Context: an optimization exercise on an open-source flow, tuned for small area, a short achievable clock period and few clock cycles per item. The choices shown serve that exercise and are no tape-out recipe. Where RTL was checked, it was by simulation tests only, not by an equivalence proof against the original. Not every run is shown, and edits may drop behaviour that the tests do not exercise. For runs 5 to 8, only the layout was checked, not whether the RTL still works.

--- flow/run.sh ---
#!/bin/bash
# The standard layout (standard.sh) with extra ORFS make variables:
#  - port buffers use a plain buffer cell (buf_2) instead of the default choice
#  - flow/extra.txt, if present, holds one more VAR=VALUE per line
set -euo pipefail
ARGS=("BUFFER_PORTS_ARGS=-buffer_cell sky130_fd_sc_hd__buf_2")
if [[ -f flow/extra.txt ]]; then
  while read -r line; do [[ -n "$line" ]] && ARGS+=("$line"); done < flow/extra.txt
fi
bash standard.sh "${ARGS[@]}" finish > make.log 2>&1
--- standard.sh ---
#!/bin/bash
# synth_recipe.tcl (not shown) runs the flow's synth.tcl, then flattens the netlist and writes it again
# the make line also repeats each setting of config.mk as NAME=value (left out here)
make -C /OpenROAD-flow-scripts/flow DESIGN_CONFIG=/design/flow/config.mk WORK_HOME=/design/flow/orfs CLKGATE_MAP_FILE= SYNTH_SCRIPT=/design/flow/synth_recipe.tcl "${@:-finish}"
--- config.mk ---
export PLATFORM = sky130hd
export DESIGN_NAME = booth_multiplier
export DESIGN_NICKNAME = booth_multiplier
export VERILOG_FILES = /design/flow/design.v
export SDC_FILE = /design/flow/constraint.sdc
export NUM_CORES = 4
export LEC_CHECK = 0
export ABC_AREA = 1
export CAP_MARGIN = 20
export CELL_PAD_IN_SITES_DETAIL_PLACEMENT = 2
export CELL_PAD_IN_SITES_GLOBAL_PLACEMENT = 2
export CORE_MARGIN = 2
export CORE_UTILIZATION = 30
export CTS_CLUSTER_DIAMETER = 100
export CTS_CLUSTER_SIZE = 24
export PLACE_DENSITY = 0.5
export SLEW_MARGIN = 20
export SYNTH_HIERARCHICAL = 1
export SYNTH_MINIMUM_KEEP_SIZE = 0
--- constraint.sdc ---
create_clock -name core_clock -period 32.0 [get_ports {clk}]
set_input_delay 6.4000 -clock core_clock [delete_from_list [all_inputs] [get_ports {clk}]]
set_output_delay 6.4000 -clock core_clock [all_outputs]
set_load 0.01 [all_outputs]
--- design.v ---
module booth_multiplier(
	input			clk,
	input			rst_n,
	input [32:0]	data1,
	input [32:0]	data2,
	input			valid_i,
	output			ready_o,
	input			ready_i,
	output			valid_o,
	output [63:0] 	res
);
	reg			va, vs, vr;
	reg			nrdy, vo;
	reg [32:0]	na1, s1, s2;
	reg [16:0]	na_one, na_two;
	reg [15:0]	a_neg;
	reg [63:0]	r;
	wire [63:0]	prod;
	wire		r_free = ~vr | ready_i;
	wire		a_load = r_free | ~va;
	wire		acc = valid_i & ~vs;
	assign ready_o = ~nrdy;
	assign valid_o = vo;
	assign res = r;
	wire [32:0]	b_in = vs ? s2 : data2;
	wire [34:0]	b_ext = {1'b0, b_in, 1'b0};
	wire [16:0]	e_one, e_two;
	wire [15:0]	e_neg;
	genvar j;
	generate
		for (j = 0; j < 17; j = j + 1) begin : enc
			assign e_one[j] = b_ext[2*j+1] ^ b_ext[2*j];
			assign e_two[j] = (b_ext[2*j+2] & ~b_ext[2*j+1] & ~b_ext[2*j]) |
			                  (~b_ext[2*j+2] & b_ext[2*j+1] & b_ext[2*j]);
			if (j < 16) begin : n
				assign e_neg[j] = b_ext[2*j+2];
			end
		end
	endgenerate
	always @(posedge clk or negedge rst_n) begin
		if (!rst_n) begin
			va <= 1'b0;
			vs <= 1'b0;
			vr <= 1'b0;
			nrdy <= 1'b0;
			vo <= 1'b0;
		end else begin
			if (r_free)
				vr <= va;
			vo <= va | (vr & ~ready_i);
			if (a_load)
				va <= vs | acc;
			if (vs)
				vs <= ~r_free;
			else
				vs <= acc & ~a_load;
			nrdy <= vr & ~ready_i & (vs | (valid_i & va));
		end
	end
	always @(posedge clk) begin
		if (a_load) begin
			na1 <= ~(vs ? s1 : data1);
			na_one <= ~e_one;
			na_two <= ~e_two;
			a_neg <= e_neg;
		end
		if (~vs) begin
			s1 <= data1;
			s2 <= data2;
		end
		if (r_free)
			r <= prod;
	end
	mul33 u_mul (.na(na1), .none(na_one), .ntwo(na_two), .neg(a_neg), .p(prod));
endmodule
module mul33 (input [32:0] na, input [16:0] none, input [16:0] ntwo, input [15:0] neg, output [63:0] p);
wire pp0_0;
wire pp0_1;
wire pp0_2;
wire pp0_3;
wire pp0_4;
wire pp0_5;
wire pp0_6;
wire pp0_7;
wire pp0_8;
wire pp0_9;
wire pp0_10;
wire pp0_11;
wire pp0_12;
wire pp0_13;
wire pp0_14;
wire pp0_15;
wire pp0_16;
wire pp0_17;
wire pp0_18;
wire pp0_19;
wire pp0_20;
wire pp0_21;
wire pp0_22;
wire pp0_23;
wire pp0_24;
wire pp0_25;
wire pp0_26;
wire pp0_27;
wire pp0_28;
wire pp0_29;
wire pp0_30;
wire pp0_31;
wire pp0_32;
wire pp0_33;
wire pp1_0;
wire pp1_1;
wire pp1_2;
wire pp1_3;
wire pp1_4;
wire pp1_5;
wire pp1_6;
wire pp1_7;
wire pp1_8;
wire pp1_9;
wire pp1_10;
wire pp1_11;
wire pp1_12;
wire pp1_13;
wire pp1_14;
wire pp1_15;
wire pp1_16;
wire pp1_17;
wire pp1_18;
wire pp1_19;
wire pp1_20;
wire pp1_21;
wire pp1_22;
wire pp1_23;
wire pp1_24;
wire pp1_25;
wire pp1_26;
wire pp1_27;
wire pp1_28;
wire pp1_29;
wire pp1_30;
wire pp1_31;
wire pp1_32;
wire pp1_33;
wire pp2_0;
wire pp2_1;
wire pp2_2;
wire pp2_3;
wire pp2_4;
wire pp2_5;
wire pp2_6;
wire pp2_7;
wire pp2_8;
wire pp2_9;
wire pp2_10;
wire pp2_11;
wire pp2_12;
wire pp2_13;
wire pp2_14;
wire pp2_15;
wire pp2_16;
wire pp2_17;
wire pp2_18;
wire pp2_19;
wire pp2_20;
wire pp2_21;
wire pp2_22;
wire pp2_23;
wire pp2_24;
wire pp2_25;
wire pp2_26;
wire pp2_27;
wire pp2_28;
wire pp2_29;
wire pp2_30;
wire pp2_31;
wire pp2_32;
wire pp2_33;
wire pp3_0;
wire pp3_1;
wire pp3_2;
wire pp3_3;
wire pp3_4;
wire pp3_5;
wire pp3_6;
wire pp3_7;
wire pp3_8;
wire pp3_9;
wire pp3_10;
wire pp3_11;
wire pp3_12;
wire pp3_13;
wire pp3_14;
wire pp3_15;
wire pp3_16;
wire pp3_17;
wire pp3_18;
wire pp3_19;
wire pp3_20;
wire pp3_21;
wire pp3_22;
wire pp3_23;
wire pp3_24;
wire pp3_25;
wire pp3_26;
wire pp3_27;
wire pp3_28;
wire pp3_29;
wire pp3_30;
wire pp3_31;
wire pp3_32;
wire pp3_33;
wire pp4_0;
wire pp4_1;
wire pp4_2;
wire pp4_3;
wire pp4_4;
wire pp4_5;
wire pp4_6;
wire pp4_7;
wire pp4_8;
wire pp4_9;
wire pp4_10;
wire pp4_11;
wire pp4_12;
wire pp4_13;
wire pp4_14;
wire pp4_15;
wire pp4_16;
wire pp4_17;
wire pp4_18;
wire pp4_19;
wire pp4_20;
wire pp4_21;
wire pp4_22;
wire pp4_23;
wire pp4_24;
wire pp4_25;
wire pp4_26;
wire pp4_27;
wire pp4_28;
wire pp4_29;
wire pp4_30;
wire pp4_31;
wire pp4_32;
wire pp4_33;
wire pp5_0;
wire pp5_1;
wire pp5_2;
wire pp5_3;
wire pp5_4;
wire pp5_5;
wire pp5_6;
wire pp5_7;
wire pp5_8;
wire pp5_9;
wire pp5_10;
wire pp5_11;
wire pp5_12;
wire pp5_13;
wire pp5_14;
wire pp5_15;
wire pp5_16;
wire pp5_17;
wire pp5_18;
wire pp5_19;
wire pp5_20;
wire pp5_21;
wire pp5_22;
wire pp5_23;
wire pp5_24;
wire pp5_25;
wire pp5_26;
wire pp5_27;
wire pp5_28;
wire pp5_29;
wire pp5_30;
wire pp5_31;
wire pp5_32;
wire pp5_33;
wire pp6_0;
wire pp6_1;
wire pp6_2;
wire pp6_3;
wire pp6_4;
wire pp6_5;
wire pp6_6;
wire pp6_7;
wire pp6_8;
wire pp6_9;
wire pp6_10;
wire pp6_11;
wire pp6_12;
wire pp6_13;
wire pp6_14;
wire pp6_15;
wire pp6_16;
wire pp6_17;
wire pp6_18;
wire pp6_19;
wire pp6_20;
wire pp6_21;
wire pp6_22;
wire pp6_23;
wire pp6_24;
wire pp6_25;
wire pp6_26;
wire pp6_27;
wire pp6_28;
wire pp6_29;
wire pp6_30;
wire pp6_31;
wire pp6_32;
wire pp6_33;
wire pp7_0;
wire pp7_1;
wire pp7_2;
wire pp7_3;
wire pp7_4;
wire pp7_5;
wire pp7_6;
wire pp7_7;
wire pp7_8;
wire pp7_9;
wire pp7_10;
wire pp7_11;
wire pp7_12;
wire pp7_13;
wire pp7_14;
wire pp7_15;
wire pp7_16;
wire pp7_17;
wire pp7_18;
wire pp7_19;
wire pp7_20;
wire pp7_21;
wire pp7_22;
wire pp7_23;
wire pp7_24;
wire pp7_25;
wire pp7_26;
wire pp7_27;
wire pp7_28;
wire pp7_29;
wire pp7_30;
wire pp7_31;
wire pp7_32;
wire pp7_33;
wire pp8_0;
wire pp8_1;
wire pp8_2;
wire pp8_3;
wire pp8_4;
wire pp8_5;
wire pp8_6;
wire pp8_7;
wire pp8_8;
wire pp8_9;
wire pp8_10;
wire pp8_11;
wire pp8_12;
wire pp8_13;
wire pp8_14;
wire pp8_15;
wire pp8_16;
wire pp8_17;
wire pp8_18;
wire pp8_19;
wire pp8_20;
wire pp8_21;
wire pp8_22;
wire pp8_23;
wire pp8_24;
wire pp8_25;
wire pp8_26;
wire pp8_27;
wire pp8_28;
wire pp8_29;
wire pp8_30;
wire pp8_31;
wire pp8_32;
wire pp8_33;
wire pp9_0;
wire pp9_1;
wire pp9_2;
wire pp9_3;
wire pp9_4;
wire pp9_5;
wire pp9_6;
wire pp9_7;
wire pp9_8;
wire pp9_9;
wire pp9_10;
wire pp9_11;
wire pp9_12;
wire pp9_13;
wire pp9_14;
wire pp9_15;
wire pp9_16;
wire pp9_17;
wire pp9_18;
wire pp9_19;
wire pp9_20;
wire pp9_21;
wire pp9_22;
wire pp9_23;
wire pp9_24;
wire pp9_25;
wire pp9_26;
wire pp9_27;
wire pp9_28;
wire pp9_29;
wire pp9_30;
wire pp9_31;
wire pp9_32;
wire pp9_33;
wire pp10_0;
wire pp10_1;
wire pp10_2;
wire pp10_3;
wire pp10_4;
wire pp10_5;
wire pp10_6;
wire pp10_7;
wire pp10_8;
wire pp10_9;
wire pp10_10;
wire pp10_11;
wire pp10_12;
wire pp10_13;
wire pp10_14;
wire pp10_15;
wire pp10_16;
wire pp10_17;
wire pp10_18;
wire pp10_19;
wire pp10_20;
wire pp10_21;
wire pp10_22;
wire pp10_23;
wire pp10_24;
wire pp10_25;
wire pp10_26;
wire pp10_27;
wire pp10_28;
wire pp10_29;
wire pp10_30;
wire pp10_31;
wire pp10_32;
wire pp10_33;
wire pp11_0;
wire pp11_1;
wire pp11_2;
wire pp11_3;
wire pp11_4;
wire pp11_5;
wire pp11_6;
wire pp11_7;
wire pp11_8;
wire pp11_9;
wire pp11_10;
wire pp11_11;
wire pp11_12;
wire pp11_13;
wire pp11_14;
wire pp11_15;
wire pp11_16;
wire pp11_17;
wire pp11_18;
wire pp11_19;
wire pp11_20;
wire pp11_21;
wire pp11_22;
wire pp11_23;
wire pp11_24;
wire pp11_25;
wire pp11_26;
wire pp11_27;
wire pp11_28;
wire pp11_29;
wire pp11_30;
wire pp11_31;
wire pp11_32;
wire pp11_33;
wire pp12_0;
wire pp12_1;
wire pp12_2;
wire pp12_3;
wire pp12_4;
wire pp12_5;
wire pp12_6;
wire pp12_7;
wire pp12_8;
wire pp12_9;
wire pp12_10;
wire pp12_11;
wire pp12_12;
wire pp12_13;
wire pp12_14;
wire pp12_15;
wire pp12_16;
wire pp12_17;
wire pp12_18;
wire pp12_19;
wire pp12_20;
wire pp12_21;
wire pp12_22;
wire pp12_23;
wire pp12_24;
wire pp12_25;
wire pp12_26;
wire pp12_27;
wire pp12_28;
wire pp12_29;
wire pp12_30;
wire pp12_31;
wire pp12_32;
wire pp12_33;
wire pp13_0;
wire pp13_1;
wire pp13_2;
wire pp13_3;
wire pp13_4;
wire pp13_5;
wire pp13_6;
wire pp13_7;
wire pp13_8;
wire pp13_9;
wire pp13_10;
wire pp13_11;
wire pp13_12;
wire pp13_13;
wire pp13_14;
wire pp13_15;
wire pp13_16;
wire pp13_17;
wire pp13_18;
wire pp13_19;
wire pp13_20;
wire pp13_21;
wire pp13_22;
wire pp13_23;
wire pp13_24;
wire pp13_25;
wire pp13_26;
wire pp13_27;
wire pp13_28;
wire pp13_29;
wire pp13_30;
wire pp13_31;
wire pp13_32;
wire pp13_33;
wire pp14_0;
wire pp14_1;
wire pp14_2;
wire pp14_3;
wire pp14_4;
wire pp14_5;
wire pp14_6;
wire pp14_7;
wire pp14_8;
wire pp14_9;
wire pp14_10;
wire pp14_11;
wire pp14_12;
wire pp14_13;
wire pp14_14;
wire pp14_15;
wire pp14_16;
wire pp14_17;
wire pp14_18;
wire pp14_19;
wire pp14_20;
wire pp14_21;
wire pp14_22;
wire pp14_23;
wire pp14_24;
wire pp14_25;
wire pp14_26;
wire pp14_27;
wire pp14_28;
wire pp14_29;
wire pp14_30;
wire pp14_31;
wire pp14_32;
wire pp14_33;
wire pp15_0;
wire pp15_1;
wire pp15_2;
wire pp15_3;
wire pp15_4;
wire pp15_5;
wire pp15_6;
wire pp15_7;
wire pp15_8;
wire pp15_9;
wire pp15_10;
wire pp15_11;
wire pp15_12;
wire pp15_13;
wire pp15_14;
wire pp15_15;
wire pp15_16;
wire pp15_17;
wire pp15_18;
wire pp15_19;
wire pp15_20;
wire pp15_21;
wire pp15_22;
wire pp15_23;
wire pp15_24;
wire pp15_25;
wire pp15_26;
wire pp15_27;
wire pp15_28;
wire pp15_29;
wire pp15_30;
wire pp15_31;
wire pp15_32;
wire pp15_33;
wire pp16_0;
wire pp16_1;
wire pp16_2;
wire pp16_3;
wire pp16_4;
wire pp16_5;
wire pp16_6;
wire pp16_7;
wire pp16_8;
wire pp16_9;
wire pp16_10;
wire pp16_11;
wire pp16_12;
wire pp16_13;
wire pp16_14;
wire pp16_15;
wire pp16_16;
wire pp16_17;
wire pp16_18;
wire pp16_19;
wire pp16_20;
wire pp16_21;
wire pp16_22;
wire pp16_23;
wire pp16_24;
wire pp16_25;
wire pp16_26;
wire pp16_27;
wire pp16_28;
wire pp16_29;
wire pp16_30;
wire pp16_31;
wire s1;
wire c2;
wire s3;
wire c4;
wire s5;
wire c6;
wire s7;
wire c8;
wire s9;
wire c10;
wire s11;
wire c12;
wire s13;
wire c14;
wire s15;
wire c16;
wire s17;
wire c18;
wire s19;
wire c20;
wire s21;
wire c22;
wire s23;
wire c24;
wire s25;
wire c26;
wire s27;
wire c28;
wire s29;
wire c30;
wire s31;
wire c32;
wire s33;
wire c34;
wire s35;
wire c36;
wire s37;
wire c38;
wire s39;
wire c40;
wire s41;
wire c42;
wire s43;
wire c44;
wire s45;
wire c46;
wire s47;
wire c48;
wire s49;
wire c50;
wire s51;
wire c52;
wire s53;
wire c54;
wire s55;
wire c56;
wire s57;
wire c58;
wire s59;
wire c60;
wire s61;
wire c62;
wire s63;
wire c64;
wire s65;
wire c66;
wire s67;
wire c68;
wire s69;
wire c70;
wire s71;
wire c72;
wire s73;
wire c74;
wire s75;
wire c76;
wire s77;
wire c78;
wire s79;
wire c80;
wire s81;
wire c82;
wire s83;
wire c84;
wire s85;
wire c86;
wire s87;
wire c88;
wire s89;
wire c90;
wire s91;
wire c92;
wire s93;
wire c94;
wire s95;
wire c96;
wire s97;
wire c98;
wire s99;
wire c100;
wire s101;
wire c102;
wire s103;
wire c104;
wire s105;
wire c106;
wire s107;
wire c108;
wire s109;
wire c110;
wire s111;
wire c112;
wire s113;
wire c114;
wire s115;
wire c116;
wire s117;
wire c118;
wire s119;
wire c120;
wire s121;
wire c122;
wire s123;
wire c124;
wire s125;
wire c126;
wire s127;
wire c128;
wire s129;
wire c130;
wire s131;
wire c132;
wire s133;
wire c134;
wire s135;
wire c136;
wire s137;
wire c138;
wire s139;
wire c140;
wire s141;
wire c142;
wire s143;
wire c144;
wire s145;
wire c146;
wire s147;
wire c148;
wire s149;
wire c150;
wire s151;
wire c152;
wire s153;
wire c154;
wire s155;
wire c156;
wire s157;
wire c158;
wire s159;
wire c160;
wire s161;
wire c162;
wire s163;
wire c164;
wire s165;
wire c166;
wire s167;
wire c168;
wire s169;
wire c170;
wire s171;
wire c172;
wire s173;
wire c174;
wire s175;
wire c176;
wire s177;
wire c178;
wire s179;
wire c180;
wire s181;
wire c182;
wire s183;
wire c184;
wire s185;
wire c186;
wire s187;
wire c188;
wire s189;
wire c190;
wire s191;
wire c192;
wire s193;
wire c194;
wire s195;
wire c196;
wire s197;
wire c198;
wire s199;
wire c200;
wire s201;
wire c202;
wire s203;
wire c204;
wire s205;
wire c206;
wire s207;
wire c208;
wire s209;
wire c210;
wire s211;
wire c212;
wire s213;
wire c214;
wire s215;
wire c216;
wire s217;
wire c218;
wire s219;
wire c220;
wire s221;
wire c222;
wire s223;
wire c224;
wire s225;
wire c226;
wire s227;
wire c228;
wire s229;
wire c230;
wire s231;
wire c232;
wire s233;
wire c234;
wire s235;
wire c236;
wire s237;
wire c238;
wire s239;
wire c240;
wire s241;
wire c242;
wire s243;
wire c244;
wire s245;
wire c246;
wire s247;
wire c248;
wire s249;
wire c250;
wire s251;
wire c252;
wire s253;
wire c254;
wire s255;
wire c256;
wire s257;
wire c258;
wire s259;
wire c260;
wire s261;
wire c262;
wire s263;
wire c264;
wire s265;
wire c266;
wire s267;
wire c268;
wire s269;
wire c270;
wire s271;
wire c272;
wire s273;
wire c274;
wire s275;
wire c276;
wire s277;
wire c278;
wire s279;
wire c280;
wire s281;
wire c282;
wire s283;
wire c284;
wire s285;
wire c286;
wire s287;
wire c288;
wire s289;
wire c290;
wire s291;
wire c292;
wire s293;
wire c294;
wire s295;
wire c296;
wire s297;
wire c298;
wire s299;
wire c300;
wire s301;
wire c302;
wire s303;
wire c304;
wire s305;
wire c306;
wire s307;
wire c308;
wire s309;
wire c310;
wire s311;
wire c312;
wire s313;
wire c314;
wire s315;
wire c316;
wire s317;
wire c318;
wire s319;
wire c320;
wire s321;
wire c322;
wire s323;
wire c324;
wire s325;
wire c326;
wire s327;
wire c328;
wire s329;
wire c330;
wire s331;
wire c332;
wire s333;
wire c334;
wire s335;
wire c336;
wire s337;
wire c338;
wire s339;
wire c340;
wire s341;
wire c342;
wire s343;
wire c344;
wire s345;
wire c346;
wire s347;
wire c348;
wire s349;
wire c350;
wire s351;
wire c352;
wire s353;
wire c354;
wire s355;
wire c356;
wire s357;
wire c358;
wire s359;
wire c360;
wire s361;
wire c362;
wire s363;
wire c364;
wire s365;
wire c366;
wire s367;
wire c368;
wire s369;
wire c370;
wire s371;
wire c372;
wire s373;
wire c374;
wire s375;
wire c376;
wire s377;
wire c378;
wire s379;
wire c380;
wire s381;
wire c382;
wire s383;
wire c384;
wire s385;
wire c386;
wire s387;
wire c388;
wire s389;
wire c390;
wire s391;
wire c392;
wire s393;
wire c394;
wire s395;
wire c396;
wire s397;
wire c398;
wire s399;
wire c400;
wire s401;
wire c402;
wire s403;
wire c404;
wire s405;
wire c406;
wire s407;
wire c408;
wire s409;
wire c410;
wire s411;
wire c412;
wire s413;
wire c414;
wire s415;
wire c416;
wire s417;
wire c418;
wire s419;
wire c420;
wire s421;
wire c422;
wire s423;
wire c424;
wire s425;
wire c426;
wire s427;
wire c428;
wire s429;
wire c430;
wire s431;
wire c432;
wire s433;
wire c434;
wire s435;
wire c436;
wire s437;
wire c438;
wire s439;
wire c440;
wire s441;
wire c442;
wire s443;
wire c444;
wire s445;
wire c446;
wire s447;
wire c448;
wire s449;
wire c450;
wire s451;
wire c452;
wire s453;
wire c454;
wire s455;
wire c456;
wire s457;
wire c458;
wire s459;
wire c460;
wire s461;
wire c462;
wire s463;
wire c464;
wire s465;
wire c466;
wire s467;
wire c468;
wire s469;
wire c470;
wire s471;
wire c472;
wire s473;
wire c474;
wire s475;
wire c476;
wire s477;
wire c478;
wire s479;
wire c480;
wire s481;
wire c482;
wire s483;
wire c484;
wire s485;
wire c486;
wire s487;
wire c488;
wire s489;
wire c490;
wire s491;
wire c492;
wire s493;
wire c494;
wire s495;
wire c496;
wire s497;
wire c498;
wire s499;
wire c500;
wire s501;
wire c502;
wire s503;
wire c504;
wire s505;
wire c506;
wire s507;
wire c508;
wire s509;
wire c510;
wire s511;
wire c512;
wire s513;
wire c514;
wire s515;
wire c516;
wire s517;
wire c518;
wire s519;
wire c520;
wire s521;
wire c522;
wire s523;
wire c524;
wire s525;
wire c526;
wire s527;
wire c528;
wire s529;
wire c530;
wire s531;
wire c532;
wire s533;
wire c534;
wire s535;
wire c536;
wire s537;
wire c538;
wire s539;
wire c540;
wire s541;
wire c542;
wire s543;
wire c544;
wire s545;
wire c546;
wire s547;
wire c548;
wire s549;
wire c550;
wire s551;
wire c552;
wire s553;
wire c554;
wire s555;
wire c556;
wire s557;
wire c558;
wire s559;
wire c560;
wire s561;
wire c562;
wire s563;
wire c564;
wire s565;
wire c566;
wire s567;
wire c568;
wire s569;
wire c570;
wire s571;
wire c572;
wire s573;
wire c574;
wire s575;
wire c576;
wire s577;
wire c578;
wire s579;
wire c580;
wire s581;
wire c582;
wire s583;
wire c584;
wire s585;
wire c586;
wire s587;
wire c588;
wire s589;
wire c590;
wire s591;
wire c592;
wire s593;
wire c594;
wire s595;
wire c596;
wire s597;
wire c598;
wire s599;
wire c600;
wire s601;
wire c602;
wire s603;
wire c604;
wire s605;
wire c606;
wire s607;
wire c608;
wire s609;
wire c610;
wire s611;
wire c612;
wire s613;
wire c614;
wire s615;
wire c616;
wire s617;
wire c618;
wire s619;
wire c620;
wire s621;
wire c622;
wire s623;
wire c624;
wire s625;
wire c626;
wire s627;
wire c628;
wire s629;
wire c630;
wire s631;
wire c632;
wire s633;
wire c634;
wire s635;
wire c636;
wire s637;
wire c638;
wire s639;
wire c640;
wire s641;
wire c642;
wire s643;
wire c644;
wire s645;
wire c646;
wire s647;
wire c648;
wire s649;
wire c650;
wire s651;
wire c652;
wire s653;
wire c654;
wire s655;
wire c656;
wire s657;
wire c658;
wire s659;
wire c660;
wire s661;
wire c662;
wire s663;
wire c664;
wire s665;
wire c666;
wire s667;
wire c668;
wire s669;
wire c670;
wire s671;
wire c672;
wire s673;
wire c674;
wire s675;
wire c676;
wire s677;
wire c678;
wire s679;
wire c680;
wire s681;
wire c682;
wire s683;
wire c684;
wire s685;
wire c686;
wire s687;
wire c688;
wire s689;
wire c690;
wire s691;
wire c692;
wire s693;
wire c694;
wire s695;
wire c696;
wire s697;
wire c698;
wire s699;
wire c700;
wire s701;
wire c702;
wire s703;
wire c704;
wire s705;
wire c706;
wire s707;
wire c708;
wire s709;
wire c710;
wire s711;
wire c712;
wire s713;
wire c714;
wire s715;
wire c716;
wire s717;
wire c718;
wire s719;
wire c720;
wire s721;
wire c722;
wire s723;
wire c724;
wire s725;
wire c726;
wire s727;
wire c728;
wire s729;
wire c730;
wire s731;
wire c732;
wire s733;
wire c734;
wire s735;
wire c736;
wire s737;
wire c738;
wire s739;
wire c740;
wire s741;
wire c742;
wire s743;
wire c744;
wire s745;
wire c746;
wire s747;
wire c748;
wire s749;
wire c750;
wire s751;
wire c752;
wire s753;
wire c754;
wire s755;
wire c756;
wire s757;
wire c758;
wire s759;
wire c760;
wire s761;
wire c762;
wire s763;
wire c764;
wire s765;
wire c766;
wire s767;
wire c768;
wire s769;
wire c770;
wire s771;
wire c772;
wire s773;
wire c774;
wire s775;
wire c776;
wire s777;
wire c778;
wire s779;
wire c780;
wire s781;
wire c782;
wire s783;
wire c784;
wire s785;
wire c786;
wire s787;
wire c788;
wire s789;
wire c790;
wire s791;
wire c792;
wire s793;
wire c794;
wire s795;
wire c796;
wire s797;
wire c798;
wire s799;
wire c800;
wire s801;
wire c802;
wire s803;
wire c804;
wire s805;
wire c806;
wire s807;
wire c808;
wire s809;
wire c810;
wire s811;
wire c812;
wire s813;
wire c814;
wire s815;
wire c816;
wire s817;
wire c818;
wire s819;
wire c820;
wire s821;
wire c822;
wire s823;
wire c824;
wire s825;
wire c826;
wire s827;
wire c828;
wire s829;
wire c830;
wire s831;
wire c832;
wire s833;
wire c834;
wire s835;
wire c836;
wire s837;
wire c838;
wire s839;
wire c840;
wire s841;
wire c842;
wire s843;
wire c844;
wire s845;
wire c846;
wire s847;
wire c848;
wire s849;
wire c850;
wire s851;
wire c852;
wire s853;
wire c854;
wire s855;
wire c856;
wire s857;
wire c858;
wire s859;
wire c860;
wire s861;
wire c862;
wire s863;
wire c864;
wire s865;
wire c866;
wire s867;
wire c868;
wire s869;
wire c870;
wire s871;
wire c872;
wire s873;
wire c874;
wire s875;
wire c876;
wire s877;
wire c878;
wire s879;
wire c880;
wire s881;
wire c882;
wire s883;
wire c884;
wire s885;
wire c886;
wire s887;
wire c888;
wire s889;
wire c890;
wire s891;
wire c892;
wire s893;
wire c894;
wire s895;
wire c896;
wire s897;
wire c898;
wire s899;
wire c900;
wire s901;
wire c902;
wire s903;
wire c904;
wire s905;
wire c906;
wire s907;
wire c908;
wire s909;
wire c910;
wire s911;
wire c912;
wire s913;
wire c914;
wire s915;
wire c916;
wire s917;
wire c918;
wire s919;
wire c920;
wire s921;
wire c922;
wire s923;
wire c924;
wire s925;
wire c926;
wire s927;
wire c928;
wire s929;
wire c930;
wire s931;
wire c932;
wire s933;
wire c934;
wire s935;
wire c936;
wire s937;
wire c938;
wire s939;
wire c940;
wire s941;
wire c942;
wire s943;
wire c944;
wire s945;
wire c946;
wire s947;
wire c948;
wire s949;
wire c950;
wire s951;
wire c952;
wire s953;
wire c954;
wire s955;
wire c956;
wire s957;
wire c958;
wire s959;
wire c960;
wire s961;
wire c962;
wire s963;
wire c964;
wire s965;
wire c966;
wire s967;
wire c968;
wire s969;
wire c970;
wire s971;
wire c972;
wire s973;
wire c974;
wire s975;
wire c976;
wire s977;
wire c978;
wire s979;
wire c980;
wire s981;
wire c982;
wire s983;
wire c984;
wire s985;
wire c986;
wire s987;
wire c988;
wire s989;
wire c990;
wire s991;
wire c992;
wire s993;
wire c994;
wire s995;
wire c996;
wire s997;
wire c998;
wire s999;
wire c1000;
wire s1001;
wire c1002;
wire s1003;
wire c1004;
wire s1005;
wire c1006;
wire s1007;
wire c1008;
wire s1009;
wire c1010;
wire s1011;
wire c1012;
wire s1013;
wire c1014;
wire s1015;
wire c1016;
wire s1017;
wire c1018;
wire s1019;
wire c1020;
wire s1021;
wire c1022;
wire s1023;
wire c1024;
wire s1025;
wire c1026;
wire s1027;
wire c1028;
wire s1029;
wire c1030;
wire s1031;
wire c1032;
wire s1033;
wire c1034;
wire s1035;
wire c1036;
wire s1037;
wire c1038;
wire s1039;
wire c1040;
wire s1041;
wire c1042;
wire s1043;
wire c1044;
wire s1045;
wire c1046;
wire s1047;
wire c1048;
wire s1049;
wire c1050;
wire s1051;
wire c1052;
assign pp0_0 = (~(none[0] | na[0]) ^ neg[0]);
assign pp0_1 = (~((none[0] | na[1]) & (ntwo[0] | na[0])) ^ neg[0]);
assign pp0_2 = (~((none[0] | na[2]) & (ntwo[0] | na[1])) ^ neg[0]);
assign pp0_3 = (~((none[0] | na[3]) & (ntwo[0] | na[2])) ^ neg[0]);
assign pp0_4 = (~((none[0] | na[4]) & (ntwo[0] | na[3])) ^ neg[0]);
assign pp0_5 = (~((none[0] | na[5]) & (ntwo[0] | na[4])) ^ neg[0]);
assign pp0_6 = (~((none[0] | na[6]) & (ntwo[0] | na[5])) ^ neg[0]);
assign pp0_7 = (~((none[0] | na[7]) & (ntwo[0] | na[6])) ^ neg[0]);
assign pp0_8 = (~((none[0] | na[8]) & (ntwo[0] | na[7])) ^ neg[0]);
assign pp0_9 = (~((none[0] | na[9]) & (ntwo[0] | na[8])) ^ neg[0]);
assign pp0_10 = (~((none[0] | na[10]) & (ntwo[0] | na[9])) ^ neg[0]);
assign pp0_11 = (~((none[0] | na[11]) & (ntwo[0] | na[10])) ^ neg[0]);
assign pp0_12 = (~((none[0] | na[12]) & (ntwo[0] | na[11])) ^ neg[0]);
assign pp0_13 = (~((none[0] | na[13]) & (ntwo[0] | na[12])) ^ neg[0]);
assign pp0_14 = (~((none[0] | na[14]) & (ntwo[0] | na[13])) ^ neg[0]);
assign pp0_15 = (~((none[0] | na[15]) & (ntwo[0] | na[14])) ^ neg[0]);
assign pp0_16 = (~((none[0] | na[16]) & (ntwo[0] | na[15])) ^ neg[0]);
assign pp0_17 = (~((none[0] | na[17]) & (ntwo[0] | na[16])) ^ neg[0]);
assign pp0_18 = (~((none[0] | na[18]) & (ntwo[0] | na[17])) ^ neg[0]);
assign pp0_19 = (~((none[0] | na[19]) & (ntwo[0] | na[18])) ^ neg[0]);
assign pp0_20 = (~((none[0] | na[20]) & (ntwo[0] | na[19])) ^ neg[0]);
assign pp0_21 = (~((none[0] | na[21]) & (ntwo[0] | na[20])) ^ neg[0]);
assign pp0_22 = (~((none[0] | na[22]) & (ntwo[0] | na[21])) ^ neg[0]);
assign pp0_23 = (~((none[0] | na[23]) & (ntwo[0] | na[22])) ^ neg[0]);
assign pp0_24 = (~((none[0] | na[24]) & (ntwo[0] | na[23])) ^ neg[0]);
assign pp0_25 = (~((none[0] | na[25]) & (ntwo[0] | na[24])) ^ neg[0]);
assign pp0_26 = (~((none[0] | na[26]) & (ntwo[0] | na[25])) ^ neg[0]);
assign pp0_27 = (~((none[0] | na[27]) & (ntwo[0] | na[26])) ^ neg[0]);
assign pp0_28 = (~((none[0] | na[28]) & (ntwo[0] | na[27])) ^ neg[0]);
assign pp0_29 = (~((none[0] | na[29]) & (ntwo[0] | na[28])) ^ neg[0]);
assign pp0_30 = (~((none[0] | na[30]) & (ntwo[0] | na[29])) ^ neg[0]);
assign pp0_31 = (~((none[0] | na[31]) & (ntwo[0] | na[30])) ^ neg[0]);
assign pp0_32 = (~((none[0] | na[32]) & (ntwo[0] | na[31])) ^ neg[0]);
assign pp0_33 = ~(~((none[0] | na[32]) & (ntwo[0] | na[32])) ^ neg[0]);
assign pp1_0 = (~(none[1] | na[0]) ^ neg[1]);
assign pp1_1 = (~((none[1] | na[1]) & (ntwo[1] | na[0])) ^ neg[1]);
assign pp1_2 = (~((none[1] | na[2]) & (ntwo[1] | na[1])) ^ neg[1]);
assign pp1_3 = (~((none[1] | na[3]) & (ntwo[1] | na[2])) ^ neg[1]);
assign pp1_4 = (~((none[1] | na[4]) & (ntwo[1] | na[3])) ^ neg[1]);
assign pp1_5 = (~((none[1] | na[5]) & (ntwo[1] | na[4])) ^ neg[1]);
assign pp1_6 = (~((none[1] | na[6]) & (ntwo[1] | na[5])) ^ neg[1]);
assign pp1_7 = (~((none[1] | na[7]) & (ntwo[1] | na[6])) ^ neg[1]);
assign pp1_8 = (~((none[1] | na[8]) & (ntwo[1] | na[7])) ^ neg[1]);
assign pp1_9 = (~((none[1] | na[9]) & (ntwo[1] | na[8])) ^ neg[1]);
assign pp1_10 = (~((none[1] | na[10]) & (ntwo[1] | na[9])) ^ neg[1]);
assign pp1_11 = (~((none[1] | na[11]) & (ntwo[1] | na[10])) ^ neg[1]);
assign pp1_12 = (~((none[1] | na[12]) & (ntwo[1] | na[11])) ^ neg[1]);
assign pp1_13 = (~((none[1] | na[13]) & (ntwo[1] | na[12])) ^ neg[1]);
assign pp1_14 = (~((none[1] | na[14]) & (ntwo[1] | na[13])) ^ neg[1]);
assign pp1_15 = (~((none[1] | na[15]) & (ntwo[1] | na[14])) ^ neg[1]);
assign pp1_16 = (~((none[1] | na[16]) & (ntwo[1] | na[15])) ^ neg[1]);
assign pp1_17 = (~((none[1] | na[17]) & (ntwo[1] | na[16])) ^ neg[1]);
assign pp1_18 = (~((none[1] | na[18]) & (ntwo[1] | na[17])) ^ neg[1]);
assign pp1_19 = (~((none[1] | na[19]) & (ntwo[1] | na[18])) ^ neg[1]);
assign pp1_20 = (~((none[1] | na[20]) & (ntwo[1] | na[19])) ^ neg[1]);
assign pp1_21 = (~((none[1] | na[21]) & (ntwo[1] | na[20])) ^ neg[1]);
assign pp1_22 = (~((none[1] | na[22]) & (ntwo[1] | na[21])) ^ neg[1]);
assign pp1_23 = (~((none[1] | na[23]) & (ntwo[1] | na[22])) ^ neg[1]);
assign pp1_24 = (~((none[1] | na[24]) & (ntwo[1] | na[23])) ^ neg[1]);
assign pp1_25 = (~((none[1] | na[25]) & (ntwo[1] | na[24])) ^ neg[1]);
assign pp1_26 = (~((none[1] | na[26]) & (ntwo[1] | na[25])) ^ neg[1]);
assign pp1_27 = (~((none[1] | na[27]) & (ntwo[1] | na[26])) ^ neg[1]);
assign pp1_28 = (~((none[1] | na[28]) & (ntwo[1] | na[27])) ^ neg[1]);
assign pp1_29 = (~((none[1] | na[29]) & (ntwo[1] | na[28])) ^ neg[1]);
assign pp1_30 = (~((none[1] | na[30]) & (ntwo[1] | na[29])) ^ neg[1]);
assign pp1_31 = (~((none[1] | na[31]) & (ntwo[1] | na[30])) ^ neg[1]);
assign pp1_32 = (~((none[1] | na[32]) & (ntwo[1] | na[31])) ^ neg[1]);
assign pp1_33 = ~(~((none[1] | na[32]) & (ntwo[1] | na[32])) ^ neg[1]);
assign pp2_0 = (~(none[2] | na[0]) ^ neg[2]);
assign pp2_1 = (~((none[2] | na[1]) & (ntwo[2] | na[0])) ^ neg[2]);
assign pp2_2 = (~((none[2] | na[2]) & (ntwo[2] | na[1])) ^ neg[2]);
assign pp2_3 = (~((none[2] | na[3]) & (ntwo[2] | na[2])) ^ neg[2]);
assign pp2_4 = (~((none[2] | na[4]) & (ntwo[2] | na[3])) ^ neg[2]);
assign pp2_5 = (~((none[2] | na[5]) & (ntwo[2] | na[4])) ^ neg[2]);
assign pp2_6 = (~((none[2] | na[6]) & (ntwo[2] | na[5])) ^ neg[2]);
assign pp2_7 = (~((none[2] | na[7]) & (ntwo[2] | na[6])) ^ neg[2]);
assign pp2_8 = (~((none[2] | na[8]) & (ntwo[2] | na[7])) ^ neg[2]);
assign pp2_9 = (~((none[2] | na[9]) & (ntwo[2] | na[8])) ^ neg[2]);
assign pp2_10 = (~((none[2] | na[10]) & (ntwo[2] | na[9])) ^ neg[2]);
assign pp2_11 = (~((none[2] | na[11]) & (ntwo[2] | na[10])) ^ neg[2]);
assign pp2_12 = (~((none[2] | na[12]) & (ntwo[2] | na[11])) ^ neg[2]);
assign pp2_13 = (~((none[2] | na[13]) & (ntwo[2] | na[12])) ^ neg[2]);
assign pp2_14 = (~((none[2] | na[14]) & (ntwo[2] | na[13])) ^ neg[2]);
assign pp2_15 = (~((none[2] | na[15]) & (ntwo[2] | na[14])) ^ neg[2]);
assign pp2_16 = (~((none[2] | na[16]) & (ntwo[2] | na[15])) ^ neg[2]);
assign pp2_17 = (~((none[2] | na[17]) & (ntwo[2] | na[16])) ^ neg[2]);
assign pp2_18 = (~((none[2] | na[18]) & (ntwo[2] | na[17])) ^ neg[2]);
assign pp2_19 = (~((none[2] | na[19]) & (ntwo[2] | na[18])) ^ neg[2]);
assign pp2_20 = (~((none[2] | na[20]) & (ntwo[2] | na[19])) ^ neg[2]);
assign pp2_21 = (~((none[2] | na[21]) & (ntwo[2] | na[20])) ^ neg[2]);
assign pp2_22 = (~((none[2] | na[22]) & (ntwo[2] | na[21])) ^ neg[2]);
assign pp2_23 = (~((none[2] | na[23]) & (ntwo[2] | na[22])) ^ neg[2]);
assign pp2_24 = (~((none[2] | na[24]) & (ntwo[2] | na[23])) ^ neg[2]);
assign pp2_25 = (~((none[2] | na[25]) & (ntwo[2] | na[24])) ^ neg[2]);
assign pp2_26 = (~((none[2] | na[26]) & (ntwo[2] | na[25])) ^ neg[2]);
assign pp2_27 = (~((none[2] | na[27]) & (ntwo[2] | na[26])) ^ neg[2]);
assign pp2_28 = (~((none[2] | na[28]) & (ntwo[2] | na[27])) ^ neg[2]);
assign pp2_29 = (~((none[2] | na[29]) & (ntwo[2] | na[28])) ^ neg[2]);
assign pp2_30 = (~((none[2] | na[30]) & (ntwo[2] | na[29])) ^ neg[2]);
assign pp2_31 = (~((none[2] | na[31]) & (ntwo[2] | na[30])) ^ neg[2]);
assign pp2_32 = (~((none[2] | na[32]) & (ntwo[2] | na[31])) ^ neg[2]);
assign pp2_33 = ~(~((none[2] | na[32]) & (ntwo[2] | na[32])) ^ neg[2]);
assign pp3_0 = (~(none[3] | na[0]) ^ neg[3]);
assign pp3_1 = (~((none[3] | na[1]) & (ntwo[3] | na[0])) ^ neg[3]);
assign pp3_2 = (~((none[3] | na[2]) & (ntwo[3] | na[1])) ^ neg[3]);
assign pp3_3 = (~((none[3] | na[3]) & (ntwo[3] | na[2])) ^ neg[3]);
assign pp3_4 = (~((none[3] | na[4]) & (ntwo[3] | na[3])) ^ neg[3]);
assign pp3_5 = (~((none[3] | na[5]) & (ntwo[3] | na[4])) ^ neg[3]);
assign pp3_6 = (~((none[3] | na[6]) & (ntwo[3] | na[5])) ^ neg[3]);
assign pp3_7 = (~((none[3] | na[7]) & (ntwo[3] | na[6])) ^ neg[3]);
assign pp3_8 = (~((none[3] | na[8]) & (ntwo[3] | na[7])) ^ neg[3]);
assign pp3_9 = (~((none[3] | na[9]) & (ntwo[3] | na[8])) ^ neg[3]);
assign pp3_10 = (~((none[3] | na[10]) & (ntwo[3] | na[9])) ^ neg[3]);
assign pp3_11 = (~((none[3] | na[11]) & (ntwo[3] | na[10])) ^ neg[3]);
assign pp3_12 = (~((none[3] | na[12]) & (ntwo[3] | na[11])) ^ neg[3]);
assign pp3_13 = (~((none[3] | na[13]) & (ntwo[3] | na[12])) ^ neg[3]);
assign pp3_14 = (~((none[3] | na[14]) & (ntwo[3] | na[13])) ^ neg[3]);
assign pp3_15 = (~((none[3] | na[15]) & (ntwo[3] | na[14])) ^ neg[3]);
assign pp3_16 = (~((none[3] | na[16]) & (ntwo[3] | na[15])) ^ neg[3]);
assign pp3_17 = (~((none[3] | na[17]) & (ntwo[3] | na[16])) ^ neg[3]);
assign pp3_18 = (~((none[3] | na[18]) & (ntwo[3] | na[17])) ^ neg[3]);
assign pp3_19 = (~((none[3] | na[19]) & (ntwo[3] | na[18])) ^ neg[3]);
assign pp3_20 = (~((none[3] | na[20]) & (ntwo[3] | na[19])) ^ neg[3]);
assign pp3_21 = (~((none[3] | na[21]) & (ntwo[3] | na[20])) ^ neg[3]);
assign pp3_22 = (~((none[3] | na[22]) & (ntwo[3] | na[21])) ^ neg[3]);
assign pp3_23 = (~((none[3] | na[23]) & (ntwo[3] | na[22])) ^ neg[3]);
assign pp3_24 = (~((none[3] | na[24]) & (ntwo[3] | na[23])) ^ neg[3]);
assign pp3_25 = (~((none[3] | na[25]) & (ntwo[3] | na[24])) ^ neg[3]);
assign pp3_26 = (~((none[3] | na[26]) & (ntwo[3] | na[25])) ^ neg[3]);
assign pp3_27 = (~((none[3] | na[27]) & (ntwo[3] | na[26])) ^ neg[3]);
assign pp3_28 = (~((none[3] | na[28]) & (ntwo[3] | na[27])) ^ neg[3]);
assign pp3_29 = (~((none[3] | na[29]) & (ntwo[3] | na[28])) ^ neg[3]);
assign pp3_30 = (~((none[3] | na[30]) & (ntwo[3] | na[29])) ^ neg[3]);
assign pp3_31 = (~((none[3] | na[31]) & (ntwo[3] | na[30])) ^ neg[3]);
assign pp3_32 = (~((none[3] | na[32]) & (ntwo[3] | na[31])) ^ neg[3]);
assign pp3_33 = ~(~((none[3] | na[32]) & (ntwo[3] | na[32])) ^ neg[3]);
assign pp4_0 = (~(none[4] | na[0]) ^ neg[4]);
assign pp4_1 = (~((none[4] | na[1]) & (ntwo[4] | na[0])) ^ neg[4]);
assign pp4_2 = (~((none[4] | na[2]) & (ntwo[4] | na[1])) ^ neg[4]);
assign pp4_3 = (~((none[4] | na[3]) & (ntwo[4] | na[2])) ^ neg[4]);
assign pp4_4 = (~((none[4] | na[4]) & (ntwo[4] | na[3])) ^ neg[4]);
assign pp4_5 = (~((none[4] | na[5]) & (ntwo[4] | na[4])) ^ neg[4]);
assign pp4_6 = (~((none[4] | na[6]) & (ntwo[4] | na[5])) ^ neg[4]);
assign pp4_7 = (~((none[4] | na[7]) & (ntwo[4] | na[6])) ^ neg[4]);
assign pp4_8 = (~((none[4] | na[8]) & (ntwo[4] | na[7])) ^ neg[4]);
assign pp4_9 = (~((none[4] | na[9]) & (ntwo[4] | na[8])) ^ neg[4]);
assign pp4_10 = (~((none[4] | na[10]) & (ntwo[4] | na[9])) ^ neg[4]);
assign pp4_11 = (~((none[4] | na[11]) & (ntwo[4] | na[10])) ^ neg[4]);
assign pp4_12 = (~((none[4] | na[12]) & (ntwo[4] | na[11])) ^ neg[4]);
assign pp4_13 = (~((none[4] | na[13]) & (ntwo[4] | na[12])) ^ neg[4]);
assign pp4_14 = (~((none[4] | na[14]) & (ntwo[4] | na[13])) ^ neg[4]);
assign pp4_15 = (~((none[4] | na[15]) & (ntwo[4] | na[14])) ^ neg[4]);
assign pp4_16 = (~((none[4] | na[16]) & (ntwo[4] | na[15])) ^ neg[4]);
assign pp4_17 = (~((none[4] | na[17]) & (ntwo[4] | na[16])) ^ neg[4]);
assign pp4_18 = (~((none[4] | na[18]) & (ntwo[4] | na[17])) ^ neg[4]);
assign pp4_19 = (~((none[4] | na[19]) & (ntwo[4] | na[18])) ^ neg[4]);
assign pp4_20 = (~((none[4] | na[20]) & (ntwo[4] | na[19])) ^ neg[4]);
assign pp4_21 = (~((none[4] | na[21]) & (ntwo[4] | na[20])) ^ neg[4]);
assign pp4_22 = (~((none[4] | na[22]) & (ntwo[4] | na[21])) ^ neg[4]);
assign pp4_23 = (~((none[4] | na[23]) & (ntwo[4] | na[22])) ^ neg[4]);
assign pp4_24 = (~((none[4] | na[24]) & (ntwo[4] | na[23])) ^ neg[4]);
assign pp4_25 = (~((none[4] | na[25]) & (ntwo[4] | na[24])) ^ neg[4]);
assign pp4_26 = (~((none[4] | na[26]) & (ntwo[4] | na[25])) ^ neg[4]);
assign pp4_27 = (~((none[4] | na[27]) & (ntwo[4] | na[26])) ^ neg[4]);
assign pp4_28 = (~((none[4] | na[28]) & (ntwo[4] | na[27])) ^ neg[4]);
assign pp4_29 = (~((none[4] | na[29]) & (ntwo[4] | na[28])) ^ neg[4]);
assign pp4_30 = (~((none[4] | na[30]) & (ntwo[4] | na[29])) ^ neg[4]);
assign pp4_31 = (~((none[4] | na[31]) & (ntwo[4] | na[30])) ^ neg[4]);
assign pp4_32 = (~((none[4] | na[32]) & (ntwo[4] | na[31])) ^ neg[4]);
assign pp4_33 = ~(~((none[4] | na[32]) & (ntwo[4] | na[32])) ^ neg[4]);
assign pp5_0 = (~(none[5] | na[0]) ^ neg[5]);
assign pp5_1 = (~((none[5] | na[1]) & (ntwo[5] | na[0])) ^ neg[5]);
assign pp5_2 = (~((none[5] | na[2]) & (ntwo[5] | na[1])) ^ neg[5]);
assign pp5_3 = (~((none[5] | na[3]) & (ntwo[5] | na[2])) ^ neg[5]);
assign pp5_4 = (~((none[5] | na[4]) & (ntwo[5] | na[3])) ^ neg[5]);
assign pp5_5 = (~((none[5] | na[5]) & (ntwo[5] | na[4])) ^ neg[5]);
assign pp5_6 = (~((none[5] | na[6]) & (ntwo[5] | na[5])) ^ neg[5]);
assign pp5_7 = (~((none[5] | na[7]) & (ntwo[5] | na[6])) ^ neg[5]);
assign pp5_8 = (~((none[5] | na[8]) & (ntwo[5] | na[7])) ^ neg[5]);
assign pp5_9 = (~((none[5] | na[9]) & (ntwo[5] | na[8])) ^ neg[5]);
assign pp5_10 = (~((none[5] | na[10]) & (ntwo[5] | na[9])) ^ neg[5]);
assign pp5_11 = (~((none[5] | na[11]) & (ntwo[5] | na[10])) ^ neg[5]);
assign pp5_12 = (~((none[5] | na[12]) & (ntwo[5] | na[11])) ^ neg[5]);
assign pp5_13 = (~((none[5] | na[13]) & (ntwo[5] | na[12])) ^ neg[5]);
assign pp5_14 = (~((none[5] | na[14]) & (ntwo[5] | na[13])) ^ neg[5]);
assign pp5_15 = (~((none[5] | na[15]) & (ntwo[5] | na[14])) ^ neg[5]);
assign pp5_16 = (~((none[5] | na[16]) & (ntwo[5] | na[15])) ^ neg[5]);
assign pp5_17 = (~((none[5] | na[17]) & (ntwo[5] | na[16])) ^ neg[5]);
assign pp5_18 = (~((none[5] | na[18]) & (ntwo[5] | na[17])) ^ neg[5]);
assign pp5_19 = (~((none[5] | na[19]) & (ntwo[5] | na[18])) ^ neg[5]);
assign pp5_20 = (~((none[5] | na[20]) & (ntwo[5] | na[19])) ^ neg[5]);
assign pp5_21 = (~((none[5] | na[21]) & (ntwo[5] | na[20])) ^ neg[5]);
assign pp5_22 = (~((none[5] | na[22]) & (ntwo[5] | na[21])) ^ neg[5]);
assign pp5_23 = (~((none[5] | na[23]) & (ntwo[5] | na[22])) ^ neg[5]);
assign pp5_24 = (~((none[5] | na[24]) & (ntwo[5] | na[23])) ^ neg[5]);
assign pp5_25 = (~((none[5] | na[25]) & (ntwo[5] | na[24])) ^ neg[5]);
assign pp5_26 = (~((none[5] | na[26]) & (ntwo[5] | na[25])) ^ neg[5]);
assign pp5_27 = (~((none[5] | na[27]) & (ntwo[5] | na[26])) ^ neg[5]);
assign pp5_28 = (~((none[5] | na[28]) & (ntwo[5] | na[27])) ^ neg[5]);
assign pp5_29 = (~((none[5] | na[29]) & (ntwo[5] | na[28])) ^ neg[5]);
assign pp5_30 = (~((none[5] | na[30]) & (ntwo[5] | na[29])) ^ neg[5]);
assign pp5_31 = (~((none[5] | na[31]) & (ntwo[5] | na[30])) ^ neg[5]);
assign pp5_32 = (~((none[5] | na[32]) & (ntwo[5] | na[31])) ^ neg[5]);
assign pp5_33 = ~(~((none[5] | na[32]) & (ntwo[5] | na[32])) ^ neg[5]);
assign pp6_0 = (~(none[6] | na[0]) ^ neg[6]);
assign pp6_1 = (~((none[6] | na[1]) & (ntwo[6] | na[0])) ^ neg[6]);
assign pp6_2 = (~((none[6] | na[2]) & (ntwo[6] | na[1])) ^ neg[6]);
assign pp6_3 = (~((none[6] | na[3]) & (ntwo[6] | na[2])) ^ neg[6]);
assign pp6_4 = (~((none[6] | na[4]) & (ntwo[6] | na[3])) ^ neg[6]);
assign pp6_5 = (~((none[6] | na[5]) & (ntwo[6] | na[4])) ^ neg[6]);
assign pp6_6 = (~((none[6] | na[6]) & (ntwo[6] | na[5])) ^ neg[6]);
assign pp6_7 = (~((none[6] | na[7]) & (ntwo[6] | na[6])) ^ neg[6]);
assign pp6_8 = (~((none[6] | na[8]) & (ntwo[6] | na[7])) ^ neg[6]);
assign pp6_9 = (~((none[6] | na[9]) & (ntwo[6] | na[8])) ^ neg[6]);
assign pp6_10 = (~((none[6] | na[10]) & (ntwo[6] | na[9])) ^ neg[6]);
assign pp6_11 = (~((none[6] | na[11]) & (ntwo[6] | na[10])) ^ neg[6]);
assign pp6_12 = (~((none[6] | na[12]) & (ntwo[6] | na[11])) ^ neg[6]);
assign pp6_13 = (~((none[6] | na[13]) & (ntwo[6] | na[12])) ^ neg[6]);
assign pp6_14 = (~((none[6] | na[14]) & (ntwo[6] | na[13])) ^ neg[6]);
assign pp6_15 = (~((none[6] | na[15]) & (ntwo[6] | na[14])) ^ neg[6]);
assign pp6_16 = (~((none[6] | na[16]) & (ntwo[6] | na[15])) ^ neg[6]);
assign pp6_17 = (~((none[6] | na[17]) & (ntwo[6] | na[16])) ^ neg[6]);
assign pp6_18 = (~((none[6] | na[18]) & (ntwo[6] | na[17])) ^ neg[6]);
assign pp6_19 = (~((none[6] | na[19]) & (ntwo[6] | na[18])) ^ neg[6]);
assign pp6_20 = (~((none[6] | na[20]) & (ntwo[6] | na[19])) ^ neg[6]);
assign pp6_21 = (~((none[6] | na[21]) & (ntwo[6] | na[20])) ^ neg[6]);
assign pp6_22 = (~((none[6] | na[22]) & (ntwo[6] | na[21])) ^ neg[6]);
assign pp6_23 = (~((none[6] | na[23]) & (ntwo[6] | na[22])) ^ neg[6]);
assign pp6_24 = (~((none[6] | na[24]) & (ntwo[6] | na[23])) ^ neg[6]);
assign pp6_25 = (~((none[6] | na[25]) & (ntwo[6] | na[24])) ^ neg[6]);
assign pp6_26 = (~((none[6] | na[26]) & (ntwo[6] | na[25])) ^ neg[6]);
assign pp6_27 = (~((none[6] | na[27]) & (ntwo[6] | na[26])) ^ neg[6]);
assign pp6_28 = (~((none[6] | na[28]) & (ntwo[6] | na[27])) ^ neg[6]);
assign pp6_29 = (~((none[6] | na[29]) & (ntwo[6] | na[28])) ^ neg[6]);
assign pp6_30 = (~((none[6] | na[30]) & (ntwo[6] | na[29])) ^ neg[6]);
assign pp6_31 = (~((none[6] | na[31]) & (ntwo[6] | na[30])) ^ neg[6]);
assign pp6_32 = (~((none[6] | na[32]) & (ntwo[6] | na[31])) ^ neg[6]);
assign pp6_33 = ~(~((none[6] | na[32]) & (ntwo[6] | na[32])) ^ neg[6]);
assign pp7_0 = (~(none[7] | na[0]) ^ neg[7]);
assign pp7_1 = (~((none[7] | na[1]) & (ntwo[7] | na[0])) ^ neg[7]);
assign pp7_2 = (~((none[7] | na[2]) & (ntwo[7] | na[1])) ^ neg[7]);
assign pp7_3 = (~((none[7] | na[3]) & (ntwo[7] | na[2])) ^ neg[7]);
assign pp7_4 = (~((none[7] | na[4]) & (ntwo[7] | na[3])) ^ neg[7]);
assign pp7_5 = (~((none[7] | na[5]) & (ntwo[7] | na[4])) ^ neg[7]);
assign pp7_6 = (~((none[7] | na[6]) & (ntwo[7] | na[5])) ^ neg[7]);
assign pp7_7 = (~((none[7] | na[7]) & (ntwo[7] | na[6])) ^ neg[7]);
assign pp7_8 = (~((none[7] | na[8]) & (ntwo[7] | na[7])) ^ neg[7]);
assign pp7_9 = (~((none[7] | na[9]) & (ntwo[7] | na[8])) ^ neg[7]);
assign pp7_10 = (~((none[7] | na[10]) & (ntwo[7] | na[9])) ^ neg[7]);
assign pp7_11 = (~((none[7] | na[11]) & (ntwo[7] | na[10])) ^ neg[7]);
assign pp7_12 = (~((none[7] | na[12]) & (ntwo[7] | na[11])) ^ neg[7]);
assign pp7_13 = (~((none[7] | na[13]) & (ntwo[7] | na[12])) ^ neg[7]);
assign pp7_14 = (~((none[7] | na[14]) & (ntwo[7] | na[13])) ^ neg[7]);
assign pp7_15 = (~((none[7] | na[15]) & (ntwo[7] | na[14])) ^ neg[7]);
assign pp7_16 = (~((none[7] | na[16]) & (ntwo[7] | na[15])) ^ neg[7]);
assign pp7_17 = (~((none[7] | na[17]) & (ntwo[7] | na[16])) ^ neg[7]);
assign pp7_18 = (~((none[7] | na[18]) & (ntwo[7] | na[17])) ^ neg[7]);
assign pp7_19 = (~((none[7] | na[19]) & (ntwo[7] | na[18])) ^ neg[7]);
assign pp7_20 = (~((none[7] | na[20]) & (ntwo[7] | na[19])) ^ neg[7]);
assign pp7_21 = (~((none[7] | na[21]) & (ntwo[7] | na[20])) ^ neg[7]);
assign pp7_22 = (~((none[7] | na[22]) & (ntwo[7] | na[21])) ^ neg[7]);
assign pp7_23 = (~((none[7] | na[23]) & (ntwo[7] | na[22])) ^ neg[7]);
assign pp7_24 = (~((none[7] | na[24]) & (ntwo[7] | na[23])) ^ neg[7]);
assign pp7_25 = (~((none[7] | na[25]) & (ntwo[7] | na[24])) ^ neg[7]);
assign pp7_26 = (~((none[7] | na[26]) & (ntwo[7] | na[25])) ^ neg[7]);
assign pp7_27 = (~((none[7] | na[27]) & (ntwo[7] | na[26])) ^ neg[7]);
assign pp7_28 = (~((none[7] | na[28]) & (ntwo[7] | na[27])) ^ neg[7]);
assign pp7_29 = (~((none[7] | na[29]) & (ntwo[7] | na[28])) ^ neg[7]);
assign pp7_30 = (~((none[7] | na[30]) & (ntwo[7] | na[29])) ^ neg[7]);
assign pp7_31 = (~((none[7] | na[31]) & (ntwo[7] | na[30])) ^ neg[7]);
assign pp7_32 = (~((none[7] | na[32]) & (ntwo[7] | na[31])) ^ neg[7]);
assign pp7_33 = ~(~((none[7] | na[32]) & (ntwo[7] | na[32])) ^ neg[7]);
assign pp8_0 = (~(none[8] | na[0]) ^ neg[8]);
assign pp8_1 = (~((none[8] | na[1]) & (ntwo[8] | na[0])) ^ neg[8]);
assign pp8_2 = (~((none[8] | na[2]) & (ntwo[8] | na[1])) ^ neg[8]);
assign pp8_3 = (~((none[8] | na[3]) & (ntwo[8] | na[2])) ^ neg[8]);
assign pp8_4 = (~((none[8] | na[4]) & (ntwo[8] | na[3])) ^ neg[8]);
assign pp8_5 = (~((none[8] | na[5]) & (ntwo[8] | na[4])) ^ neg[8]);
assign pp8_6 = (~((none[8] | na[6]) & (ntwo[8] | na[5])) ^ neg[8]);
assign pp8_7 = (~((none[8] | na[7]) & (ntwo[8] | na[6])) ^ neg[8]);
assign pp8_8 = (~((none[8] | na[8]) & (ntwo[8] | na[7])) ^ neg[8]);
assign pp8_9 = (~((none[8] | na[9]) & (ntwo[8] | na[8])) ^ neg[8]);
assign pp8_10 = (~((none[8] | na[10]) & (ntwo[8] | na[9])) ^ neg[8]);
assign pp8_11 = (~((none[8] | na[11]) & (ntwo[8] | na[10])) ^ neg[8]);
assign pp8_12 = (~((none[8] | na[12]) & (ntwo[8] | na[11])) ^ neg[8]);
assign pp8_13 = (~((none[8] | na[13]) & (ntwo[8] | na[12])) ^ neg[8]);
assign pp8_14 = (~((none[8] | na[14]) & (ntwo[8] | na[13])) ^ neg[8]);
assign pp8_15 = (~((none[8] | na[15]) & (ntwo[8] | na[14])) ^ neg[8]);
assign pp8_16 = (~((none[8] | na[16]) & (ntwo[8] | na[15])) ^ neg[8]);
assign pp8_17 = (~((none[8] | na[17]) & (ntwo[8] | na[16])) ^ neg[8]);
assign pp8_18 = (~((none[8] | na[18]) & (ntwo[8] | na[17])) ^ neg[8]);
assign pp8_19 = (~((none[8] | na[19]) & (ntwo[8] | na[18])) ^ neg[8]);
assign pp8_20 = (~((none[8] | na[20]) & (ntwo[8] | na[19])) ^ neg[8]);
assign pp8_21 = (~((none[8] | na[21]) & (ntwo[8] | na[20])) ^ neg[8]);
assign pp8_22 = (~((none[8] | na[22]) & (ntwo[8] | na[21])) ^ neg[8]);
assign pp8_23 = (~((none[8] | na[23]) & (ntwo[8] | na[22])) ^ neg[8]);
assign pp8_24 = (~((none[8] | na[24]) & (ntwo[8] | na[23])) ^ neg[8]);
assign pp8_25 = (~((none[8] | na[25]) & (ntwo[8] | na[24])) ^ neg[8]);
assign pp8_26 = (~((none[8] | na[26]) & (ntwo[8] | na[25])) ^ neg[8]);
assign pp8_27 = (~((none[8] | na[27]) & (ntwo[8] | na[26])) ^ neg[8]);
assign pp8_28 = (~((none[8] | na[28]) & (ntwo[8] | na[27])) ^ neg[8]);
assign pp8_29 = (~((none[8] | na[29]) & (ntwo[8] | na[28])) ^ neg[8]);
assign pp8_30 = (~((none[8] | na[30]) & (ntwo[8] | na[29])) ^ neg[8]);
assign pp8_31 = (~((none[8] | na[31]) & (ntwo[8] | na[30])) ^ neg[8]);
assign pp8_32 = (~((none[8] | na[32]) & (ntwo[8] | na[31])) ^ neg[8]);
assign pp8_33 = ~(~((none[8] | na[32]) & (ntwo[8] | na[32])) ^ neg[8]);
assign pp9_0 = (~(none[9] | na[0]) ^ neg[9]);
assign pp9_1 = (~((none[9] | na[1]) & (ntwo[9] | na[0])) ^ neg[9]);
assign pp9_2 = (~((none[9] | na[2]) & (ntwo[9] | na[1])) ^ neg[9]);
assign pp9_3 = (~((none[9] | na[3]) & (ntwo[9] | na[2])) ^ neg[9]);
assign pp9_4 = (~((none[9] | na[4]) & (ntwo[9] | na[3])) ^ neg[9]);
assign pp9_5 = (~((none[9] | na[5]) & (ntwo[9] | na[4])) ^ neg[9]);
assign pp9_6 = (~((none[9] | na[6]) & (ntwo[9] | na[5])) ^ neg[9]);
assign pp9_7 = (~((none[9] | na[7]) & (ntwo[9] | na[6])) ^ neg[9]);
assign pp9_8 = (~((none[9] | na[8]) & (ntwo[9] | na[7])) ^ neg[9]);
assign pp9_9 = (~((none[9] | na[9]) & (ntwo[9] | na[8])) ^ neg[9]);
assign pp9_10 = (~((none[9] | na[10]) & (ntwo[9] | na[9])) ^ neg[9]);
assign pp9_11 = (~((none[9] | na[11]) & (ntwo[9] | na[10])) ^ neg[9]);
assign pp9_12 = (~((none[9] | na[12]) & (ntwo[9] | na[11])) ^ neg[9]);
assign pp9_13 = (~((none[9] | na[13]) & (ntwo[9] | na[12])) ^ neg[9]);
assign pp9_14 = (~((none[9] | na[14]) & (ntwo[9] | na[13])) ^ neg[9]);
assign pp9_15 = (~((none[9] | na[15]) & (ntwo[9] | na[14])) ^ neg[9]);
assign pp9_16 = (~((none[9] | na[16]) & (ntwo[9] | na[15])) ^ neg[9]);
assign pp9_17 = (~((none[9] | na[17]) & (ntwo[9] | na[16])) ^ neg[9]);
assign pp9_18 = (~((none[9] | na[18]) & (ntwo[9] | na[17])) ^ neg[9]);
assign pp9_19 = (~((none[9] | na[19]) & (ntwo[9] | na[18])) ^ neg[9]);
assign pp9_20 = (~((none[9] | na[20]) & (ntwo[9] | na[19])) ^ neg[9]);
assign pp9_21 = (~((none[9] | na[21]) & (ntwo[9] | na[20])) ^ neg[9]);
assign pp9_22 = (~((none[9] | na[22]) & (ntwo[9] | na[21])) ^ neg[9]);
assign pp9_23 = (~((none[9] | na[23]) & (ntwo[9] | na[22])) ^ neg[9]);
assign pp9_24 = (~((none[9] | na[24]) & (ntwo[9] | na[23])) ^ neg[9]);
assign pp9_25 = (~((none[9] | na[25]) & (ntwo[9] | na[24])) ^ neg[9]);
assign pp9_26 = (~((none[9] | na[26]) & (ntwo[9] | na[25])) ^ neg[9]);
assign pp9_27 = (~((none[9] | na[27]) & (ntwo[9] | na[26])) ^ neg[9]);
assign pp9_28 = (~((none[9] | na[28]) & (ntwo[9] | na[27])) ^ neg[9]);
assign pp9_29 = (~((none[9] | na[29]) & (ntwo[9] | na[28])) ^ neg[9]);
assign pp9_30 = (~((none[9] | na[30]) & (ntwo[9] | na[29])) ^ neg[9]);
assign pp9_31 = (~((none[9] | na[31]) & (ntwo[9] | na[30])) ^ neg[9]);
assign pp9_32 = (~((none[9] | na[32]) & (ntwo[9] | na[31])) ^ neg[9]);
assign pp9_33 = ~(~((none[9] | na[32]) & (ntwo[9] | na[32])) ^ neg[9]);
assign pp10_0 = (~(none[10] | na[0]) ^ neg[10]);
assign pp10_1 = (~((none[10] | na[1]) & (ntwo[10] | na[0])) ^ neg[10]);
assign pp10_2 = (~((none[10] | na[2]) & (ntwo[10] | na[1])) ^ neg[10]);
assign pp10_3 = (~((none[10] | na[3]) & (ntwo[10] | na[2])) ^ neg[10]);
assign pp10_4 = (~((none[10] | na[4]) & (ntwo[10] | na[3])) ^ neg[10]);
assign pp10_5 = (~((none[10] | na[5]) & (ntwo[10] | na[4])) ^ neg[10]);
assign pp10_6 = (~((none[10] | na[6]) & (ntwo[10] | na[5])) ^ neg[10]);
assign pp10_7 = (~((none[10] | na[7]) & (ntwo[10] | na[6])) ^ neg[10]);
assign pp10_8 = (~((none[10] | na[8]) & (ntwo[10] | na[7])) ^ neg[10]);
assign pp10_9 = (~((none[10] | na[9]) & (ntwo[10] | na[8])) ^ neg[10]);
assign pp10_10 = (~((none[10] | na[10]) & (ntwo[10] | na[9])) ^ neg[10]);
assign pp10_11 = (~((none[10] | na[11]) & (ntwo[10] | na[10])) ^ neg[10]);
assign pp10_12 = (~((none[10] | na[12]) & (ntwo[10] | na[11])) ^ neg[10]);
assign pp10_13 = (~((none[10] | na[13]) & (ntwo[10] | na[12])) ^ neg[10]);
assign pp10_14 = (~((none[10] | na[14]) & (ntwo[10] | na[13])) ^ neg[10]);
assign pp10_15 = (~((none[10] | na[15]) & (ntwo[10] | na[14])) ^ neg[10]);
assign pp10_16 = (~((none[10] | na[16]) & (ntwo[10] | na[15])) ^ neg[10]);
assign pp10_17 = (~((none[10] | na[17]) & (ntwo[10] | na[16])) ^ neg[10]);
assign pp10_18 = (~((none[10] | na[18]) & (ntwo[10] | na[17])) ^ neg[10]);
assign pp10_19 = (~((none[10] | na[19]) & (ntwo[10] | na[18])) ^ neg[10]);
assign pp10_20 = (~((none[10] | na[20]) & (ntwo[10] | na[19])) ^ neg[10]);
assign pp10_21 = (~((none[10] | na[21]) & (ntwo[10] | na[20])) ^ neg[10]);
assign pp10_22 = (~((none[10] | na[22]) & (ntwo[10] | na[21])) ^ neg[10]);
assign pp10_23 = (~((none[10] | na[23]) & (ntwo[10] | na[22])) ^ neg[10]);
assign pp10_24 = (~((none[10] | na[24]) & (ntwo[10] | na[23])) ^ neg[10]);
assign pp10_25 = (~((none[10] | na[25]) & (ntwo[10] | na[24])) ^ neg[10]);
assign pp10_26 = (~((none[10] | na[26]) & (ntwo[10] | na[25])) ^ neg[10]);
assign pp10_27 = (~((none[10] | na[27]) & (ntwo[10] | na[26])) ^ neg[10]);
assign pp10_28 = (~((none[10] | na[28]) & (ntwo[10] | na[27])) ^ neg[10]);
assign pp10_29 = (~((none[10] | na[29]) & (ntwo[10] | na[28])) ^ neg[10]);
assign pp10_30 = (~((none[10] | na[30]) & (ntwo[10] | na[29])) ^ neg[10]);
assign pp10_31 = (~((none[10] | na[31]) & (ntwo[10] | na[30])) ^ neg[10]);
assign pp10_32 = (~((none[10] | na[32]) & (ntwo[10] | na[31])) ^ neg[10]);
assign pp10_33 = ~(~((none[10] | na[32]) & (ntwo[10] | na[32])) ^ neg[10]);
assign pp11_0 = (~(none[11] | na[0]) ^ neg[11]);
assign pp11_1 = (~((none[11] | na[1]) & (ntwo[11] | na[0])) ^ neg[11]);
assign pp11_2 = (~((none[11] | na[2]) & (ntwo[11] | na[1])) ^ neg[11]);
assign pp11_3 = (~((none[11] | na[3]) & (ntwo[11] | na[2])) ^ neg[11]);
assign pp11_4 = (~((none[11] | na[4]) & (ntwo[11] | na[3])) ^ neg[11]);
assign pp11_5 = (~((none[11] | na[5]) & (ntwo[11] | na[4])) ^ neg[11]);
assign pp11_6 = (~((none[11] | na[6]) & (ntwo[11] | na[5])) ^ neg[11]);
assign pp11_7 = (~((none[11] | na[7]) & (ntwo[11] | na[6])) ^ neg[11]);
assign pp11_8 = (~((none[11] | na[8]) & (ntwo[11] | na[7])) ^ neg[11]);
assign pp11_9 = (~((none[11] | na[9]) & (ntwo[11] | na[8])) ^ neg[11]);
assign pp11_10 = (~((none[11] | na[10]) & (ntwo[11] | na[9])) ^ neg[11]);
assign pp11_11 = (~((none[11] | na[11]) & (ntwo[11] | na[10])) ^ neg[11]);
assign pp11_12 = (~((none[11] | na[12]) & (ntwo[11] | na[11])) ^ neg[11]);
assign pp11_13 = (~((none[11] | na[13]) & (ntwo[11] | na[12])) ^ neg[11]);
assign pp11_14 = (~((none[11] | na[14]) & (ntwo[11] | na[13])) ^ neg[11]);
assign pp11_15 = (~((none[11] | na[15]) & (ntwo[11] | na[14])) ^ neg[11]);
assign pp11_16 = (~((none[11] | na[16]) & (ntwo[11] | na[15])) ^ neg[11]);
assign pp11_17 = (~((none[11] | na[17]) & (ntwo[11] | na[16])) ^ neg[11]);
assign pp11_18 = (~((none[11] | na[18]) & (ntwo[11] | na[17])) ^ neg[11]);
assign pp11_19 = (~((none[11] | na[19]) & (ntwo[11] | na[18])) ^ neg[11]);
assign pp11_20 = (~((none[11] | na[20]) & (ntwo[11] | na[19])) ^ neg[11]);
assign pp11_21 = (~((none[11] | na[21]) & (ntwo[11] | na[20])) ^ neg[11]);
assign pp11_22 = (~((none[11] | na[22]) & (ntwo[11] | na[21])) ^ neg[11]);
assign pp11_23 = (~((none[11] | na[23]) & (ntwo[11] | na[22])) ^ neg[11]);
assign pp11_24 = (~((none[11] | na[24]) & (ntwo[11] | na[23])) ^ neg[11]);
assign pp11_25 = (~((none[11] | na[25]) & (ntwo[11] | na[24])) ^ neg[11]);
assign pp11_26 = (~((none[11] | na[26]) & (ntwo[11] | na[25])) ^ neg[11]);
assign pp11_27 = (~((none[11] | na[27]) & (ntwo[11] | na[26])) ^ neg[11]);
assign pp11_28 = (~((none[11] | na[28]) & (ntwo[11] | na[27])) ^ neg[11]);
assign pp11_29 = (~((none[11] | na[29]) & (ntwo[11] | na[28])) ^ neg[11]);
assign pp11_30 = (~((none[11] | na[30]) & (ntwo[11] | na[29])) ^ neg[11]);
assign pp11_31 = (~((none[11] | na[31]) & (ntwo[11] | na[30])) ^ neg[11]);
assign pp11_32 = (~((none[11] | na[32]) & (ntwo[11] | na[31])) ^ neg[11]);
assign pp11_33 = ~(~((none[11] | na[32]) & (ntwo[11] | na[32])) ^ neg[11]);
assign pp12_0 = (~(none[12] | na[0]) ^ neg[12]);
assign pp12_1 = (~((none[12] | na[1]) & (ntwo[12] | na[0])) ^ neg[12]);
assign pp12_2 = (~((none[12] | na[2]) & (ntwo[12] | na[1])) ^ neg[12]);
assign pp12_3 = (~((none[12] | na[3]) & (ntwo[12] | na[2])) ^ neg[12]);
assign pp12_4 = (~((none[12] | na[4]) & (ntwo[12] | na[3])) ^ neg[12]);
assign pp12_5 = (~((none[12] | na[5]) & (ntwo[12] | na[4])) ^ neg[12]);
assign pp12_6 = (~((none[12] | na[6]) & (ntwo[12] | na[5])) ^ neg[12]);
assign pp12_7 = (~((none[12] | na[7]) & (ntwo[12] | na[6])) ^ neg[12]);
assign pp12_8 = (~((none[12] | na[8]) & (ntwo[12] | na[7])) ^ neg[12]);
assign pp12_9 = (~((none[12] | na[9]) & (ntwo[12] | na[8])) ^ neg[12]);
assign pp12_10 = (~((none[12] | na[10]) & (ntwo[12] | na[9])) ^ neg[12]);
assign pp12_11 = (~((none[12] | na[11]) & (ntwo[12] | na[10])) ^ neg[12]);
assign pp12_12 = (~((none[12] | na[12]) & (ntwo[12] | na[11])) ^ neg[12]);
assign pp12_13 = (~((none[12] | na[13]) & (ntwo[12] | na[12])) ^ neg[12]);
assign pp12_14 = (~((none[12] | na[14]) & (ntwo[12] | na[13])) ^ neg[12]);
assign pp12_15 = (~((none[12] | na[15]) & (ntwo[12] | na[14])) ^ neg[12]);
assign pp12_16 = (~((none[12] | na[16]) & (ntwo[12] | na[15])) ^ neg[12]);
assign pp12_17 = (~((none[12] | na[17]) & (ntwo[12] | na[16])) ^ neg[12]);
assign pp12_18 = (~((none[12] | na[18]) & (ntwo[12] | na[17])) ^ neg[12]);
assign pp12_19 = (~((none[12] | na[19]) & (ntwo[12] | na[18])) ^ neg[12]);
assign pp12_20 = (~((none[12] | na[20]) & (ntwo[12] | na[19])) ^ neg[12]);
assign pp12_21 = (~((none[12] | na[21]) & (ntwo[12] | na[20])) ^ neg[12]);
assign pp12_22 = (~((none[12] | na[22]) & (ntwo[12] | na[21])) ^ neg[12]);
assign pp12_23 = (~((none[12] | na[23]) & (ntwo[12] | na[22])) ^ neg[12]);
assign pp12_24 = (~((none[12] | na[24]) & (ntwo[12] | na[23])) ^ neg[12]);
assign pp12_25 = (~((none[12] | na[25]) & (ntwo[12] | na[24])) ^ neg[12]);
assign pp12_26 = (~((none[12] | na[26]) & (ntwo[12] | na[25])) ^ neg[12]);
assign pp12_27 = (~((none[12] | na[27]) & (ntwo[12] | na[26])) ^ neg[12]);
assign pp12_28 = (~((none[12] | na[28]) & (ntwo[12] | na[27])) ^ neg[12]);
assign pp12_29 = (~((none[12] | na[29]) & (ntwo[12] | na[28])) ^ neg[12]);
assign pp12_30 = (~((none[12] | na[30]) & (ntwo[12] | na[29])) ^ neg[12]);
assign pp12_31 = (~((none[12] | na[31]) & (ntwo[12] | na[30])) ^ neg[12]);
assign pp12_32 = (~((none[12] | na[32]) & (ntwo[12] | na[31])) ^ neg[12]);
assign pp12_33 = ~(~((none[12] | na[32]) & (ntwo[12] | na[32])) ^ neg[12]);
assign pp13_0 = (~(none[13] | na[0]) ^ neg[13]);
assign pp13_1 = (~((none[13] | na[1]) & (ntwo[13] | na[0])) ^ neg[13]);
assign pp13_2 = (~((none[13] | na[2]) & (ntwo[13] | na[1])) ^ neg[13]);
assign pp13_3 = (~((none[13] | na[3]) & (ntwo[13] | na[2])) ^ neg[13]);
assign pp13_4 = (~((none[13] | na[4]) & (ntwo[13] | na[3])) ^ neg[13]);
assign pp13_5 = (~((none[13] | na[5]) & (ntwo[13] | na[4])) ^ neg[13]);
assign pp13_6 = (~((none[13] | na[6]) & (ntwo[13] | na[5])) ^ neg[13]);
assign pp13_7 = (~((none[13] | na[7]) & (ntwo[13] | na[6])) ^ neg[13]);
assign pp13_8 = (~((none[13] | na[8]) & (ntwo[13] | na[7])) ^ neg[13]);
assign pp13_9 = (~((none[13] | na[9]) & (ntwo[13] | na[8])) ^ neg[13]);
assign pp13_10 = (~((none[13] | na[10]) & (ntwo[13] | na[9])) ^ neg[13]);
assign pp13_11 = (~((none[13] | na[11]) & (ntwo[13] | na[10])) ^ neg[13]);
assign pp13_12 = (~((none[13] | na[12]) & (ntwo[13] | na[11])) ^ neg[13]);
assign pp13_13 = (~((none[13] | na[13]) & (ntwo[13] | na[12])) ^ neg[13]);
assign pp13_14 = (~((none[13] | na[14]) & (ntwo[13] | na[13])) ^ neg[13]);
assign pp13_15 = (~((none[13] | na[15]) & (ntwo[13] | na[14])) ^ neg[13]);
assign pp13_16 = (~((none[13] | na[16]) & (ntwo[13] | na[15])) ^ neg[13]);
assign pp13_17 = (~((none[13] | na[17]) & (ntwo[13] | na[16])) ^ neg[13]);
assign pp13_18 = (~((none[13] | na[18]) & (ntwo[13] | na[17])) ^ neg[13]);
assign pp13_19 = (~((none[13] | na[19]) & (ntwo[13] | na[18])) ^ neg[13]);
assign pp13_20 = (~((none[13] | na[20]) & (ntwo[13] | na[19])) ^ neg[13]);
assign pp13_21 = (~((none[13] | na[21]) & (ntwo[13] | na[20])) ^ neg[13]);
assign pp13_22 = (~((none[13] | na[22]) & (ntwo[13] | na[21])) ^ neg[13]);
assign pp13_23 = (~((none[13] | na[23]) & (ntwo[13] | na[22])) ^ neg[13]);
assign pp13_24 = (~((none[13] | na[24]) & (ntwo[13] | na[23])) ^ neg[13]);
assign pp13_25 = (~((none[13] | na[25]) & (ntwo[13] | na[24])) ^ neg[13]);
assign pp13_26 = (~((none[13] | na[26]) & (ntwo[13] | na[25])) ^ neg[13]);
assign pp13_27 = (~((none[13] | na[27]) & (ntwo[13] | na[26])) ^ neg[13]);
assign pp13_28 = (~((none[13] | na[28]) & (ntwo[13] | na[27])) ^ neg[13]);
assign pp13_29 = (~((none[13] | na[29]) & (ntwo[13] | na[28])) ^ neg[13]);
assign pp13_30 = (~((none[13] | na[30]) & (ntwo[13] | na[29])) ^ neg[13]);
assign pp13_31 = (~((none[13] | na[31]) & (ntwo[13] | na[30])) ^ neg[13]);
assign pp13_32 = (~((none[13] | na[32]) & (ntwo[13] | na[31])) ^ neg[13]);
assign pp13_33 = ~(~((none[13] | na[32]) & (ntwo[13] | na[32])) ^ neg[13]);
assign pp14_0 = (~(none[14] | na[0]) ^ neg[14]);
assign pp14_1 = (~((none[14] | na[1]) & (ntwo[14] | na[0])) ^ neg[14]);
assign pp14_2 = (~((none[14] | na[2]) & (ntwo[14] | na[1])) ^ neg[14]);
assign pp14_3 = (~((none[14] | na[3]) & (ntwo[14] | na[2])) ^ neg[14]);
assign pp14_4 = (~((none[14] | na[4]) & (ntwo[14] | na[3])) ^ neg[14]);
assign pp14_5 = (~((none[14] | na[5]) & (ntwo[14] | na[4])) ^ neg[14]);
assign pp14_6 = (~((none[14] | na[6]) & (ntwo[14] | na[5])) ^ neg[14]);
assign pp14_7 = (~((none[14] | na[7]) & (ntwo[14] | na[6])) ^ neg[14]);
assign pp14_8 = (~((none[14] | na[8]) & (ntwo[14] | na[7])) ^ neg[14]);
assign pp14_9 = (~((none[14] | na[9]) & (ntwo[14] | na[8])) ^ neg[14]);
assign pp14_10 = (~((none[14] | na[10]) & (ntwo[14] | na[9])) ^ neg[14]);
assign pp14_11 = (~((none[14] | na[11]) & (ntwo[14] | na[10])) ^ neg[14]);
assign pp14_12 = (~((none[14] | na[12]) & (ntwo[14] | na[11])) ^ neg[14]);
assign pp14_13 = (~((none[14] | na[13]) & (ntwo[14] | na[12])) ^ neg[14]);
assign pp14_14 = (~((none[14] | na[14]) & (ntwo[14] | na[13])) ^ neg[14]);
assign pp14_15 = (~((none[14] | na[15]) & (ntwo[14] | na[14])) ^ neg[14]);
assign pp14_16 = (~((none[14] | na[16]) & (ntwo[14] | na[15])) ^ neg[14]);
assign pp14_17 = (~((none[14] | na[17]) & (ntwo[14] | na[16])) ^ neg[14]);
assign pp14_18 = (~((none[14] | na[18]) & (ntwo[14] | na[17])) ^ neg[14]);
assign pp14_19 = (~((none[14] | na[19]) & (ntwo[14] | na[18])) ^ neg[14]);
assign pp14_20 = (~((none[14] | na[20]) & (ntwo[14] | na[19])) ^ neg[14]);
assign pp14_21 = (~((none[14] | na[21]) & (ntwo[14] | na[20])) ^ neg[14]);
assign pp14_22 = (~((none[14] | na[22]) & (ntwo[14] | na[21])) ^ neg[14]);
assign pp14_23 = (~((none[14] | na[23]) & (ntwo[14] | na[22])) ^ neg[14]);
assign pp14_24 = (~((none[14] | na[24]) & (ntwo[14] | na[23])) ^ neg[14]);
assign pp14_25 = (~((none[14] | na[25]) & (ntwo[14] | na[24])) ^ neg[14]);
assign pp14_26 = (~((none[14] | na[26]) & (ntwo[14] | na[25])) ^ neg[14]);
assign pp14_27 = (~((none[14] | na[27]) & (ntwo[14] | na[26])) ^ neg[14]);
assign pp14_28 = (~((none[14] | na[28]) & (ntwo[14] | na[27])) ^ neg[14]);
assign pp14_29 = (~((none[14] | na[29]) & (ntwo[14] | na[28])) ^ neg[14]);
assign pp14_30 = (~((none[14] | na[30]) & (ntwo[14] | na[29])) ^ neg[14]);
assign pp14_31 = (~((none[14] | na[31]) & (ntwo[14] | na[30])) ^ neg[14]);
assign pp14_32 = (~((none[14] | na[32]) & (ntwo[14] | na[31])) ^ neg[14]);
assign pp14_33 = ~(~((none[14] | na[32]) & (ntwo[14] | na[32])) ^ neg[14]);
assign pp15_0 = (~(none[15] | na[0]) ^ neg[15]);
assign pp15_1 = (~((none[15] | na[1]) & (ntwo[15] | na[0])) ^ neg[15]);
assign pp15_2 = (~((none[15] | na[2]) & (ntwo[15] | na[1])) ^ neg[15]);
assign pp15_3 = (~((none[15] | na[3]) & (ntwo[15] | na[2])) ^ neg[15]);
assign pp15_4 = (~((none[15] | na[4]) & (ntwo[15] | na[3])) ^ neg[15]);
assign pp15_5 = (~((none[15] | na[5]) & (ntwo[15] | na[4])) ^ neg[15]);
assign pp15_6 = (~((none[15] | na[6]) & (ntwo[15] | na[5])) ^ neg[15]);
assign pp15_7 = (~((none[15] | na[7]) & (ntwo[15] | na[6])) ^ neg[15]);
assign pp15_8 = (~((none[15] | na[8]) & (ntwo[15] | na[7])) ^ neg[15]);
assign pp15_9 = (~((none[15] | na[9]) & (ntwo[15] | na[8])) ^ neg[15]);
assign pp15_10 = (~((none[15] | na[10]) & (ntwo[15] | na[9])) ^ neg[15]);
assign pp15_11 = (~((none[15] | na[11]) & (ntwo[15] | na[10])) ^ neg[15]);
assign pp15_12 = (~((none[15] | na[12]) & (ntwo[15] | na[11])) ^ neg[15]);
assign pp15_13 = (~((none[15] | na[13]) & (ntwo[15] | na[12])) ^ neg[15]);
assign pp15_14 = (~((none[15] | na[14]) & (ntwo[15] | na[13])) ^ neg[15]);
assign pp15_15 = (~((none[15] | na[15]) & (ntwo[15] | na[14])) ^ neg[15]);
assign pp15_16 = (~((none[15] | na[16]) & (ntwo[15] | na[15])) ^ neg[15]);
assign pp15_17 = (~((none[15] | na[17]) & (ntwo[15] | na[16])) ^ neg[15]);
assign pp15_18 = (~((none[15] | na[18]) & (ntwo[15] | na[17])) ^ neg[15]);
assign pp15_19 = (~((none[15] | na[19]) & (ntwo[15] | na[18])) ^ neg[15]);
assign pp15_20 = (~((none[15] | na[20]) & (ntwo[15] | na[19])) ^ neg[15]);
assign pp15_21 = (~((none[15] | na[21]) & (ntwo[15] | na[20])) ^ neg[15]);
assign pp15_22 = (~((none[15] | na[22]) & (ntwo[15] | na[21])) ^ neg[15]);
assign pp15_23 = (~((none[15] | na[23]) & (ntwo[15] | na[22])) ^ neg[15]);
assign pp15_24 = (~((none[15] | na[24]) & (ntwo[15] | na[23])) ^ neg[15]);
assign pp15_25 = (~((none[15] | na[25]) & (ntwo[15] | na[24])) ^ neg[15]);
assign pp15_26 = (~((none[15] | na[26]) & (ntwo[15] | na[25])) ^ neg[15]);
assign pp15_27 = (~((none[15] | na[27]) & (ntwo[15] | na[26])) ^ neg[15]);
assign pp15_28 = (~((none[15] | na[28]) & (ntwo[15] | na[27])) ^ neg[15]);
assign pp15_29 = (~((none[15] | na[29]) & (ntwo[15] | na[28])) ^ neg[15]);
assign pp15_30 = (~((none[15] | na[30]) & (ntwo[15] | na[29])) ^ neg[15]);
assign pp15_31 = (~((none[15] | na[31]) & (ntwo[15] | na[30])) ^ neg[15]);
assign pp15_32 = (~((none[15] | na[32]) & (ntwo[15] | na[31])) ^ neg[15]);
assign pp15_33 = ~(~((none[15] | na[32]) & (ntwo[15] | na[32])) ^ neg[15]);
assign pp16_0 = ~(none[16] | na[0]);
assign pp16_1 = ~((none[16] | na[1]) & (ntwo[16] | na[0]));
assign pp16_2 = ~((none[16] | na[2]) & (ntwo[16] | na[1]));
assign pp16_3 = ~((none[16] | na[3]) & (ntwo[16] | na[2]));
assign pp16_4 = ~((none[16] | na[4]) & (ntwo[16] | na[3]));
assign pp16_5 = ~((none[16] | na[5]) & (ntwo[16] | na[4]));
assign pp16_6 = ~((none[16] | na[6]) & (ntwo[16] | na[5]));
assign pp16_7 = ~((none[16] | na[7]) & (ntwo[16] | na[6]));
assign pp16_8 = ~((none[16] | na[8]) & (ntwo[16] | na[7]));
assign pp16_9 = ~((none[16] | na[9]) & (ntwo[16] | na[8]));
assign pp16_10 = ~((none[16] | na[10]) & (ntwo[16] | na[9]));
assign pp16_11 = ~((none[16] | na[11]) & (ntwo[16] | na[10]));
assign pp16_12 = ~((none[16] | na[12]) & (ntwo[16] | na[11]));
assign pp16_13 = ~((none[16] | na[13]) & (ntwo[16] | na[12]));
assign pp16_14 = ~((none[16] | na[14]) & (ntwo[16] | na[13]));
assign pp16_15 = ~((none[16] | na[15]) & (ntwo[16] | na[14]));
assign pp16_16 = ~((none[16] | na[16]) & (ntwo[16] | na[15]));
assign pp16_17 = ~((none[16] | na[17]) & (ntwo[16] | na[16]));
assign pp16_18 = ~((none[16] | na[18]) & (ntwo[16] | na[17]));
assign pp16_19 = ~((none[16] | na[19]) & (ntwo[16] | na[18]));
assign pp16_20 = ~((none[16] | na[20]) & (ntwo[16] | na[19]));
assign pp16_21 = ~((none[16] | na[21]) & (ntwo[16] | na[20]));
assign pp16_22 = ~((none[16] | na[22]) & (ntwo[16] | na[21]));
assign pp16_23 = ~((none[16] | na[23]) & (ntwo[16] | na[22]));
assign pp16_24 = ~((none[16] | na[24]) & (ntwo[16] | na[23]));
assign pp16_25 = ~((none[16] | na[25]) & (ntwo[16] | na[24]));
assign pp16_26 = ~((none[16] | na[26]) & (ntwo[16] | na[25]));
assign pp16_27 = ~((none[16] | na[27]) & (ntwo[16] | na[26]));
assign pp16_28 = ~((none[16] | na[28]) & (ntwo[16] | na[27]));
assign pp16_29 = ~((none[16] | na[29]) & (ntwo[16] | na[28]));
assign pp16_30 = ~((none[16] | na[30]) & (ntwo[16] | na[29]));
assign pp16_31 = ~((none[16] | na[31]) & (ntwo[16] | na[30]));
fa u_s1 (.a(neg[1]), .b(pp0_2), .ci(pp1_0), .s(s1), .co(c2));
ha u_s3 (.a(pp0_3), .b(pp1_1), .s(s3), .co(c4));
fa u_s5 (.a(neg[2]), .b(pp0_4), .ci(pp1_2), .s(s5), .co(c6));
ha u_s7 (.a(pp2_0), .b(c4), .s(s7), .co(c8));
fa u_s9 (.a(pp0_5), .b(pp1_3), .ci(pp2_1), .s(s9), .co(c10));
ha u_s11 (.a(c6), .b(s9), .s(s11), .co(c12));
fa u_s13 (.a(neg[3]), .b(pp0_6), .ci(pp1_4), .s(s13), .co(c14));
fa u_s15 (.a(pp2_2), .b(pp3_0), .ci(c10), .s(s15), .co(c16));
ha u_s17 (.a(s13), .b(c12), .s(s17), .co(c18));
fa u_s19 (.a(pp0_7), .b(pp1_5), .ci(pp2_3), .s(s19), .co(c20));
fa u_s21 (.a(pp3_1), .b(c14), .ci(s19), .s(s21), .co(c22));
ha u_s23 (.a(c16), .b(s21), .s(s23), .co(c24));
fa u_s25 (.a(neg[4]), .b(pp0_8), .ci(pp1_6), .s(s25), .co(c26));
fa u_s27 (.a(pp2_4), .b(pp3_2), .ci(pp4_0), .s(s27), .co(c28));
fa u_s29 (.a(c20), .b(s25), .ci(s27), .s(s29), .co(c30));
ha u_s31 (.a(c22), .b(s29), .s(s31), .co(c32));
fa u_s33 (.a(pp0_9), .b(pp1_7), .ci(pp2_5), .s(s33), .co(c34));
fa u_s35 (.a(pp3_3), .b(pp4_1), .ci(c26), .s(s35), .co(c36));
fa u_s37 (.a(c28), .b(s33), .ci(c30), .s(s37), .co(c38));
ha u_s39 (.a(s35), .b(c32), .s(s39), .co(c40));
fa u_s41 (.a(neg[5]), .b(pp0_10), .ci(pp1_8), .s(s41), .co(c42));
fa u_s43 (.a(pp2_6), .b(pp3_4), .ci(pp4_2), .s(s43), .co(c44));
fa u_s45 (.a(pp5_0), .b(c34), .ci(s41), .s(s45), .co(c46));
fa u_s47 (.a(s43), .b(c36), .ci(s45), .s(s47), .co(c48));
ha u_s49 (.a(c38), .b(s47), .s(s49), .co(c50));
fa u_s51 (.a(pp0_11), .b(pp1_9), .ci(pp2_7), .s(s51), .co(c52));
fa u_s53 (.a(pp3_5), .b(pp4_3), .ci(pp5_1), .s(s53), .co(c54));
fa u_s55 (.a(c42), .b(c44), .ci(s51), .s(s55), .co(c56));
fa u_s57 (.a(s53), .b(c46), .ci(s55), .s(s57), .co(c58));
ha u_s59 (.a(c48), .b(s57), .s(s59), .co(c60));
fa u_s61 (.a(neg[6]), .b(pp0_12), .ci(pp1_10), .s(s61), .co(c62));
fa u_s63 (.a(pp2_8), .b(pp3_6), .ci(pp4_4), .s(s63), .co(c64));
fa u_s65 (.a(pp5_2), .b(pp6_0), .ci(c52), .s(s65), .co(c66));
fa u_s67 (.a(c54), .b(s61), .ci(s63), .s(s67), .co(c68));
fa u_s69 (.a(c56), .b(s65), .ci(s67), .s(s69), .co(c70));
ha u_s71 (.a(c58), .b(s69), .s(s71), .co(c72));
fa u_s73 (.a(pp0_13), .b(pp1_11), .ci(pp2_9), .s(s73), .co(c74));
fa u_s75 (.a(pp3_7), .b(pp4_5), .ci(pp5_3), .s(s75), .co(c76));
fa u_s77 (.a(pp6_1), .b(c62), .ci(c64), .s(s77), .co(c78));
fa u_s79 (.a(s73), .b(s75), .ci(c66), .s(s79), .co(c80));
fa u_s81 (.a(c68), .b(s77), .ci(s79), .s(s81), .co(c82));
ha u_s83 (.a(c70), .b(c72), .s(s83), .co(c84));
fa u_s85 (.a(neg[7]), .b(pp0_14), .ci(pp1_12), .s(s85), .co(c86));
fa u_s87 (.a(pp2_10), .b(pp3_8), .ci(pp4_6), .s(s87), .co(c88));
fa u_s89 (.a(pp5_4), .b(pp6_2), .ci(pp7_0), .s(s89), .co(c90));
fa u_s91 (.a(c74), .b(c76), .ci(s85), .s(s91), .co(c92));
fa u_s93 (.a(s87), .b(s89), .ci(c78), .s(s93), .co(c94));
fa u_s95 (.a(s91), .b(c80), .ci(s93), .s(s95), .co(c96));
ha u_s97 (.a(c82), .b(s95), .s(s97), .co(c98));
fa u_s99 (.a(pp0_15), .b(pp1_13), .ci(pp2_11), .s(s99), .co(c100));
fa u_s101 (.a(pp3_9), .b(pp4_7), .ci(pp5_5), .s(s101), .co(c102));
fa u_s103 (.a(pp6_3), .b(pp7_1), .ci(c86), .s(s103), .co(c104));
fa u_s105 (.a(c88), .b(c90), .ci(s101), .s(s105), .co(c106));
fa u_s107 (.a(s99), .b(c92), .ci(s103), .s(s107), .co(c108));
fa u_s109 (.a(s105), .b(c94), .ci(s107), .s(s109), .co(c110));
ha u_s111 (.a(c96), .b(s109), .s(s111), .co(c112));
fa u_s113 (.a(neg[8]), .b(pp0_16), .ci(pp1_14), .s(s113), .co(c114));
fa u_s115 (.a(pp2_12), .b(pp3_10), .ci(pp4_8), .s(s115), .co(c116));
fa u_s117 (.a(pp5_6), .b(pp6_4), .ci(pp7_2), .s(s117), .co(c118));
fa u_s119 (.a(pp8_0), .b(c100), .ci(c102), .s(s119), .co(c120));
fa u_s121 (.a(s113), .b(s115), .ci(s117), .s(s121), .co(c122));
fa u_s123 (.a(c104), .b(c106), .ci(s119), .s(s123), .co(c124));
fa u_s125 (.a(s121), .b(c108), .ci(s123), .s(s125), .co(c126));
ha u_s127 (.a(c110), .b(s125), .s(s127), .co(c128));
fa u_s129 (.a(pp0_17), .b(pp1_15), .ci(pp2_13), .s(s129), .co(c130));
fa u_s131 (.a(pp3_11), .b(pp4_9), .ci(pp5_7), .s(s131), .co(c132));
fa u_s133 (.a(pp6_5), .b(pp7_3), .ci(pp8_1), .s(s133), .co(c134));
fa u_s135 (.a(c114), .b(c116), .ci(c118), .s(s135), .co(c136));
fa u_s137 (.a(s129), .b(s131), .ci(s133), .s(s137), .co(c138));
fa u_s139 (.a(c120), .b(c122), .ci(s135), .s(s139), .co(c140));
fa u_s141 (.a(s137), .b(c124), .ci(s139), .s(s141), .co(c142));
ha u_s143 (.a(c126), .b(s141), .s(s143), .co(c144));
fa u_s145 (.a(neg[9]), .b(pp0_18), .ci(pp1_16), .s(s145), .co(c146));
fa u_s147 (.a(pp2_14), .b(pp3_12), .ci(pp4_10), .s(s147), .co(c148));
fa u_s149 (.a(pp5_8), .b(pp6_6), .ci(pp7_4), .s(s149), .co(c150));
fa u_s151 (.a(pp8_2), .b(pp9_0), .ci(c130), .s(s151), .co(c152));
fa u_s153 (.a(c132), .b(c134), .ci(s145), .s(s153), .co(c154));
fa u_s155 (.a(s147), .b(s149), .ci(c136), .s(s155), .co(c156));
fa u_s157 (.a(c138), .b(s151), .ci(s153), .s(s157), .co(c158));
fa u_s159 (.a(c140), .b(s155), .ci(s157), .s(s159), .co(c160));
ha u_s161 (.a(c142), .b(s159), .s(s161), .co(c162));
fa u_s163 (.a(pp0_19), .b(pp1_17), .ci(pp2_15), .s(s163), .co(c164));
fa u_s165 (.a(pp3_13), .b(pp4_11), .ci(pp5_9), .s(s165), .co(c166));
fa u_s167 (.a(pp6_7), .b(pp7_5), .ci(pp8_3), .s(s167), .co(c168));
fa u_s169 (.a(pp9_1), .b(c146), .ci(c148), .s(s169), .co(c170));
fa u_s171 (.a(c150), .b(s163), .ci(s165), .s(s171), .co(c172));
fa u_s173 (.a(s167), .b(c152), .ci(c154), .s(s173), .co(c174));
fa u_s175 (.a(s169), .b(s171), .ci(c156), .s(s175), .co(c176));
fa u_s177 (.a(c158), .b(s173), .ci(s175), .s(s177), .co(c178));
ha u_s179 (.a(c160), .b(c162), .s(s179), .co(c180));
fa u_s181 (.a(neg[10]), .b(pp0_20), .ci(pp10_0), .s(s181), .co(c182));
fa u_s183 (.a(pp1_18), .b(pp2_16), .ci(pp3_14), .s(s183), .co(c184));
fa u_s185 (.a(pp4_12), .b(pp5_10), .ci(pp6_8), .s(s185), .co(c186));
fa u_s187 (.a(pp7_6), .b(pp8_4), .ci(pp9_2), .s(s187), .co(c188));
fa u_s189 (.a(c164), .b(c166), .ci(c168), .s(s189), .co(c190));
fa u_s191 (.a(s181), .b(s183), .ci(s185), .s(s191), .co(c192));
fa u_s193 (.a(s187), .b(c170), .ci(c172), .s(s193), .co(c194));
fa u_s195 (.a(s189), .b(s191), .ci(c174), .s(s195), .co(c196));
fa u_s197 (.a(s193), .b(c176), .ci(s195), .s(s197), .co(c198));
ha u_s199 (.a(c178), .b(s197), .s(s199), .co(c200));
fa u_s201 (.a(pp0_21), .b(pp10_1), .ci(pp1_19), .s(s201), .co(c202));
fa u_s203 (.a(pp2_17), .b(pp3_15), .ci(pp4_13), .s(s203), .co(c204));
fa u_s205 (.a(pp5_11), .b(pp6_9), .ci(pp7_7), .s(s205), .co(c206));
fa u_s207 (.a(pp8_5), .b(pp9_3), .ci(c182), .s(s207), .co(c208));
fa u_s209 (.a(c184), .b(c186), .ci(c188), .s(s209), .co(c210));
fa u_s211 (.a(s201), .b(s203), .ci(s205), .s(s211), .co(c212));
fa u_s213 (.a(c190), .b(c192), .ci(s207), .s(s213), .co(c214));
fa u_s215 (.a(s209), .b(s211), .ci(c194), .s(s215), .co(c216));
fa u_s217 (.a(s213), .b(c196), .ci(s215), .s(s217), .co(c218));
ha u_s219 (.a(c198), .b(s217), .s(s219), .co(c220));
fa u_s221 (.a(neg[11]), .b(pp0_22), .ci(pp10_2), .s(s221), .co(c222));
fa u_s223 (.a(pp11_0), .b(pp1_20), .ci(pp2_18), .s(s223), .co(c224));
fa u_s225 (.a(pp3_16), .b(pp4_14), .ci(pp5_12), .s(s225), .co(c226));
fa u_s227 (.a(pp6_10), .b(pp7_8), .ci(pp8_6), .s(s227), .co(c228));
fa u_s229 (.a(pp9_4), .b(c202), .ci(c204), .s(s229), .co(c230));
fa u_s231 (.a(c206), .b(s221), .ci(s223), .s(s231), .co(c232));
fa u_s233 (.a(s225), .b(s227), .ci(c208), .s(s233), .co(c234));
fa u_s235 (.a(c210), .b(c212), .ci(s229), .s(s235), .co(c236));
fa u_s237 (.a(s231), .b(c214), .ci(s233), .s(s237), .co(c238));
fa u_s239 (.a(s235), .b(c216), .ci(s237), .s(s239), .co(c240));
ha u_s241 (.a(c218), .b(s239), .s(s241), .co(c242));
fa u_s243 (.a(pp0_23), .b(pp10_3), .ci(pp11_1), .s(s243), .co(c244));
fa u_s245 (.a(pp1_21), .b(pp2_19), .ci(pp3_17), .s(s245), .co(c246));
fa u_s247 (.a(pp4_15), .b(pp5_13), .ci(pp6_11), .s(s247), .co(c248));
fa u_s249 (.a(pp7_9), .b(pp8_7), .ci(pp9_5), .s(s249), .co(c250));
fa u_s251 (.a(c222), .b(c224), .ci(c226), .s(s251), .co(c252));
fa u_s253 (.a(c228), .b(s243), .ci(s245), .s(s253), .co(c254));
fa u_s255 (.a(s247), .b(s249), .ci(c230), .s(s255), .co(c256));
fa u_s257 (.a(c232), .b(s251), .ci(s253), .s(s257), .co(c258));
fa u_s259 (.a(c234), .b(c236), .ci(s255), .s(s259), .co(c260));
fa u_s261 (.a(s257), .b(c238), .ci(s259), .s(s261), .co(c262));
ha u_s263 (.a(c240), .b(s261), .s(s263), .co(c264));
fa u_s265 (.a(neg[12]), .b(pp0_24), .ci(pp10_4), .s(s265), .co(c266));
fa u_s267 (.a(pp11_2), .b(pp12_0), .ci(pp1_22), .s(s267), .co(c268));
fa u_s269 (.a(pp2_20), .b(pp3_18), .ci(pp4_16), .s(s269), .co(c270));
fa u_s271 (.a(pp5_14), .b(pp6_12), .ci(pp7_10), .s(s271), .co(c272));
fa u_s273 (.a(pp8_8), .b(pp9_6), .ci(c244), .s(s273), .co(c274));
fa u_s275 (.a(c246), .b(c248), .ci(c250), .s(s275), .co(c276));
fa u_s277 (.a(s265), .b(s267), .ci(s269), .s(s277), .co(c278));
fa u_s279 (.a(s271), .b(c252), .ci(c254), .s(s279), .co(c280));
fa u_s281 (.a(s273), .b(s275), .ci(s277), .s(s281), .co(c282));
fa u_s283 (.a(c256), .b(c258), .ci(s279), .s(s283), .co(c284));
fa u_s285 (.a(s281), .b(c260), .ci(s283), .s(s285), .co(c286));
ha u_s287 (.a(c262), .b(s285), .s(s287), .co(c288));
fa u_s289 (.a(pp0_25), .b(pp10_5), .ci(pp11_3), .s(s289), .co(c290));
fa u_s291 (.a(pp12_1), .b(pp1_23), .ci(pp2_21), .s(s291), .co(c292));
fa u_s293 (.a(pp3_19), .b(pp4_17), .ci(pp5_15), .s(s293), .co(c294));
fa u_s295 (.a(pp6_13), .b(pp7_11), .ci(pp8_9), .s(s295), .co(c296));
fa u_s297 (.a(pp9_7), .b(c266), .ci(c268), .s(s297), .co(c298));
fa u_s299 (.a(c270), .b(c272), .ci(s289), .s(s299), .co(c300));
fa u_s301 (.a(s291), .b(s293), .ci(s295), .s(s301), .co(c302));
fa u_s303 (.a(c274), .b(c276), .ci(c278), .s(s303), .co(c304));
fa u_s305 (.a(s297), .b(s299), .ci(s301), .s(s305), .co(c306));
fa u_s307 (.a(c280), .b(c282), .ci(s303), .s(s307), .co(c308));
fa u_s309 (.a(s305), .b(c284), .ci(s307), .s(s309), .co(c310));
ha u_s311 (.a(c286), .b(s309), .s(s311), .co(c312));
fa u_s313 (.a(neg[13]), .b(pp0_26), .ci(pp10_6), .s(s313), .co(c314));
fa u_s315 (.a(pp11_4), .b(pp12_2), .ci(pp13_0), .s(s315), .co(c316));
fa u_s317 (.a(pp1_24), .b(pp2_22), .ci(pp3_20), .s(s317), .co(c318));
fa u_s319 (.a(pp4_18), .b(pp5_16), .ci(pp6_14), .s(s319), .co(c320));
fa u_s321 (.a(pp7_12), .b(pp8_10), .ci(pp9_8), .s(s321), .co(c322));
fa u_s323 (.a(c290), .b(c292), .ci(c294), .s(s323), .co(c324));
fa u_s325 (.a(c296), .b(s313), .ci(s315), .s(s325), .co(c326));
fa u_s327 (.a(s317), .b(s319), .ci(s321), .s(s327), .co(c328));
fa u_s329 (.a(c298), .b(c300), .ci(c302), .s(s329), .co(c330));
fa u_s331 (.a(s323), .b(s325), .ci(s327), .s(s331), .co(c332));
fa u_s333 (.a(c304), .b(c306), .ci(s329), .s(s333), .co(c334));
fa u_s335 (.a(s331), .b(c308), .ci(s333), .s(s335), .co(c336));
ha u_s337 (.a(c310), .b(s335), .s(s337), .co(c338));
fa u_s339 (.a(pp0_27), .b(pp10_7), .ci(pp11_5), .s(s339), .co(c340));
fa u_s341 (.a(pp12_3), .b(pp13_1), .ci(pp1_25), .s(s341), .co(c342));
fa u_s343 (.a(pp2_23), .b(pp3_21), .ci(pp4_19), .s(s343), .co(c344));
fa u_s345 (.a(pp5_17), .b(pp6_15), .ci(pp7_13), .s(s345), .co(c346));
fa u_s347 (.a(pp8_11), .b(pp9_9), .ci(c314), .s(s347), .co(c348));
fa u_s349 (.a(c316), .b(c318), .ci(c320), .s(s349), .co(c350));
fa u_s351 (.a(c322), .b(s339), .ci(s341), .s(s351), .co(c352));
fa u_s353 (.a(s343), .b(s345), .ci(c324), .s(s353), .co(c354));
fa u_s355 (.a(c326), .b(c328), .ci(s347), .s(s355), .co(c356));
fa u_s357 (.a(s349), .b(s351), .ci(c330), .s(s357), .co(c358));
fa u_s359 (.a(s353), .b(c332), .ci(s355), .s(s359), .co(c360));
fa u_s361 (.a(s357), .b(c334), .ci(s359), .s(s361), .co(c362));
ha u_s363 (.a(c336), .b(s361), .s(s363), .co(c364));
fa u_s365 (.a(neg[14]), .b(pp0_28), .ci(pp10_8), .s(s365), .co(c366));
fa u_s367 (.a(pp11_6), .b(pp12_4), .ci(pp13_2), .s(s367), .co(c368));
fa u_s369 (.a(pp14_0), .b(pp1_26), .ci(pp2_24), .s(s369), .co(c370));
fa u_s371 (.a(pp3_22), .b(pp4_20), .ci(pp5_18), .s(s371), .co(c372));
fa u_s373 (.a(pp6_16), .b(pp7_14), .ci(pp8_12), .s(s373), .co(c374));
fa u_s375 (.a(pp9_10), .b(c340), .ci(c342), .s(s375), .co(c376));
fa u_s377 (.a(c344), .b(c346), .ci(s365), .s(s377), .co(c378));
fa u_s379 (.a(s367), .b(s369), .ci(s371), .s(s379), .co(c380));
fa u_s381 (.a(s373), .b(c348), .ci(c350), .s(s381), .co(c382));
fa u_s383 (.a(c352), .b(s375), .ci(s377), .s(s383), .co(c384));
fa u_s385 (.a(s379), .b(c354), .ci(c356), .s(s385), .co(c386));
fa u_s387 (.a(s381), .b(s383), .ci(c358), .s(s387), .co(c388));
fa u_s389 (.a(s385), .b(c360), .ci(s387), .s(s389), .co(c390));
ha u_s391 (.a(c362), .b(c364), .s(s391), .co(c392));
fa u_s393 (.a(pp0_29), .b(pp10_9), .ci(pp11_7), .s(s393), .co(c394));
fa u_s395 (.a(pp12_5), .b(pp13_3), .ci(pp14_1), .s(s395), .co(c396));
fa u_s397 (.a(pp1_27), .b(pp2_25), .ci(pp3_23), .s(s397), .co(c398));
fa u_s399 (.a(pp4_21), .b(pp5_19), .ci(pp6_17), .s(s399), .co(c400));
fa u_s401 (.a(pp7_15), .b(pp8_13), .ci(pp9_11), .s(s401), .co(c402));
fa u_s403 (.a(c366), .b(c368), .ci(c370), .s(s403), .co(c404));
fa u_s405 (.a(c372), .b(c374), .ci(s393), .s(s405), .co(c406));
fa u_s407 (.a(s395), .b(s397), .ci(s399), .s(s407), .co(c408));
fa u_s409 (.a(s401), .b(c376), .ci(c378), .s(s409), .co(c410));
fa u_s411 (.a(c380), .b(s403), .ci(s405), .s(s411), .co(c412));
fa u_s413 (.a(s407), .b(c382), .ci(c384), .s(s413), .co(c414));
fa u_s415 (.a(s409), .b(s411), .ci(c386), .s(s415), .co(c416));
fa u_s417 (.a(s413), .b(c388), .ci(s415), .s(s417), .co(c418));
ha u_s419 (.a(c390), .b(s417), .s(s419), .co(c420));
fa u_s421 (.a(neg[15]), .b(pp0_30), .ci(pp10_10), .s(s421), .co(c422));
fa u_s423 (.a(pp11_8), .b(pp12_6), .ci(pp13_4), .s(s423), .co(c424));
fa u_s425 (.a(pp14_2), .b(pp15_0), .ci(pp1_28), .s(s425), .co(c426));
fa u_s427 (.a(pp2_26), .b(pp3_24), .ci(pp4_22), .s(s427), .co(c428));
fa u_s429 (.a(pp5_20), .b(pp6_18), .ci(pp7_16), .s(s429), .co(c430));
fa u_s431 (.a(pp8_14), .b(pp9_12), .ci(c394), .s(s431), .co(c432));
fa u_s433 (.a(c396), .b(c398), .ci(c400), .s(s433), .co(c434));
fa u_s435 (.a(c402), .b(s421), .ci(s423), .s(s435), .co(c436));
fa u_s437 (.a(s425), .b(s427), .ci(s429), .s(s437), .co(c438));
fa u_s439 (.a(c404), .b(c406), .ci(c408), .s(s439), .co(c440));
fa u_s441 (.a(s431), .b(s433), .ci(s435), .s(s441), .co(c442));
fa u_s443 (.a(s437), .b(c410), .ci(c412), .s(s443), .co(c444));
fa u_s445 (.a(s439), .b(s441), .ci(c414), .s(s445), .co(c446));
fa u_s447 (.a(s443), .b(c416), .ci(s445), .s(s447), .co(c448));
ha u_s449 (.a(c418), .b(s447), .s(s449), .co(c450));
fa u_s451 (.a(pp0_31), .b(pp10_11), .ci(pp11_9), .s(s451), .co(c452));
fa u_s453 (.a(pp12_7), .b(pp13_5), .ci(pp14_3), .s(s453), .co(c454));
fa u_s455 (.a(pp15_1), .b(pp1_29), .ci(pp2_27), .s(s455), .co(c456));
fa u_s457 (.a(pp3_25), .b(pp4_23), .ci(pp5_21), .s(s457), .co(c458));
fa u_s459 (.a(pp6_19), .b(pp7_17), .ci(pp8_15), .s(s459), .co(c460));
fa u_s461 (.a(pp9_13), .b(c422), .ci(c424), .s(s461), .co(c462));
fa u_s463 (.a(c426), .b(c428), .ci(c430), .s(s463), .co(c464));
fa u_s465 (.a(s451), .b(s453), .ci(s455), .s(s465), .co(c466));
fa u_s467 (.a(s457), .b(s459), .ci(c432), .s(s467), .co(c468));
fa u_s469 (.a(c434), .b(c436), .ci(c438), .s(s469), .co(c470));
fa u_s471 (.a(s461), .b(s463), .ci(s465), .s(s471), .co(c472));
fa u_s473 (.a(c440), .b(s467), .ci(c442), .s(s473), .co(c474));
fa u_s475 (.a(s469), .b(s471), .ci(c444), .s(s475), .co(c476));
fa u_s477 (.a(s473), .b(c446), .ci(s475), .s(s477), .co(c478));
ha u_s479 (.a(c448), .b(s477), .s(s479), .co(c480));
fa u_s481 (.a(pp0_32), .b(pp10_12), .ci(pp11_10), .s(s481), .co(c482));
fa u_s483 (.a(pp12_8), .b(pp13_6), .ci(pp14_4), .s(s483), .co(c484));
fa u_s485 (.a(pp15_2), .b(pp16_0), .ci(pp1_30), .s(s485), .co(c486));
fa u_s487 (.a(pp2_28), .b(pp3_26), .ci(pp4_24), .s(s487), .co(c488));
fa u_s489 (.a(pp5_22), .b(pp6_20), .ci(pp7_18), .s(s489), .co(c490));
fa u_s491 (.a(pp8_16), .b(pp9_14), .ci(c452), .s(s491), .co(c492));
fa u_s493 (.a(c454), .b(c456), .ci(c458), .s(s493), .co(c494));
fa u_s495 (.a(c460), .b(s481), .ci(s483), .s(s495), .co(c496));
fa u_s497 (.a(s485), .b(s487), .ci(s489), .s(s497), .co(c498));
fa u_s499 (.a(c462), .b(c464), .ci(c466), .s(s499), .co(c500));
fa u_s501 (.a(s491), .b(s493), .ci(s495), .s(s501), .co(c502));
fa u_s503 (.a(s497), .b(c468), .ci(c470), .s(s503), .co(c504));
fa u_s505 (.a(c472), .b(s499), .ci(s501), .s(s505), .co(c506));
fa u_s507 (.a(s503), .b(c474), .ci(s505), .s(s507), .co(c508));
fa u_s509 (.a(c476), .b(s507), .ci(c478), .s(s509), .co(c510));
assign s511 = ~(pp0_33 ^ pp10_13);
assign c512 = pp0_33 | pp10_13;
fa u_s513 (.a(pp11_11), .b(pp12_9), .ci(pp13_7), .s(s513), .co(c514));
fa u_s515 (.a(pp14_5), .b(pp15_3), .ci(pp16_1), .s(s515), .co(c516));
fa u_s517 (.a(pp1_31), .b(pp2_29), .ci(pp3_27), .s(s517), .co(c518));
fa u_s519 (.a(pp4_25), .b(pp5_23), .ci(pp6_21), .s(s519), .co(c520));
fa u_s521 (.a(pp7_19), .b(pp8_17), .ci(pp9_15), .s(s521), .co(c522));
fa u_s523 (.a(s511), .b(c482), .ci(c484), .s(s523), .co(c524));
fa u_s525 (.a(c486), .b(c488), .ci(c490), .s(s525), .co(c526));
fa u_s527 (.a(s513), .b(s515), .ci(s517), .s(s527), .co(c528));
fa u_s529 (.a(s519), .b(s521), .ci(c492), .s(s529), .co(c530));
fa u_s531 (.a(c494), .b(c496), .ci(c498), .s(s531), .co(c532));
fa u_s533 (.a(s523), .b(s525), .ci(s527), .s(s533), .co(c534));
fa u_s535 (.a(c500), .b(s529), .ci(c502), .s(s535), .co(c536));
fa u_s537 (.a(s531), .b(s533), .ci(c504), .s(s537), .co(c538));
fa u_s539 (.a(c506), .b(s535), .ci(s537), .s(s539), .co(c540));
ha u_s541 (.a(c508), .b(s539), .s(s541), .co(c542));
assign s543 = ~(pp10_14 ^ pp11_12);
assign c544 = pp10_14 | pp11_12;
fa u_s545 (.a(pp12_10), .b(pp13_8), .ci(pp14_6), .s(s545), .co(c546));
fa u_s547 (.a(pp15_4), .b(pp16_2), .ci(pp1_32), .s(s547), .co(c548));
fa u_s549 (.a(pp2_30), .b(pp3_28), .ci(pp4_26), .s(s549), .co(c550));
fa u_s551 (.a(pp5_24), .b(pp6_22), .ci(pp7_20), .s(s551), .co(c552));
fa u_s553 (.a(pp8_18), .b(pp9_16), .ci(c512), .s(s553), .co(c554));
fa u_s555 (.a(s543), .b(c514), .ci(c516), .s(s555), .co(c556));
fa u_s557 (.a(c518), .b(c520), .ci(c522), .s(s557), .co(c558));
fa u_s559 (.a(s545), .b(s547), .ci(s549), .s(s559), .co(c560));
fa u_s561 (.a(s551), .b(s553), .ci(c524), .s(s561), .co(c562));
fa u_s563 (.a(c526), .b(c528), .ci(s555), .s(s563), .co(c564));
fa u_s565 (.a(s557), .b(s559), .ci(c530), .s(s565), .co(c566));
fa u_s567 (.a(c532), .b(s561), .ci(c534), .s(s567), .co(c568));
fa u_s569 (.a(s563), .b(s565), .ci(c536), .s(s569), .co(c570));
fa u_s571 (.a(s567), .b(c538), .ci(s569), .s(s571), .co(c572));
ha u_s573 (.a(c540), .b(s571), .s(s573), .co(c574));
fa u_s575 (.a(pp10_15), .b(pp11_13), .ci(pp12_11), .s(s575), .co(c576));
fa u_s577 (.a(pp13_9), .b(pp14_7), .ci(pp15_5), .s(s577), .co(c578));
fa u_s579 (.a(pp16_3), .b(pp1_33), .ci(pp2_31), .s(s579), .co(c580));
fa u_s581 (.a(pp3_29), .b(pp4_27), .ci(pp5_25), .s(s581), .co(c582));
fa u_s583 (.a(pp6_23), .b(pp7_21), .ci(pp8_19), .s(s583), .co(c584));
fa u_s585 (.a(pp9_17), .b(c544), .ci(c546), .s(s585), .co(c586));
fa u_s587 (.a(c548), .b(c550), .ci(c552), .s(s587), .co(c588));
fa u_s589 (.a(s575), .b(s577), .ci(s579), .s(s589), .co(c590));
fa u_s591 (.a(s581), .b(s583), .ci(c554), .s(s591), .co(c592));
fa u_s593 (.a(c556), .b(c558), .ci(c560), .s(s593), .co(c594));
fa u_s595 (.a(s585), .b(s587), .ci(s589), .s(s595), .co(c596));
fa u_s597 (.a(s591), .b(c562), .ci(c564), .s(s597), .co(c598));
fa u_s599 (.a(s593), .b(s595), .ci(c566), .s(s599), .co(c600));
fa u_s601 (.a(s597), .b(c568), .ci(s599), .s(s601), .co(c602));
fa u_s603 (.a(c570), .b(s601), .ci(c572), .s(s603), .co(c604));
assign s605 = ~(pp10_16 ^ pp11_14);
assign c606 = pp10_16 | pp11_14;
fa u_s607 (.a(pp12_12), .b(pp13_10), .ci(pp14_8), .s(s607), .co(c608));
fa u_s609 (.a(pp15_6), .b(pp16_4), .ci(pp2_32), .s(s609), .co(c610));
fa u_s611 (.a(pp3_30), .b(pp4_28), .ci(pp5_26), .s(s611), .co(c612));
fa u_s613 (.a(pp6_24), .b(pp7_22), .ci(pp8_20), .s(s613), .co(c614));
fa u_s615 (.a(pp9_18), .b(s605), .ci(c576), .s(s615), .co(c616));
fa u_s617 (.a(c578), .b(c580), .ci(c582), .s(s617), .co(c618));
fa u_s619 (.a(c584), .b(s607), .ci(s609), .s(s619), .co(c620));
fa u_s621 (.a(s611), .b(s613), .ci(c586), .s(s621), .co(c622));
fa u_s623 (.a(c588), .b(c590), .ci(s615), .s(s623), .co(c624));
fa u_s625 (.a(s617), .b(s619), .ci(c592), .s(s625), .co(c626));
fa u_s627 (.a(c594), .b(s621), .ci(c596), .s(s627), .co(c628));
fa u_s629 (.a(s623), .b(s625), .ci(c598), .s(s629), .co(c630));
fa u_s631 (.a(s627), .b(c600), .ci(s629), .s(s631), .co(c632));
ha u_s633 (.a(c602), .b(s631), .s(s633), .co(c634));
fa u_s635 (.a(pp10_17), .b(pp11_15), .ci(pp12_13), .s(s635), .co(c636));
fa u_s637 (.a(pp13_11), .b(pp14_9), .ci(pp15_7), .s(s637), .co(c638));
fa u_s639 (.a(pp16_5), .b(pp2_33), .ci(pp3_31), .s(s639), .co(c640));
fa u_s641 (.a(pp4_29), .b(pp5_27), .ci(pp6_25), .s(s641), .co(c642));
fa u_s643 (.a(pp7_23), .b(pp8_21), .ci(pp9_19), .s(s643), .co(c644));
fa u_s645 (.a(c606), .b(c608), .ci(c610), .s(s645), .co(c646));
fa u_s647 (.a(c612), .b(c614), .ci(s635), .s(s647), .co(c648));
fa u_s649 (.a(s637), .b(s639), .ci(s641), .s(s649), .co(c650));
fa u_s651 (.a(s643), .b(c616), .ci(c618), .s(s651), .co(c652));
fa u_s653 (.a(c620), .b(s645), .ci(s647), .s(s653), .co(c654));
fa u_s655 (.a(s649), .b(c622), .ci(c624), .s(s655), .co(c656));
fa u_s657 (.a(s651), .b(s653), .ci(c626), .s(s657), .co(c658));
fa u_s659 (.a(s655), .b(c628), .ci(s657), .s(s659), .co(c660));
fa u_s661 (.a(c630), .b(s659), .ci(c632), .s(s661), .co(c662));
assign s663 = ~(pp10_18 ^ pp11_16);
assign c664 = pp10_18 | pp11_16;
fa u_s665 (.a(pp12_14), .b(pp13_12), .ci(pp14_10), .s(s665), .co(c666));
fa u_s667 (.a(pp15_8), .b(pp16_6), .ci(pp3_32), .s(s667), .co(c668));
fa u_s669 (.a(pp4_30), .b(pp5_28), .ci(pp6_26), .s(s669), .co(c670));
fa u_s671 (.a(pp7_24), .b(pp8_22), .ci(pp9_20), .s(s671), .co(c672));
fa u_s673 (.a(s663), .b(c636), .ci(c638), .s(s673), .co(c674));
fa u_s675 (.a(c640), .b(c642), .ci(c644), .s(s675), .co(c676));
fa u_s677 (.a(s665), .b(s667), .ci(s669), .s(s677), .co(c678));
fa u_s679 (.a(s671), .b(c646), .ci(c648), .s(s679), .co(c680));
fa u_s681 (.a(c650), .b(s673), .ci(s675), .s(s681), .co(c682));
fa u_s683 (.a(s677), .b(c652), .ci(c654), .s(s683), .co(c684));
fa u_s685 (.a(s679), .b(s681), .ci(c656), .s(s685), .co(c686));
fa u_s687 (.a(s683), .b(c658), .ci(s685), .s(s687), .co(c688));
ha u_s689 (.a(c660), .b(s687), .s(s689), .co(c690));
fa u_s691 (.a(pp10_19), .b(pp11_17), .ci(pp12_15), .s(s691), .co(c692));
fa u_s693 (.a(pp13_13), .b(pp14_11), .ci(pp15_9), .s(s693), .co(c694));
fa u_s695 (.a(pp16_7), .b(pp3_33), .ci(pp4_31), .s(s695), .co(c696));
fa u_s697 (.a(pp5_29), .b(pp6_27), .ci(pp7_25), .s(s697), .co(c698));
fa u_s699 (.a(pp8_23), .b(pp9_21), .ci(c664), .s(s699), .co(c700));
fa u_s701 (.a(c666), .b(c668), .ci(c670), .s(s701), .co(c702));
fa u_s703 (.a(c672), .b(s691), .ci(s693), .s(s703), .co(c704));
fa u_s705 (.a(s695), .b(s697), .ci(s699), .s(s705), .co(c706));
fa u_s707 (.a(c674), .b(c676), .ci(c678), .s(s707), .co(c708));
fa u_s709 (.a(s701), .b(s703), .ci(s705), .s(s709), .co(c710));
fa u_s711 (.a(c680), .b(c682), .ci(s707), .s(s711), .co(c712));
fa u_s713 (.a(s709), .b(c684), .ci(s711), .s(s713), .co(c714));
fa u_s715 (.a(c686), .b(s713), .ci(c688), .s(s715), .co(c716));
assign s717 = ~(pp10_20 ^ pp11_18);
assign c718 = pp10_20 | pp11_18;
fa u_s719 (.a(pp12_16), .b(pp13_14), .ci(pp14_12), .s(s719), .co(c720));
fa u_s721 (.a(pp15_10), .b(pp16_8), .ci(pp4_32), .s(s721), .co(c722));
fa u_s723 (.a(pp5_30), .b(pp6_28), .ci(pp7_26), .s(s723), .co(c724));
fa u_s725 (.a(pp8_24), .b(pp9_22), .ci(s717), .s(s725), .co(c726));
fa u_s727 (.a(c692), .b(c694), .ci(c696), .s(s727), .co(c728));
fa u_s729 (.a(c698), .b(s719), .ci(s721), .s(s729), .co(c730));
fa u_s731 (.a(s723), .b(c700), .ci(s725), .s(s731), .co(c732));
fa u_s733 (.a(c702), .b(c704), .ci(s727), .s(s733), .co(c734));
fa u_s735 (.a(s729), .b(c706), .ci(s731), .s(s735), .co(c736));
fa u_s737 (.a(c708), .b(s733), .ci(c710), .s(s737), .co(c738));
fa u_s739 (.a(s735), .b(c712), .ci(s737), .s(s739), .co(c740));
ha u_s741 (.a(c714), .b(s739), .s(s741), .co(c742));
fa u_s743 (.a(pp10_21), .b(pp11_19), .ci(pp12_17), .s(s743), .co(c744));
fa u_s745 (.a(pp13_15), .b(pp14_13), .ci(pp15_11), .s(s745), .co(c746));
fa u_s747 (.a(pp16_9), .b(pp4_33), .ci(pp5_31), .s(s747), .co(c748));
fa u_s749 (.a(pp6_29), .b(pp7_27), .ci(pp8_25), .s(s749), .co(c750));
fa u_s751 (.a(pp9_23), .b(c718), .ci(c720), .s(s751), .co(c752));
fa u_s753 (.a(c722), .b(c724), .ci(s743), .s(s753), .co(c754));
fa u_s755 (.a(s745), .b(s747), .ci(s749), .s(s755), .co(c756));
fa u_s757 (.a(c726), .b(c728), .ci(c730), .s(s757), .co(c758));
fa u_s759 (.a(s751), .b(s753), .ci(s755), .s(s759), .co(c760));
fa u_s761 (.a(c732), .b(c734), .ci(s757), .s(s761), .co(c762));
fa u_s763 (.a(s759), .b(c736), .ci(s761), .s(s763), .co(c764));
fa u_s765 (.a(c738), .b(s763), .ci(c740), .s(s765), .co(c766));
assign s767 = ~(pp10_22 ^ pp11_20);
assign c768 = pp10_22 | pp11_20;
fa u_s769 (.a(pp12_18), .b(pp13_16), .ci(pp14_14), .s(s769), .co(c770));
fa u_s771 (.a(pp15_12), .b(pp16_10), .ci(pp5_32), .s(s771), .co(c772));
fa u_s773 (.a(pp6_30), .b(pp7_28), .ci(pp8_26), .s(s773), .co(c774));
fa u_s775 (.a(pp9_24), .b(s767), .ci(c744), .s(s775), .co(c776));
fa u_s777 (.a(c746), .b(c748), .ci(c750), .s(s777), .co(c778));
fa u_s779 (.a(s769), .b(s771), .ci(s773), .s(s779), .co(c780));
fa u_s781 (.a(c752), .b(c754), .ci(c756), .s(s781), .co(c782));
fa u_s783 (.a(s775), .b(s777), .ci(s779), .s(s783), .co(c784));
fa u_s785 (.a(c758), .b(c760), .ci(s781), .s(s785), .co(c786));
fa u_s787 (.a(s783), .b(c762), .ci(s785), .s(s787), .co(c788));
ha u_s789 (.a(c764), .b(s787), .s(s789), .co(c790));
fa u_s791 (.a(pp10_23), .b(pp11_21), .ci(pp12_19), .s(s791), .co(c792));
fa u_s793 (.a(pp13_17), .b(pp14_15), .ci(pp15_13), .s(s793), .co(c794));
fa u_s795 (.a(pp16_11), .b(pp5_33), .ci(pp6_31), .s(s795), .co(c796));
fa u_s797 (.a(pp7_29), .b(pp8_27), .ci(pp9_25), .s(s797), .co(c798));
fa u_s799 (.a(c768), .b(c770), .ci(c772), .s(s799), .co(c800));
fa u_s801 (.a(c774), .b(s791), .ci(s793), .s(s801), .co(c802));
fa u_s803 (.a(s795), .b(s797), .ci(c776), .s(s803), .co(c804));
fa u_s805 (.a(c778), .b(c780), .ci(s799), .s(s805), .co(c806));
fa u_s807 (.a(s801), .b(c782), .ci(s803), .s(s807), .co(c808));
fa u_s809 (.a(c784), .b(s805), .ci(s807), .s(s809), .co(c810));
fa u_s811 (.a(c786), .b(s809), .ci(c788), .s(s811), .co(c812));
assign s813 = ~(pp10_24 ^ pp11_22);
assign c814 = pp10_24 | pp11_22;
fa u_s815 (.a(pp12_20), .b(pp13_18), .ci(pp14_16), .s(s815), .co(c816));
fa u_s817 (.a(pp15_14), .b(pp16_12), .ci(pp6_32), .s(s817), .co(c818));
fa u_s819 (.a(pp7_30), .b(pp8_28), .ci(pp9_26), .s(s819), .co(c820));
fa u_s821 (.a(s813), .b(c792), .ci(c794), .s(s821), .co(c822));
fa u_s823 (.a(c796), .b(c798), .ci(s815), .s(s823), .co(c824));
fa u_s825 (.a(s817), .b(s819), .ci(c800), .s(s825), .co(c826));
fa u_s827 (.a(c802), .b(s821), .ci(s823), .s(s827), .co(c828));
fa u_s829 (.a(c804), .b(c806), .ci(s825), .s(s829), .co(c830));
fa u_s831 (.a(s827), .b(c808), .ci(s829), .s(s831), .co(c832));
ha u_s833 (.a(c810), .b(s831), .s(s833), .co(c834));
fa u_s835 (.a(pp10_25), .b(pp11_23), .ci(pp12_21), .s(s835), .co(c836));
fa u_s837 (.a(pp13_19), .b(pp14_17), .ci(pp15_15), .s(s837), .co(c838));
fa u_s839 (.a(pp16_13), .b(pp6_33), .ci(pp7_31), .s(s839), .co(c840));
fa u_s841 (.a(pp8_29), .b(pp9_27), .ci(c814), .s(s841), .co(c842));
fa u_s843 (.a(c816), .b(c818), .ci(c820), .s(s843), .co(c844));
fa u_s845 (.a(s835), .b(s837), .ci(s839), .s(s845), .co(c846));
fa u_s847 (.a(s841), .b(c822), .ci(c824), .s(s847), .co(c848));
fa u_s849 (.a(s843), .b(s845), .ci(c826), .s(s849), .co(c850));
fa u_s851 (.a(c828), .b(s847), .ci(c830), .s(s851), .co(c852));
fa u_s853 (.a(s849), .b(c832), .ci(s851), .s(s853), .co(c854));
assign s855 = ~(pp10_26 ^ pp11_24);
assign c856 = pp10_26 | pp11_24;
fa u_s857 (.a(pp12_22), .b(pp13_20), .ci(pp14_18), .s(s857), .co(c858));
fa u_s859 (.a(pp15_16), .b(pp16_14), .ci(pp7_32), .s(s859), .co(c860));
fa u_s861 (.a(pp8_30), .b(pp9_28), .ci(s855), .s(s861), .co(c862));
fa u_s863 (.a(c836), .b(c838), .ci(c840), .s(s863), .co(c864));
fa u_s865 (.a(s857), .b(s859), .ci(c842), .s(s865), .co(c866));
fa u_s867 (.a(s861), .b(c844), .ci(c846), .s(s867), .co(c868));
fa u_s869 (.a(s863), .b(s865), .ci(c848), .s(s869), .co(c870));
fa u_s871 (.a(s867), .b(c850), .ci(s869), .s(s871), .co(c872));
ha u_s873 (.a(c852), .b(s871), .s(s873), .co(c874));
fa u_s875 (.a(pp10_27), .b(pp11_25), .ci(pp12_23), .s(s875), .co(c876));
fa u_s877 (.a(pp13_21), .b(pp14_19), .ci(pp15_17), .s(s877), .co(c878));
fa u_s879 (.a(pp16_15), .b(pp7_33), .ci(pp8_31), .s(s879), .co(c880));
fa u_s881 (.a(pp9_29), .b(c856), .ci(c858), .s(s881), .co(c882));
fa u_s883 (.a(c860), .b(s875), .ci(s877), .s(s883), .co(c884));
fa u_s885 (.a(s879), .b(c862), .ci(c864), .s(s885), .co(c886));
fa u_s887 (.a(s881), .b(s883), .ci(c866), .s(s887), .co(c888));
fa u_s889 (.a(c868), .b(s885), .ci(s887), .s(s889), .co(c890));
fa u_s891 (.a(c870), .b(s889), .ci(c872), .s(s891), .co(c892));
assign s893 = ~(pp10_28 ^ pp11_26);
assign c894 = pp10_28 | pp11_26;
fa u_s895 (.a(pp12_24), .b(pp13_22), .ci(pp14_20), .s(s895), .co(c896));
fa u_s897 (.a(pp15_18), .b(pp16_16), .ci(pp8_32), .s(s897), .co(c898));
fa u_s899 (.a(pp9_30), .b(s893), .ci(c876), .s(s899), .co(c900));
fa u_s901 (.a(c878), .b(c880), .ci(s895), .s(s901), .co(c902));
fa u_s903 (.a(s897), .b(c882), .ci(c884), .s(s903), .co(c904));
fa u_s905 (.a(s899), .b(s901), .ci(c886), .s(s905), .co(c906));
fa u_s907 (.a(s903), .b(c888), .ci(s905), .s(s907), .co(c908));
ha u_s909 (.a(c890), .b(s907), .s(s909), .co(c910));
fa u_s911 (.a(pp10_29), .b(pp11_27), .ci(pp12_25), .s(s911), .co(c912));
fa u_s913 (.a(pp13_23), .b(pp14_21), .ci(pp15_19), .s(s913), .co(c914));
fa u_s915 (.a(pp16_17), .b(pp8_33), .ci(pp9_31), .s(s915), .co(c916));
fa u_s917 (.a(c894), .b(c896), .ci(c898), .s(s917), .co(c918));
fa u_s919 (.a(s911), .b(s913), .ci(s915), .s(s919), .co(c920));
fa u_s921 (.a(c900), .b(c902), .ci(s917), .s(s921), .co(c922));
fa u_s923 (.a(s919), .b(c904), .ci(s921), .s(s923), .co(c924));
fa u_s925 (.a(c906), .b(s923), .ci(c908), .s(s925), .co(c926));
assign s927 = ~(pp10_30 ^ pp11_28);
assign c928 = pp10_30 | pp11_28;
fa u_s929 (.a(pp12_26), .b(pp13_24), .ci(pp14_22), .s(s929), .co(c930));
fa u_s931 (.a(pp15_20), .b(pp16_18), .ci(pp9_32), .s(s931), .co(c932));
fa u_s933 (.a(s927), .b(c912), .ci(c914), .s(s933), .co(c934));
fa u_s935 (.a(c916), .b(s929), .ci(s931), .s(s935), .co(c936));
fa u_s937 (.a(c918), .b(c920), .ci(s933), .s(s937), .co(c938));
fa u_s939 (.a(s935), .b(c922), .ci(s937), .s(s939), .co(c940));
ha u_s941 (.a(c924), .b(s939), .s(s941), .co(c942));
fa u_s943 (.a(pp10_31), .b(pp11_29), .ci(pp12_27), .s(s943), .co(c944));
fa u_s945 (.a(pp13_25), .b(pp14_23), .ci(pp15_21), .s(s945), .co(c946));
fa u_s947 (.a(pp16_19), .b(pp9_33), .ci(c928), .s(s947), .co(c948));
fa u_s949 (.a(c930), .b(c932), .ci(s943), .s(s949), .co(c950));
fa u_s951 (.a(s945), .b(s947), .ci(c934), .s(s951), .co(c952));
fa u_s953 (.a(c936), .b(s949), .ci(c938), .s(s953), .co(c954));
fa u_s955 (.a(s951), .b(s953), .ci(c940), .s(s955), .co(c956));
assign s957 = ~(pp10_32 ^ pp11_30);
assign c958 = pp10_32 | pp11_30;
fa u_s959 (.a(pp12_28), .b(pp13_26), .ci(pp14_24), .s(s959), .co(c960));
fa u_s961 (.a(pp15_22), .b(pp16_20), .ci(s957), .s(s961), .co(c962));
fa u_s963 (.a(c944), .b(c946), .ci(s959), .s(s963), .co(c964));
fa u_s965 (.a(c948), .b(s961), .ci(c950), .s(s965), .co(c966));
fa u_s967 (.a(s963), .b(c952), .ci(s965), .s(s967), .co(c968));
ha u_s969 (.a(c954), .b(s967), .s(s969), .co(c970));
fa u_s971 (.a(pp10_33), .b(pp11_31), .ci(pp12_29), .s(s971), .co(c972));
fa u_s973 (.a(pp13_27), .b(pp14_25), .ci(pp15_23), .s(s973), .co(c974));
fa u_s975 (.a(pp16_21), .b(c958), .ci(c960), .s(s975), .co(c976));
fa u_s977 (.a(s971), .b(s973), .ci(c962), .s(s977), .co(c978));
fa u_s979 (.a(c964), .b(s975), .ci(s977), .s(s979), .co(c980));
fa u_s981 (.a(c966), .b(s979), .ci(c968), .s(s981), .co(c982));
assign s983 = ~(pp11_32 ^ pp12_30);
assign c984 = pp11_32 | pp12_30;
fa u_s985 (.a(pp13_28), .b(pp14_26), .ci(pp15_24), .s(s985), .co(c986));
fa u_s987 (.a(pp16_22), .b(s983), .ci(c972), .s(s987), .co(c988));
fa u_s989 (.a(c974), .b(s985), .ci(c976), .s(s989), .co(c990));
fa u_s991 (.a(s987), .b(c978), .ci(s989), .s(s991), .co(c992));
ha u_s993 (.a(c980), .b(s991), .s(s993), .co(c994));
fa u_s995 (.a(pp11_33), .b(pp12_31), .ci(pp13_29), .s(s995), .co(c996));
fa u_s997 (.a(pp14_27), .b(pp15_25), .ci(pp16_23), .s(s997), .co(c998));
fa u_s999 (.a(c984), .b(c986), .ci(s995), .s(s999), .co(c1000));
fa u_s1001 (.a(s997), .b(c988), .ci(s999), .s(s1001), .co(c1002));
fa u_s1003 (.a(c990), .b(s1001), .ci(c992), .s(s1003), .co(c1004));
assign s1005 = ~(pp12_32 ^ pp13_30);
assign c1006 = pp12_32 | pp13_30;
fa u_s1007 (.a(pp14_28), .b(pp15_26), .ci(pp16_24), .s(s1007), .co(c1008));
fa u_s1009 (.a(s1005), .b(c996), .ci(c998), .s(s1009), .co(c1010));
fa u_s1011 (.a(s1007), .b(c1000), .ci(s1009), .s(s1011), .co(c1012));
ha u_s1013 (.a(c1002), .b(s1011), .s(s1013), .co(c1014));
fa u_s1015 (.a(pp12_33), .b(pp13_31), .ci(pp14_29), .s(s1015), .co(c1016));
fa u_s1017 (.a(pp15_27), .b(pp16_25), .ci(c1006), .s(s1017), .co(c1018));
fa u_s1019 (.a(c1008), .b(s1015), .ci(s1017), .s(s1019), .co(c1020));
fa u_s1021 (.a(c1010), .b(s1019), .ci(c1012), .s(s1021), .co(c1022));
assign s1023 = ~(pp13_32 ^ pp14_30);
assign c1024 = pp13_32 | pp14_30;
fa u_s1025 (.a(pp15_28), .b(pp16_26), .ci(s1023), .s(s1025), .co(c1026));
fa u_s1027 (.a(c1016), .b(c1018), .ci(s1025), .s(s1027), .co(c1028));
ha u_s1029 (.a(c1020), .b(s1027), .s(s1029), .co(c1030));
fa u_s1031 (.a(pp13_33), .b(pp14_31), .ci(pp15_29), .s(s1031), .co(c1032));
fa u_s1033 (.a(pp16_27), .b(c1024), .ci(s1031), .s(s1033), .co(c1034));
fa u_s1035 (.a(c1026), .b(s1033), .ci(c1028), .s(s1035), .co(c1036));
assign s1037 = ~(pp14_32 ^ pp15_30);
assign c1038 = pp14_32 | pp15_30;
fa u_s1039 (.a(pp16_28), .b(s1037), .ci(c1032), .s(s1039), .co(c1040));
ha u_s1041 (.a(c1034), .b(s1039), .s(s1041), .co(c1042));
fa u_s1043 (.a(pp14_33), .b(pp15_31), .ci(pp16_29), .s(s1043), .co(c1044));
fa u_s1045 (.a(c1038), .b(s1043), .ci(c1040), .s(s1045), .co(c1046));
assign s1047 = ~(pp15_32 ^ pp16_30);
assign c1048 = pp15_32 | pp16_30;
ha u_s1049 (.a(s1047), .b(c1044), .s(s1049), .co(c1050));
fa u_s1051 (.a(pp15_33), .b(pp16_31), .ci(c1048), .s(s1051), .co(c1052));
wire [63:0] x = {s1051, s1049, c1042, s1041, c1030, s1029, c1014, s1013, c994, s993, c970, s969, c942, s941, c910, s909, c874, s873, c834, s833, c790, s789, c742, s741, c690, s689, c634, s633, c574, c542, s541, c480, c450, c420, c392, s389, c338, c312, c288, c264, c242, c220, c200, c180, s177, c144, c128, c112, c98, c84, s81, c60, c50, c40, s37, c24, c18, s15, c8, s5, s3, s1, pp0_1, neg[0]};
wire [63:0] y = {c1050, c1046, s1045, c1036, s1035, c1022, s1021, c1004, s1003, c982, s981, c956, s955, c926, s925, c892, s891, c854, s853, c812, s811, c766, s765, c716, s715, c662, s661, c604, s603, s573, c510, s509, s479, s449, s419, s391, s363, s337, s311, s287, s263, s241, s219, s199, s179, s161, s143, s127, s111, s97, s83, s71, s59, s49, s39, s31, s23, s17, s11, s7, c2, 1'b0, 1'b0, pp0_0};
wire ag0, ap0;
assign ag0 = neg[0] & pp0_0; assign ap0 = neg[0] ^ pp0_0;
wire ag1, ap1;
assign ag1 = 1'b0; assign ap1 = pp0_1;
wire ag2, ap2;
assign ag2 = 1'b0; assign ap2 = s1;
wire ag3, ap3;
assign ag3 = s3 & c2; assign ap3 = s3 ^ c2;
wire ag4, ap4;
assign ag4 = s5 & s7; assign ap4 = s5 ^ s7;
wire ag5, ap5;
assign ag5 = c8 & s11; assign ap5 = c8 ^ s11;
wire ag6, ap6;
assign ag6 = s15 & s17; assign ap6 = s15 ^ s17;
wire ag7, ap7;
assign ag7 = c18 & s23; assign ap7 = c18 ^ s23;
wire ag8, ap8;
assign ag8 = c24 & s31; assign ap8 = c24 ^ s31;
wire ag9, ap9;
assign ag9 = s37 & s39; assign ap9 = s37 ^ s39;
wire ag10, ap10;
assign ag10 = c40 & s49; assign ap10 = c40 ^ s49;
wire ag11, ap11;
assign ag11 = c50 & s59; assign ap11 = c50 ^ s59;
wire ag12, ap12;
assign ag12 = c60 & s71; assign ap12 = c60 ^ s71;
wire ag13, ap13;
assign ag13 = s81 & s83; assign ap13 = s81 ^ s83;
wire ag14, ap14;
assign ag14 = c84 & s97; assign ap14 = c84 ^ s97;
wire ag15, ap15;
assign ag15 = c98 & s111; assign ap15 = c98 ^ s111;
wire ag16, ap16;
assign ag16 = c112 & s127; assign ap16 = c112 ^ s127;
wire ag17, ap17;
assign ag17 = c128 & s143; assign ap17 = c128 ^ s143;
wire ag18, ap18;
assign ag18 = c144 & s161; assign ap18 = c144 ^ s161;
wire ag19, ap19;
assign ag19 = s177 & s179; assign ap19 = s177 ^ s179;
wire ag20, ap20;
assign ag20 = c180 & s199; assign ap20 = c180 ^ s199;
wire ag21, ap21;
assign ag21 = c200 & s219; assign ap21 = c200 ^ s219;
wire ag22, ap22;
assign ag22 = c220 & s241; assign ap22 = c220 ^ s241;
wire ag23, ap23;
assign ag23 = c242 & s263; assign ap23 = c242 ^ s263;
wire ag24, ap24;
assign ag24 = c264 & s287; assign ap24 = c264 ^ s287;
wire ag25, ap25;
assign ag25 = c288 & s311; assign ap25 = c288 ^ s311;
wire ag26, ap26;
assign ag26 = c312 & s337; assign ap26 = c312 ^ s337;
wire ag27, ap27;
assign ag27 = c338 & s363; assign ap27 = c338 ^ s363;
wire ag28, ap28;
assign ag28 = s389 & s391; assign ap28 = s389 ^ s391;
wire ag29, ap29;
assign ag29 = c392 & s419; assign ap29 = c392 ^ s419;
wire ag30, ap30;
assign ag30 = c420 & s449; assign ap30 = c420 ^ s449;
wire ag31, ap31;
assign ag31 = c450 & s479; assign ap31 = c450 ^ s479;
wire ag32, ap32;
assign ag32 = c480 & s509; assign ap32 = c480 ^ s509;
wire ag33, ap33;
assign ag33 = s541 & c510; assign ap33 = s541 ^ c510;
wire ag34, ap34;
assign ag34 = c542 & s573; assign ap34 = c542 ^ s573;
wire ag35, ap35;
assign ag35 = c574 & s603; assign ap35 = c574 ^ s603;
wire ag36, ap36;
assign ag36 = s633 & c604; assign ap36 = s633 ^ c604;
wire ag37, ap37;
assign ag37 = c634 & s661; assign ap37 = c634 ^ s661;
wire ag38, ap38;
assign ag38 = s689 & c662; assign ap38 = s689 ^ c662;
wire ag39, ap39;
assign ag39 = c690 & s715; assign ap39 = c690 ^ s715;
wire ag40, ap40;
assign ag40 = s741 & c716; assign ap40 = s741 ^ c716;
wire ag41, ap41;
assign ag41 = c742 & s765; assign ap41 = c742 ^ s765;
wire ag42, ap42;
assign ag42 = s789 & c766; assign ap42 = s789 ^ c766;
wire ag43, ap43;
assign ag43 = c790 & s811; assign ap43 = c790 ^ s811;
wire ag44, ap44;
assign ag44 = s833 & c812; assign ap44 = s833 ^ c812;
wire ag45, ap45;
assign ag45 = c834 & s853; assign ap45 = c834 ^ s853;
wire ag46, ap46;
assign ag46 = s873 & c854; assign ap46 = s873 ^ c854;
wire ag47, ap47;
assign ag47 = c874 & s891; assign ap47 = c874 ^ s891;
wire ag48, ap48;
assign ag48 = s909 & c892; assign ap48 = s909 ^ c892;
wire ag49, ap49;
assign ag49 = c910 & s925; assign ap49 = c910 ^ s925;
wire ag50, ap50;
assign ag50 = s941 & c926; assign ap50 = s941 ^ c926;
wire ag51, ap51;
assign ag51 = c942 & s955; assign ap51 = c942 ^ s955;
wire ag52, ap52;
assign ag52 = s969 & c956; assign ap52 = s969 ^ c956;
wire ag53, ap53;
assign ag53 = c970 & s981; assign ap53 = c970 ^ s981;
wire ag54, ap54;
assign ag54 = s993 & c982; assign ap54 = s993 ^ c982;
wire ag55, ap55;
assign ag55 = c994 & s1003; assign ap55 = c994 ^ s1003;
wire ag56, ap56;
assign ag56 = s1013 & c1004; assign ap56 = s1013 ^ c1004;
wire ag57, ap57;
assign ag57 = c1014 & s1021; assign ap57 = c1014 ^ s1021;
wire ag58, ap58;
assign ag58 = s1029 & c1022; assign ap58 = s1029 ^ c1022;
wire ag59, ap59;
assign ag59 = c1030 & s1035; assign ap59 = c1030 ^ s1035;
wire ag60, ap60;
assign ag60 = s1041 & c1036; assign ap60 = s1041 ^ c1036;
wire ag61, ap61;
assign ag61 = c1042 & s1045; assign ap61 = c1042 ^ s1045;
wire ag62, ap62;
assign ag62 = s1049 & c1046; assign ap62 = s1049 ^ c1046;
wire ag63, ap63;
assign ag63 = s1051 & c1050; assign ap63 = s1051 ^ c1050;
wire bg1, bp1;
assign bg1 = ag1 | (ap1 & ag0);
assign bp1 = ap1 & ap0;
wire bg2, bp2;
assign bg2 = ag3 | (ap3 & ag2);
assign bp2 = ap3 & ap2;
wire bg3, bp3;
assign bg3 = ag5 | (ap5 & ag4);
assign bp3 = ap5 & ap4;
wire bg4, bp4;
assign bg4 = ag7 | (ap7 & ag6);
assign bp4 = ap7 & ap6;
wire bg5, bp5;
assign bg5 = ag9 | (ap9 & ag8);
assign bp5 = ap9 & ap8;
wire bg6, bp6;
assign bg6 = ag11 | (ap11 & ag10);
assign bp6 = ap11 & ap10;
wire bg7, bp7;
assign bg7 = ag13 | (ap13 & ag12);
assign bp7 = ap13 & ap12;
wire bg8, bp8;
assign bg8 = ag15 | (ap15 & ag14);
assign bp8 = ap15 & ap14;
wire bg9, bp9;
assign bg9 = ag17 | (ap17 & ag16);
assign bp9 = ap17 & ap16;
wire bg10, bp10;
assign bg10 = ag19 | (ap19 & ag18);
assign bp10 = ap19 & ap18;
wire bg11, bp11;
assign bg11 = ag21 | (ap21 & ag20);
assign bp11 = ap21 & ap20;
wire bg12, bp12;
assign bg12 = ag23 | (ap23 & ag22);
assign bp12 = ap23 & ap22;
wire bg13, bp13;
assign bg13 = ag25 | (ap25 & ag24);
assign bp13 = ap25 & ap24;
wire bg14, bp14;
assign bg14 = ag27 | (ap27 & ag26);
assign bp14 = ap27 & ap26;
wire bg15, bp15;
assign bg15 = ag29 | (ap29 & ag28);
assign bp15 = ap29 & ap28;
wire bg16, bp16;
assign bg16 = ag31 | (ap31 & ag30);
assign bp16 = ap31 & ap30;
wire bg17, bp17;
assign bg17 = ag33 | (ap33 & ag32);
assign bp17 = ap33 & ap32;
wire bg18, bp18;
assign bg18 = ag35 | (ap35 & ag34);
assign bp18 = ap35 & ap34;
wire bg19, bp19;
assign bg19 = ag37 | (ap37 & ag36);
assign bp19 = ap37 & ap36;
wire bg20, bp20;
assign bg20 = ag39 | (ap39 & ag38);
assign bp20 = ap39 & ap38;
wire bg21, bp21;
assign bg21 = ag41 | (ap41 & ag40);
assign bp21 = ap41 & ap40;
wire bg22, bp22;
assign bg22 = ag43 | (ap43 & ag42);
assign bp22 = ap43 & ap42;
wire bg23, bp23;
assign bg23 = ag45 | (ap45 & ag44);
assign bp23 = ap45 & ap44;
wire bg24, bp24;
assign bg24 = ag47 | (ap47 & ag46);
assign bp24 = ap47 & ap46;
wire bg25, bp25;
assign bg25 = ag49 | (ap49 & ag48);
assign bp25 = ap49 & ap48;
wire bg26, bp26;
assign bg26 = ag51 | (ap51 & ag50);
assign bp26 = ap51 & ap50;
wire bg27, bp27;
assign bg27 = ag53 | (ap53 & ag52);
assign bp27 = ap53 & ap52;
wire bg28, bp28;
assign bg28 = ag55 | (ap55 & ag54);
assign bp28 = ap55 & ap54;
wire bg29, bp29;
assign bg29 = ag57 | (ap57 & ag56);
assign bp29 = ap57 & ap56;
wire bg30, bp30;
assign bg30 = ag59 | (ap59 & ag58);
assign bp30 = ap59 & ap58;
wire bg31, bp31;
assign bg31 = ag61 | (ap61 & ag60);
assign bp31 = ap61 & ap60;
wire bg32, bp32;
assign bg32 = ag63 | (ap63 & ag62);
assign bp32 = ap63 & ap62;
wire bg33, bp33;
assign bg33 = bg2 | (bp2 & bg1);
assign bp33 = bp2 & bp1;
wire bg34, bp34;
assign bg34 = bg4 | (bp4 & bg3);
assign bp34 = bp4 & bp3;
wire bg35, bp35;
assign bg35 = bg6 | (bp6 & bg5);
assign bp35 = bp6 & bp5;
wire bg36, bp36;
assign bg36 = bg8 | (bp8 & bg7);
assign bp36 = bp8 & bp7;
wire bg37, bp37;
assign bg37 = bg10 | (bp10 & bg9);
assign bp37 = bp10 & bp9;
wire bg38, bp38;
assign bg38 = bg12 | (bp12 & bg11);
assign bp38 = bp12 & bp11;
wire bg39, bp39;
assign bg39 = bg14 | (bp14 & bg13);
assign bp39 = bp14 & bp13;
wire bg40, bp40;
assign bg40 = bg16 | (bp16 & bg15);
assign bp40 = bp16 & bp15;
wire bg41, bp41;
assign bg41 = bg18 | (bp18 & bg17);
assign bp41 = bp18 & bp17;
wire bg42, bp42;
assign bg42 = bg20 | (bp20 & bg19);
assign bp42 = bp20 & bp19;
wire bg43, bp43;
assign bg43 = bg22 | (bp22 & bg21);
assign bp43 = bp22 & bp21;
wire bg44, bp44;
assign bg44 = bg24 | (bp24 & bg23);
assign bp44 = bp24 & bp23;
wire bg45, bp45;
assign bg45 = bg26 | (bp26 & bg25);
assign bp45 = bp26 & bp25;
wire bg46, bp46;
assign bg46 = bg28 | (bp28 & bg27);
assign bp46 = bp28 & bp27;
wire bg47, bp47;
assign bg47 = bg30 | (bp30 & bg29);
assign bp47 = bp30 & bp29;
wire bg48, bp48;
assign bg48 = bg32 | (bp32 & bg31);
assign bp48 = bp32 & bp31;
wire bg49, bp49;
assign bg49 = bg34 | (bp34 & bg33);
assign bp49 = bp34 & bp33;
wire bg50, bp50;
assign bg50 = bg36 | (bp36 & bg35);
assign bp50 = bp36 & bp35;
wire bg51, bp51;
assign bg51 = bg38 | (bp38 & bg37);
assign bp51 = bp38 & bp37;
wire bg52, bp52;
assign bg52 = bg40 | (bp40 & bg39);
assign bp52 = bp40 & bp39;
wire bg53, bp53;
assign bg53 = bg42 | (bp42 & bg41);
assign bp53 = bp42 & bp41;
wire bg54, bp54;
assign bg54 = bg44 | (bp44 & bg43);
assign bp54 = bp44 & bp43;
wire bg55, bp55;
assign bg55 = bg46 | (bp46 & bg45);
assign bp55 = bp46 & bp45;
wire bg56, bp56;
assign bg56 = bg48 | (bp48 & bg47);
assign bp56 = bp48 & bp47;
wire bg57, bp57;
assign bg57 = bg50 | (bp50 & bg49);
assign bp57 = bp50 & bp49;
wire bg58, bp58;
assign bg58 = bg52 | (bp52 & bg51);
assign bp58 = bp52 & bp51;
wire bg59, bp59;
assign bg59 = bg54 | (bp54 & bg53);
assign bp59 = bp54 & bp53;
wire bg60, bp60;
assign bg60 = bg56 | (bp56 & bg55);
assign bp60 = bp56 & bp55;
wire bg61, bp61;
assign bg61 = bg58 | (bp58 & bg57);
assign bp61 = bp58 & bp57;
wire bg62, bp62;
assign bg62 = bg60 | (bp60 & bg59);
assign bp62 = bp60 & bp59;
wire bg63, bp63;
assign bg63 = bg62 | (bp62 & bg61);
assign bp63 = bp62 & bp61;
wire bg64, bp64;
assign bg64 = bg59 | (bp59 & bg61);
assign bp64 = bp59 & bp61;
wire bg65, bp65;
assign bg65 = bg51 | (bp51 & bg57);
assign bp65 = bp51 & bp57;
wire bg66, bp66;
assign bg66 = bg53 | (bp53 & bg61);
assign bp66 = bp53 & bp61;
wire bg67, bp67;
assign bg67 = bg55 | (bp55 & bg64);
assign bp67 = bp55 & bp64;
wire bg68, bp68;
assign bg68 = bg35 | (bp35 & bg49);
assign bp68 = bp35 & bp49;
wire bg69, bp69;
assign bg69 = bg37 | (bp37 & bg57);
assign bp69 = bp37 & bp57;
wire bg70, bp70;
assign bg70 = bg39 | (bp39 & bg65);
assign bp70 = bp39 & bp65;
wire bg71, bp71;
assign bg71 = bg41 | (bp41 & bg61);
assign bp71 = bp41 & bp61;
wire bg72, bp72;
assign bg72 = bg43 | (bp43 & bg66);
assign bp72 = bp43 & bp66;
wire bg73, bp73;
assign bg73 = bg45 | (bp45 & bg64);
assign bp73 = bp45 & bp64;
wire bg74, bp74;
assign bg74 = bg47 | (bp47 & bg67);
assign bp74 = bp47 & bp67;
wire bg75, bp75;
assign bg75 = bg3 | (bp3 & bg33);
assign bp75 = bp3 & bp33;
wire bg76, bp76;
assign bg76 = bg5 | (bp5 & bg49);
assign bp76 = bp5 & bp49;
wire bg77, bp77;
assign bg77 = bg7 | (bp7 & bg68);
assign bp77 = bp7 & bp68;
wire bg78, bp78;
assign bg78 = bg9 | (bp9 & bg57);
assign bp78 = bp9 & bp57;
wire bg79, bp79;
assign bg79 = bg11 | (bp11 & bg69);
assign bp79 = bp11 & bp69;
wire bg80, bp80;
assign bg80 = bg13 | (bp13 & bg65);
assign bp80 = bp13 & bp65;
wire bg81, bp81;
assign bg81 = bg15 | (bp15 & bg70);
assign bp81 = bp15 & bp70;
wire bg82, bp82;
assign bg82 = bg17 | (bp17 & bg61);
assign bp82 = bp17 & bp61;
wire bg83, bp83;
assign bg83 = bg19 | (bp19 & bg71);
assign bp83 = bp19 & bp71;
wire bg84, bp84;
assign bg84 = bg21 | (bp21 & bg66);
assign bp84 = bp21 & bp66;
wire bg85, bp85;
assign bg85 = bg23 | (bp23 & bg72);
assign bp85 = bp23 & bp72;
wire bg86, bp86;
assign bg86 = bg25 | (bp25 & bg64);
assign bp86 = bp25 & bp64;
wire bg87, bp87;
assign bg87 = bg27 | (bp27 & bg73);
assign bp87 = bp27 & bp73;
wire bg88, bp88;
assign bg88 = bg29 | (bp29 & bg67);
assign bp88 = bp29 & bp67;
wire bg89, bp89;
assign bg89 = bg31 | (bp31 & bg74);
assign bp89 = bp31 & bp74;
wire bg90, bp90;
assign bg90 = ag2 | (ap2 & bg1);
assign bp90 = ap2 & bp1;
wire bg91, bp91;
assign bg91 = ag4 | (ap4 & bg33);
assign bp91 = ap4 & bp33;
wire bg92, bp92;
assign bg92 = ag6 | (ap6 & bg75);
assign bp92 = ap6 & bp75;
wire bg93, bp93;
assign bg93 = ag8 | (ap8 & bg49);
assign bp93 = ap8 & bp49;
wire bg94, bp94;
assign bg94 = ag10 | (ap10 & bg76);
assign bp94 = ap10 & bp76;
wire bg95, bp95;
assign bg95 = ag12 | (ap12 & bg68);
assign bp95 = ap12 & bp68;
wire bg96, bp96;
assign bg96 = ag14 | (ap14 & bg77);
assign bp96 = ap14 & bp77;
wire bg97, bp97;
assign bg97 = ag16 | (ap16 & bg57);
assign bp97 = ap16 & bp57;
wire bg98, bp98;
assign bg98 = ag18 | (ap18 & bg78);
assign bp98 = ap18 & bp78;
wire bg99, bp99;
assign bg99 = ag20 | (ap20 & bg69);
assign bp99 = ap20 & bp69;
wire bg100, bp100;
assign bg100 = ag22 | (ap22 & bg79);
assign bp100 = ap22 & bp79;
wire bg101, bp101;
assign bg101 = ag24 | (ap24 & bg65);
assign bp101 = ap24 & bp65;
wire bg102, bp102;
assign bg102 = ag26 | (ap26 & bg80);
assign bp102 = ap26 & bp80;
wire bg103, bp103;
assign bg103 = ag28 | (ap28 & bg70);
assign bp103 = ap28 & bp70;
wire bg104, bp104;
assign bg104 = ag30 | (ap30 & bg81);
assign bp104 = ap30 & bp81;
wire bg105, bp105;
assign bg105 = ag32 | (ap32 & bg61);
assign bp105 = ap32 & bp61;
wire bg106, bp106;
assign bg106 = ag34 | (ap34 & bg82);
assign bp106 = ap34 & bp82;
wire bg107, bp107;
assign bg107 = ag36 | (ap36 & bg71);
assign bp107 = ap36 & bp71;
wire bg108, bp108;
assign bg108 = ag38 | (ap38 & bg83);
assign bp108 = ap38 & bp83;
wire bg109, bp109;
assign bg109 = ag40 | (ap40 & bg66);
assign bp109 = ap40 & bp66;
wire bg110, bp110;
assign bg110 = ag42 | (ap42 & bg84);
assign bp110 = ap42 & bp84;
wire bg111, bp111;
assign bg111 = ag44 | (ap44 & bg72);
assign bp111 = ap44 & bp72;
wire bg112, bp112;
assign bg112 = ag46 | (ap46 & bg85);
assign bp112 = ap46 & bp85;
wire bg113, bp113;
assign bg113 = ag48 | (ap48 & bg64);
assign bp113 = ap48 & bp64;
wire bg114, bp114;
assign bg114 = ag50 | (ap50 & bg86);
assign bp114 = ap50 & bp86;
wire bg115, bp115;
assign bg115 = ag52 | (ap52 & bg73);
assign bp115 = ap52 & bp73;
wire bg116, bp116;
assign bg116 = ag54 | (ap54 & bg87);
assign bp116 = ap54 & bp87;
wire bg117, bp117;
assign bg117 = ag56 | (ap56 & bg67);
assign bp117 = ap56 & bp67;
wire bg118, bp118;
assign bg118 = ag58 | (ap58 & bg88);
assign bp118 = ap58 & bp88;
wire bg119, bp119;
assign bg119 = ag60 | (ap60 & bg74);
assign bp119 = ap60 & bp74;
wire bg120, bp120;
assign bg120 = ag62 | (ap62 & bg89);
assign bp120 = ap62 & bp89;
assign p[0] = ap0 ^ 1'b0;
assign p[1] = ap1 ^ ag0;
assign p[2] = ap2 ^ bg1;
assign p[3] = ap3 ^ bg90;
assign p[4] = ap4 ^ bg33;
assign p[5] = ap5 ^ bg91;
assign p[6] = ap6 ^ bg75;
assign p[7] = ap7 ^ bg92;
assign p[8] = ap8 ^ bg49;
assign p[9] = ap9 ^ bg93;
assign p[10] = ap10 ^ bg76;
assign p[11] = ap11 ^ bg94;
assign p[12] = ap12 ^ bg68;
assign p[13] = ap13 ^ bg95;
assign p[14] = ap14 ^ bg77;
assign p[15] = ap15 ^ bg96;
assign p[16] = ap16 ^ bg57;
assign p[17] = ap17 ^ bg97;
assign p[18] = ap18 ^ bg78;
assign p[19] = ap19 ^ bg98;
assign p[20] = ap20 ^ bg69;
assign p[21] = ap21 ^ bg99;
assign p[22] = ap22 ^ bg79;
assign p[23] = ap23 ^ bg100;
assign p[24] = ap24 ^ bg65;
assign p[25] = ap25 ^ bg101;
assign p[26] = ap26 ^ bg80;
assign p[27] = ap27 ^ bg102;
assign p[28] = ap28 ^ bg70;
assign p[29] = ap29 ^ bg103;
assign p[30] = ap30 ^ bg81;
assign p[31] = ap31 ^ bg104;
assign p[32] = ap32 ^ bg61;
assign p[33] = ap33 ^ bg105;
assign p[34] = ap34 ^ bg82;
assign p[35] = ap35 ^ bg106;
assign p[36] = ap36 ^ bg71;
assign p[37] = ap37 ^ bg107;
assign p[38] = ap38 ^ bg83;
assign p[39] = ap39 ^ bg108;
assign p[40] = ap40 ^ bg66;
assign p[41] = ap41 ^ bg109;
assign p[42] = ap42 ^ bg84;
assign p[43] = ap43 ^ bg110;
assign p[44] = ap44 ^ bg72;
assign p[45] = ap45 ^ bg111;
assign p[46] = ap46 ^ bg85;
assign p[47] = ap47 ^ bg112;
assign p[48] = ap48 ^ bg64;
assign p[49] = ap49 ^ bg113;
assign p[50] = ap50 ^ bg86;
assign p[51] = ap51 ^ bg114;
assign p[52] = ap52 ^ bg73;
assign p[53] = ap53 ^ bg115;
assign p[54] = ap54 ^ bg87;
assign p[55] = ap55 ^ bg116;
assign p[56] = ap56 ^ bg67;
assign p[57] = ap57 ^ bg117;
assign p[58] = ap58 ^ bg88;
assign p[59] = ap59 ^ bg118;
assign p[60] = ap60 ^ bg74;
assign p[61] = ap61 ^ bg119;
assign p[62] = ap62 ^ bg89;
assign p[63] = ap63 ^ bg120;
endmodule
module fa (input a, input b, input ci, output s, output co);
assign s = a ^ b ^ ci;
assign co = (a & b) | (a & ci) | (b & ci);
endmodule
module ha (input a, input b, output s, output co);
assign s = a ^ b;
assign co = a & b;
endmodule
### Register map, names as in the netlist, run 1

(2 px per um) Other sequential cells in the stronger grey, the rest of the logic in the fainter grey.
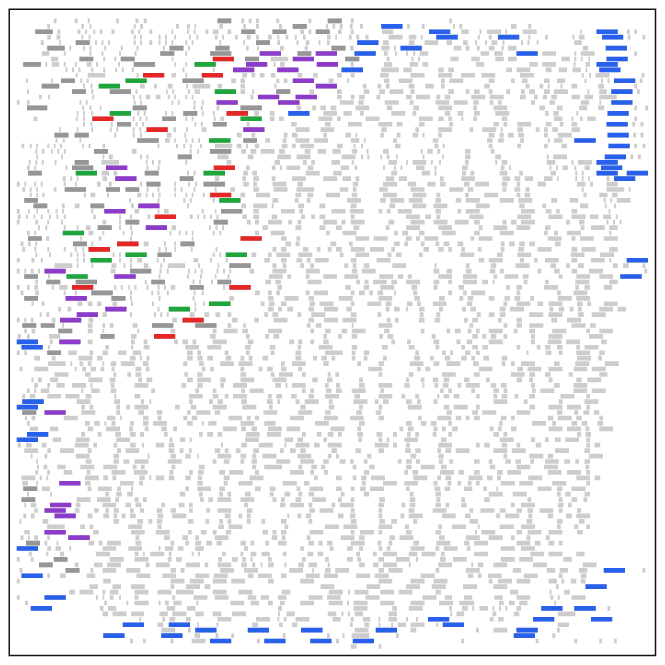
Key: `r` = blue [placed flops 64, where widely spread]; `na1` = purple [placed flops 33]; `na_one` = green [placed flops 17]; `a_neg` = red [placed flops 16]

### Track usage over the die, run 1

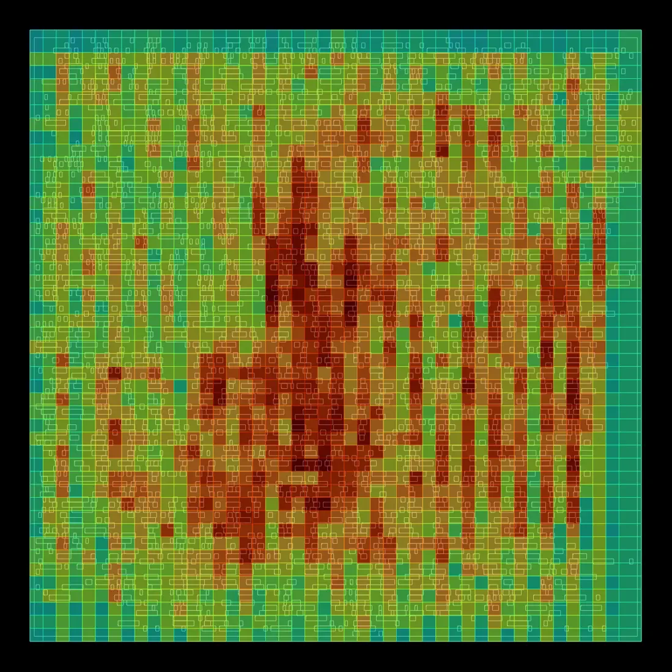
GR Layer Usage met2: 0.422
GR Layer Usage met3: 0.0258

==> results.json, run 1 <==
{
  "met2WireLength_mm": 62.1,
  "final_nets": 3627,
  "yosys.area_share.simple": 0.0618,
  "buf_share": 0.0433,
  "min_path_type": "reg2reg",
  "holdPathStages": 2,
  "cp_num_buf_inv": 1,
  "die_x_um": 322,
  "post_drt_wl_per_cell_um": 29.8,
  "rsz0062_at_grt": "no",
  "holdBufCountCts": 0,
  "place_inst": 4275,
  "cts_max_level": 1,
  "pre_cts_ws_ps": 24010,
  "post_cts_buffers": 0,
  "dr_total_vias": 23900,
  "synth_warnings": 7,
  "largest_reg_flops": 64,
  "rrSetupSlack_ps": 24720,
  "yosys_register_bits": 218,
  "start_kind": "register",
  "regArea_sq_um": 5860,
  "nMultiInputCombCells": 2280,
  "place_area_sq_um": 32100,
  "fin_area_sq_um": 32700,
  "io_buffer_count": 135,
  "timing.final.crit_share": 0.236,
  "grt_pass1_wl_mm": 190,
  "maxCapViolations": 0,
  "synthArstFlopShare": 0.0229,
  "worst_slack_ps": 24430,
  "finalSetupViolations": 0,
  "vias_per_cell": 5.55,
  "rr_startpoint": "a_neg[8]",
  "taps": 1357,
  "crit_path_top_delay_cell": "edfxtp_1",
  "synthXorXnorAreaFrac": 0.166,
  "clk_pin_slew_worst_paths_ps": 100,
  "netlist_instances": 3036,
  "cts_buffer_depth": 3,
  "final.clkbuf_count": 19,
  "synth_top_area_frac": 0.326,
  "drv_slew": 0,
  "finalClockSkew_ps": 27.2,
  "critical_path.top_delay_family": "flip-flops",
  "ctsResizeCount": 0,
  "reg2reg_to": "r[63]",
  "max_freq_ghz": 0.132,
  "rows": 116,
  "multi_input_area_share": 0.685,
  "hold_slack_ps": 480,
  "top_layer": "met4",
  "antenna_left": 0,
  "wl_met3_mm": 5.94,
  "cp.depth": 1,
  "synth-adder-area-share": 0.377,
  "cp_slowest_stage_delay_ps": 420,
  "first_pass_iters": 5,
  "ios": 136,
  "cts_made_buffers": 18,
  "cts_tree": "done",
  "multi_input_area_sq_um": 22400,
  "clk_share": 0.0195,
  "remaining_drc_errors": 0,
  "sh_seq_area": 0.179,
  "die_h_um": 322,
  "die_area_sq_um": 104000,
  "yosysSeqAreaShare": 0.193,
  "path_max_fanout": 1,
  "inverters": 187,
  "crit_type": "reg2out",
  "diodes": 0,
  "area_growth_pct": 7.71,
  "synth.area.mux_share": 0,
  "grt_max_degree": 98,
  "busiest_layer": "met2",
  "core-area_sq_um": 100000,
  "finish.utilization": 0.326,
  "slew_headroom": 0.331,
  "cp-end-kind": "primary output",
  "crit_end": "res[19]",
  "layout_commonest_cell": "xor2_1",
  "min_to": "s2[32]",
  "layout.cells.non_filler": 4307,
  "initial_utilization": 0.303,
  "rr_worst_depth": 23,
  "syn_area_per_cell_sq_um": 10.0,
  "synth_top_family_by_area": "adder cells",
  "grt_pass1_vias": 27800,
  "regMostFlops": "r",
  "dominant_cells": "multi-input gates",
  "grt.total_usage": 0.248,
  "synth_compound_area_frac": 0.132,
  "path_cells": "buf_2",
  "fillCellCount": 10900,
  "hold_violations": 0,
  "tightest_slew_ps": 1000,
  "synthTopCellsByArea": "fa_1 33%, xor2_1 16%, edfxtp_1 15%, o22ai_1 11%, ha_1 5.1%",
  "first_iter_violations": 1525,
  "synthesis.area_sq_um": 30400,
  "synthFlopType": "edfxtp_1",
  "tns_ps": 0,
  "antenna_found_initial": 5,
  "synth_top_area_cell": "fa_1",
  "final_cell_mix": "558 x xor2_1, 542 x o22ai_1, 495 x fa_1",
  "nFlopsAndLatches": 218,
  "clk_latency_ps": 600,
  "gr-total-overflow": 0,
  "required_ps": 25600,
  "yosysMostFrequentCell": "xor2_1",
  "gp_congestion": 0.798,
  "synth_edf_count": 147,
  "cts_sinks": 218,
  "route.layer.met1.wl_mm": 55.3,
  "min_from": "s2[32]",
  "root_buffer": "clkbuf_16",
  "syn-num-nets": 3725,
  "outcome": "no timing/DRC/antenna violations",
  "worst_ep_arrival_time_ps": 1170,
  "crit_path_start": "r[19]",
  "dp_hpwl_mm": 82.3,
  "synth_top_cells_by_count": "558 x xor2_1, 542 x o22ai_1, 495 x fa_1",
  "nonClockBufferCount": 233,
  "drive_gt1_frac": 0.110
}
Testbench counts for the RTL of run 1, summed over its fixed seeds: cycles 2,064, items 2,048.
### Signal wires on met2, run 1

(1 px per um)
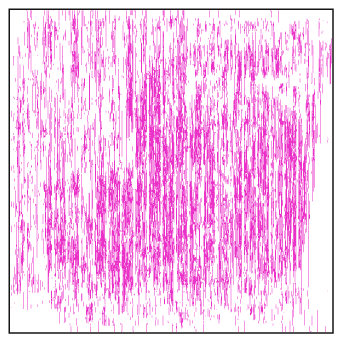
The wires run mostly vertical. The longest straight run is 146 um.

### Selected gate families, run 1

(2 px per um)
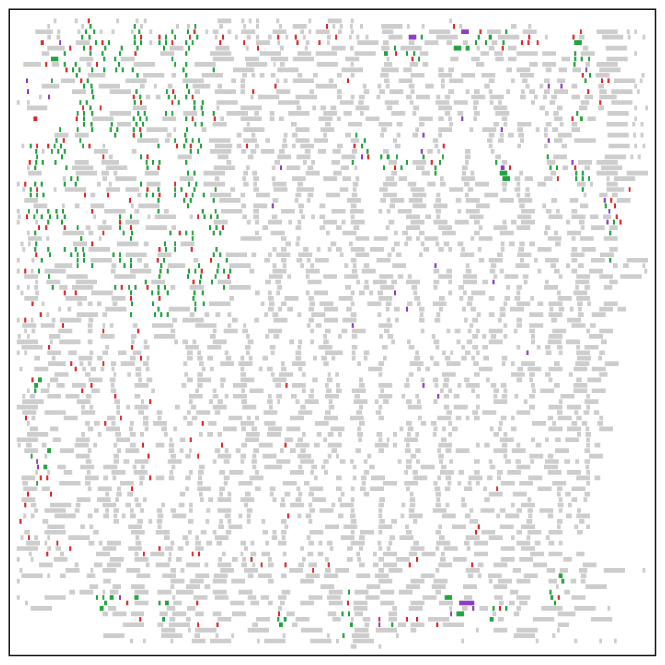

--- run 2 (diff from run 1) ---
--- a/config.mk
+++ b/config.mk
@@ -12,6 +12,6 @@
 export CORE_MARGIN = 2
-export CORE_UTILIZATION = 30
+export CORE_UTILIZATION = 50
 export CTS_CLUSTER_DIAMETER = 100
 export CTS_CLUSTER_SIZE = 24
-export PLACE_DENSITY = 0.5
+export PLACE_DENSITY = 0.65
 export SLEW_MARGIN = 20
### Selected gate families, run 2

(2 px per um)
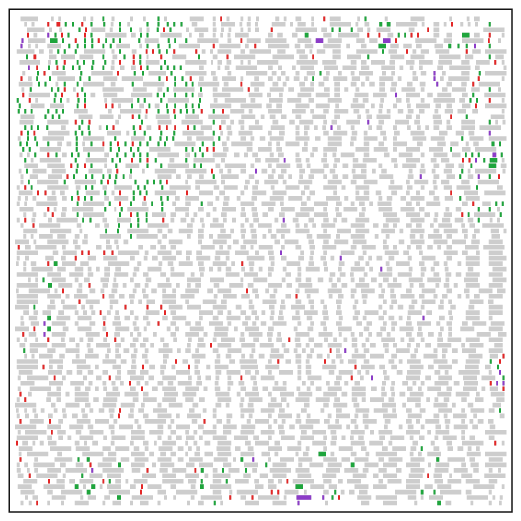
Key: nand cells = green [cells 369, most used nand2_1]; nor cells = purple [cells 37, most used nor2_1, where widely spread]; inv cells = red [cells 187, most used inv_1, where widely spread]

### Power grid, run 2

(2 px per um) Pins as bars on the die edge. Tap cells in grey.
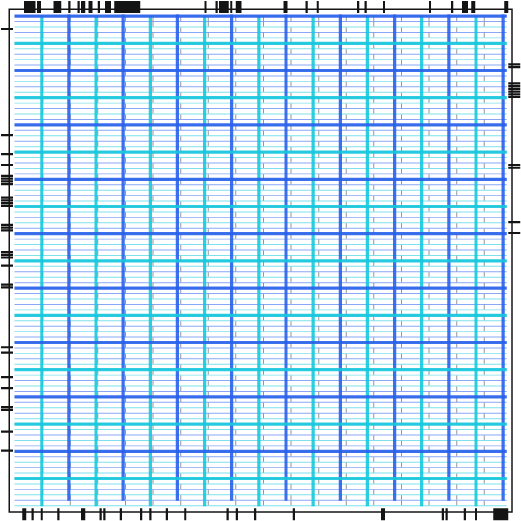
Key: VSS = cyan; VDD = blue
The core has 90 rows. 136 signal pins sit on the boundary. 18 straps on met4.

### Critical path on the layout, run 2

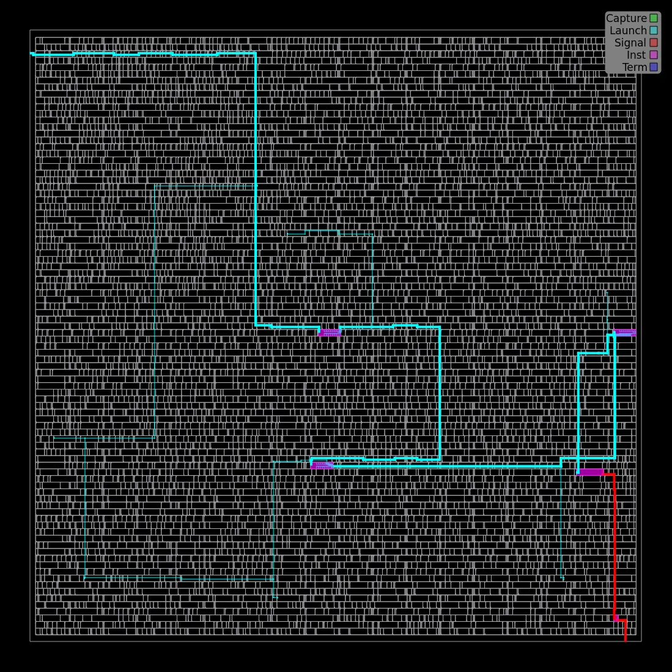
final non-filler cell total: 3718
post-route minimum period: 7610 ps
setup TNS: 0 ps
final setup slack of the worst path: 24390 ps
fin util: 0.529

### Signal wires on met2, run 2

(1.5 px per um)
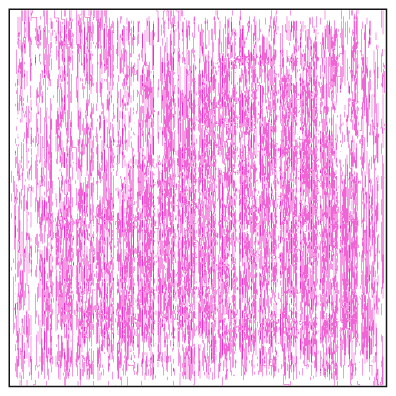
The longest straight run is 89.1 um. The wires run mostly vertical. The layer holds 49% of the routed length. The layer carries 60.5 mm of wire.

==> run 2 against run 1 <==
Net effect: flip-flop and latch count stayed put; wire length shrank 4.0%; count of clock-buffer cells in the layout up 2; via count increased by 6.6%; fmax fell by 0.53%; clock skew is 17 ps higher; critical endpoint is now res[31].
==> results.json, run 2 <==
{
  "diodes": 1,
  "min_to": "s2[32]",
  "final_nets": 3614,
  "critical_path.top_delay_family": "flip-flops",
  "dominant_cells": "multi-input gates",
  "place_area_sq_um": 31300,
  "rsz0062_at_grt": "no",
  "die_x_um": 251,
  "final.clkbuf_count": 21,
  "synth_edf_count": 147,
  "synth_warnings": 7,
  "worst_ep_arrival_time_ps": 1210,
  "area_growth_pct": 4.83,
  "grt.met3_usage": 0.0878,
  "synth.area.mux_share": 0,
  "max_freq_ghz": 0.131,
  "nonClockBufferCount": 222,
  "ios": 136,
  "start_kind": "register",
  "path_max_fanout": 1,
  "grt_pass1_vias": 29900,
  "regMostFlops": "r",
  "min_from": "s2[32]",
  "nMultiInputCombCells": 2280,
  "first_iter_violations": 2549,
  "gp_congestion": 0.862,
  "finalSetupViolations": 0,
  "initial_utilization": 0.505,
  "syn-num-nets": 3725,
  "hold_slack_ps": 489,
  "top_layer": "met5",
  "io_buffer_count": 135,
  "multi_input_area_sq_um": 22400,
  "crit_path_top_delay_cell": "edfxtp_1",
  "cts_tree": "done",
  "required_ps": 25600,
  "synth_top_area_frac": 0.326,
  "reg2reg_to": "r[63]",
  "fillCellCount": 6152,
  "dp_hpwl_mm": 77.5,
  "synthFlopType": "edfxtp_1",
  "dr_total_vias": 25500,
  "buf_share": 0.0422,
  "busiest_layer": "met2",
  "cp_num_buf_inv": 1,
  "die_h_um": 251,
  "taps": 782,
  "cts_made_buffers": 16,
  "yosysSeqAreaShare": 0.193,
  "cp.depth": 1,
  "rrSetupSlack_ps": 24730,
  "tightest_slew_ps": 993,
  "yosysMostFrequentCell": "xor2_1",
  "yosys.area_share.simple": 0.0618,
  "nFlopsAndLatches": 218,
  "rr_startpoint": "na1[25]",
  "remaining_drc_errors": 0,
  "outcome": "no timing/DRC/antenna violations",
  "clk_share": 0.0174,
  "synthTopCellsByArea": "fa_1 33%, xor2_1 16%, edfxtp_1 15%, o22ai_1 11%, ha_1 5.1%",
  "fin_area_sq_um": 31900,
  "final_cell_mix": "558 x xor2_1, 542 x o22ai_1, 495 x fa_1",
  "clk_pin_slew_worst_paths_ps": 90,
  "inverters": 187,
  "synth_top_cells_by_count": "558 x xor2_1, 542 x o22ai_1, 495 x fa_1",
  "path_cells": "buf_2",
  "slew_headroom": 0.338,
  "vias_per_cell": 6.86,
  "regArea_sq_um": 5860,
  "synthXorXnorAreaFrac": 0.166,
  "maxCapViolations": 0,
  "root_buffer": "clkbuf_16",
  "min_path_type": "reg2reg",
  "met2WireLength_mm": 60.5,
  "die_area_sq_um": 62800,
  "synthArstFlopShare": 0.0229,
  "holdPathStages": 2,
  "timing.final.crit_share": 0.238,
  "rr_worst_depth": 26,
  "synth_top_area_cell": "fa_1",
  "cp_slowest_stage_delay_ps": 440,
  "cts_sinks": 218,
  "grt_use_met2": 0.667,
  "antenna_left": 0,
  "wl_met3_mm": 11.1,
  "rows": 90,
  "grt.total_usage": 0.395,
  "crit_type": "reg2out",
  "holdBufCountCts": 0,
  "post_cts_buffers": 0,
  "hold_violations": 0,
  "sh_seq_area": 0.184,
  "antenna_found_initial": 2,
  "ys_types": 44,
  "drive_gt1_frac": 0.105,
  "netlist_instances": 3036,
  "drv_slew": 0,
  "clk_latency_ps": 610,
  "synthesis.area_sq_um": 30400,
  "syn_area_per_cell_sq_um": 10.0,
  "core-area_sq_um": 60200,
  "cts_buffer_depth": 3,
  "finalClockSkew_ps": 44.6,
  "grt_pass1_wl_mm": 186,
  "crit_end": "res[31]",
  "pre_cts_ws_ps": 24040,
  "wirelength_mm": 123,
  "cp-end-kind": "primary output",
  "yosys_register_bits": 218,
  "ctsResizeCount": 0,
  "synth-adder-area-share": 0.377,
  "layout_commonest_cell": "xor2_1",
  "grt.met1_usage": 0.469,
  "gr-total-overflow": 0,
  "grt_max_degree": 98,
  "route.layer.met1.wl_mm": 44.5,
  "post_drt_wl_per_cell_um": 33.2,
  "crit_path_start": "r[31]",
  "cts_max_level": 1,
  "place_inst": 3688,
  "first_pass_iters": 5,
  "synth_top_family_by_area": "adder cells",
  "synth_compound_area_frac": 0.132,
  "largest_reg_flops": 64,
  "multi_input_area_share": 0.703
}
### Register map, names as in the netlist, run 2

(2 px per um) Other sequential cells in the stronger grey, the rest of the logic in the fainter grey.
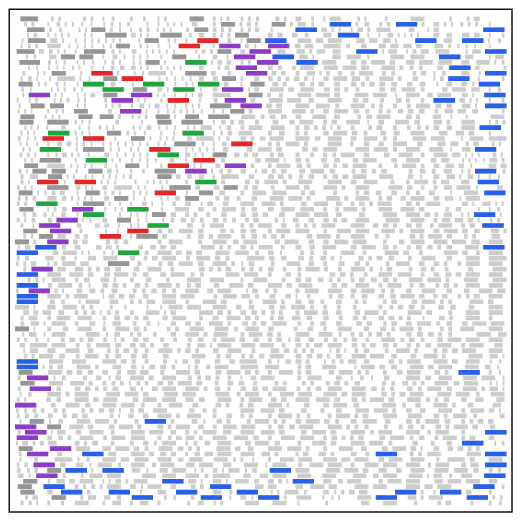

--- run 3 (diff from run 2) ---
==> flow/extra.txt (new file) <==
CTS_ARGS=-sink_clustering_enable -repair_clock_nets -sink_clustering_size 24 -sink_clustering_max_diameter 100 -buf_list sky130_fd_sc_hd__clkbuf_16 -branching_point_buffers_distance 1000 -distance_between_buffers 1000
### Register map, names as in the netlist, run 3

(2 px per um) Other sequential cells in the stronger grey, the rest of the logic in the fainter grey.
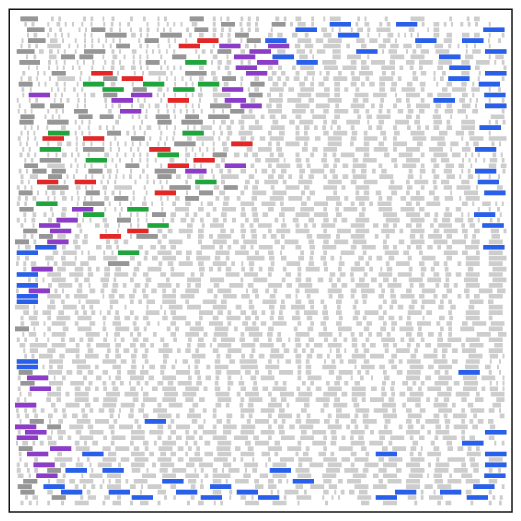
Key: `na1` = purple [placed flops 33]; `a_neg` = red [placed flops 16]; `na_one` = green [placed flops 17]; `r` = blue [placed flops 64, where widely spread]
Another 88 sequential cells are not coloured.

### Track usage over the die, run 3

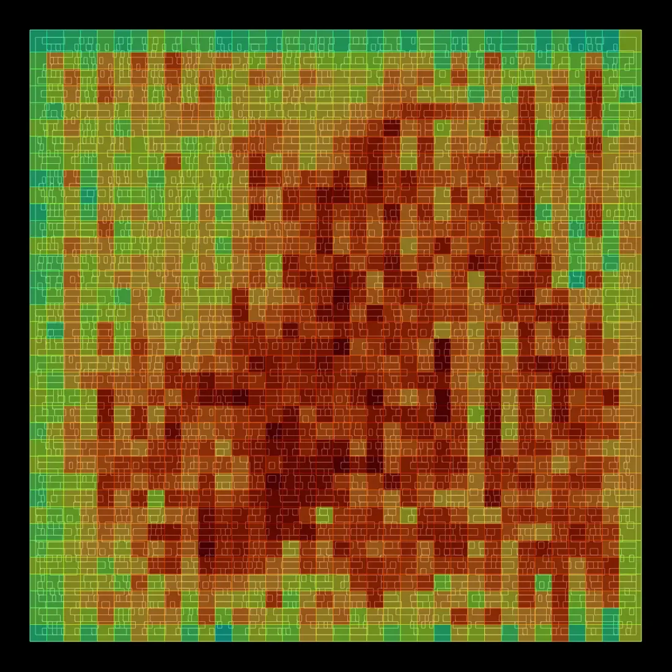
GR Layer Usage met2: 0.668
WL/cell: 33.2 um
GRT busiest layer: met2

### Selected gate families, run 3

(2 px per um)
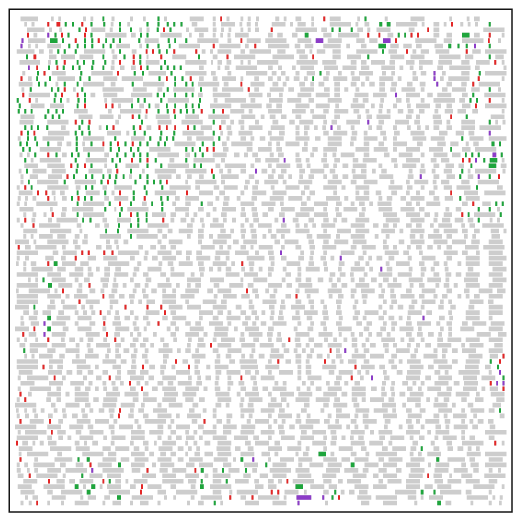
Key: nor cells = purple [cells 37, most used nor2_1, where widely spread]; inv cells = red [cells 187, most used inv_1, where widely spread]; nand cells = green [cells 369, most used nand2_1]

### Critical path on the layout, run 3

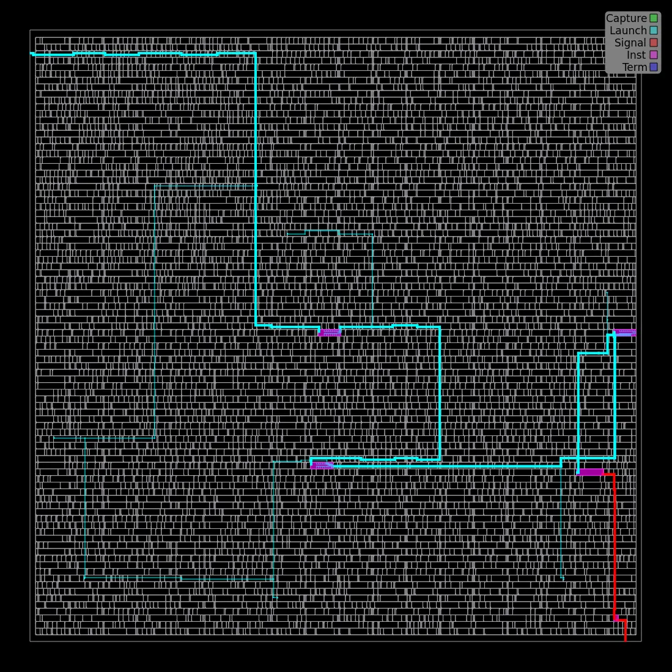
post-route minimum period: 7610 ps
final non-filler cell total: 3717
final setup slack of the worst path: 24390 ps

==> run 3 against run 2 <==
Net effect: core utilization about the same; non-clock buffer count unchanged; count of clock-buffer cells in the layout down 4; critical endpoint unchanged; highest routed layer unchanged.
==> results.json, run 3 <==
{
  "fillCellCount": 6155,
  "synthArstFlopShare": 0.0229,
  "crit_path_start": "r[31]",
  "top_layer": "met5",
  "multi_input_area_share": 0.704,
  "dominant_cells": "multi-input gates",
  "ios": 136,
  "largest_reg_flops": 64,
  "yosysSeqAreaShare": 0.193,
  "path_max_fanout": 1,
  "final_nets": 3614,
  "synth_top_cells_by_count": "558 x xor2_1, 542 x o22ai_1, 495 x fa_1",
  "rows": 90,
  "route.layer.met1.wl_mm": 44.8,
  "die_h_um": 251,
  "synth-adder-area-share": 0.377,
  "cts_made_buffers": 16,
  "dp_hpwl_mm": 77.5,
  "vias_per_cell": 6.86,
  "ctsResizeCount": 0,
  "start_kind": "register",
  "yosysMostFrequentCell": "xor2_1",
  "ys_types": 44,
  "holdPathStages": 2,
  "die_x_um": 251,
  "final.clkbuf_count": 17,
  "layout_commonest_cell": "xor2_1",
  "path_cells": "buf_2",
  "nonClockBufferCount": 222,
  "critical_path.top_delay_family": "flip-flops",
  "clk_share": 0.0171,
  "synth_top_area_frac": 0.326,
  "wl_met3_mm": 11.0,
  "grt_pass1_vias": 29900,
  "tightest_slew_ps": 979,
  "worst_ep_arrival_time_ps": 1210,
  "post_cts_buffers": 0,
  "yosys.area_share.simple": 0.0618,
  "rsz0062_at_grt": "no",
  "cp-end-kind": "primary output",
  "synth.area.mux_share": 0,
  "drv_slew": 0,
  "buf_share": 0.0422,
  "cts_buffer_depth": 3,
  "crit_type": "reg2out",
  "synth_compound_area_frac": 0.132,
  "cp.depth": 1,
  "gp_congestion": 0.862,
  "cts_tree": "done",
  "drive_gt1_frac": 0.105,
  "fin_area_sq_um": 31900,
  "synth_top_area_cell": "fa_1",
  "regArea_sq_um": 5860,
  "place_area_sq_um": 31300,
  "crit_end": "res[31]",
  "multi_input_area_sq_um": 22400,
  "regMostFlops": "r",
  "min_to": "s2[30]",
  "die_area_sq_um": 62800,
  "synth_edf_count": 147,
  "grt.met1_usage": 0.469,
  "rr_worst_depth": 26,
  "syn_area_per_cell_sq_um": 10.0,
  "synthesis.area_sq_um": 30400,
  "maxCapViolations": 0,
  "clk_pin_slew_worst_paths_ps": 100,
  "tns_ps": 0,
  "cts_max_level": 1,
  "grt.met3_usage": 0.0874,
  "outcome": "no timing/DRC/antenna violations",
  "synth_top_family_by_area": "adder cells",
  "finalSetupViolations": 0,
  "cts_sinks": 218,
  "max_freq_ghz": 0.131,
  "grt_pass1_wl_mm": 186,
  "root_buffer": "clkbuf_16",
  "timing.final.crit_share": 0.238,
  "synthXorXnorAreaFrac": 0.166,
  "place_inst": 3688,
  "finish.utilization": 0.529,
  "required_ps": 25600,
  "hold_slack_ps": 489,
  "cp_num_buf_inv": 1,
  "rrSetupSlack_ps": 24750,
  "final_cell_mix": "558 x xor2_1, 542 x o22ai_1, 495 x fa_1",
  "syn-num-nets": 3725,
  "inverters": 187,
  "rr_startpoint": "na1[25]",
  "clk_latency_ps": 610,
  "synthFlopType": "edfxtp_1",
  "initial_utilization": 0.505,
  "antenna_left": 0,
  "min_path_type": "reg2reg",
  "grt.total_usage": 0.395,
  "first_pass_iters": 7,
  "hold_violations": 0,
  "crit_path_top_delay_cell": "edfxtp_1",
  "area_growth_pct": 4.79,
  "finalClockSkew_ps": 43.4,
  "pre_cts_ws_ps": 24040,
  "io_buffer_count": 135,
  "wirelength_mm": 123,
  "yosys_register_bits": 218,
  "first_iter_violations": 2469,
  "holdBufCountCts": 0,
  "gr-total-overflow": 0,
  "synthTopCellsByArea": "fa_1 33%, xor2_1 16%, edfxtp_1 15%, o22ai_1 11%, ha_1 5.1%",
  "min_from": "s2[30]",
  "core-area_sq_um": 60200,
  "reg2reg_to": "r[63]",
  "sh_seq_area": 0.184,
  "synth_warnings": 7,
  "netlist_instances": 3036,
  "diodes": 0,
  "antenna_found_initial": 1,
  "slew_headroom": 0.347,
  "grt_max_degree": 98,
  "met2WireLength_mm": 60.5,
  "remaining_drc_errors": 0,
  "nFlopsAndLatches": 218,
  "nMultiInputCombCells": 2280,
  "dr_total_vias": 25500,
  "taps": 782,
  "cp_slowest_stage_delay_ps": 440
}
### Signal wires on met2, run 3

(1.5 px per um)
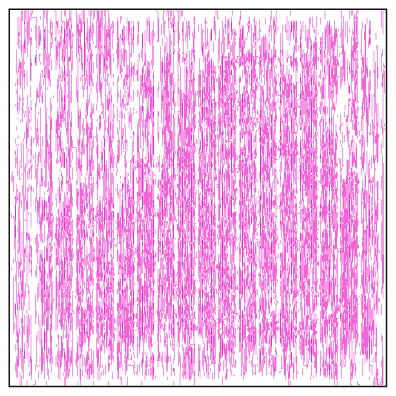

--- run 4 (diff from run 3) ---
--- a/config.mk
+++ b/config.mk
@@ -12,6 +12,6 @@
 export CORE_MARGIN = 2
-export CORE_UTILIZATION = 50
+export CORE_UTILIZATION = 30
 export CTS_CLUSTER_DIAMETER = 100
 export CTS_CLUSTER_SIZE = 24
-export PLACE_DENSITY = 0.65
+export PLACE_DENSITY = 0.5
 export SLEW_MARGIN = 20
### Signal wires on met2, run 4

(1 px per um)
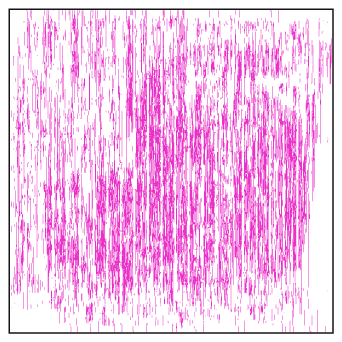
3291 nets have wire on it. The wires run mostly vertical. The layer carries 62.1 mm of wire. The layer holds 48% of the routed length.

### Critical path on the layout, run 4

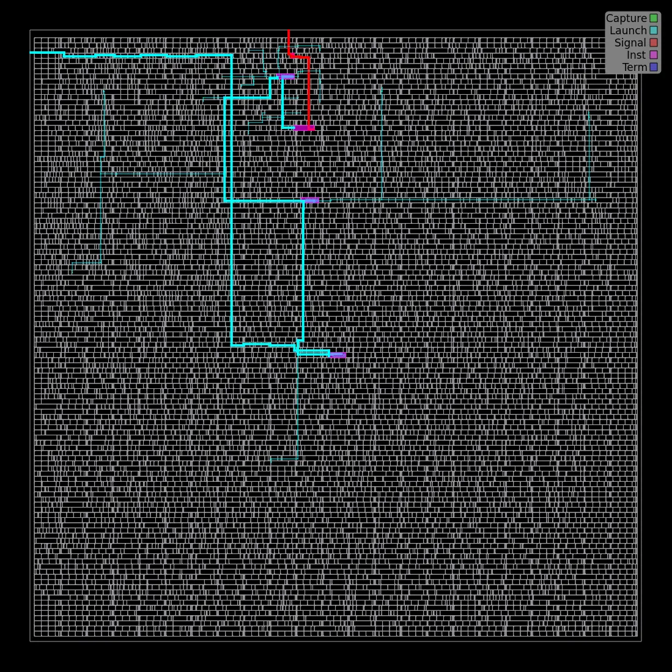
post-route minimum period: 7570 ps
final setup slack of the worst path: 24430 ps
final non-filler cell total: 4307
fin util: 0.326

==> run 4 against run 3 <==
Net effect: still clean; synthesized area unchanged; core utilization down 20 points; wire length up 4.0%; worst setup slack better by 39 ps; sequential share of layout area down 0.50 points; register-to-register slack worse by 30 ps; die area up 65%; largest cell class unchanged; highest routed layer is now met4.
==> results.json, run 4 <==
{
  "sh_seq_area": 0.179,
  "critical_path.top_delay_family": "flip-flops",
  "holdBufCountCts": 0,
  "hold_slack_ps": 480,
  "path_cells": "buf_2",
  "clk_pin_slew_worst_paths_ps": 100,
  "taps": 1357,
  "grt.total_usage": 0.248,
  "drive_gt1_frac": 0.110,
  "ios": 136,
  "clk_share": 0.0195,
  "die_area_sq_um": 104000,
  "crit_type": "reg2out",
  "syn_area_per_cell_sq_um": 10.0,
  "drv_slew": 0,
  "regArea_sq_um": 5860,
  "route.layer.met1.wl_mm": 55.4,
  "met2WireLength_mm": 62.1,
  "antenna_found_initial": 5,
  "vias_per_cell": 5.55,
  "die_x_um": 322,
  "netlist_instances": 3036,
  "nFlopsAndLatches": 218,
  "core-area_sq_um": 100000,
  "clk_latency_ps": 600,
  "cts_tree": "done",
  "cp_num_buf_inv": 1,
  "multi_input_area_sq_um": 22400,
  "synth-adder-area-share": 0.377,
  "nonClockBufferCount": 233,
  "outcome": "no timing/DRC/antenna violations",
  "inverters": 187,
  "layout_commonest_cell": "xor2_1",
  "synth_top_area_frac": 0.326,
  "final.clkbuf_count": 18,
  "synth_top_area_cell": "fa_1",
  "io_buffer_count": 135,
  "area_growth_pct": 7.71,
  "synth_edf_count": 147,
  "regMostFlops": "r",
  "grt_pass1_vias": 27800,
  "reg2reg_to": "r[63]",
  "rr_startpoint": "a_neg[8]",
  "grt_use_met2": 0.422,
  "yosysMostFrequentCell": "xor2_1",
  "diodes": 0,
  "ys_types": 44,
  "cts_max_level": 1,
  "synthTopCellsByArea": "fa_1 33%, xor2_1 16%, edfxtp_1 15%, o22ai_1 11%, ha_1 5.1%",
  "max_freq_ghz": 0.132,
  "start_kind": "register",
  "synth.area.mux_share": 0,
  "yosysSeqAreaShare": 0.193,
  "hold_violations": 0,
  "cp_slowest_stage_delay_ps": 420,
  "slew_headroom": 0.331,
  "initial_utilization": 0.303,
  "syn-num-nets": 3725,
  "ctsResizeCount": 0,
  "grt_pass1_wl_mm": 190,
  "largest_reg_flops": 64,
  "synth_warnings": 7,
  "worst_ep_arrival_time_ps": 1170,
  "grt.met1_usage": 0.323,
  "synthFlopType": "edfxtp_1",
  "grt.met3_usage": 0.0258,
  "rsz0062_at_grt": "no",
  "synth_compound_area_frac": 0.132,
  "synthArstFlopShare": 0.0229,
  "final_cell_mix": "558 x xor2_1, 542 x o22ai_1, 495 x fa_1",
  "rr_worst_depth": 23,
  "busiest_layer": "met2",
  "first_iter_violations": 1525,
  "cts_made_buffers": 18,
  "rows": 116,
  "post_drt_wl_per_cell_um": 29.8,
  "dominant_cells": "multi-input gates",
  "crit_end": "res[19]",
  "cts_sinks": 218,
  "yosys_register_bits": 218,
  "wirelength_mm": 128,
  "path_max_fanout": 1,
  "tightest_slew_ps": 1000,
  "die_h_um": 322,
  "antenna_left": 0,
  "root_buffer": "clkbuf_16",
  "place_area_sq_um": 32100,
  "timing.final.crit_share": 0.236,
  "top_layer": "met4",
  "finalClockSkew_ps": 27.2,
  "fillCellCount": 10900,
  "synthXorXnorAreaFrac": 0.166,
  "holdPathStages": 2,
  "dr_total_vias": 23900,
  "gp_congestion": 0.798,
  "cp-end-kind": "primary output",
  "post_cts_buffers": 0,
  "fin_area_sq_um": 32700,
  "final_nets": 3627,
  "dp_hpwl_mm": 82.3,
  "first_pass_iters": 5,
  "gr-total-overflow": 0,
  "pre_cts_ws_ps": 24010,
  "synth_top_cells_by_count": "558 x xor2_1, 542 x o22ai_1, 495 x fa_1",
  "min_from": "s2[32]",
  "place_inst": 4275,
  "finalSetupViolations": 0,
  "min_to": "s2[32]"
}
### Power grid, run 4

(1.5 px per um) Pins as bars on the die edge. Tap cells in grey.
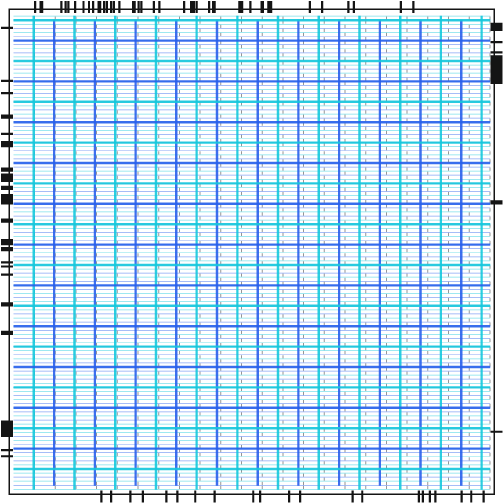
Key: VSS = cyan; VDD = blue
23 straps on met5. The core has 116 rows. 1357 tap cells.

--- run 5 (diff from run 4) ---
--- a/design.v
+++ b/design.v
@@ -13,5 +13,3 @@
 	reg			nrdy, vo;
-	reg [32:0]	na1, s1, s2;
-	reg [16:0]	na_one, na_two;
-	reg [15:0]	a_neg;
+	reg [32:0]	na1, a2, s1, s2;
 	reg [63:0]	r;
@@ -24,17 +22,2 @@
 	assign res = r;
-	wire [32:0]	b_in = vs ? s2 : data2;
-	wire [34:0]	b_ext = {1'b0, b_in, 1'b0};
-	wire [16:0]	e_one, e_two;
-	wire [15:0]	e_neg;
-	genvar j;
-	generate
-		for (j = 0; j < 17; j = j + 1) begin : enc
-			assign e_one[j] = b_ext[2*j+1] ^ b_ext[2*j];
-			assign e_two[j] = (b_ext[2*j+2] & ~b_ext[2*j+1] & ~b_ext[2*j]) |
-			                  (~b_ext[2*j+2] & b_ext[2*j+1] & b_ext[2*j]);
-			if (j < 16) begin : n
-				assign e_neg[j] = b_ext[2*j+2];
-			end
-		end
-	endgenerate
 	always @(posedge clk or negedge rst_n) begin
@@ -62,5 +45,3 @@
 			na1 <= ~(vs ? s1 : data1);
-			na_one <= ~e_one;
-			na_two <= ~e_two;
-			a_neg <= e_neg;
+			a2 <= vs ? s2 : data2;
 		end
@@ -73,5 +54,18 @@
 	end
-	mul33 u_mul (.na(na1), .none(na_one), .ntwo(na_two), .neg(a_neg), .p(prod));
+	mul33 u_mul (.na(na1), .b(a2), .p(prod));
 endmodule
-module mul33 (input [32:0] na, input [16:0] none, input [16:0] ntwo, input [15:0] neg, output [63:0] p);
+module mul33 (input [32:0] na, input [32:0] b, output [63:0] p);
+wire [34:0] b_ext = {1'b0, b, 1'b0};
+wire [16:0] none, ntwo;
+wire [15:0] neg;
+genvar j;
+generate
+for (j = 0; j < 17; j = j + 1) begin : enc
+assign none[j] = ~(b_ext[2*j+1] ^ b_ext[2*j]);
+assign ntwo[j] = ~((b_ext[2*j+2] & ~b_ext[2*j+1] & ~b_ext[2*j]) | (~b_ext[2*j+2] & b_ext[2*j+1] & b_ext[2*j]));
+if (j < 16) begin : n
+assign neg[j] = b_ext[2*j+2];
+end
+end
+endgenerate
 wire pp0_0;
removed: flow/extra.txt
### Signal wires on met2, run 5

(1 px per um)
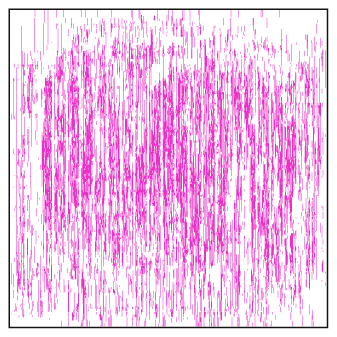
The longest straight run is 208 um. The layer carries 60.7 mm of wire. The layer holds 50% of the routed length. 3228 nets have wire on it. The wires run mostly vertical.

### Register map, names as in the netlist, run 5

(2 px per um) Other sequential cells in the stronger grey, the rest of the logic in the fainter grey.
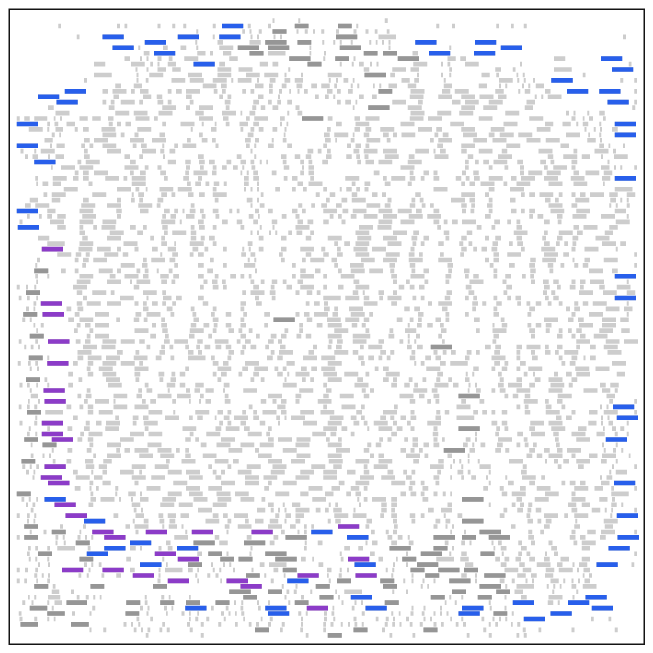
Key: `na1` = purple [placed flops 33, where south-west]; `r` = blue [placed flops 64, where widely spread]

### Track usage over the die, run 5

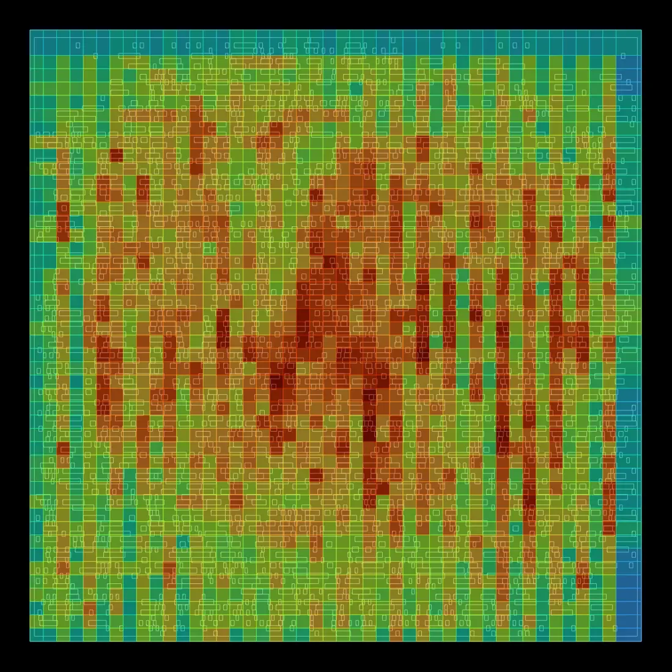
GR Layer Usage met2: 0.428
WL/cell: 29.5 um

### Selected gate families, run 5

(2 px per um)
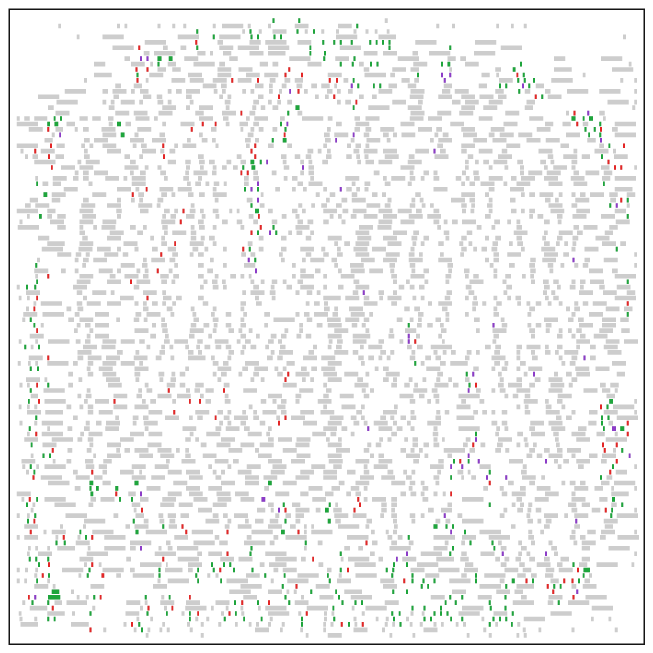
Key: inv cells = red [cells 143, most used inv_1, where widely spread]; nand cells = green [cells 298, most used nand2_1, where widely spread]; nor cells = purple [cells 58, most used nor2_1]

==> run 5 against run 4 <==
Net effect: global-route usage shrank 0.25 points; critical path depth rose by 25; critical endpoint is now r[47]; fmax decreased by 13%; synthesized area fell by 3.5%; clock skew down 1.0 ps; final area shrank 3.0%; non-clock buffer count is 2 lower.
==> results.json, run 5 <==
{
  "outcome": "no timing/DRC/antenna violations",
  "cp_slowest_stage_delay_ps": 630,
  "first_iter_violations": 1189,
  "critical_path.top_delay_family": "adder cells",
  "syn_area_per_cell_sq_um": 10.1,
  "busiest_layer": "met2",
  "place_area_sq_um": 31100,
  "vias_per_cell": 5.54,
  "min_period_ps": 8720,
  "timing.final.crit_share": 0.272,
  "final.clkbuf_count": 20,
  "die_area_sq_um": 100000,
  "fillCellCount": 10500,
  "largest_reg_flops": 64,
  "synthesis.area_sq_um": 29300,
  "cts_made_buffers": 19,
  "grt_max_degree": 68,
  "cts_buffer_depth": 3,
  "top_layer": "met4",
  "crit_type": "reg2reg",
  "crit_path_top_delay_cell": "fa_1",
  "multi_input_area_share": 0.699,
  "hold_slack_ps": 454,
  "clk_latency_ps": 590,
  "multi_input_area_sq_um": 22200,
  "ys_types": 36,
  "path_max_fanout": 40,
  "synthTopCellsByArea": "fa_1 34%, xor2_1 16%, edfxtp_1 13%, o22ai_1 12%, ha_1 5.3%",
  "finalClockSkew_ps": 26.2,
  "holdBufCountCts": 0,
  "worst_ep_arrival_time_ps": 9050,
  "min_to": "s1[9]",
  "sh_seq_area": 0.169,
  "core-area_sq_um": 96900,
  "fin_area_sq_um": 31800,
  "nonClockBufferCount": 231,
  "dp_hpwl_mm": 84.4,
  "place_inst": 4091,
  "layout_commonest_cell": "xor2_1",
  "rr_worst_depth": 26,
  "syn-num-nets": 3595,
  "min_from": "s1[9]",
  "ctsResizeCount": 0,
  "route.layer.met1.wl_mm": 52.5,
  "inverters": 143,
  "cp-end-kind": "register",
  "reg2reg_to": "r[47]",
  "regArea_sq_um": 5350,
  "cts_max_level": 1,
  "met2WireLength_mm": 60.7,
  "root_buffer": "clkbuf_16",
  "grt_pass1_wl_mm": 181,
  "die_h_um": 317,
  "remaining_drc_errors": 0,
  "layout.cells.non_filler": 4125,
  "clk_share": 0.0210,
  "worst_slack_ps": 23280,
  "synth.area.mux_share": 0,
  "tightest_slew_ps": 1080,
  "start_kind": "register",
  "rsz0062_at_grt": "no",
  "synth_top_cells_by_count": "549 x xor2_1, 542 x o22ai_1, 495 x fa_1",
  "cp_num_buf_inv": 2,
  "rows": 114,
  "synth_edf_count": 130,
  "area_growth_pct": 8.29,
  "synthFlopType": "edfxtp_1",
  "nFlopsAndLatches": 201,
  "first_pass_iters": 5,
  "synth-adder-area-share": 0.391,
  "netlist_instances": 2906,
  "dr_total_vias": 22800,
  "cts_tree": "done",
  "pre_cts_ws_ps": 23200,
  "synth_compound_area_frac": 0.148,
  "antenna_left": 0,
  "cts_sinks": 201,
  "synth_top_area_frac": 0.338,
  "taps": 1276,
  "drv_slew": 0,
  "clk_pin_slew_worst_paths_ps": 100,
  "gp_congestion": 0.847,
  "synth_top_family_by_area": "adder cells",
  "cp.depth": 26,
  "hold_violations": 0,
  "wirelength_mm": 122,
  "crit_path_start": "a2[7]",
  "yosysMostFrequentCell": "xor2_1",
  "yosys_register_bits": 201,
  "yosys.area_share.simple": 0.0479,
  "crit_end": "r[47]",
  "synthArstFlopShare": 0.0249,
  "buf_share": 0.0441,
  "tns_ps": 0,
  "maxCapViolations": 0,
  "final_nets": 3525,
  "finalSetupViolations": 0,
  "required_ps": 32340,
  "rr_startpoint": "a2[7]",
  "min_path_type": "reg2reg",
  "die_x_um": 317,
  "gr-total-overflow": 0,
  "grt.met1_usage": 0.320,
  "diodes": 0,
  "wl_met3_mm": 4.48,
  "synth_warnings": 7,
  "grt_pass1_vias": 26500,
  "io_buffer_count": 135,
  "cp_common_cell": "fa_1",
  "slew_headroom": 0.279,
  "max_freq_ghz": 0.115,
  "regMostFlops": "r",
  "synth_top_area_cell": "fa_1",
  "post_cts_buffers": 0,
  "finish.utilization": 0.328,
  "grt.total_usage": 0.245,
  "grt.met3_usage": 0.0265,
  "final_cell_mix": "549 x xor2_1, 542 x o22ai_1, 495 x fa_1",
  "antenna_found_initial": 1,
  "dominant_cells": "multi-input gates",
  "initial_utilization": 0.303,
  "holdPathStages": 2,
  "synthXorXnorAreaFrac": 0.167,
  "ios": 136,
  "drive_gt1_frac": 0.110,
  "yosysSeqAreaShare": 0.182
}
### Critical path on the layout, run 5

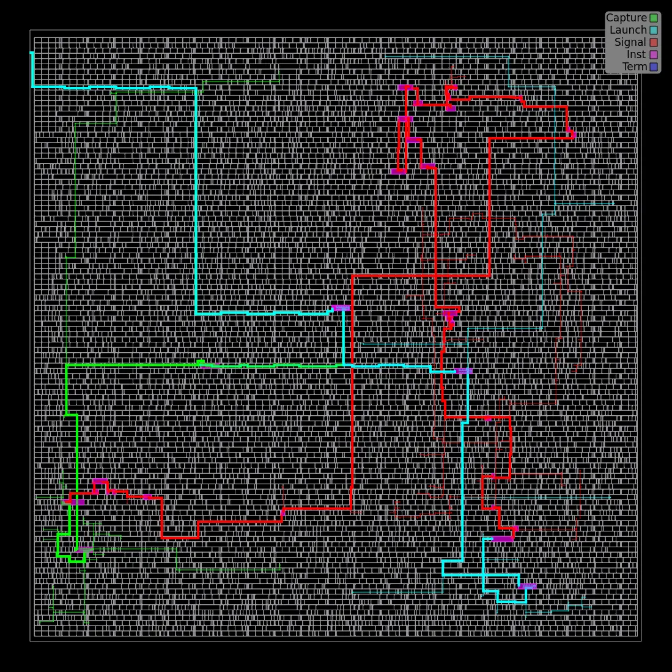

--- run 6 (diff from run 5) ---
==> flow/extra.txt (new file) <==
SETUP_SLACK_MARGIN=24.5
### Critical path on the layout, run 6

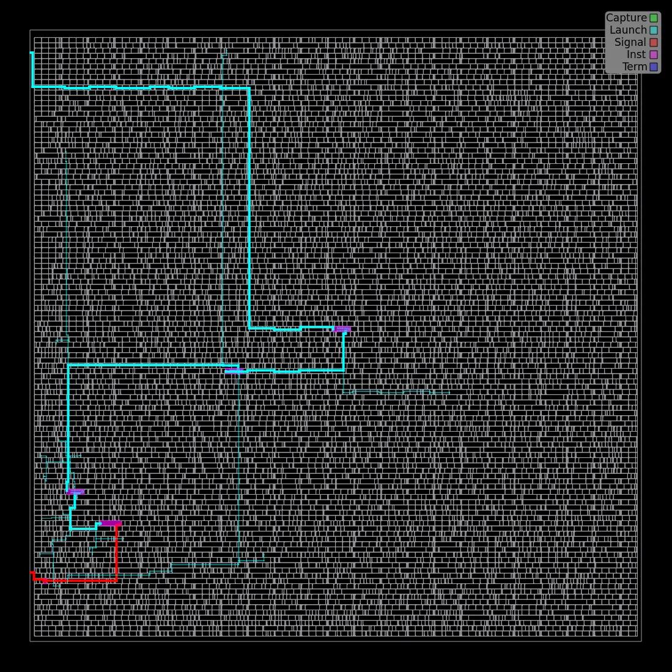
final non-filler cell total: 4227
final setup slack of the worst path: 24400 ps

### Signal wires on met2, run 6

(1 px per um)
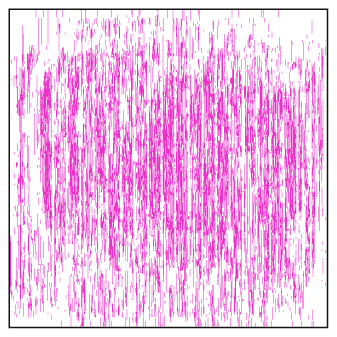
The layer holds 50% of the routed length. The longest straight run is 202 um.

### Selected gate families, run 6

(2 px per um)
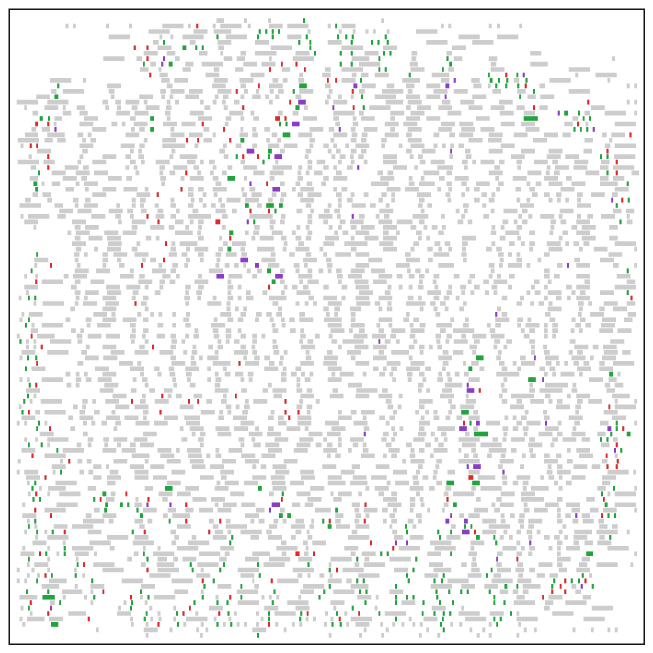
Key: nor cells = purple [cells 58, most used nor2_1]; inv cells = red [cells 143, most used inv_1, where widely spread]; nand cells = green [cells 299, most used nand2_1, where widely spread]

### Power grid, run 6

(1.5 px per um) Pins as bars on the die edge. Tap cells in grey.
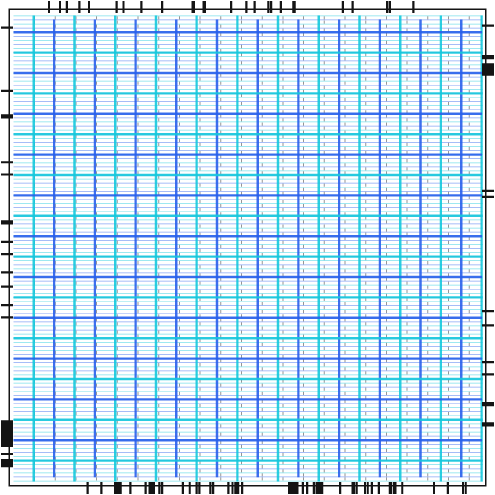
Key: VSS = cyan; VDD = blue
1276 tap cells. 22 straps on met5.

==> run 6 against run 5 <==
Net effect: die area unchanged; flip-flop and latch count is the same; first-iteration DRC count rose by 41%; still clean.
==> results.json, run 6 <==
{
  "outcome": "no timing/DRC/antenna violations",
  "grt_use_met2": 0.445,
  "worst_ep_arrival_time_ps": 1200,
  "cp_num_buf_inv": 1,
  "yosys.area_share.simple": 0.0479,
  "area_growth_pct": 15.9,
  "rows": 114,
  "tns_ps": 0,
  "hold_slack_ps": 458,
  "rr_startpoint": "a2[15]",
  "syn_area_per_cell_sq_um": 10.1,
  "path_max_fanout": 1,
  "vias_per_cell": 5.62,
  "wirelength_mm": 129,
  "place_inst": 4089,
  "yosysSeqAreaShare": 0.182,
  "remaining_drc_errors": 0,
  "multi_input_area_share": 0.669,
  "die_x_um": 317,
  "dr_total_vias": 23800,
  "slew_headroom": 0.277,
  "die_area_sq_um": 100000,
  "min_to": "s1[13]",
  "cts_max_level": 1,
  "crit_path_start": "r[47]",
  "grt.met3_usage": 0.0273,
  "max_freq_ghz": 0.132,
  "holdPathStages": 2,
  "buf_share": 0.0886,
  "io_buffer_count": 135,
  "ys_types": 36,
  "synth_compound_area_frac": 0.148,
  "gr-total-overflow": 0,
  "critical_path.top_delay_family": "flip-flops",
  "start_kind": "register",
  "synth_top_area_frac": 0.338,
  "die_h_um": 317,
  "grt_pass1_wl_mm": 188,
  "place_area_sq_um": 31100,
  "cts_buffer_depth": 3,
  "synth-adder-area-share": 0.391,
  "nonClockBufferCount": 328,
  "tightest_slew_ps": 1090,
  "first_pass_iters": 7,
  "cp-end-kind": "primary output",
  "netlist_instances": 2906,
  "synth_top_cells_by_count": "549 x xor2_1, 542 x o22ai_1, 495 x fa_1",
  "dominant_cells": "multi-input gates",
  "root_buffer": "clkbuf_16",
  "dp_hpwl_mm": 84.8,
  "initial_utilization": 0.303,
  "grt_pass1_vias": 27300,
  "synthArstFlopShare": 0.0249,
  "regMostFlops": "r",
  "synth_top_area_cell": "fa_1",
  "drive_gt1_frac": 0.166,
  "cts_tree": "done",
  "synthXorXnorAreaFrac": 0.167,
  "inverters": 143,
  "pre_cts_ws_ps": 23310,
  "top_layer": "met4",
  "post_cts_buffers": 38,
  "multi_input_area_sq_um": 22700,
  "final.clkbuf_count": 22,
  "yosysMostFrequentCell": "xor2_1",
  "synthFlopType": "edfxtp_1",
  "core-area_sq_um": 96900,
  "finish.utilization": 0.351,
  "drv_slew": 0,
  "finalSetupViolations": 0,
  "synthesis.area_sq_um": 29300,
  "synth_top_family_by_area": "adder cells",
  "finalClockSkew_ps": 26.1,
  "grt_max_degree": 80,
  "cts_sinks": 201,
  "cp_slowest_stage_delay_ps": 430,
  "final_nets": 3626,
  "yosys_register_bits": 201,
  "cts_made_buffers": 20,
  "clk_share": 0.0220,
  "synthTopCellsByArea": "fa_1 34%, xor2_1 16%, edfxtp_1 13%, o22ai_1 12%, ha_1 5.3%",
  "grt.met1_usage": 0.327,
  "met2WireLength_mm": 63.9,
  "largest_reg_flops": 64,
  "fillCellCount": 10300,
  "first_iter_violations": 1673
}
### Track usage over the die, run 6

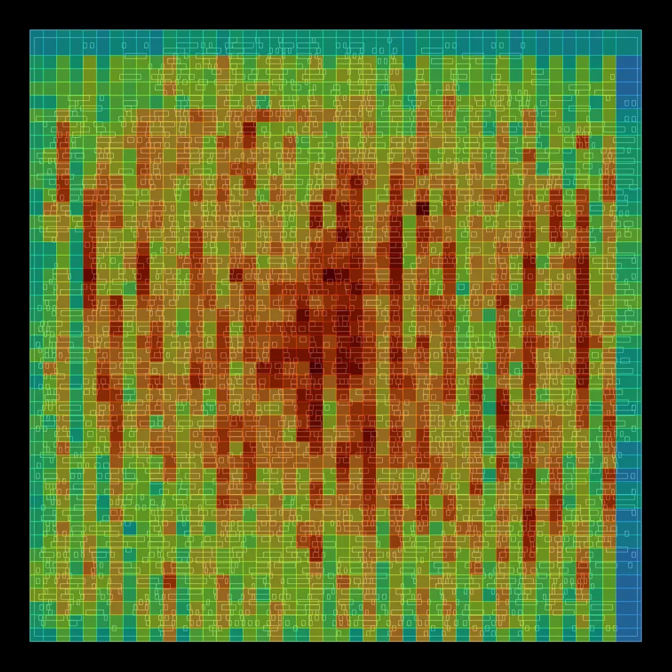

--- run 7 (diff from run 6) ---
--- a/config.mk
+++ b/config.mk
@@ -12,6 +12,6 @@
 export CORE_MARGIN = 2
-export CORE_UTILIZATION = 30
+export CORE_UTILIZATION = 50
 export CTS_CLUSTER_DIAMETER = 100
 export CTS_CLUSTER_SIZE = 24
-export PLACE_DENSITY = 0.5
+export PLACE_DENSITY = 0.65
 export SLEW_MARGIN = 20
removed: flow/extra.txt
### Track usage over the die, run 7

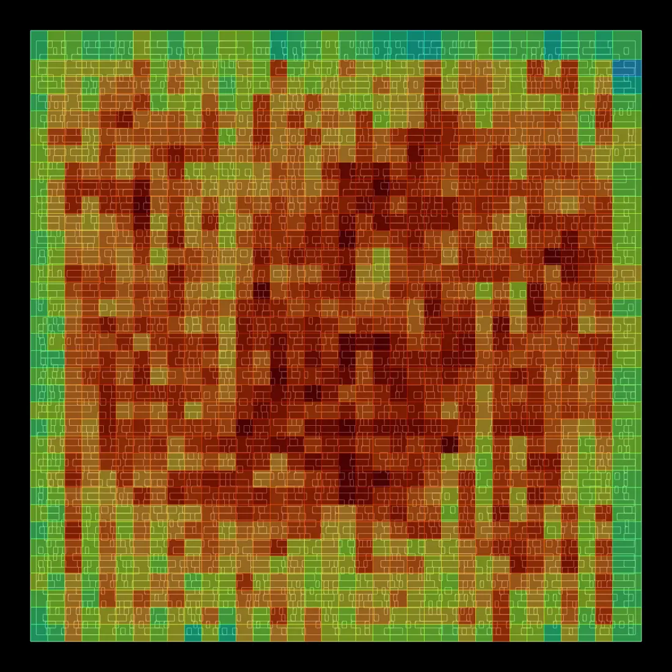
GR Layer Usage met2: 0.687
met1 Track Usage GR: 0.470
WL/cell: 33.8 um
Total GRT Usage: 0.406
GR Layer Usage met3: 0.0902

### Critical path on the layout, run 7

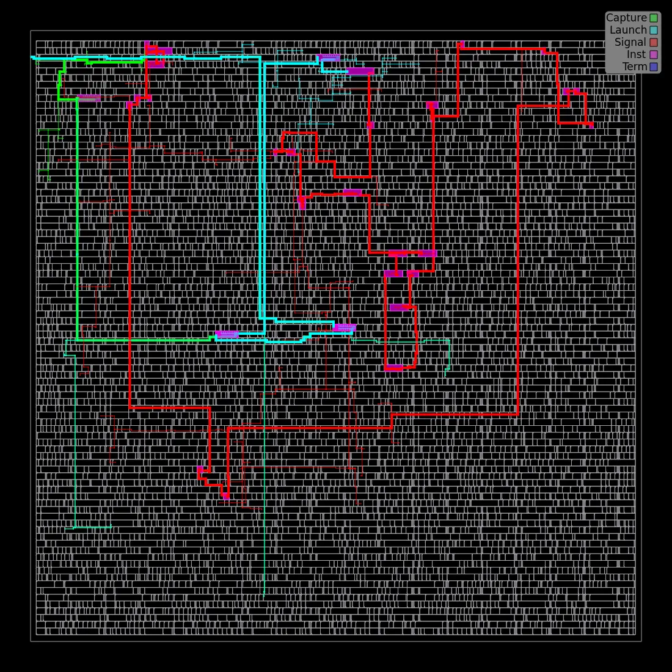
final non-filler cell total: 3597
post-route minimum period: 8900 ps

==> run 7 against run 6 <==
Net effect: worst setup slack worse by 1300 ps; synthesized cell count unchanged; highest routed layer unchanged; non-clock buffer count down 106; first-iteration DRC count rose by 18%; final area fell by 9.0%; hold slack got worse by 2.7 ps; clock skew up 25 ps; count of clock-buffer cells in the layout decreased by 3; wire length is 5.6% lower; still clean; synthesized area is the same; critical endpoint is now r[58].
==> results.json, run 7 <==
{
  "cts_sinks": 201,
  "multi_input_area_sq_um": 22200,
  "tightest_slew_ps": 1120,
  "finalSetupViolations": 0,
  "rr_startpoint": "a2[27]",
  "synth_top_area_cell": "fa_1",
  "vias_per_cell": 6.85,
  "synth_compound_area_frac": 0.148,
  "min_to": "s1[21]",
  "crit_path_start": "a2[27]",
  "slew_headroom": 0.250,
  "nonClockBufferCount": 222,
  "core-area_sq_um": 57800,
  "synth_top_area_frac": 0.338,
  "yosys_register_bits": 201,
  "multi_input_area_share": 0.718,
  "regMostFlops": "r",
  "wirelength_mm": 121,
  "place_area_sq_um": 30400,
  "final_nets": 3512,
  "yosys.area_share.simple": 0.0479,
  "first_pass_iters": 7,
  "remaining_drc_errors": 0,
  "worst_ep_arrival_time_ps": 9210,
  "root_buffer": "clkbuf_16",
  "synthFlopType": "edfxtp_1",
  "post_cts_buffers": 0,
  "cp_num_buf_inv": 3,
  "start_kind": "register",
  "drive_gt1_frac": 0.104,
  "finish.utilization": 0.535,
  "grt_pass1_vias": 29000,
  "pre_cts_ws_ps": 23350,
  "largest_reg_flops": 64,
  "die_h_um": 246,
  "cts_buffer_depth": 3,
  "gr-total-overflow": 0,
  "die_area_sq_um": 60600,
  "hold_slack_ps": 456,
  "holdPathStages": 2,
  "dominant_cells": "multi-input gates",
  "die_x_um": 246,
  "final.clkbuf_count": 19,
  "clk_share": 0.0166,
  "inverters": 143,
  "synthXorXnorAreaFrac": 0.167,
  "synth_top_family_by_area": "adder cells",
  "outcome": "no timing/DRC/antenna violations",
  "first_iter_violations": 1973,
  "path_max_fanout": 37,
  "top_layer": "met4",
  "finalClockSkew_ps": 50.9,
  "cts_max_level": 1,
  "ys_types": 36,
  "cts_made_buffers": 15,
  "syn_area_per_cell_sq_um": 10.1,
  "place_inst": 3570,
  "drv_slew": 0,
  "synth-adder-area-share": 0.391,
  "dp_hpwl_mm": 82.7,
  "synthArstFlopShare": 0.0249,
  "tns_ps": 0,
  "cts_tree": "done",
  "yosysSeqAreaShare": 0.182,
  "cp_slowest_stage_delay_ps": 910,
  "netlist_instances": 2906
}
### Power grid, run 7

(2 px per um) Pins as bars on the die edge. Tap cells in grey.
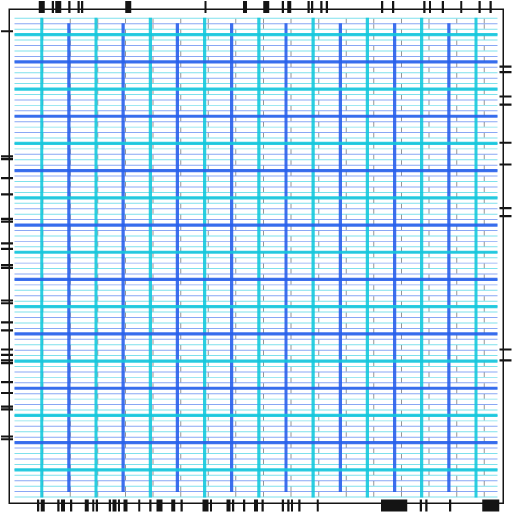
Key: VDD = blue; VSS = cyan
The core has 88 rows. 89 met1 rails follow the rows. 17 straps on met4. 765 tap cells.

### Register map, names as in the netlist, run 7

(2 px per um) Other sequential cells in the stronger grey, the rest of the logic in the fainter grey.
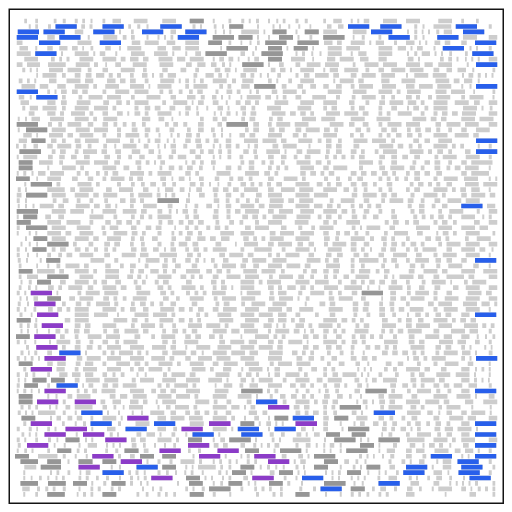
Key: `r` = blue [placed flops 64, where widely spread]; `na1` = purple [placed flops 33, where south-west]
Another 104 sequential cells are not coloured.

--- run 8 (diff from run 7) ---
==> flow/extra.txt (new file) <==
SETUP_SLACK_MARGIN=24.5
==> run 8 against run 7 <==
Net effect: the run now fails in global routing (5_1_grt); synthesized area unchanged; synthesized cell count is the same.
==> results.json, run 8 <==
{
  "synthesis.area_sq_um": 29300,
  "synthFlopType": "edfxtp_1",
  "place_area_sq_um": 30400,
  "die_h_um": 246,
  "place_inst": 3571,
  "synth_top_family_by_area": "adder cells",
  "synth_edf_count": 130,
  "worstEndpointGrtRepair": "res[38]",
  "cts_buffer_depth": 3,
  "synthXorXnorAreaFrac": 0.167,
  "yosysMostFrequentCell": "xor2_1",
  "haltStage": "global routing (5_1_grt)",
  "cts_sinks": 201,
  "grt_max_degree": 62,
  "error": "[ERROR DPL-0033] detailed placement checks failed during check placement.",
  "yosys_register_bits": 201,
  "antenna_found_initial": 11,
  "synth_top_area_cell": "fa_1",
  "synthTopCellsByArea": "fa_1 34%, xor2_1 16%, edfxtp_1 13%, o22ai_1 12%, ha_1 5.3%",
  "cts_made_buffers": 15,
  "root_buffer": "clkbuf_16",
  "netlist_instances": 2906,
  "ys_types": 36,
  "post_cts_buffers": 24,
  "synth_top_cells_by_count": "549 x xor2_1, 542 x o22ai_1, 495 x fa_1",
  "holdBufCountCts": 0,
  "worst_endpoint_kind": "top-level output",
  "syn_area_per_cell_sq_um": 10.1,
  "synth_top_area_frac": 0.338,
  "synthArstFlopShare": 0.0249,
  "synth.area.mux_share": 0,
  "gp_congestion": 0.944,
  "dp_hpwl_mm": 80.8,
  "synth-adder-area-share": 0.391,
  "synth_warnings": 7,
  "ctsResizeCount": 122,
  "syn-num-nets": 3595,
  "die_x_um": 246,
  "yosysSeqAreaShare": 0.182,
  "yosys.area_share.simple": 0.0479,
  "outcome": "stopped before the end",
  "synth_compound_area_frac": 0.148,
  "ios": 136,
  "initial_utilization": 0.508,
  "rows": 88,
  "io_buffer_count": 135,
  "pre_cts_ws_ps": 23190,
  "cts_max_level": 1
}

## static timing again, ports no longer ideal
The results above use ideal ports. As a check the final layouts listed here were re-extracted and re-timed, cells and wires unchanged.
Step 1 sets driving cells, clkbuf_16 on the clock port and buf_2 on the other inputs (assumed; they add their load-dependent delay and slew).
Step 2 moves the port delays by t, midway between the first and last clock arrival at a register: inputs arrive t later, outputs are due t later. That takes back most of the time a late clock gives input paths.
a / b / c = ideal / step 1 / step 2; a / b = the first two.
run	shift t [ns]	setup slack, ns	latest minus earliest clock arrival (ns)
run 1	0.657	24.433 / 24.361 / 24.298	0.027 / 0.027
run 2	0.654	24.392 / 24.327 / 24.133	0.045 / 0.046
run 3	0.653	24.393 / 24.328 / 24.136	0.046 / 0.046
run 4	0.657	24.433 / 24.361 / 24.298	0.027 / 0.027
run 5	0.647	23.284 / 23.284 / 23.284	0.027 / 0.027
run 6	0.658	24.401 / 24.329 / 24.067	0.026 / 0.026
run 7	0.610	23.096 / 23.096 / 23.096	0.058 / 0.058
After both steps setup and hold are still met in every run listed. The setup slack of run 6, which loses most, moves by -0.072 ns with the drivers and by -0.334 ns with both steps.
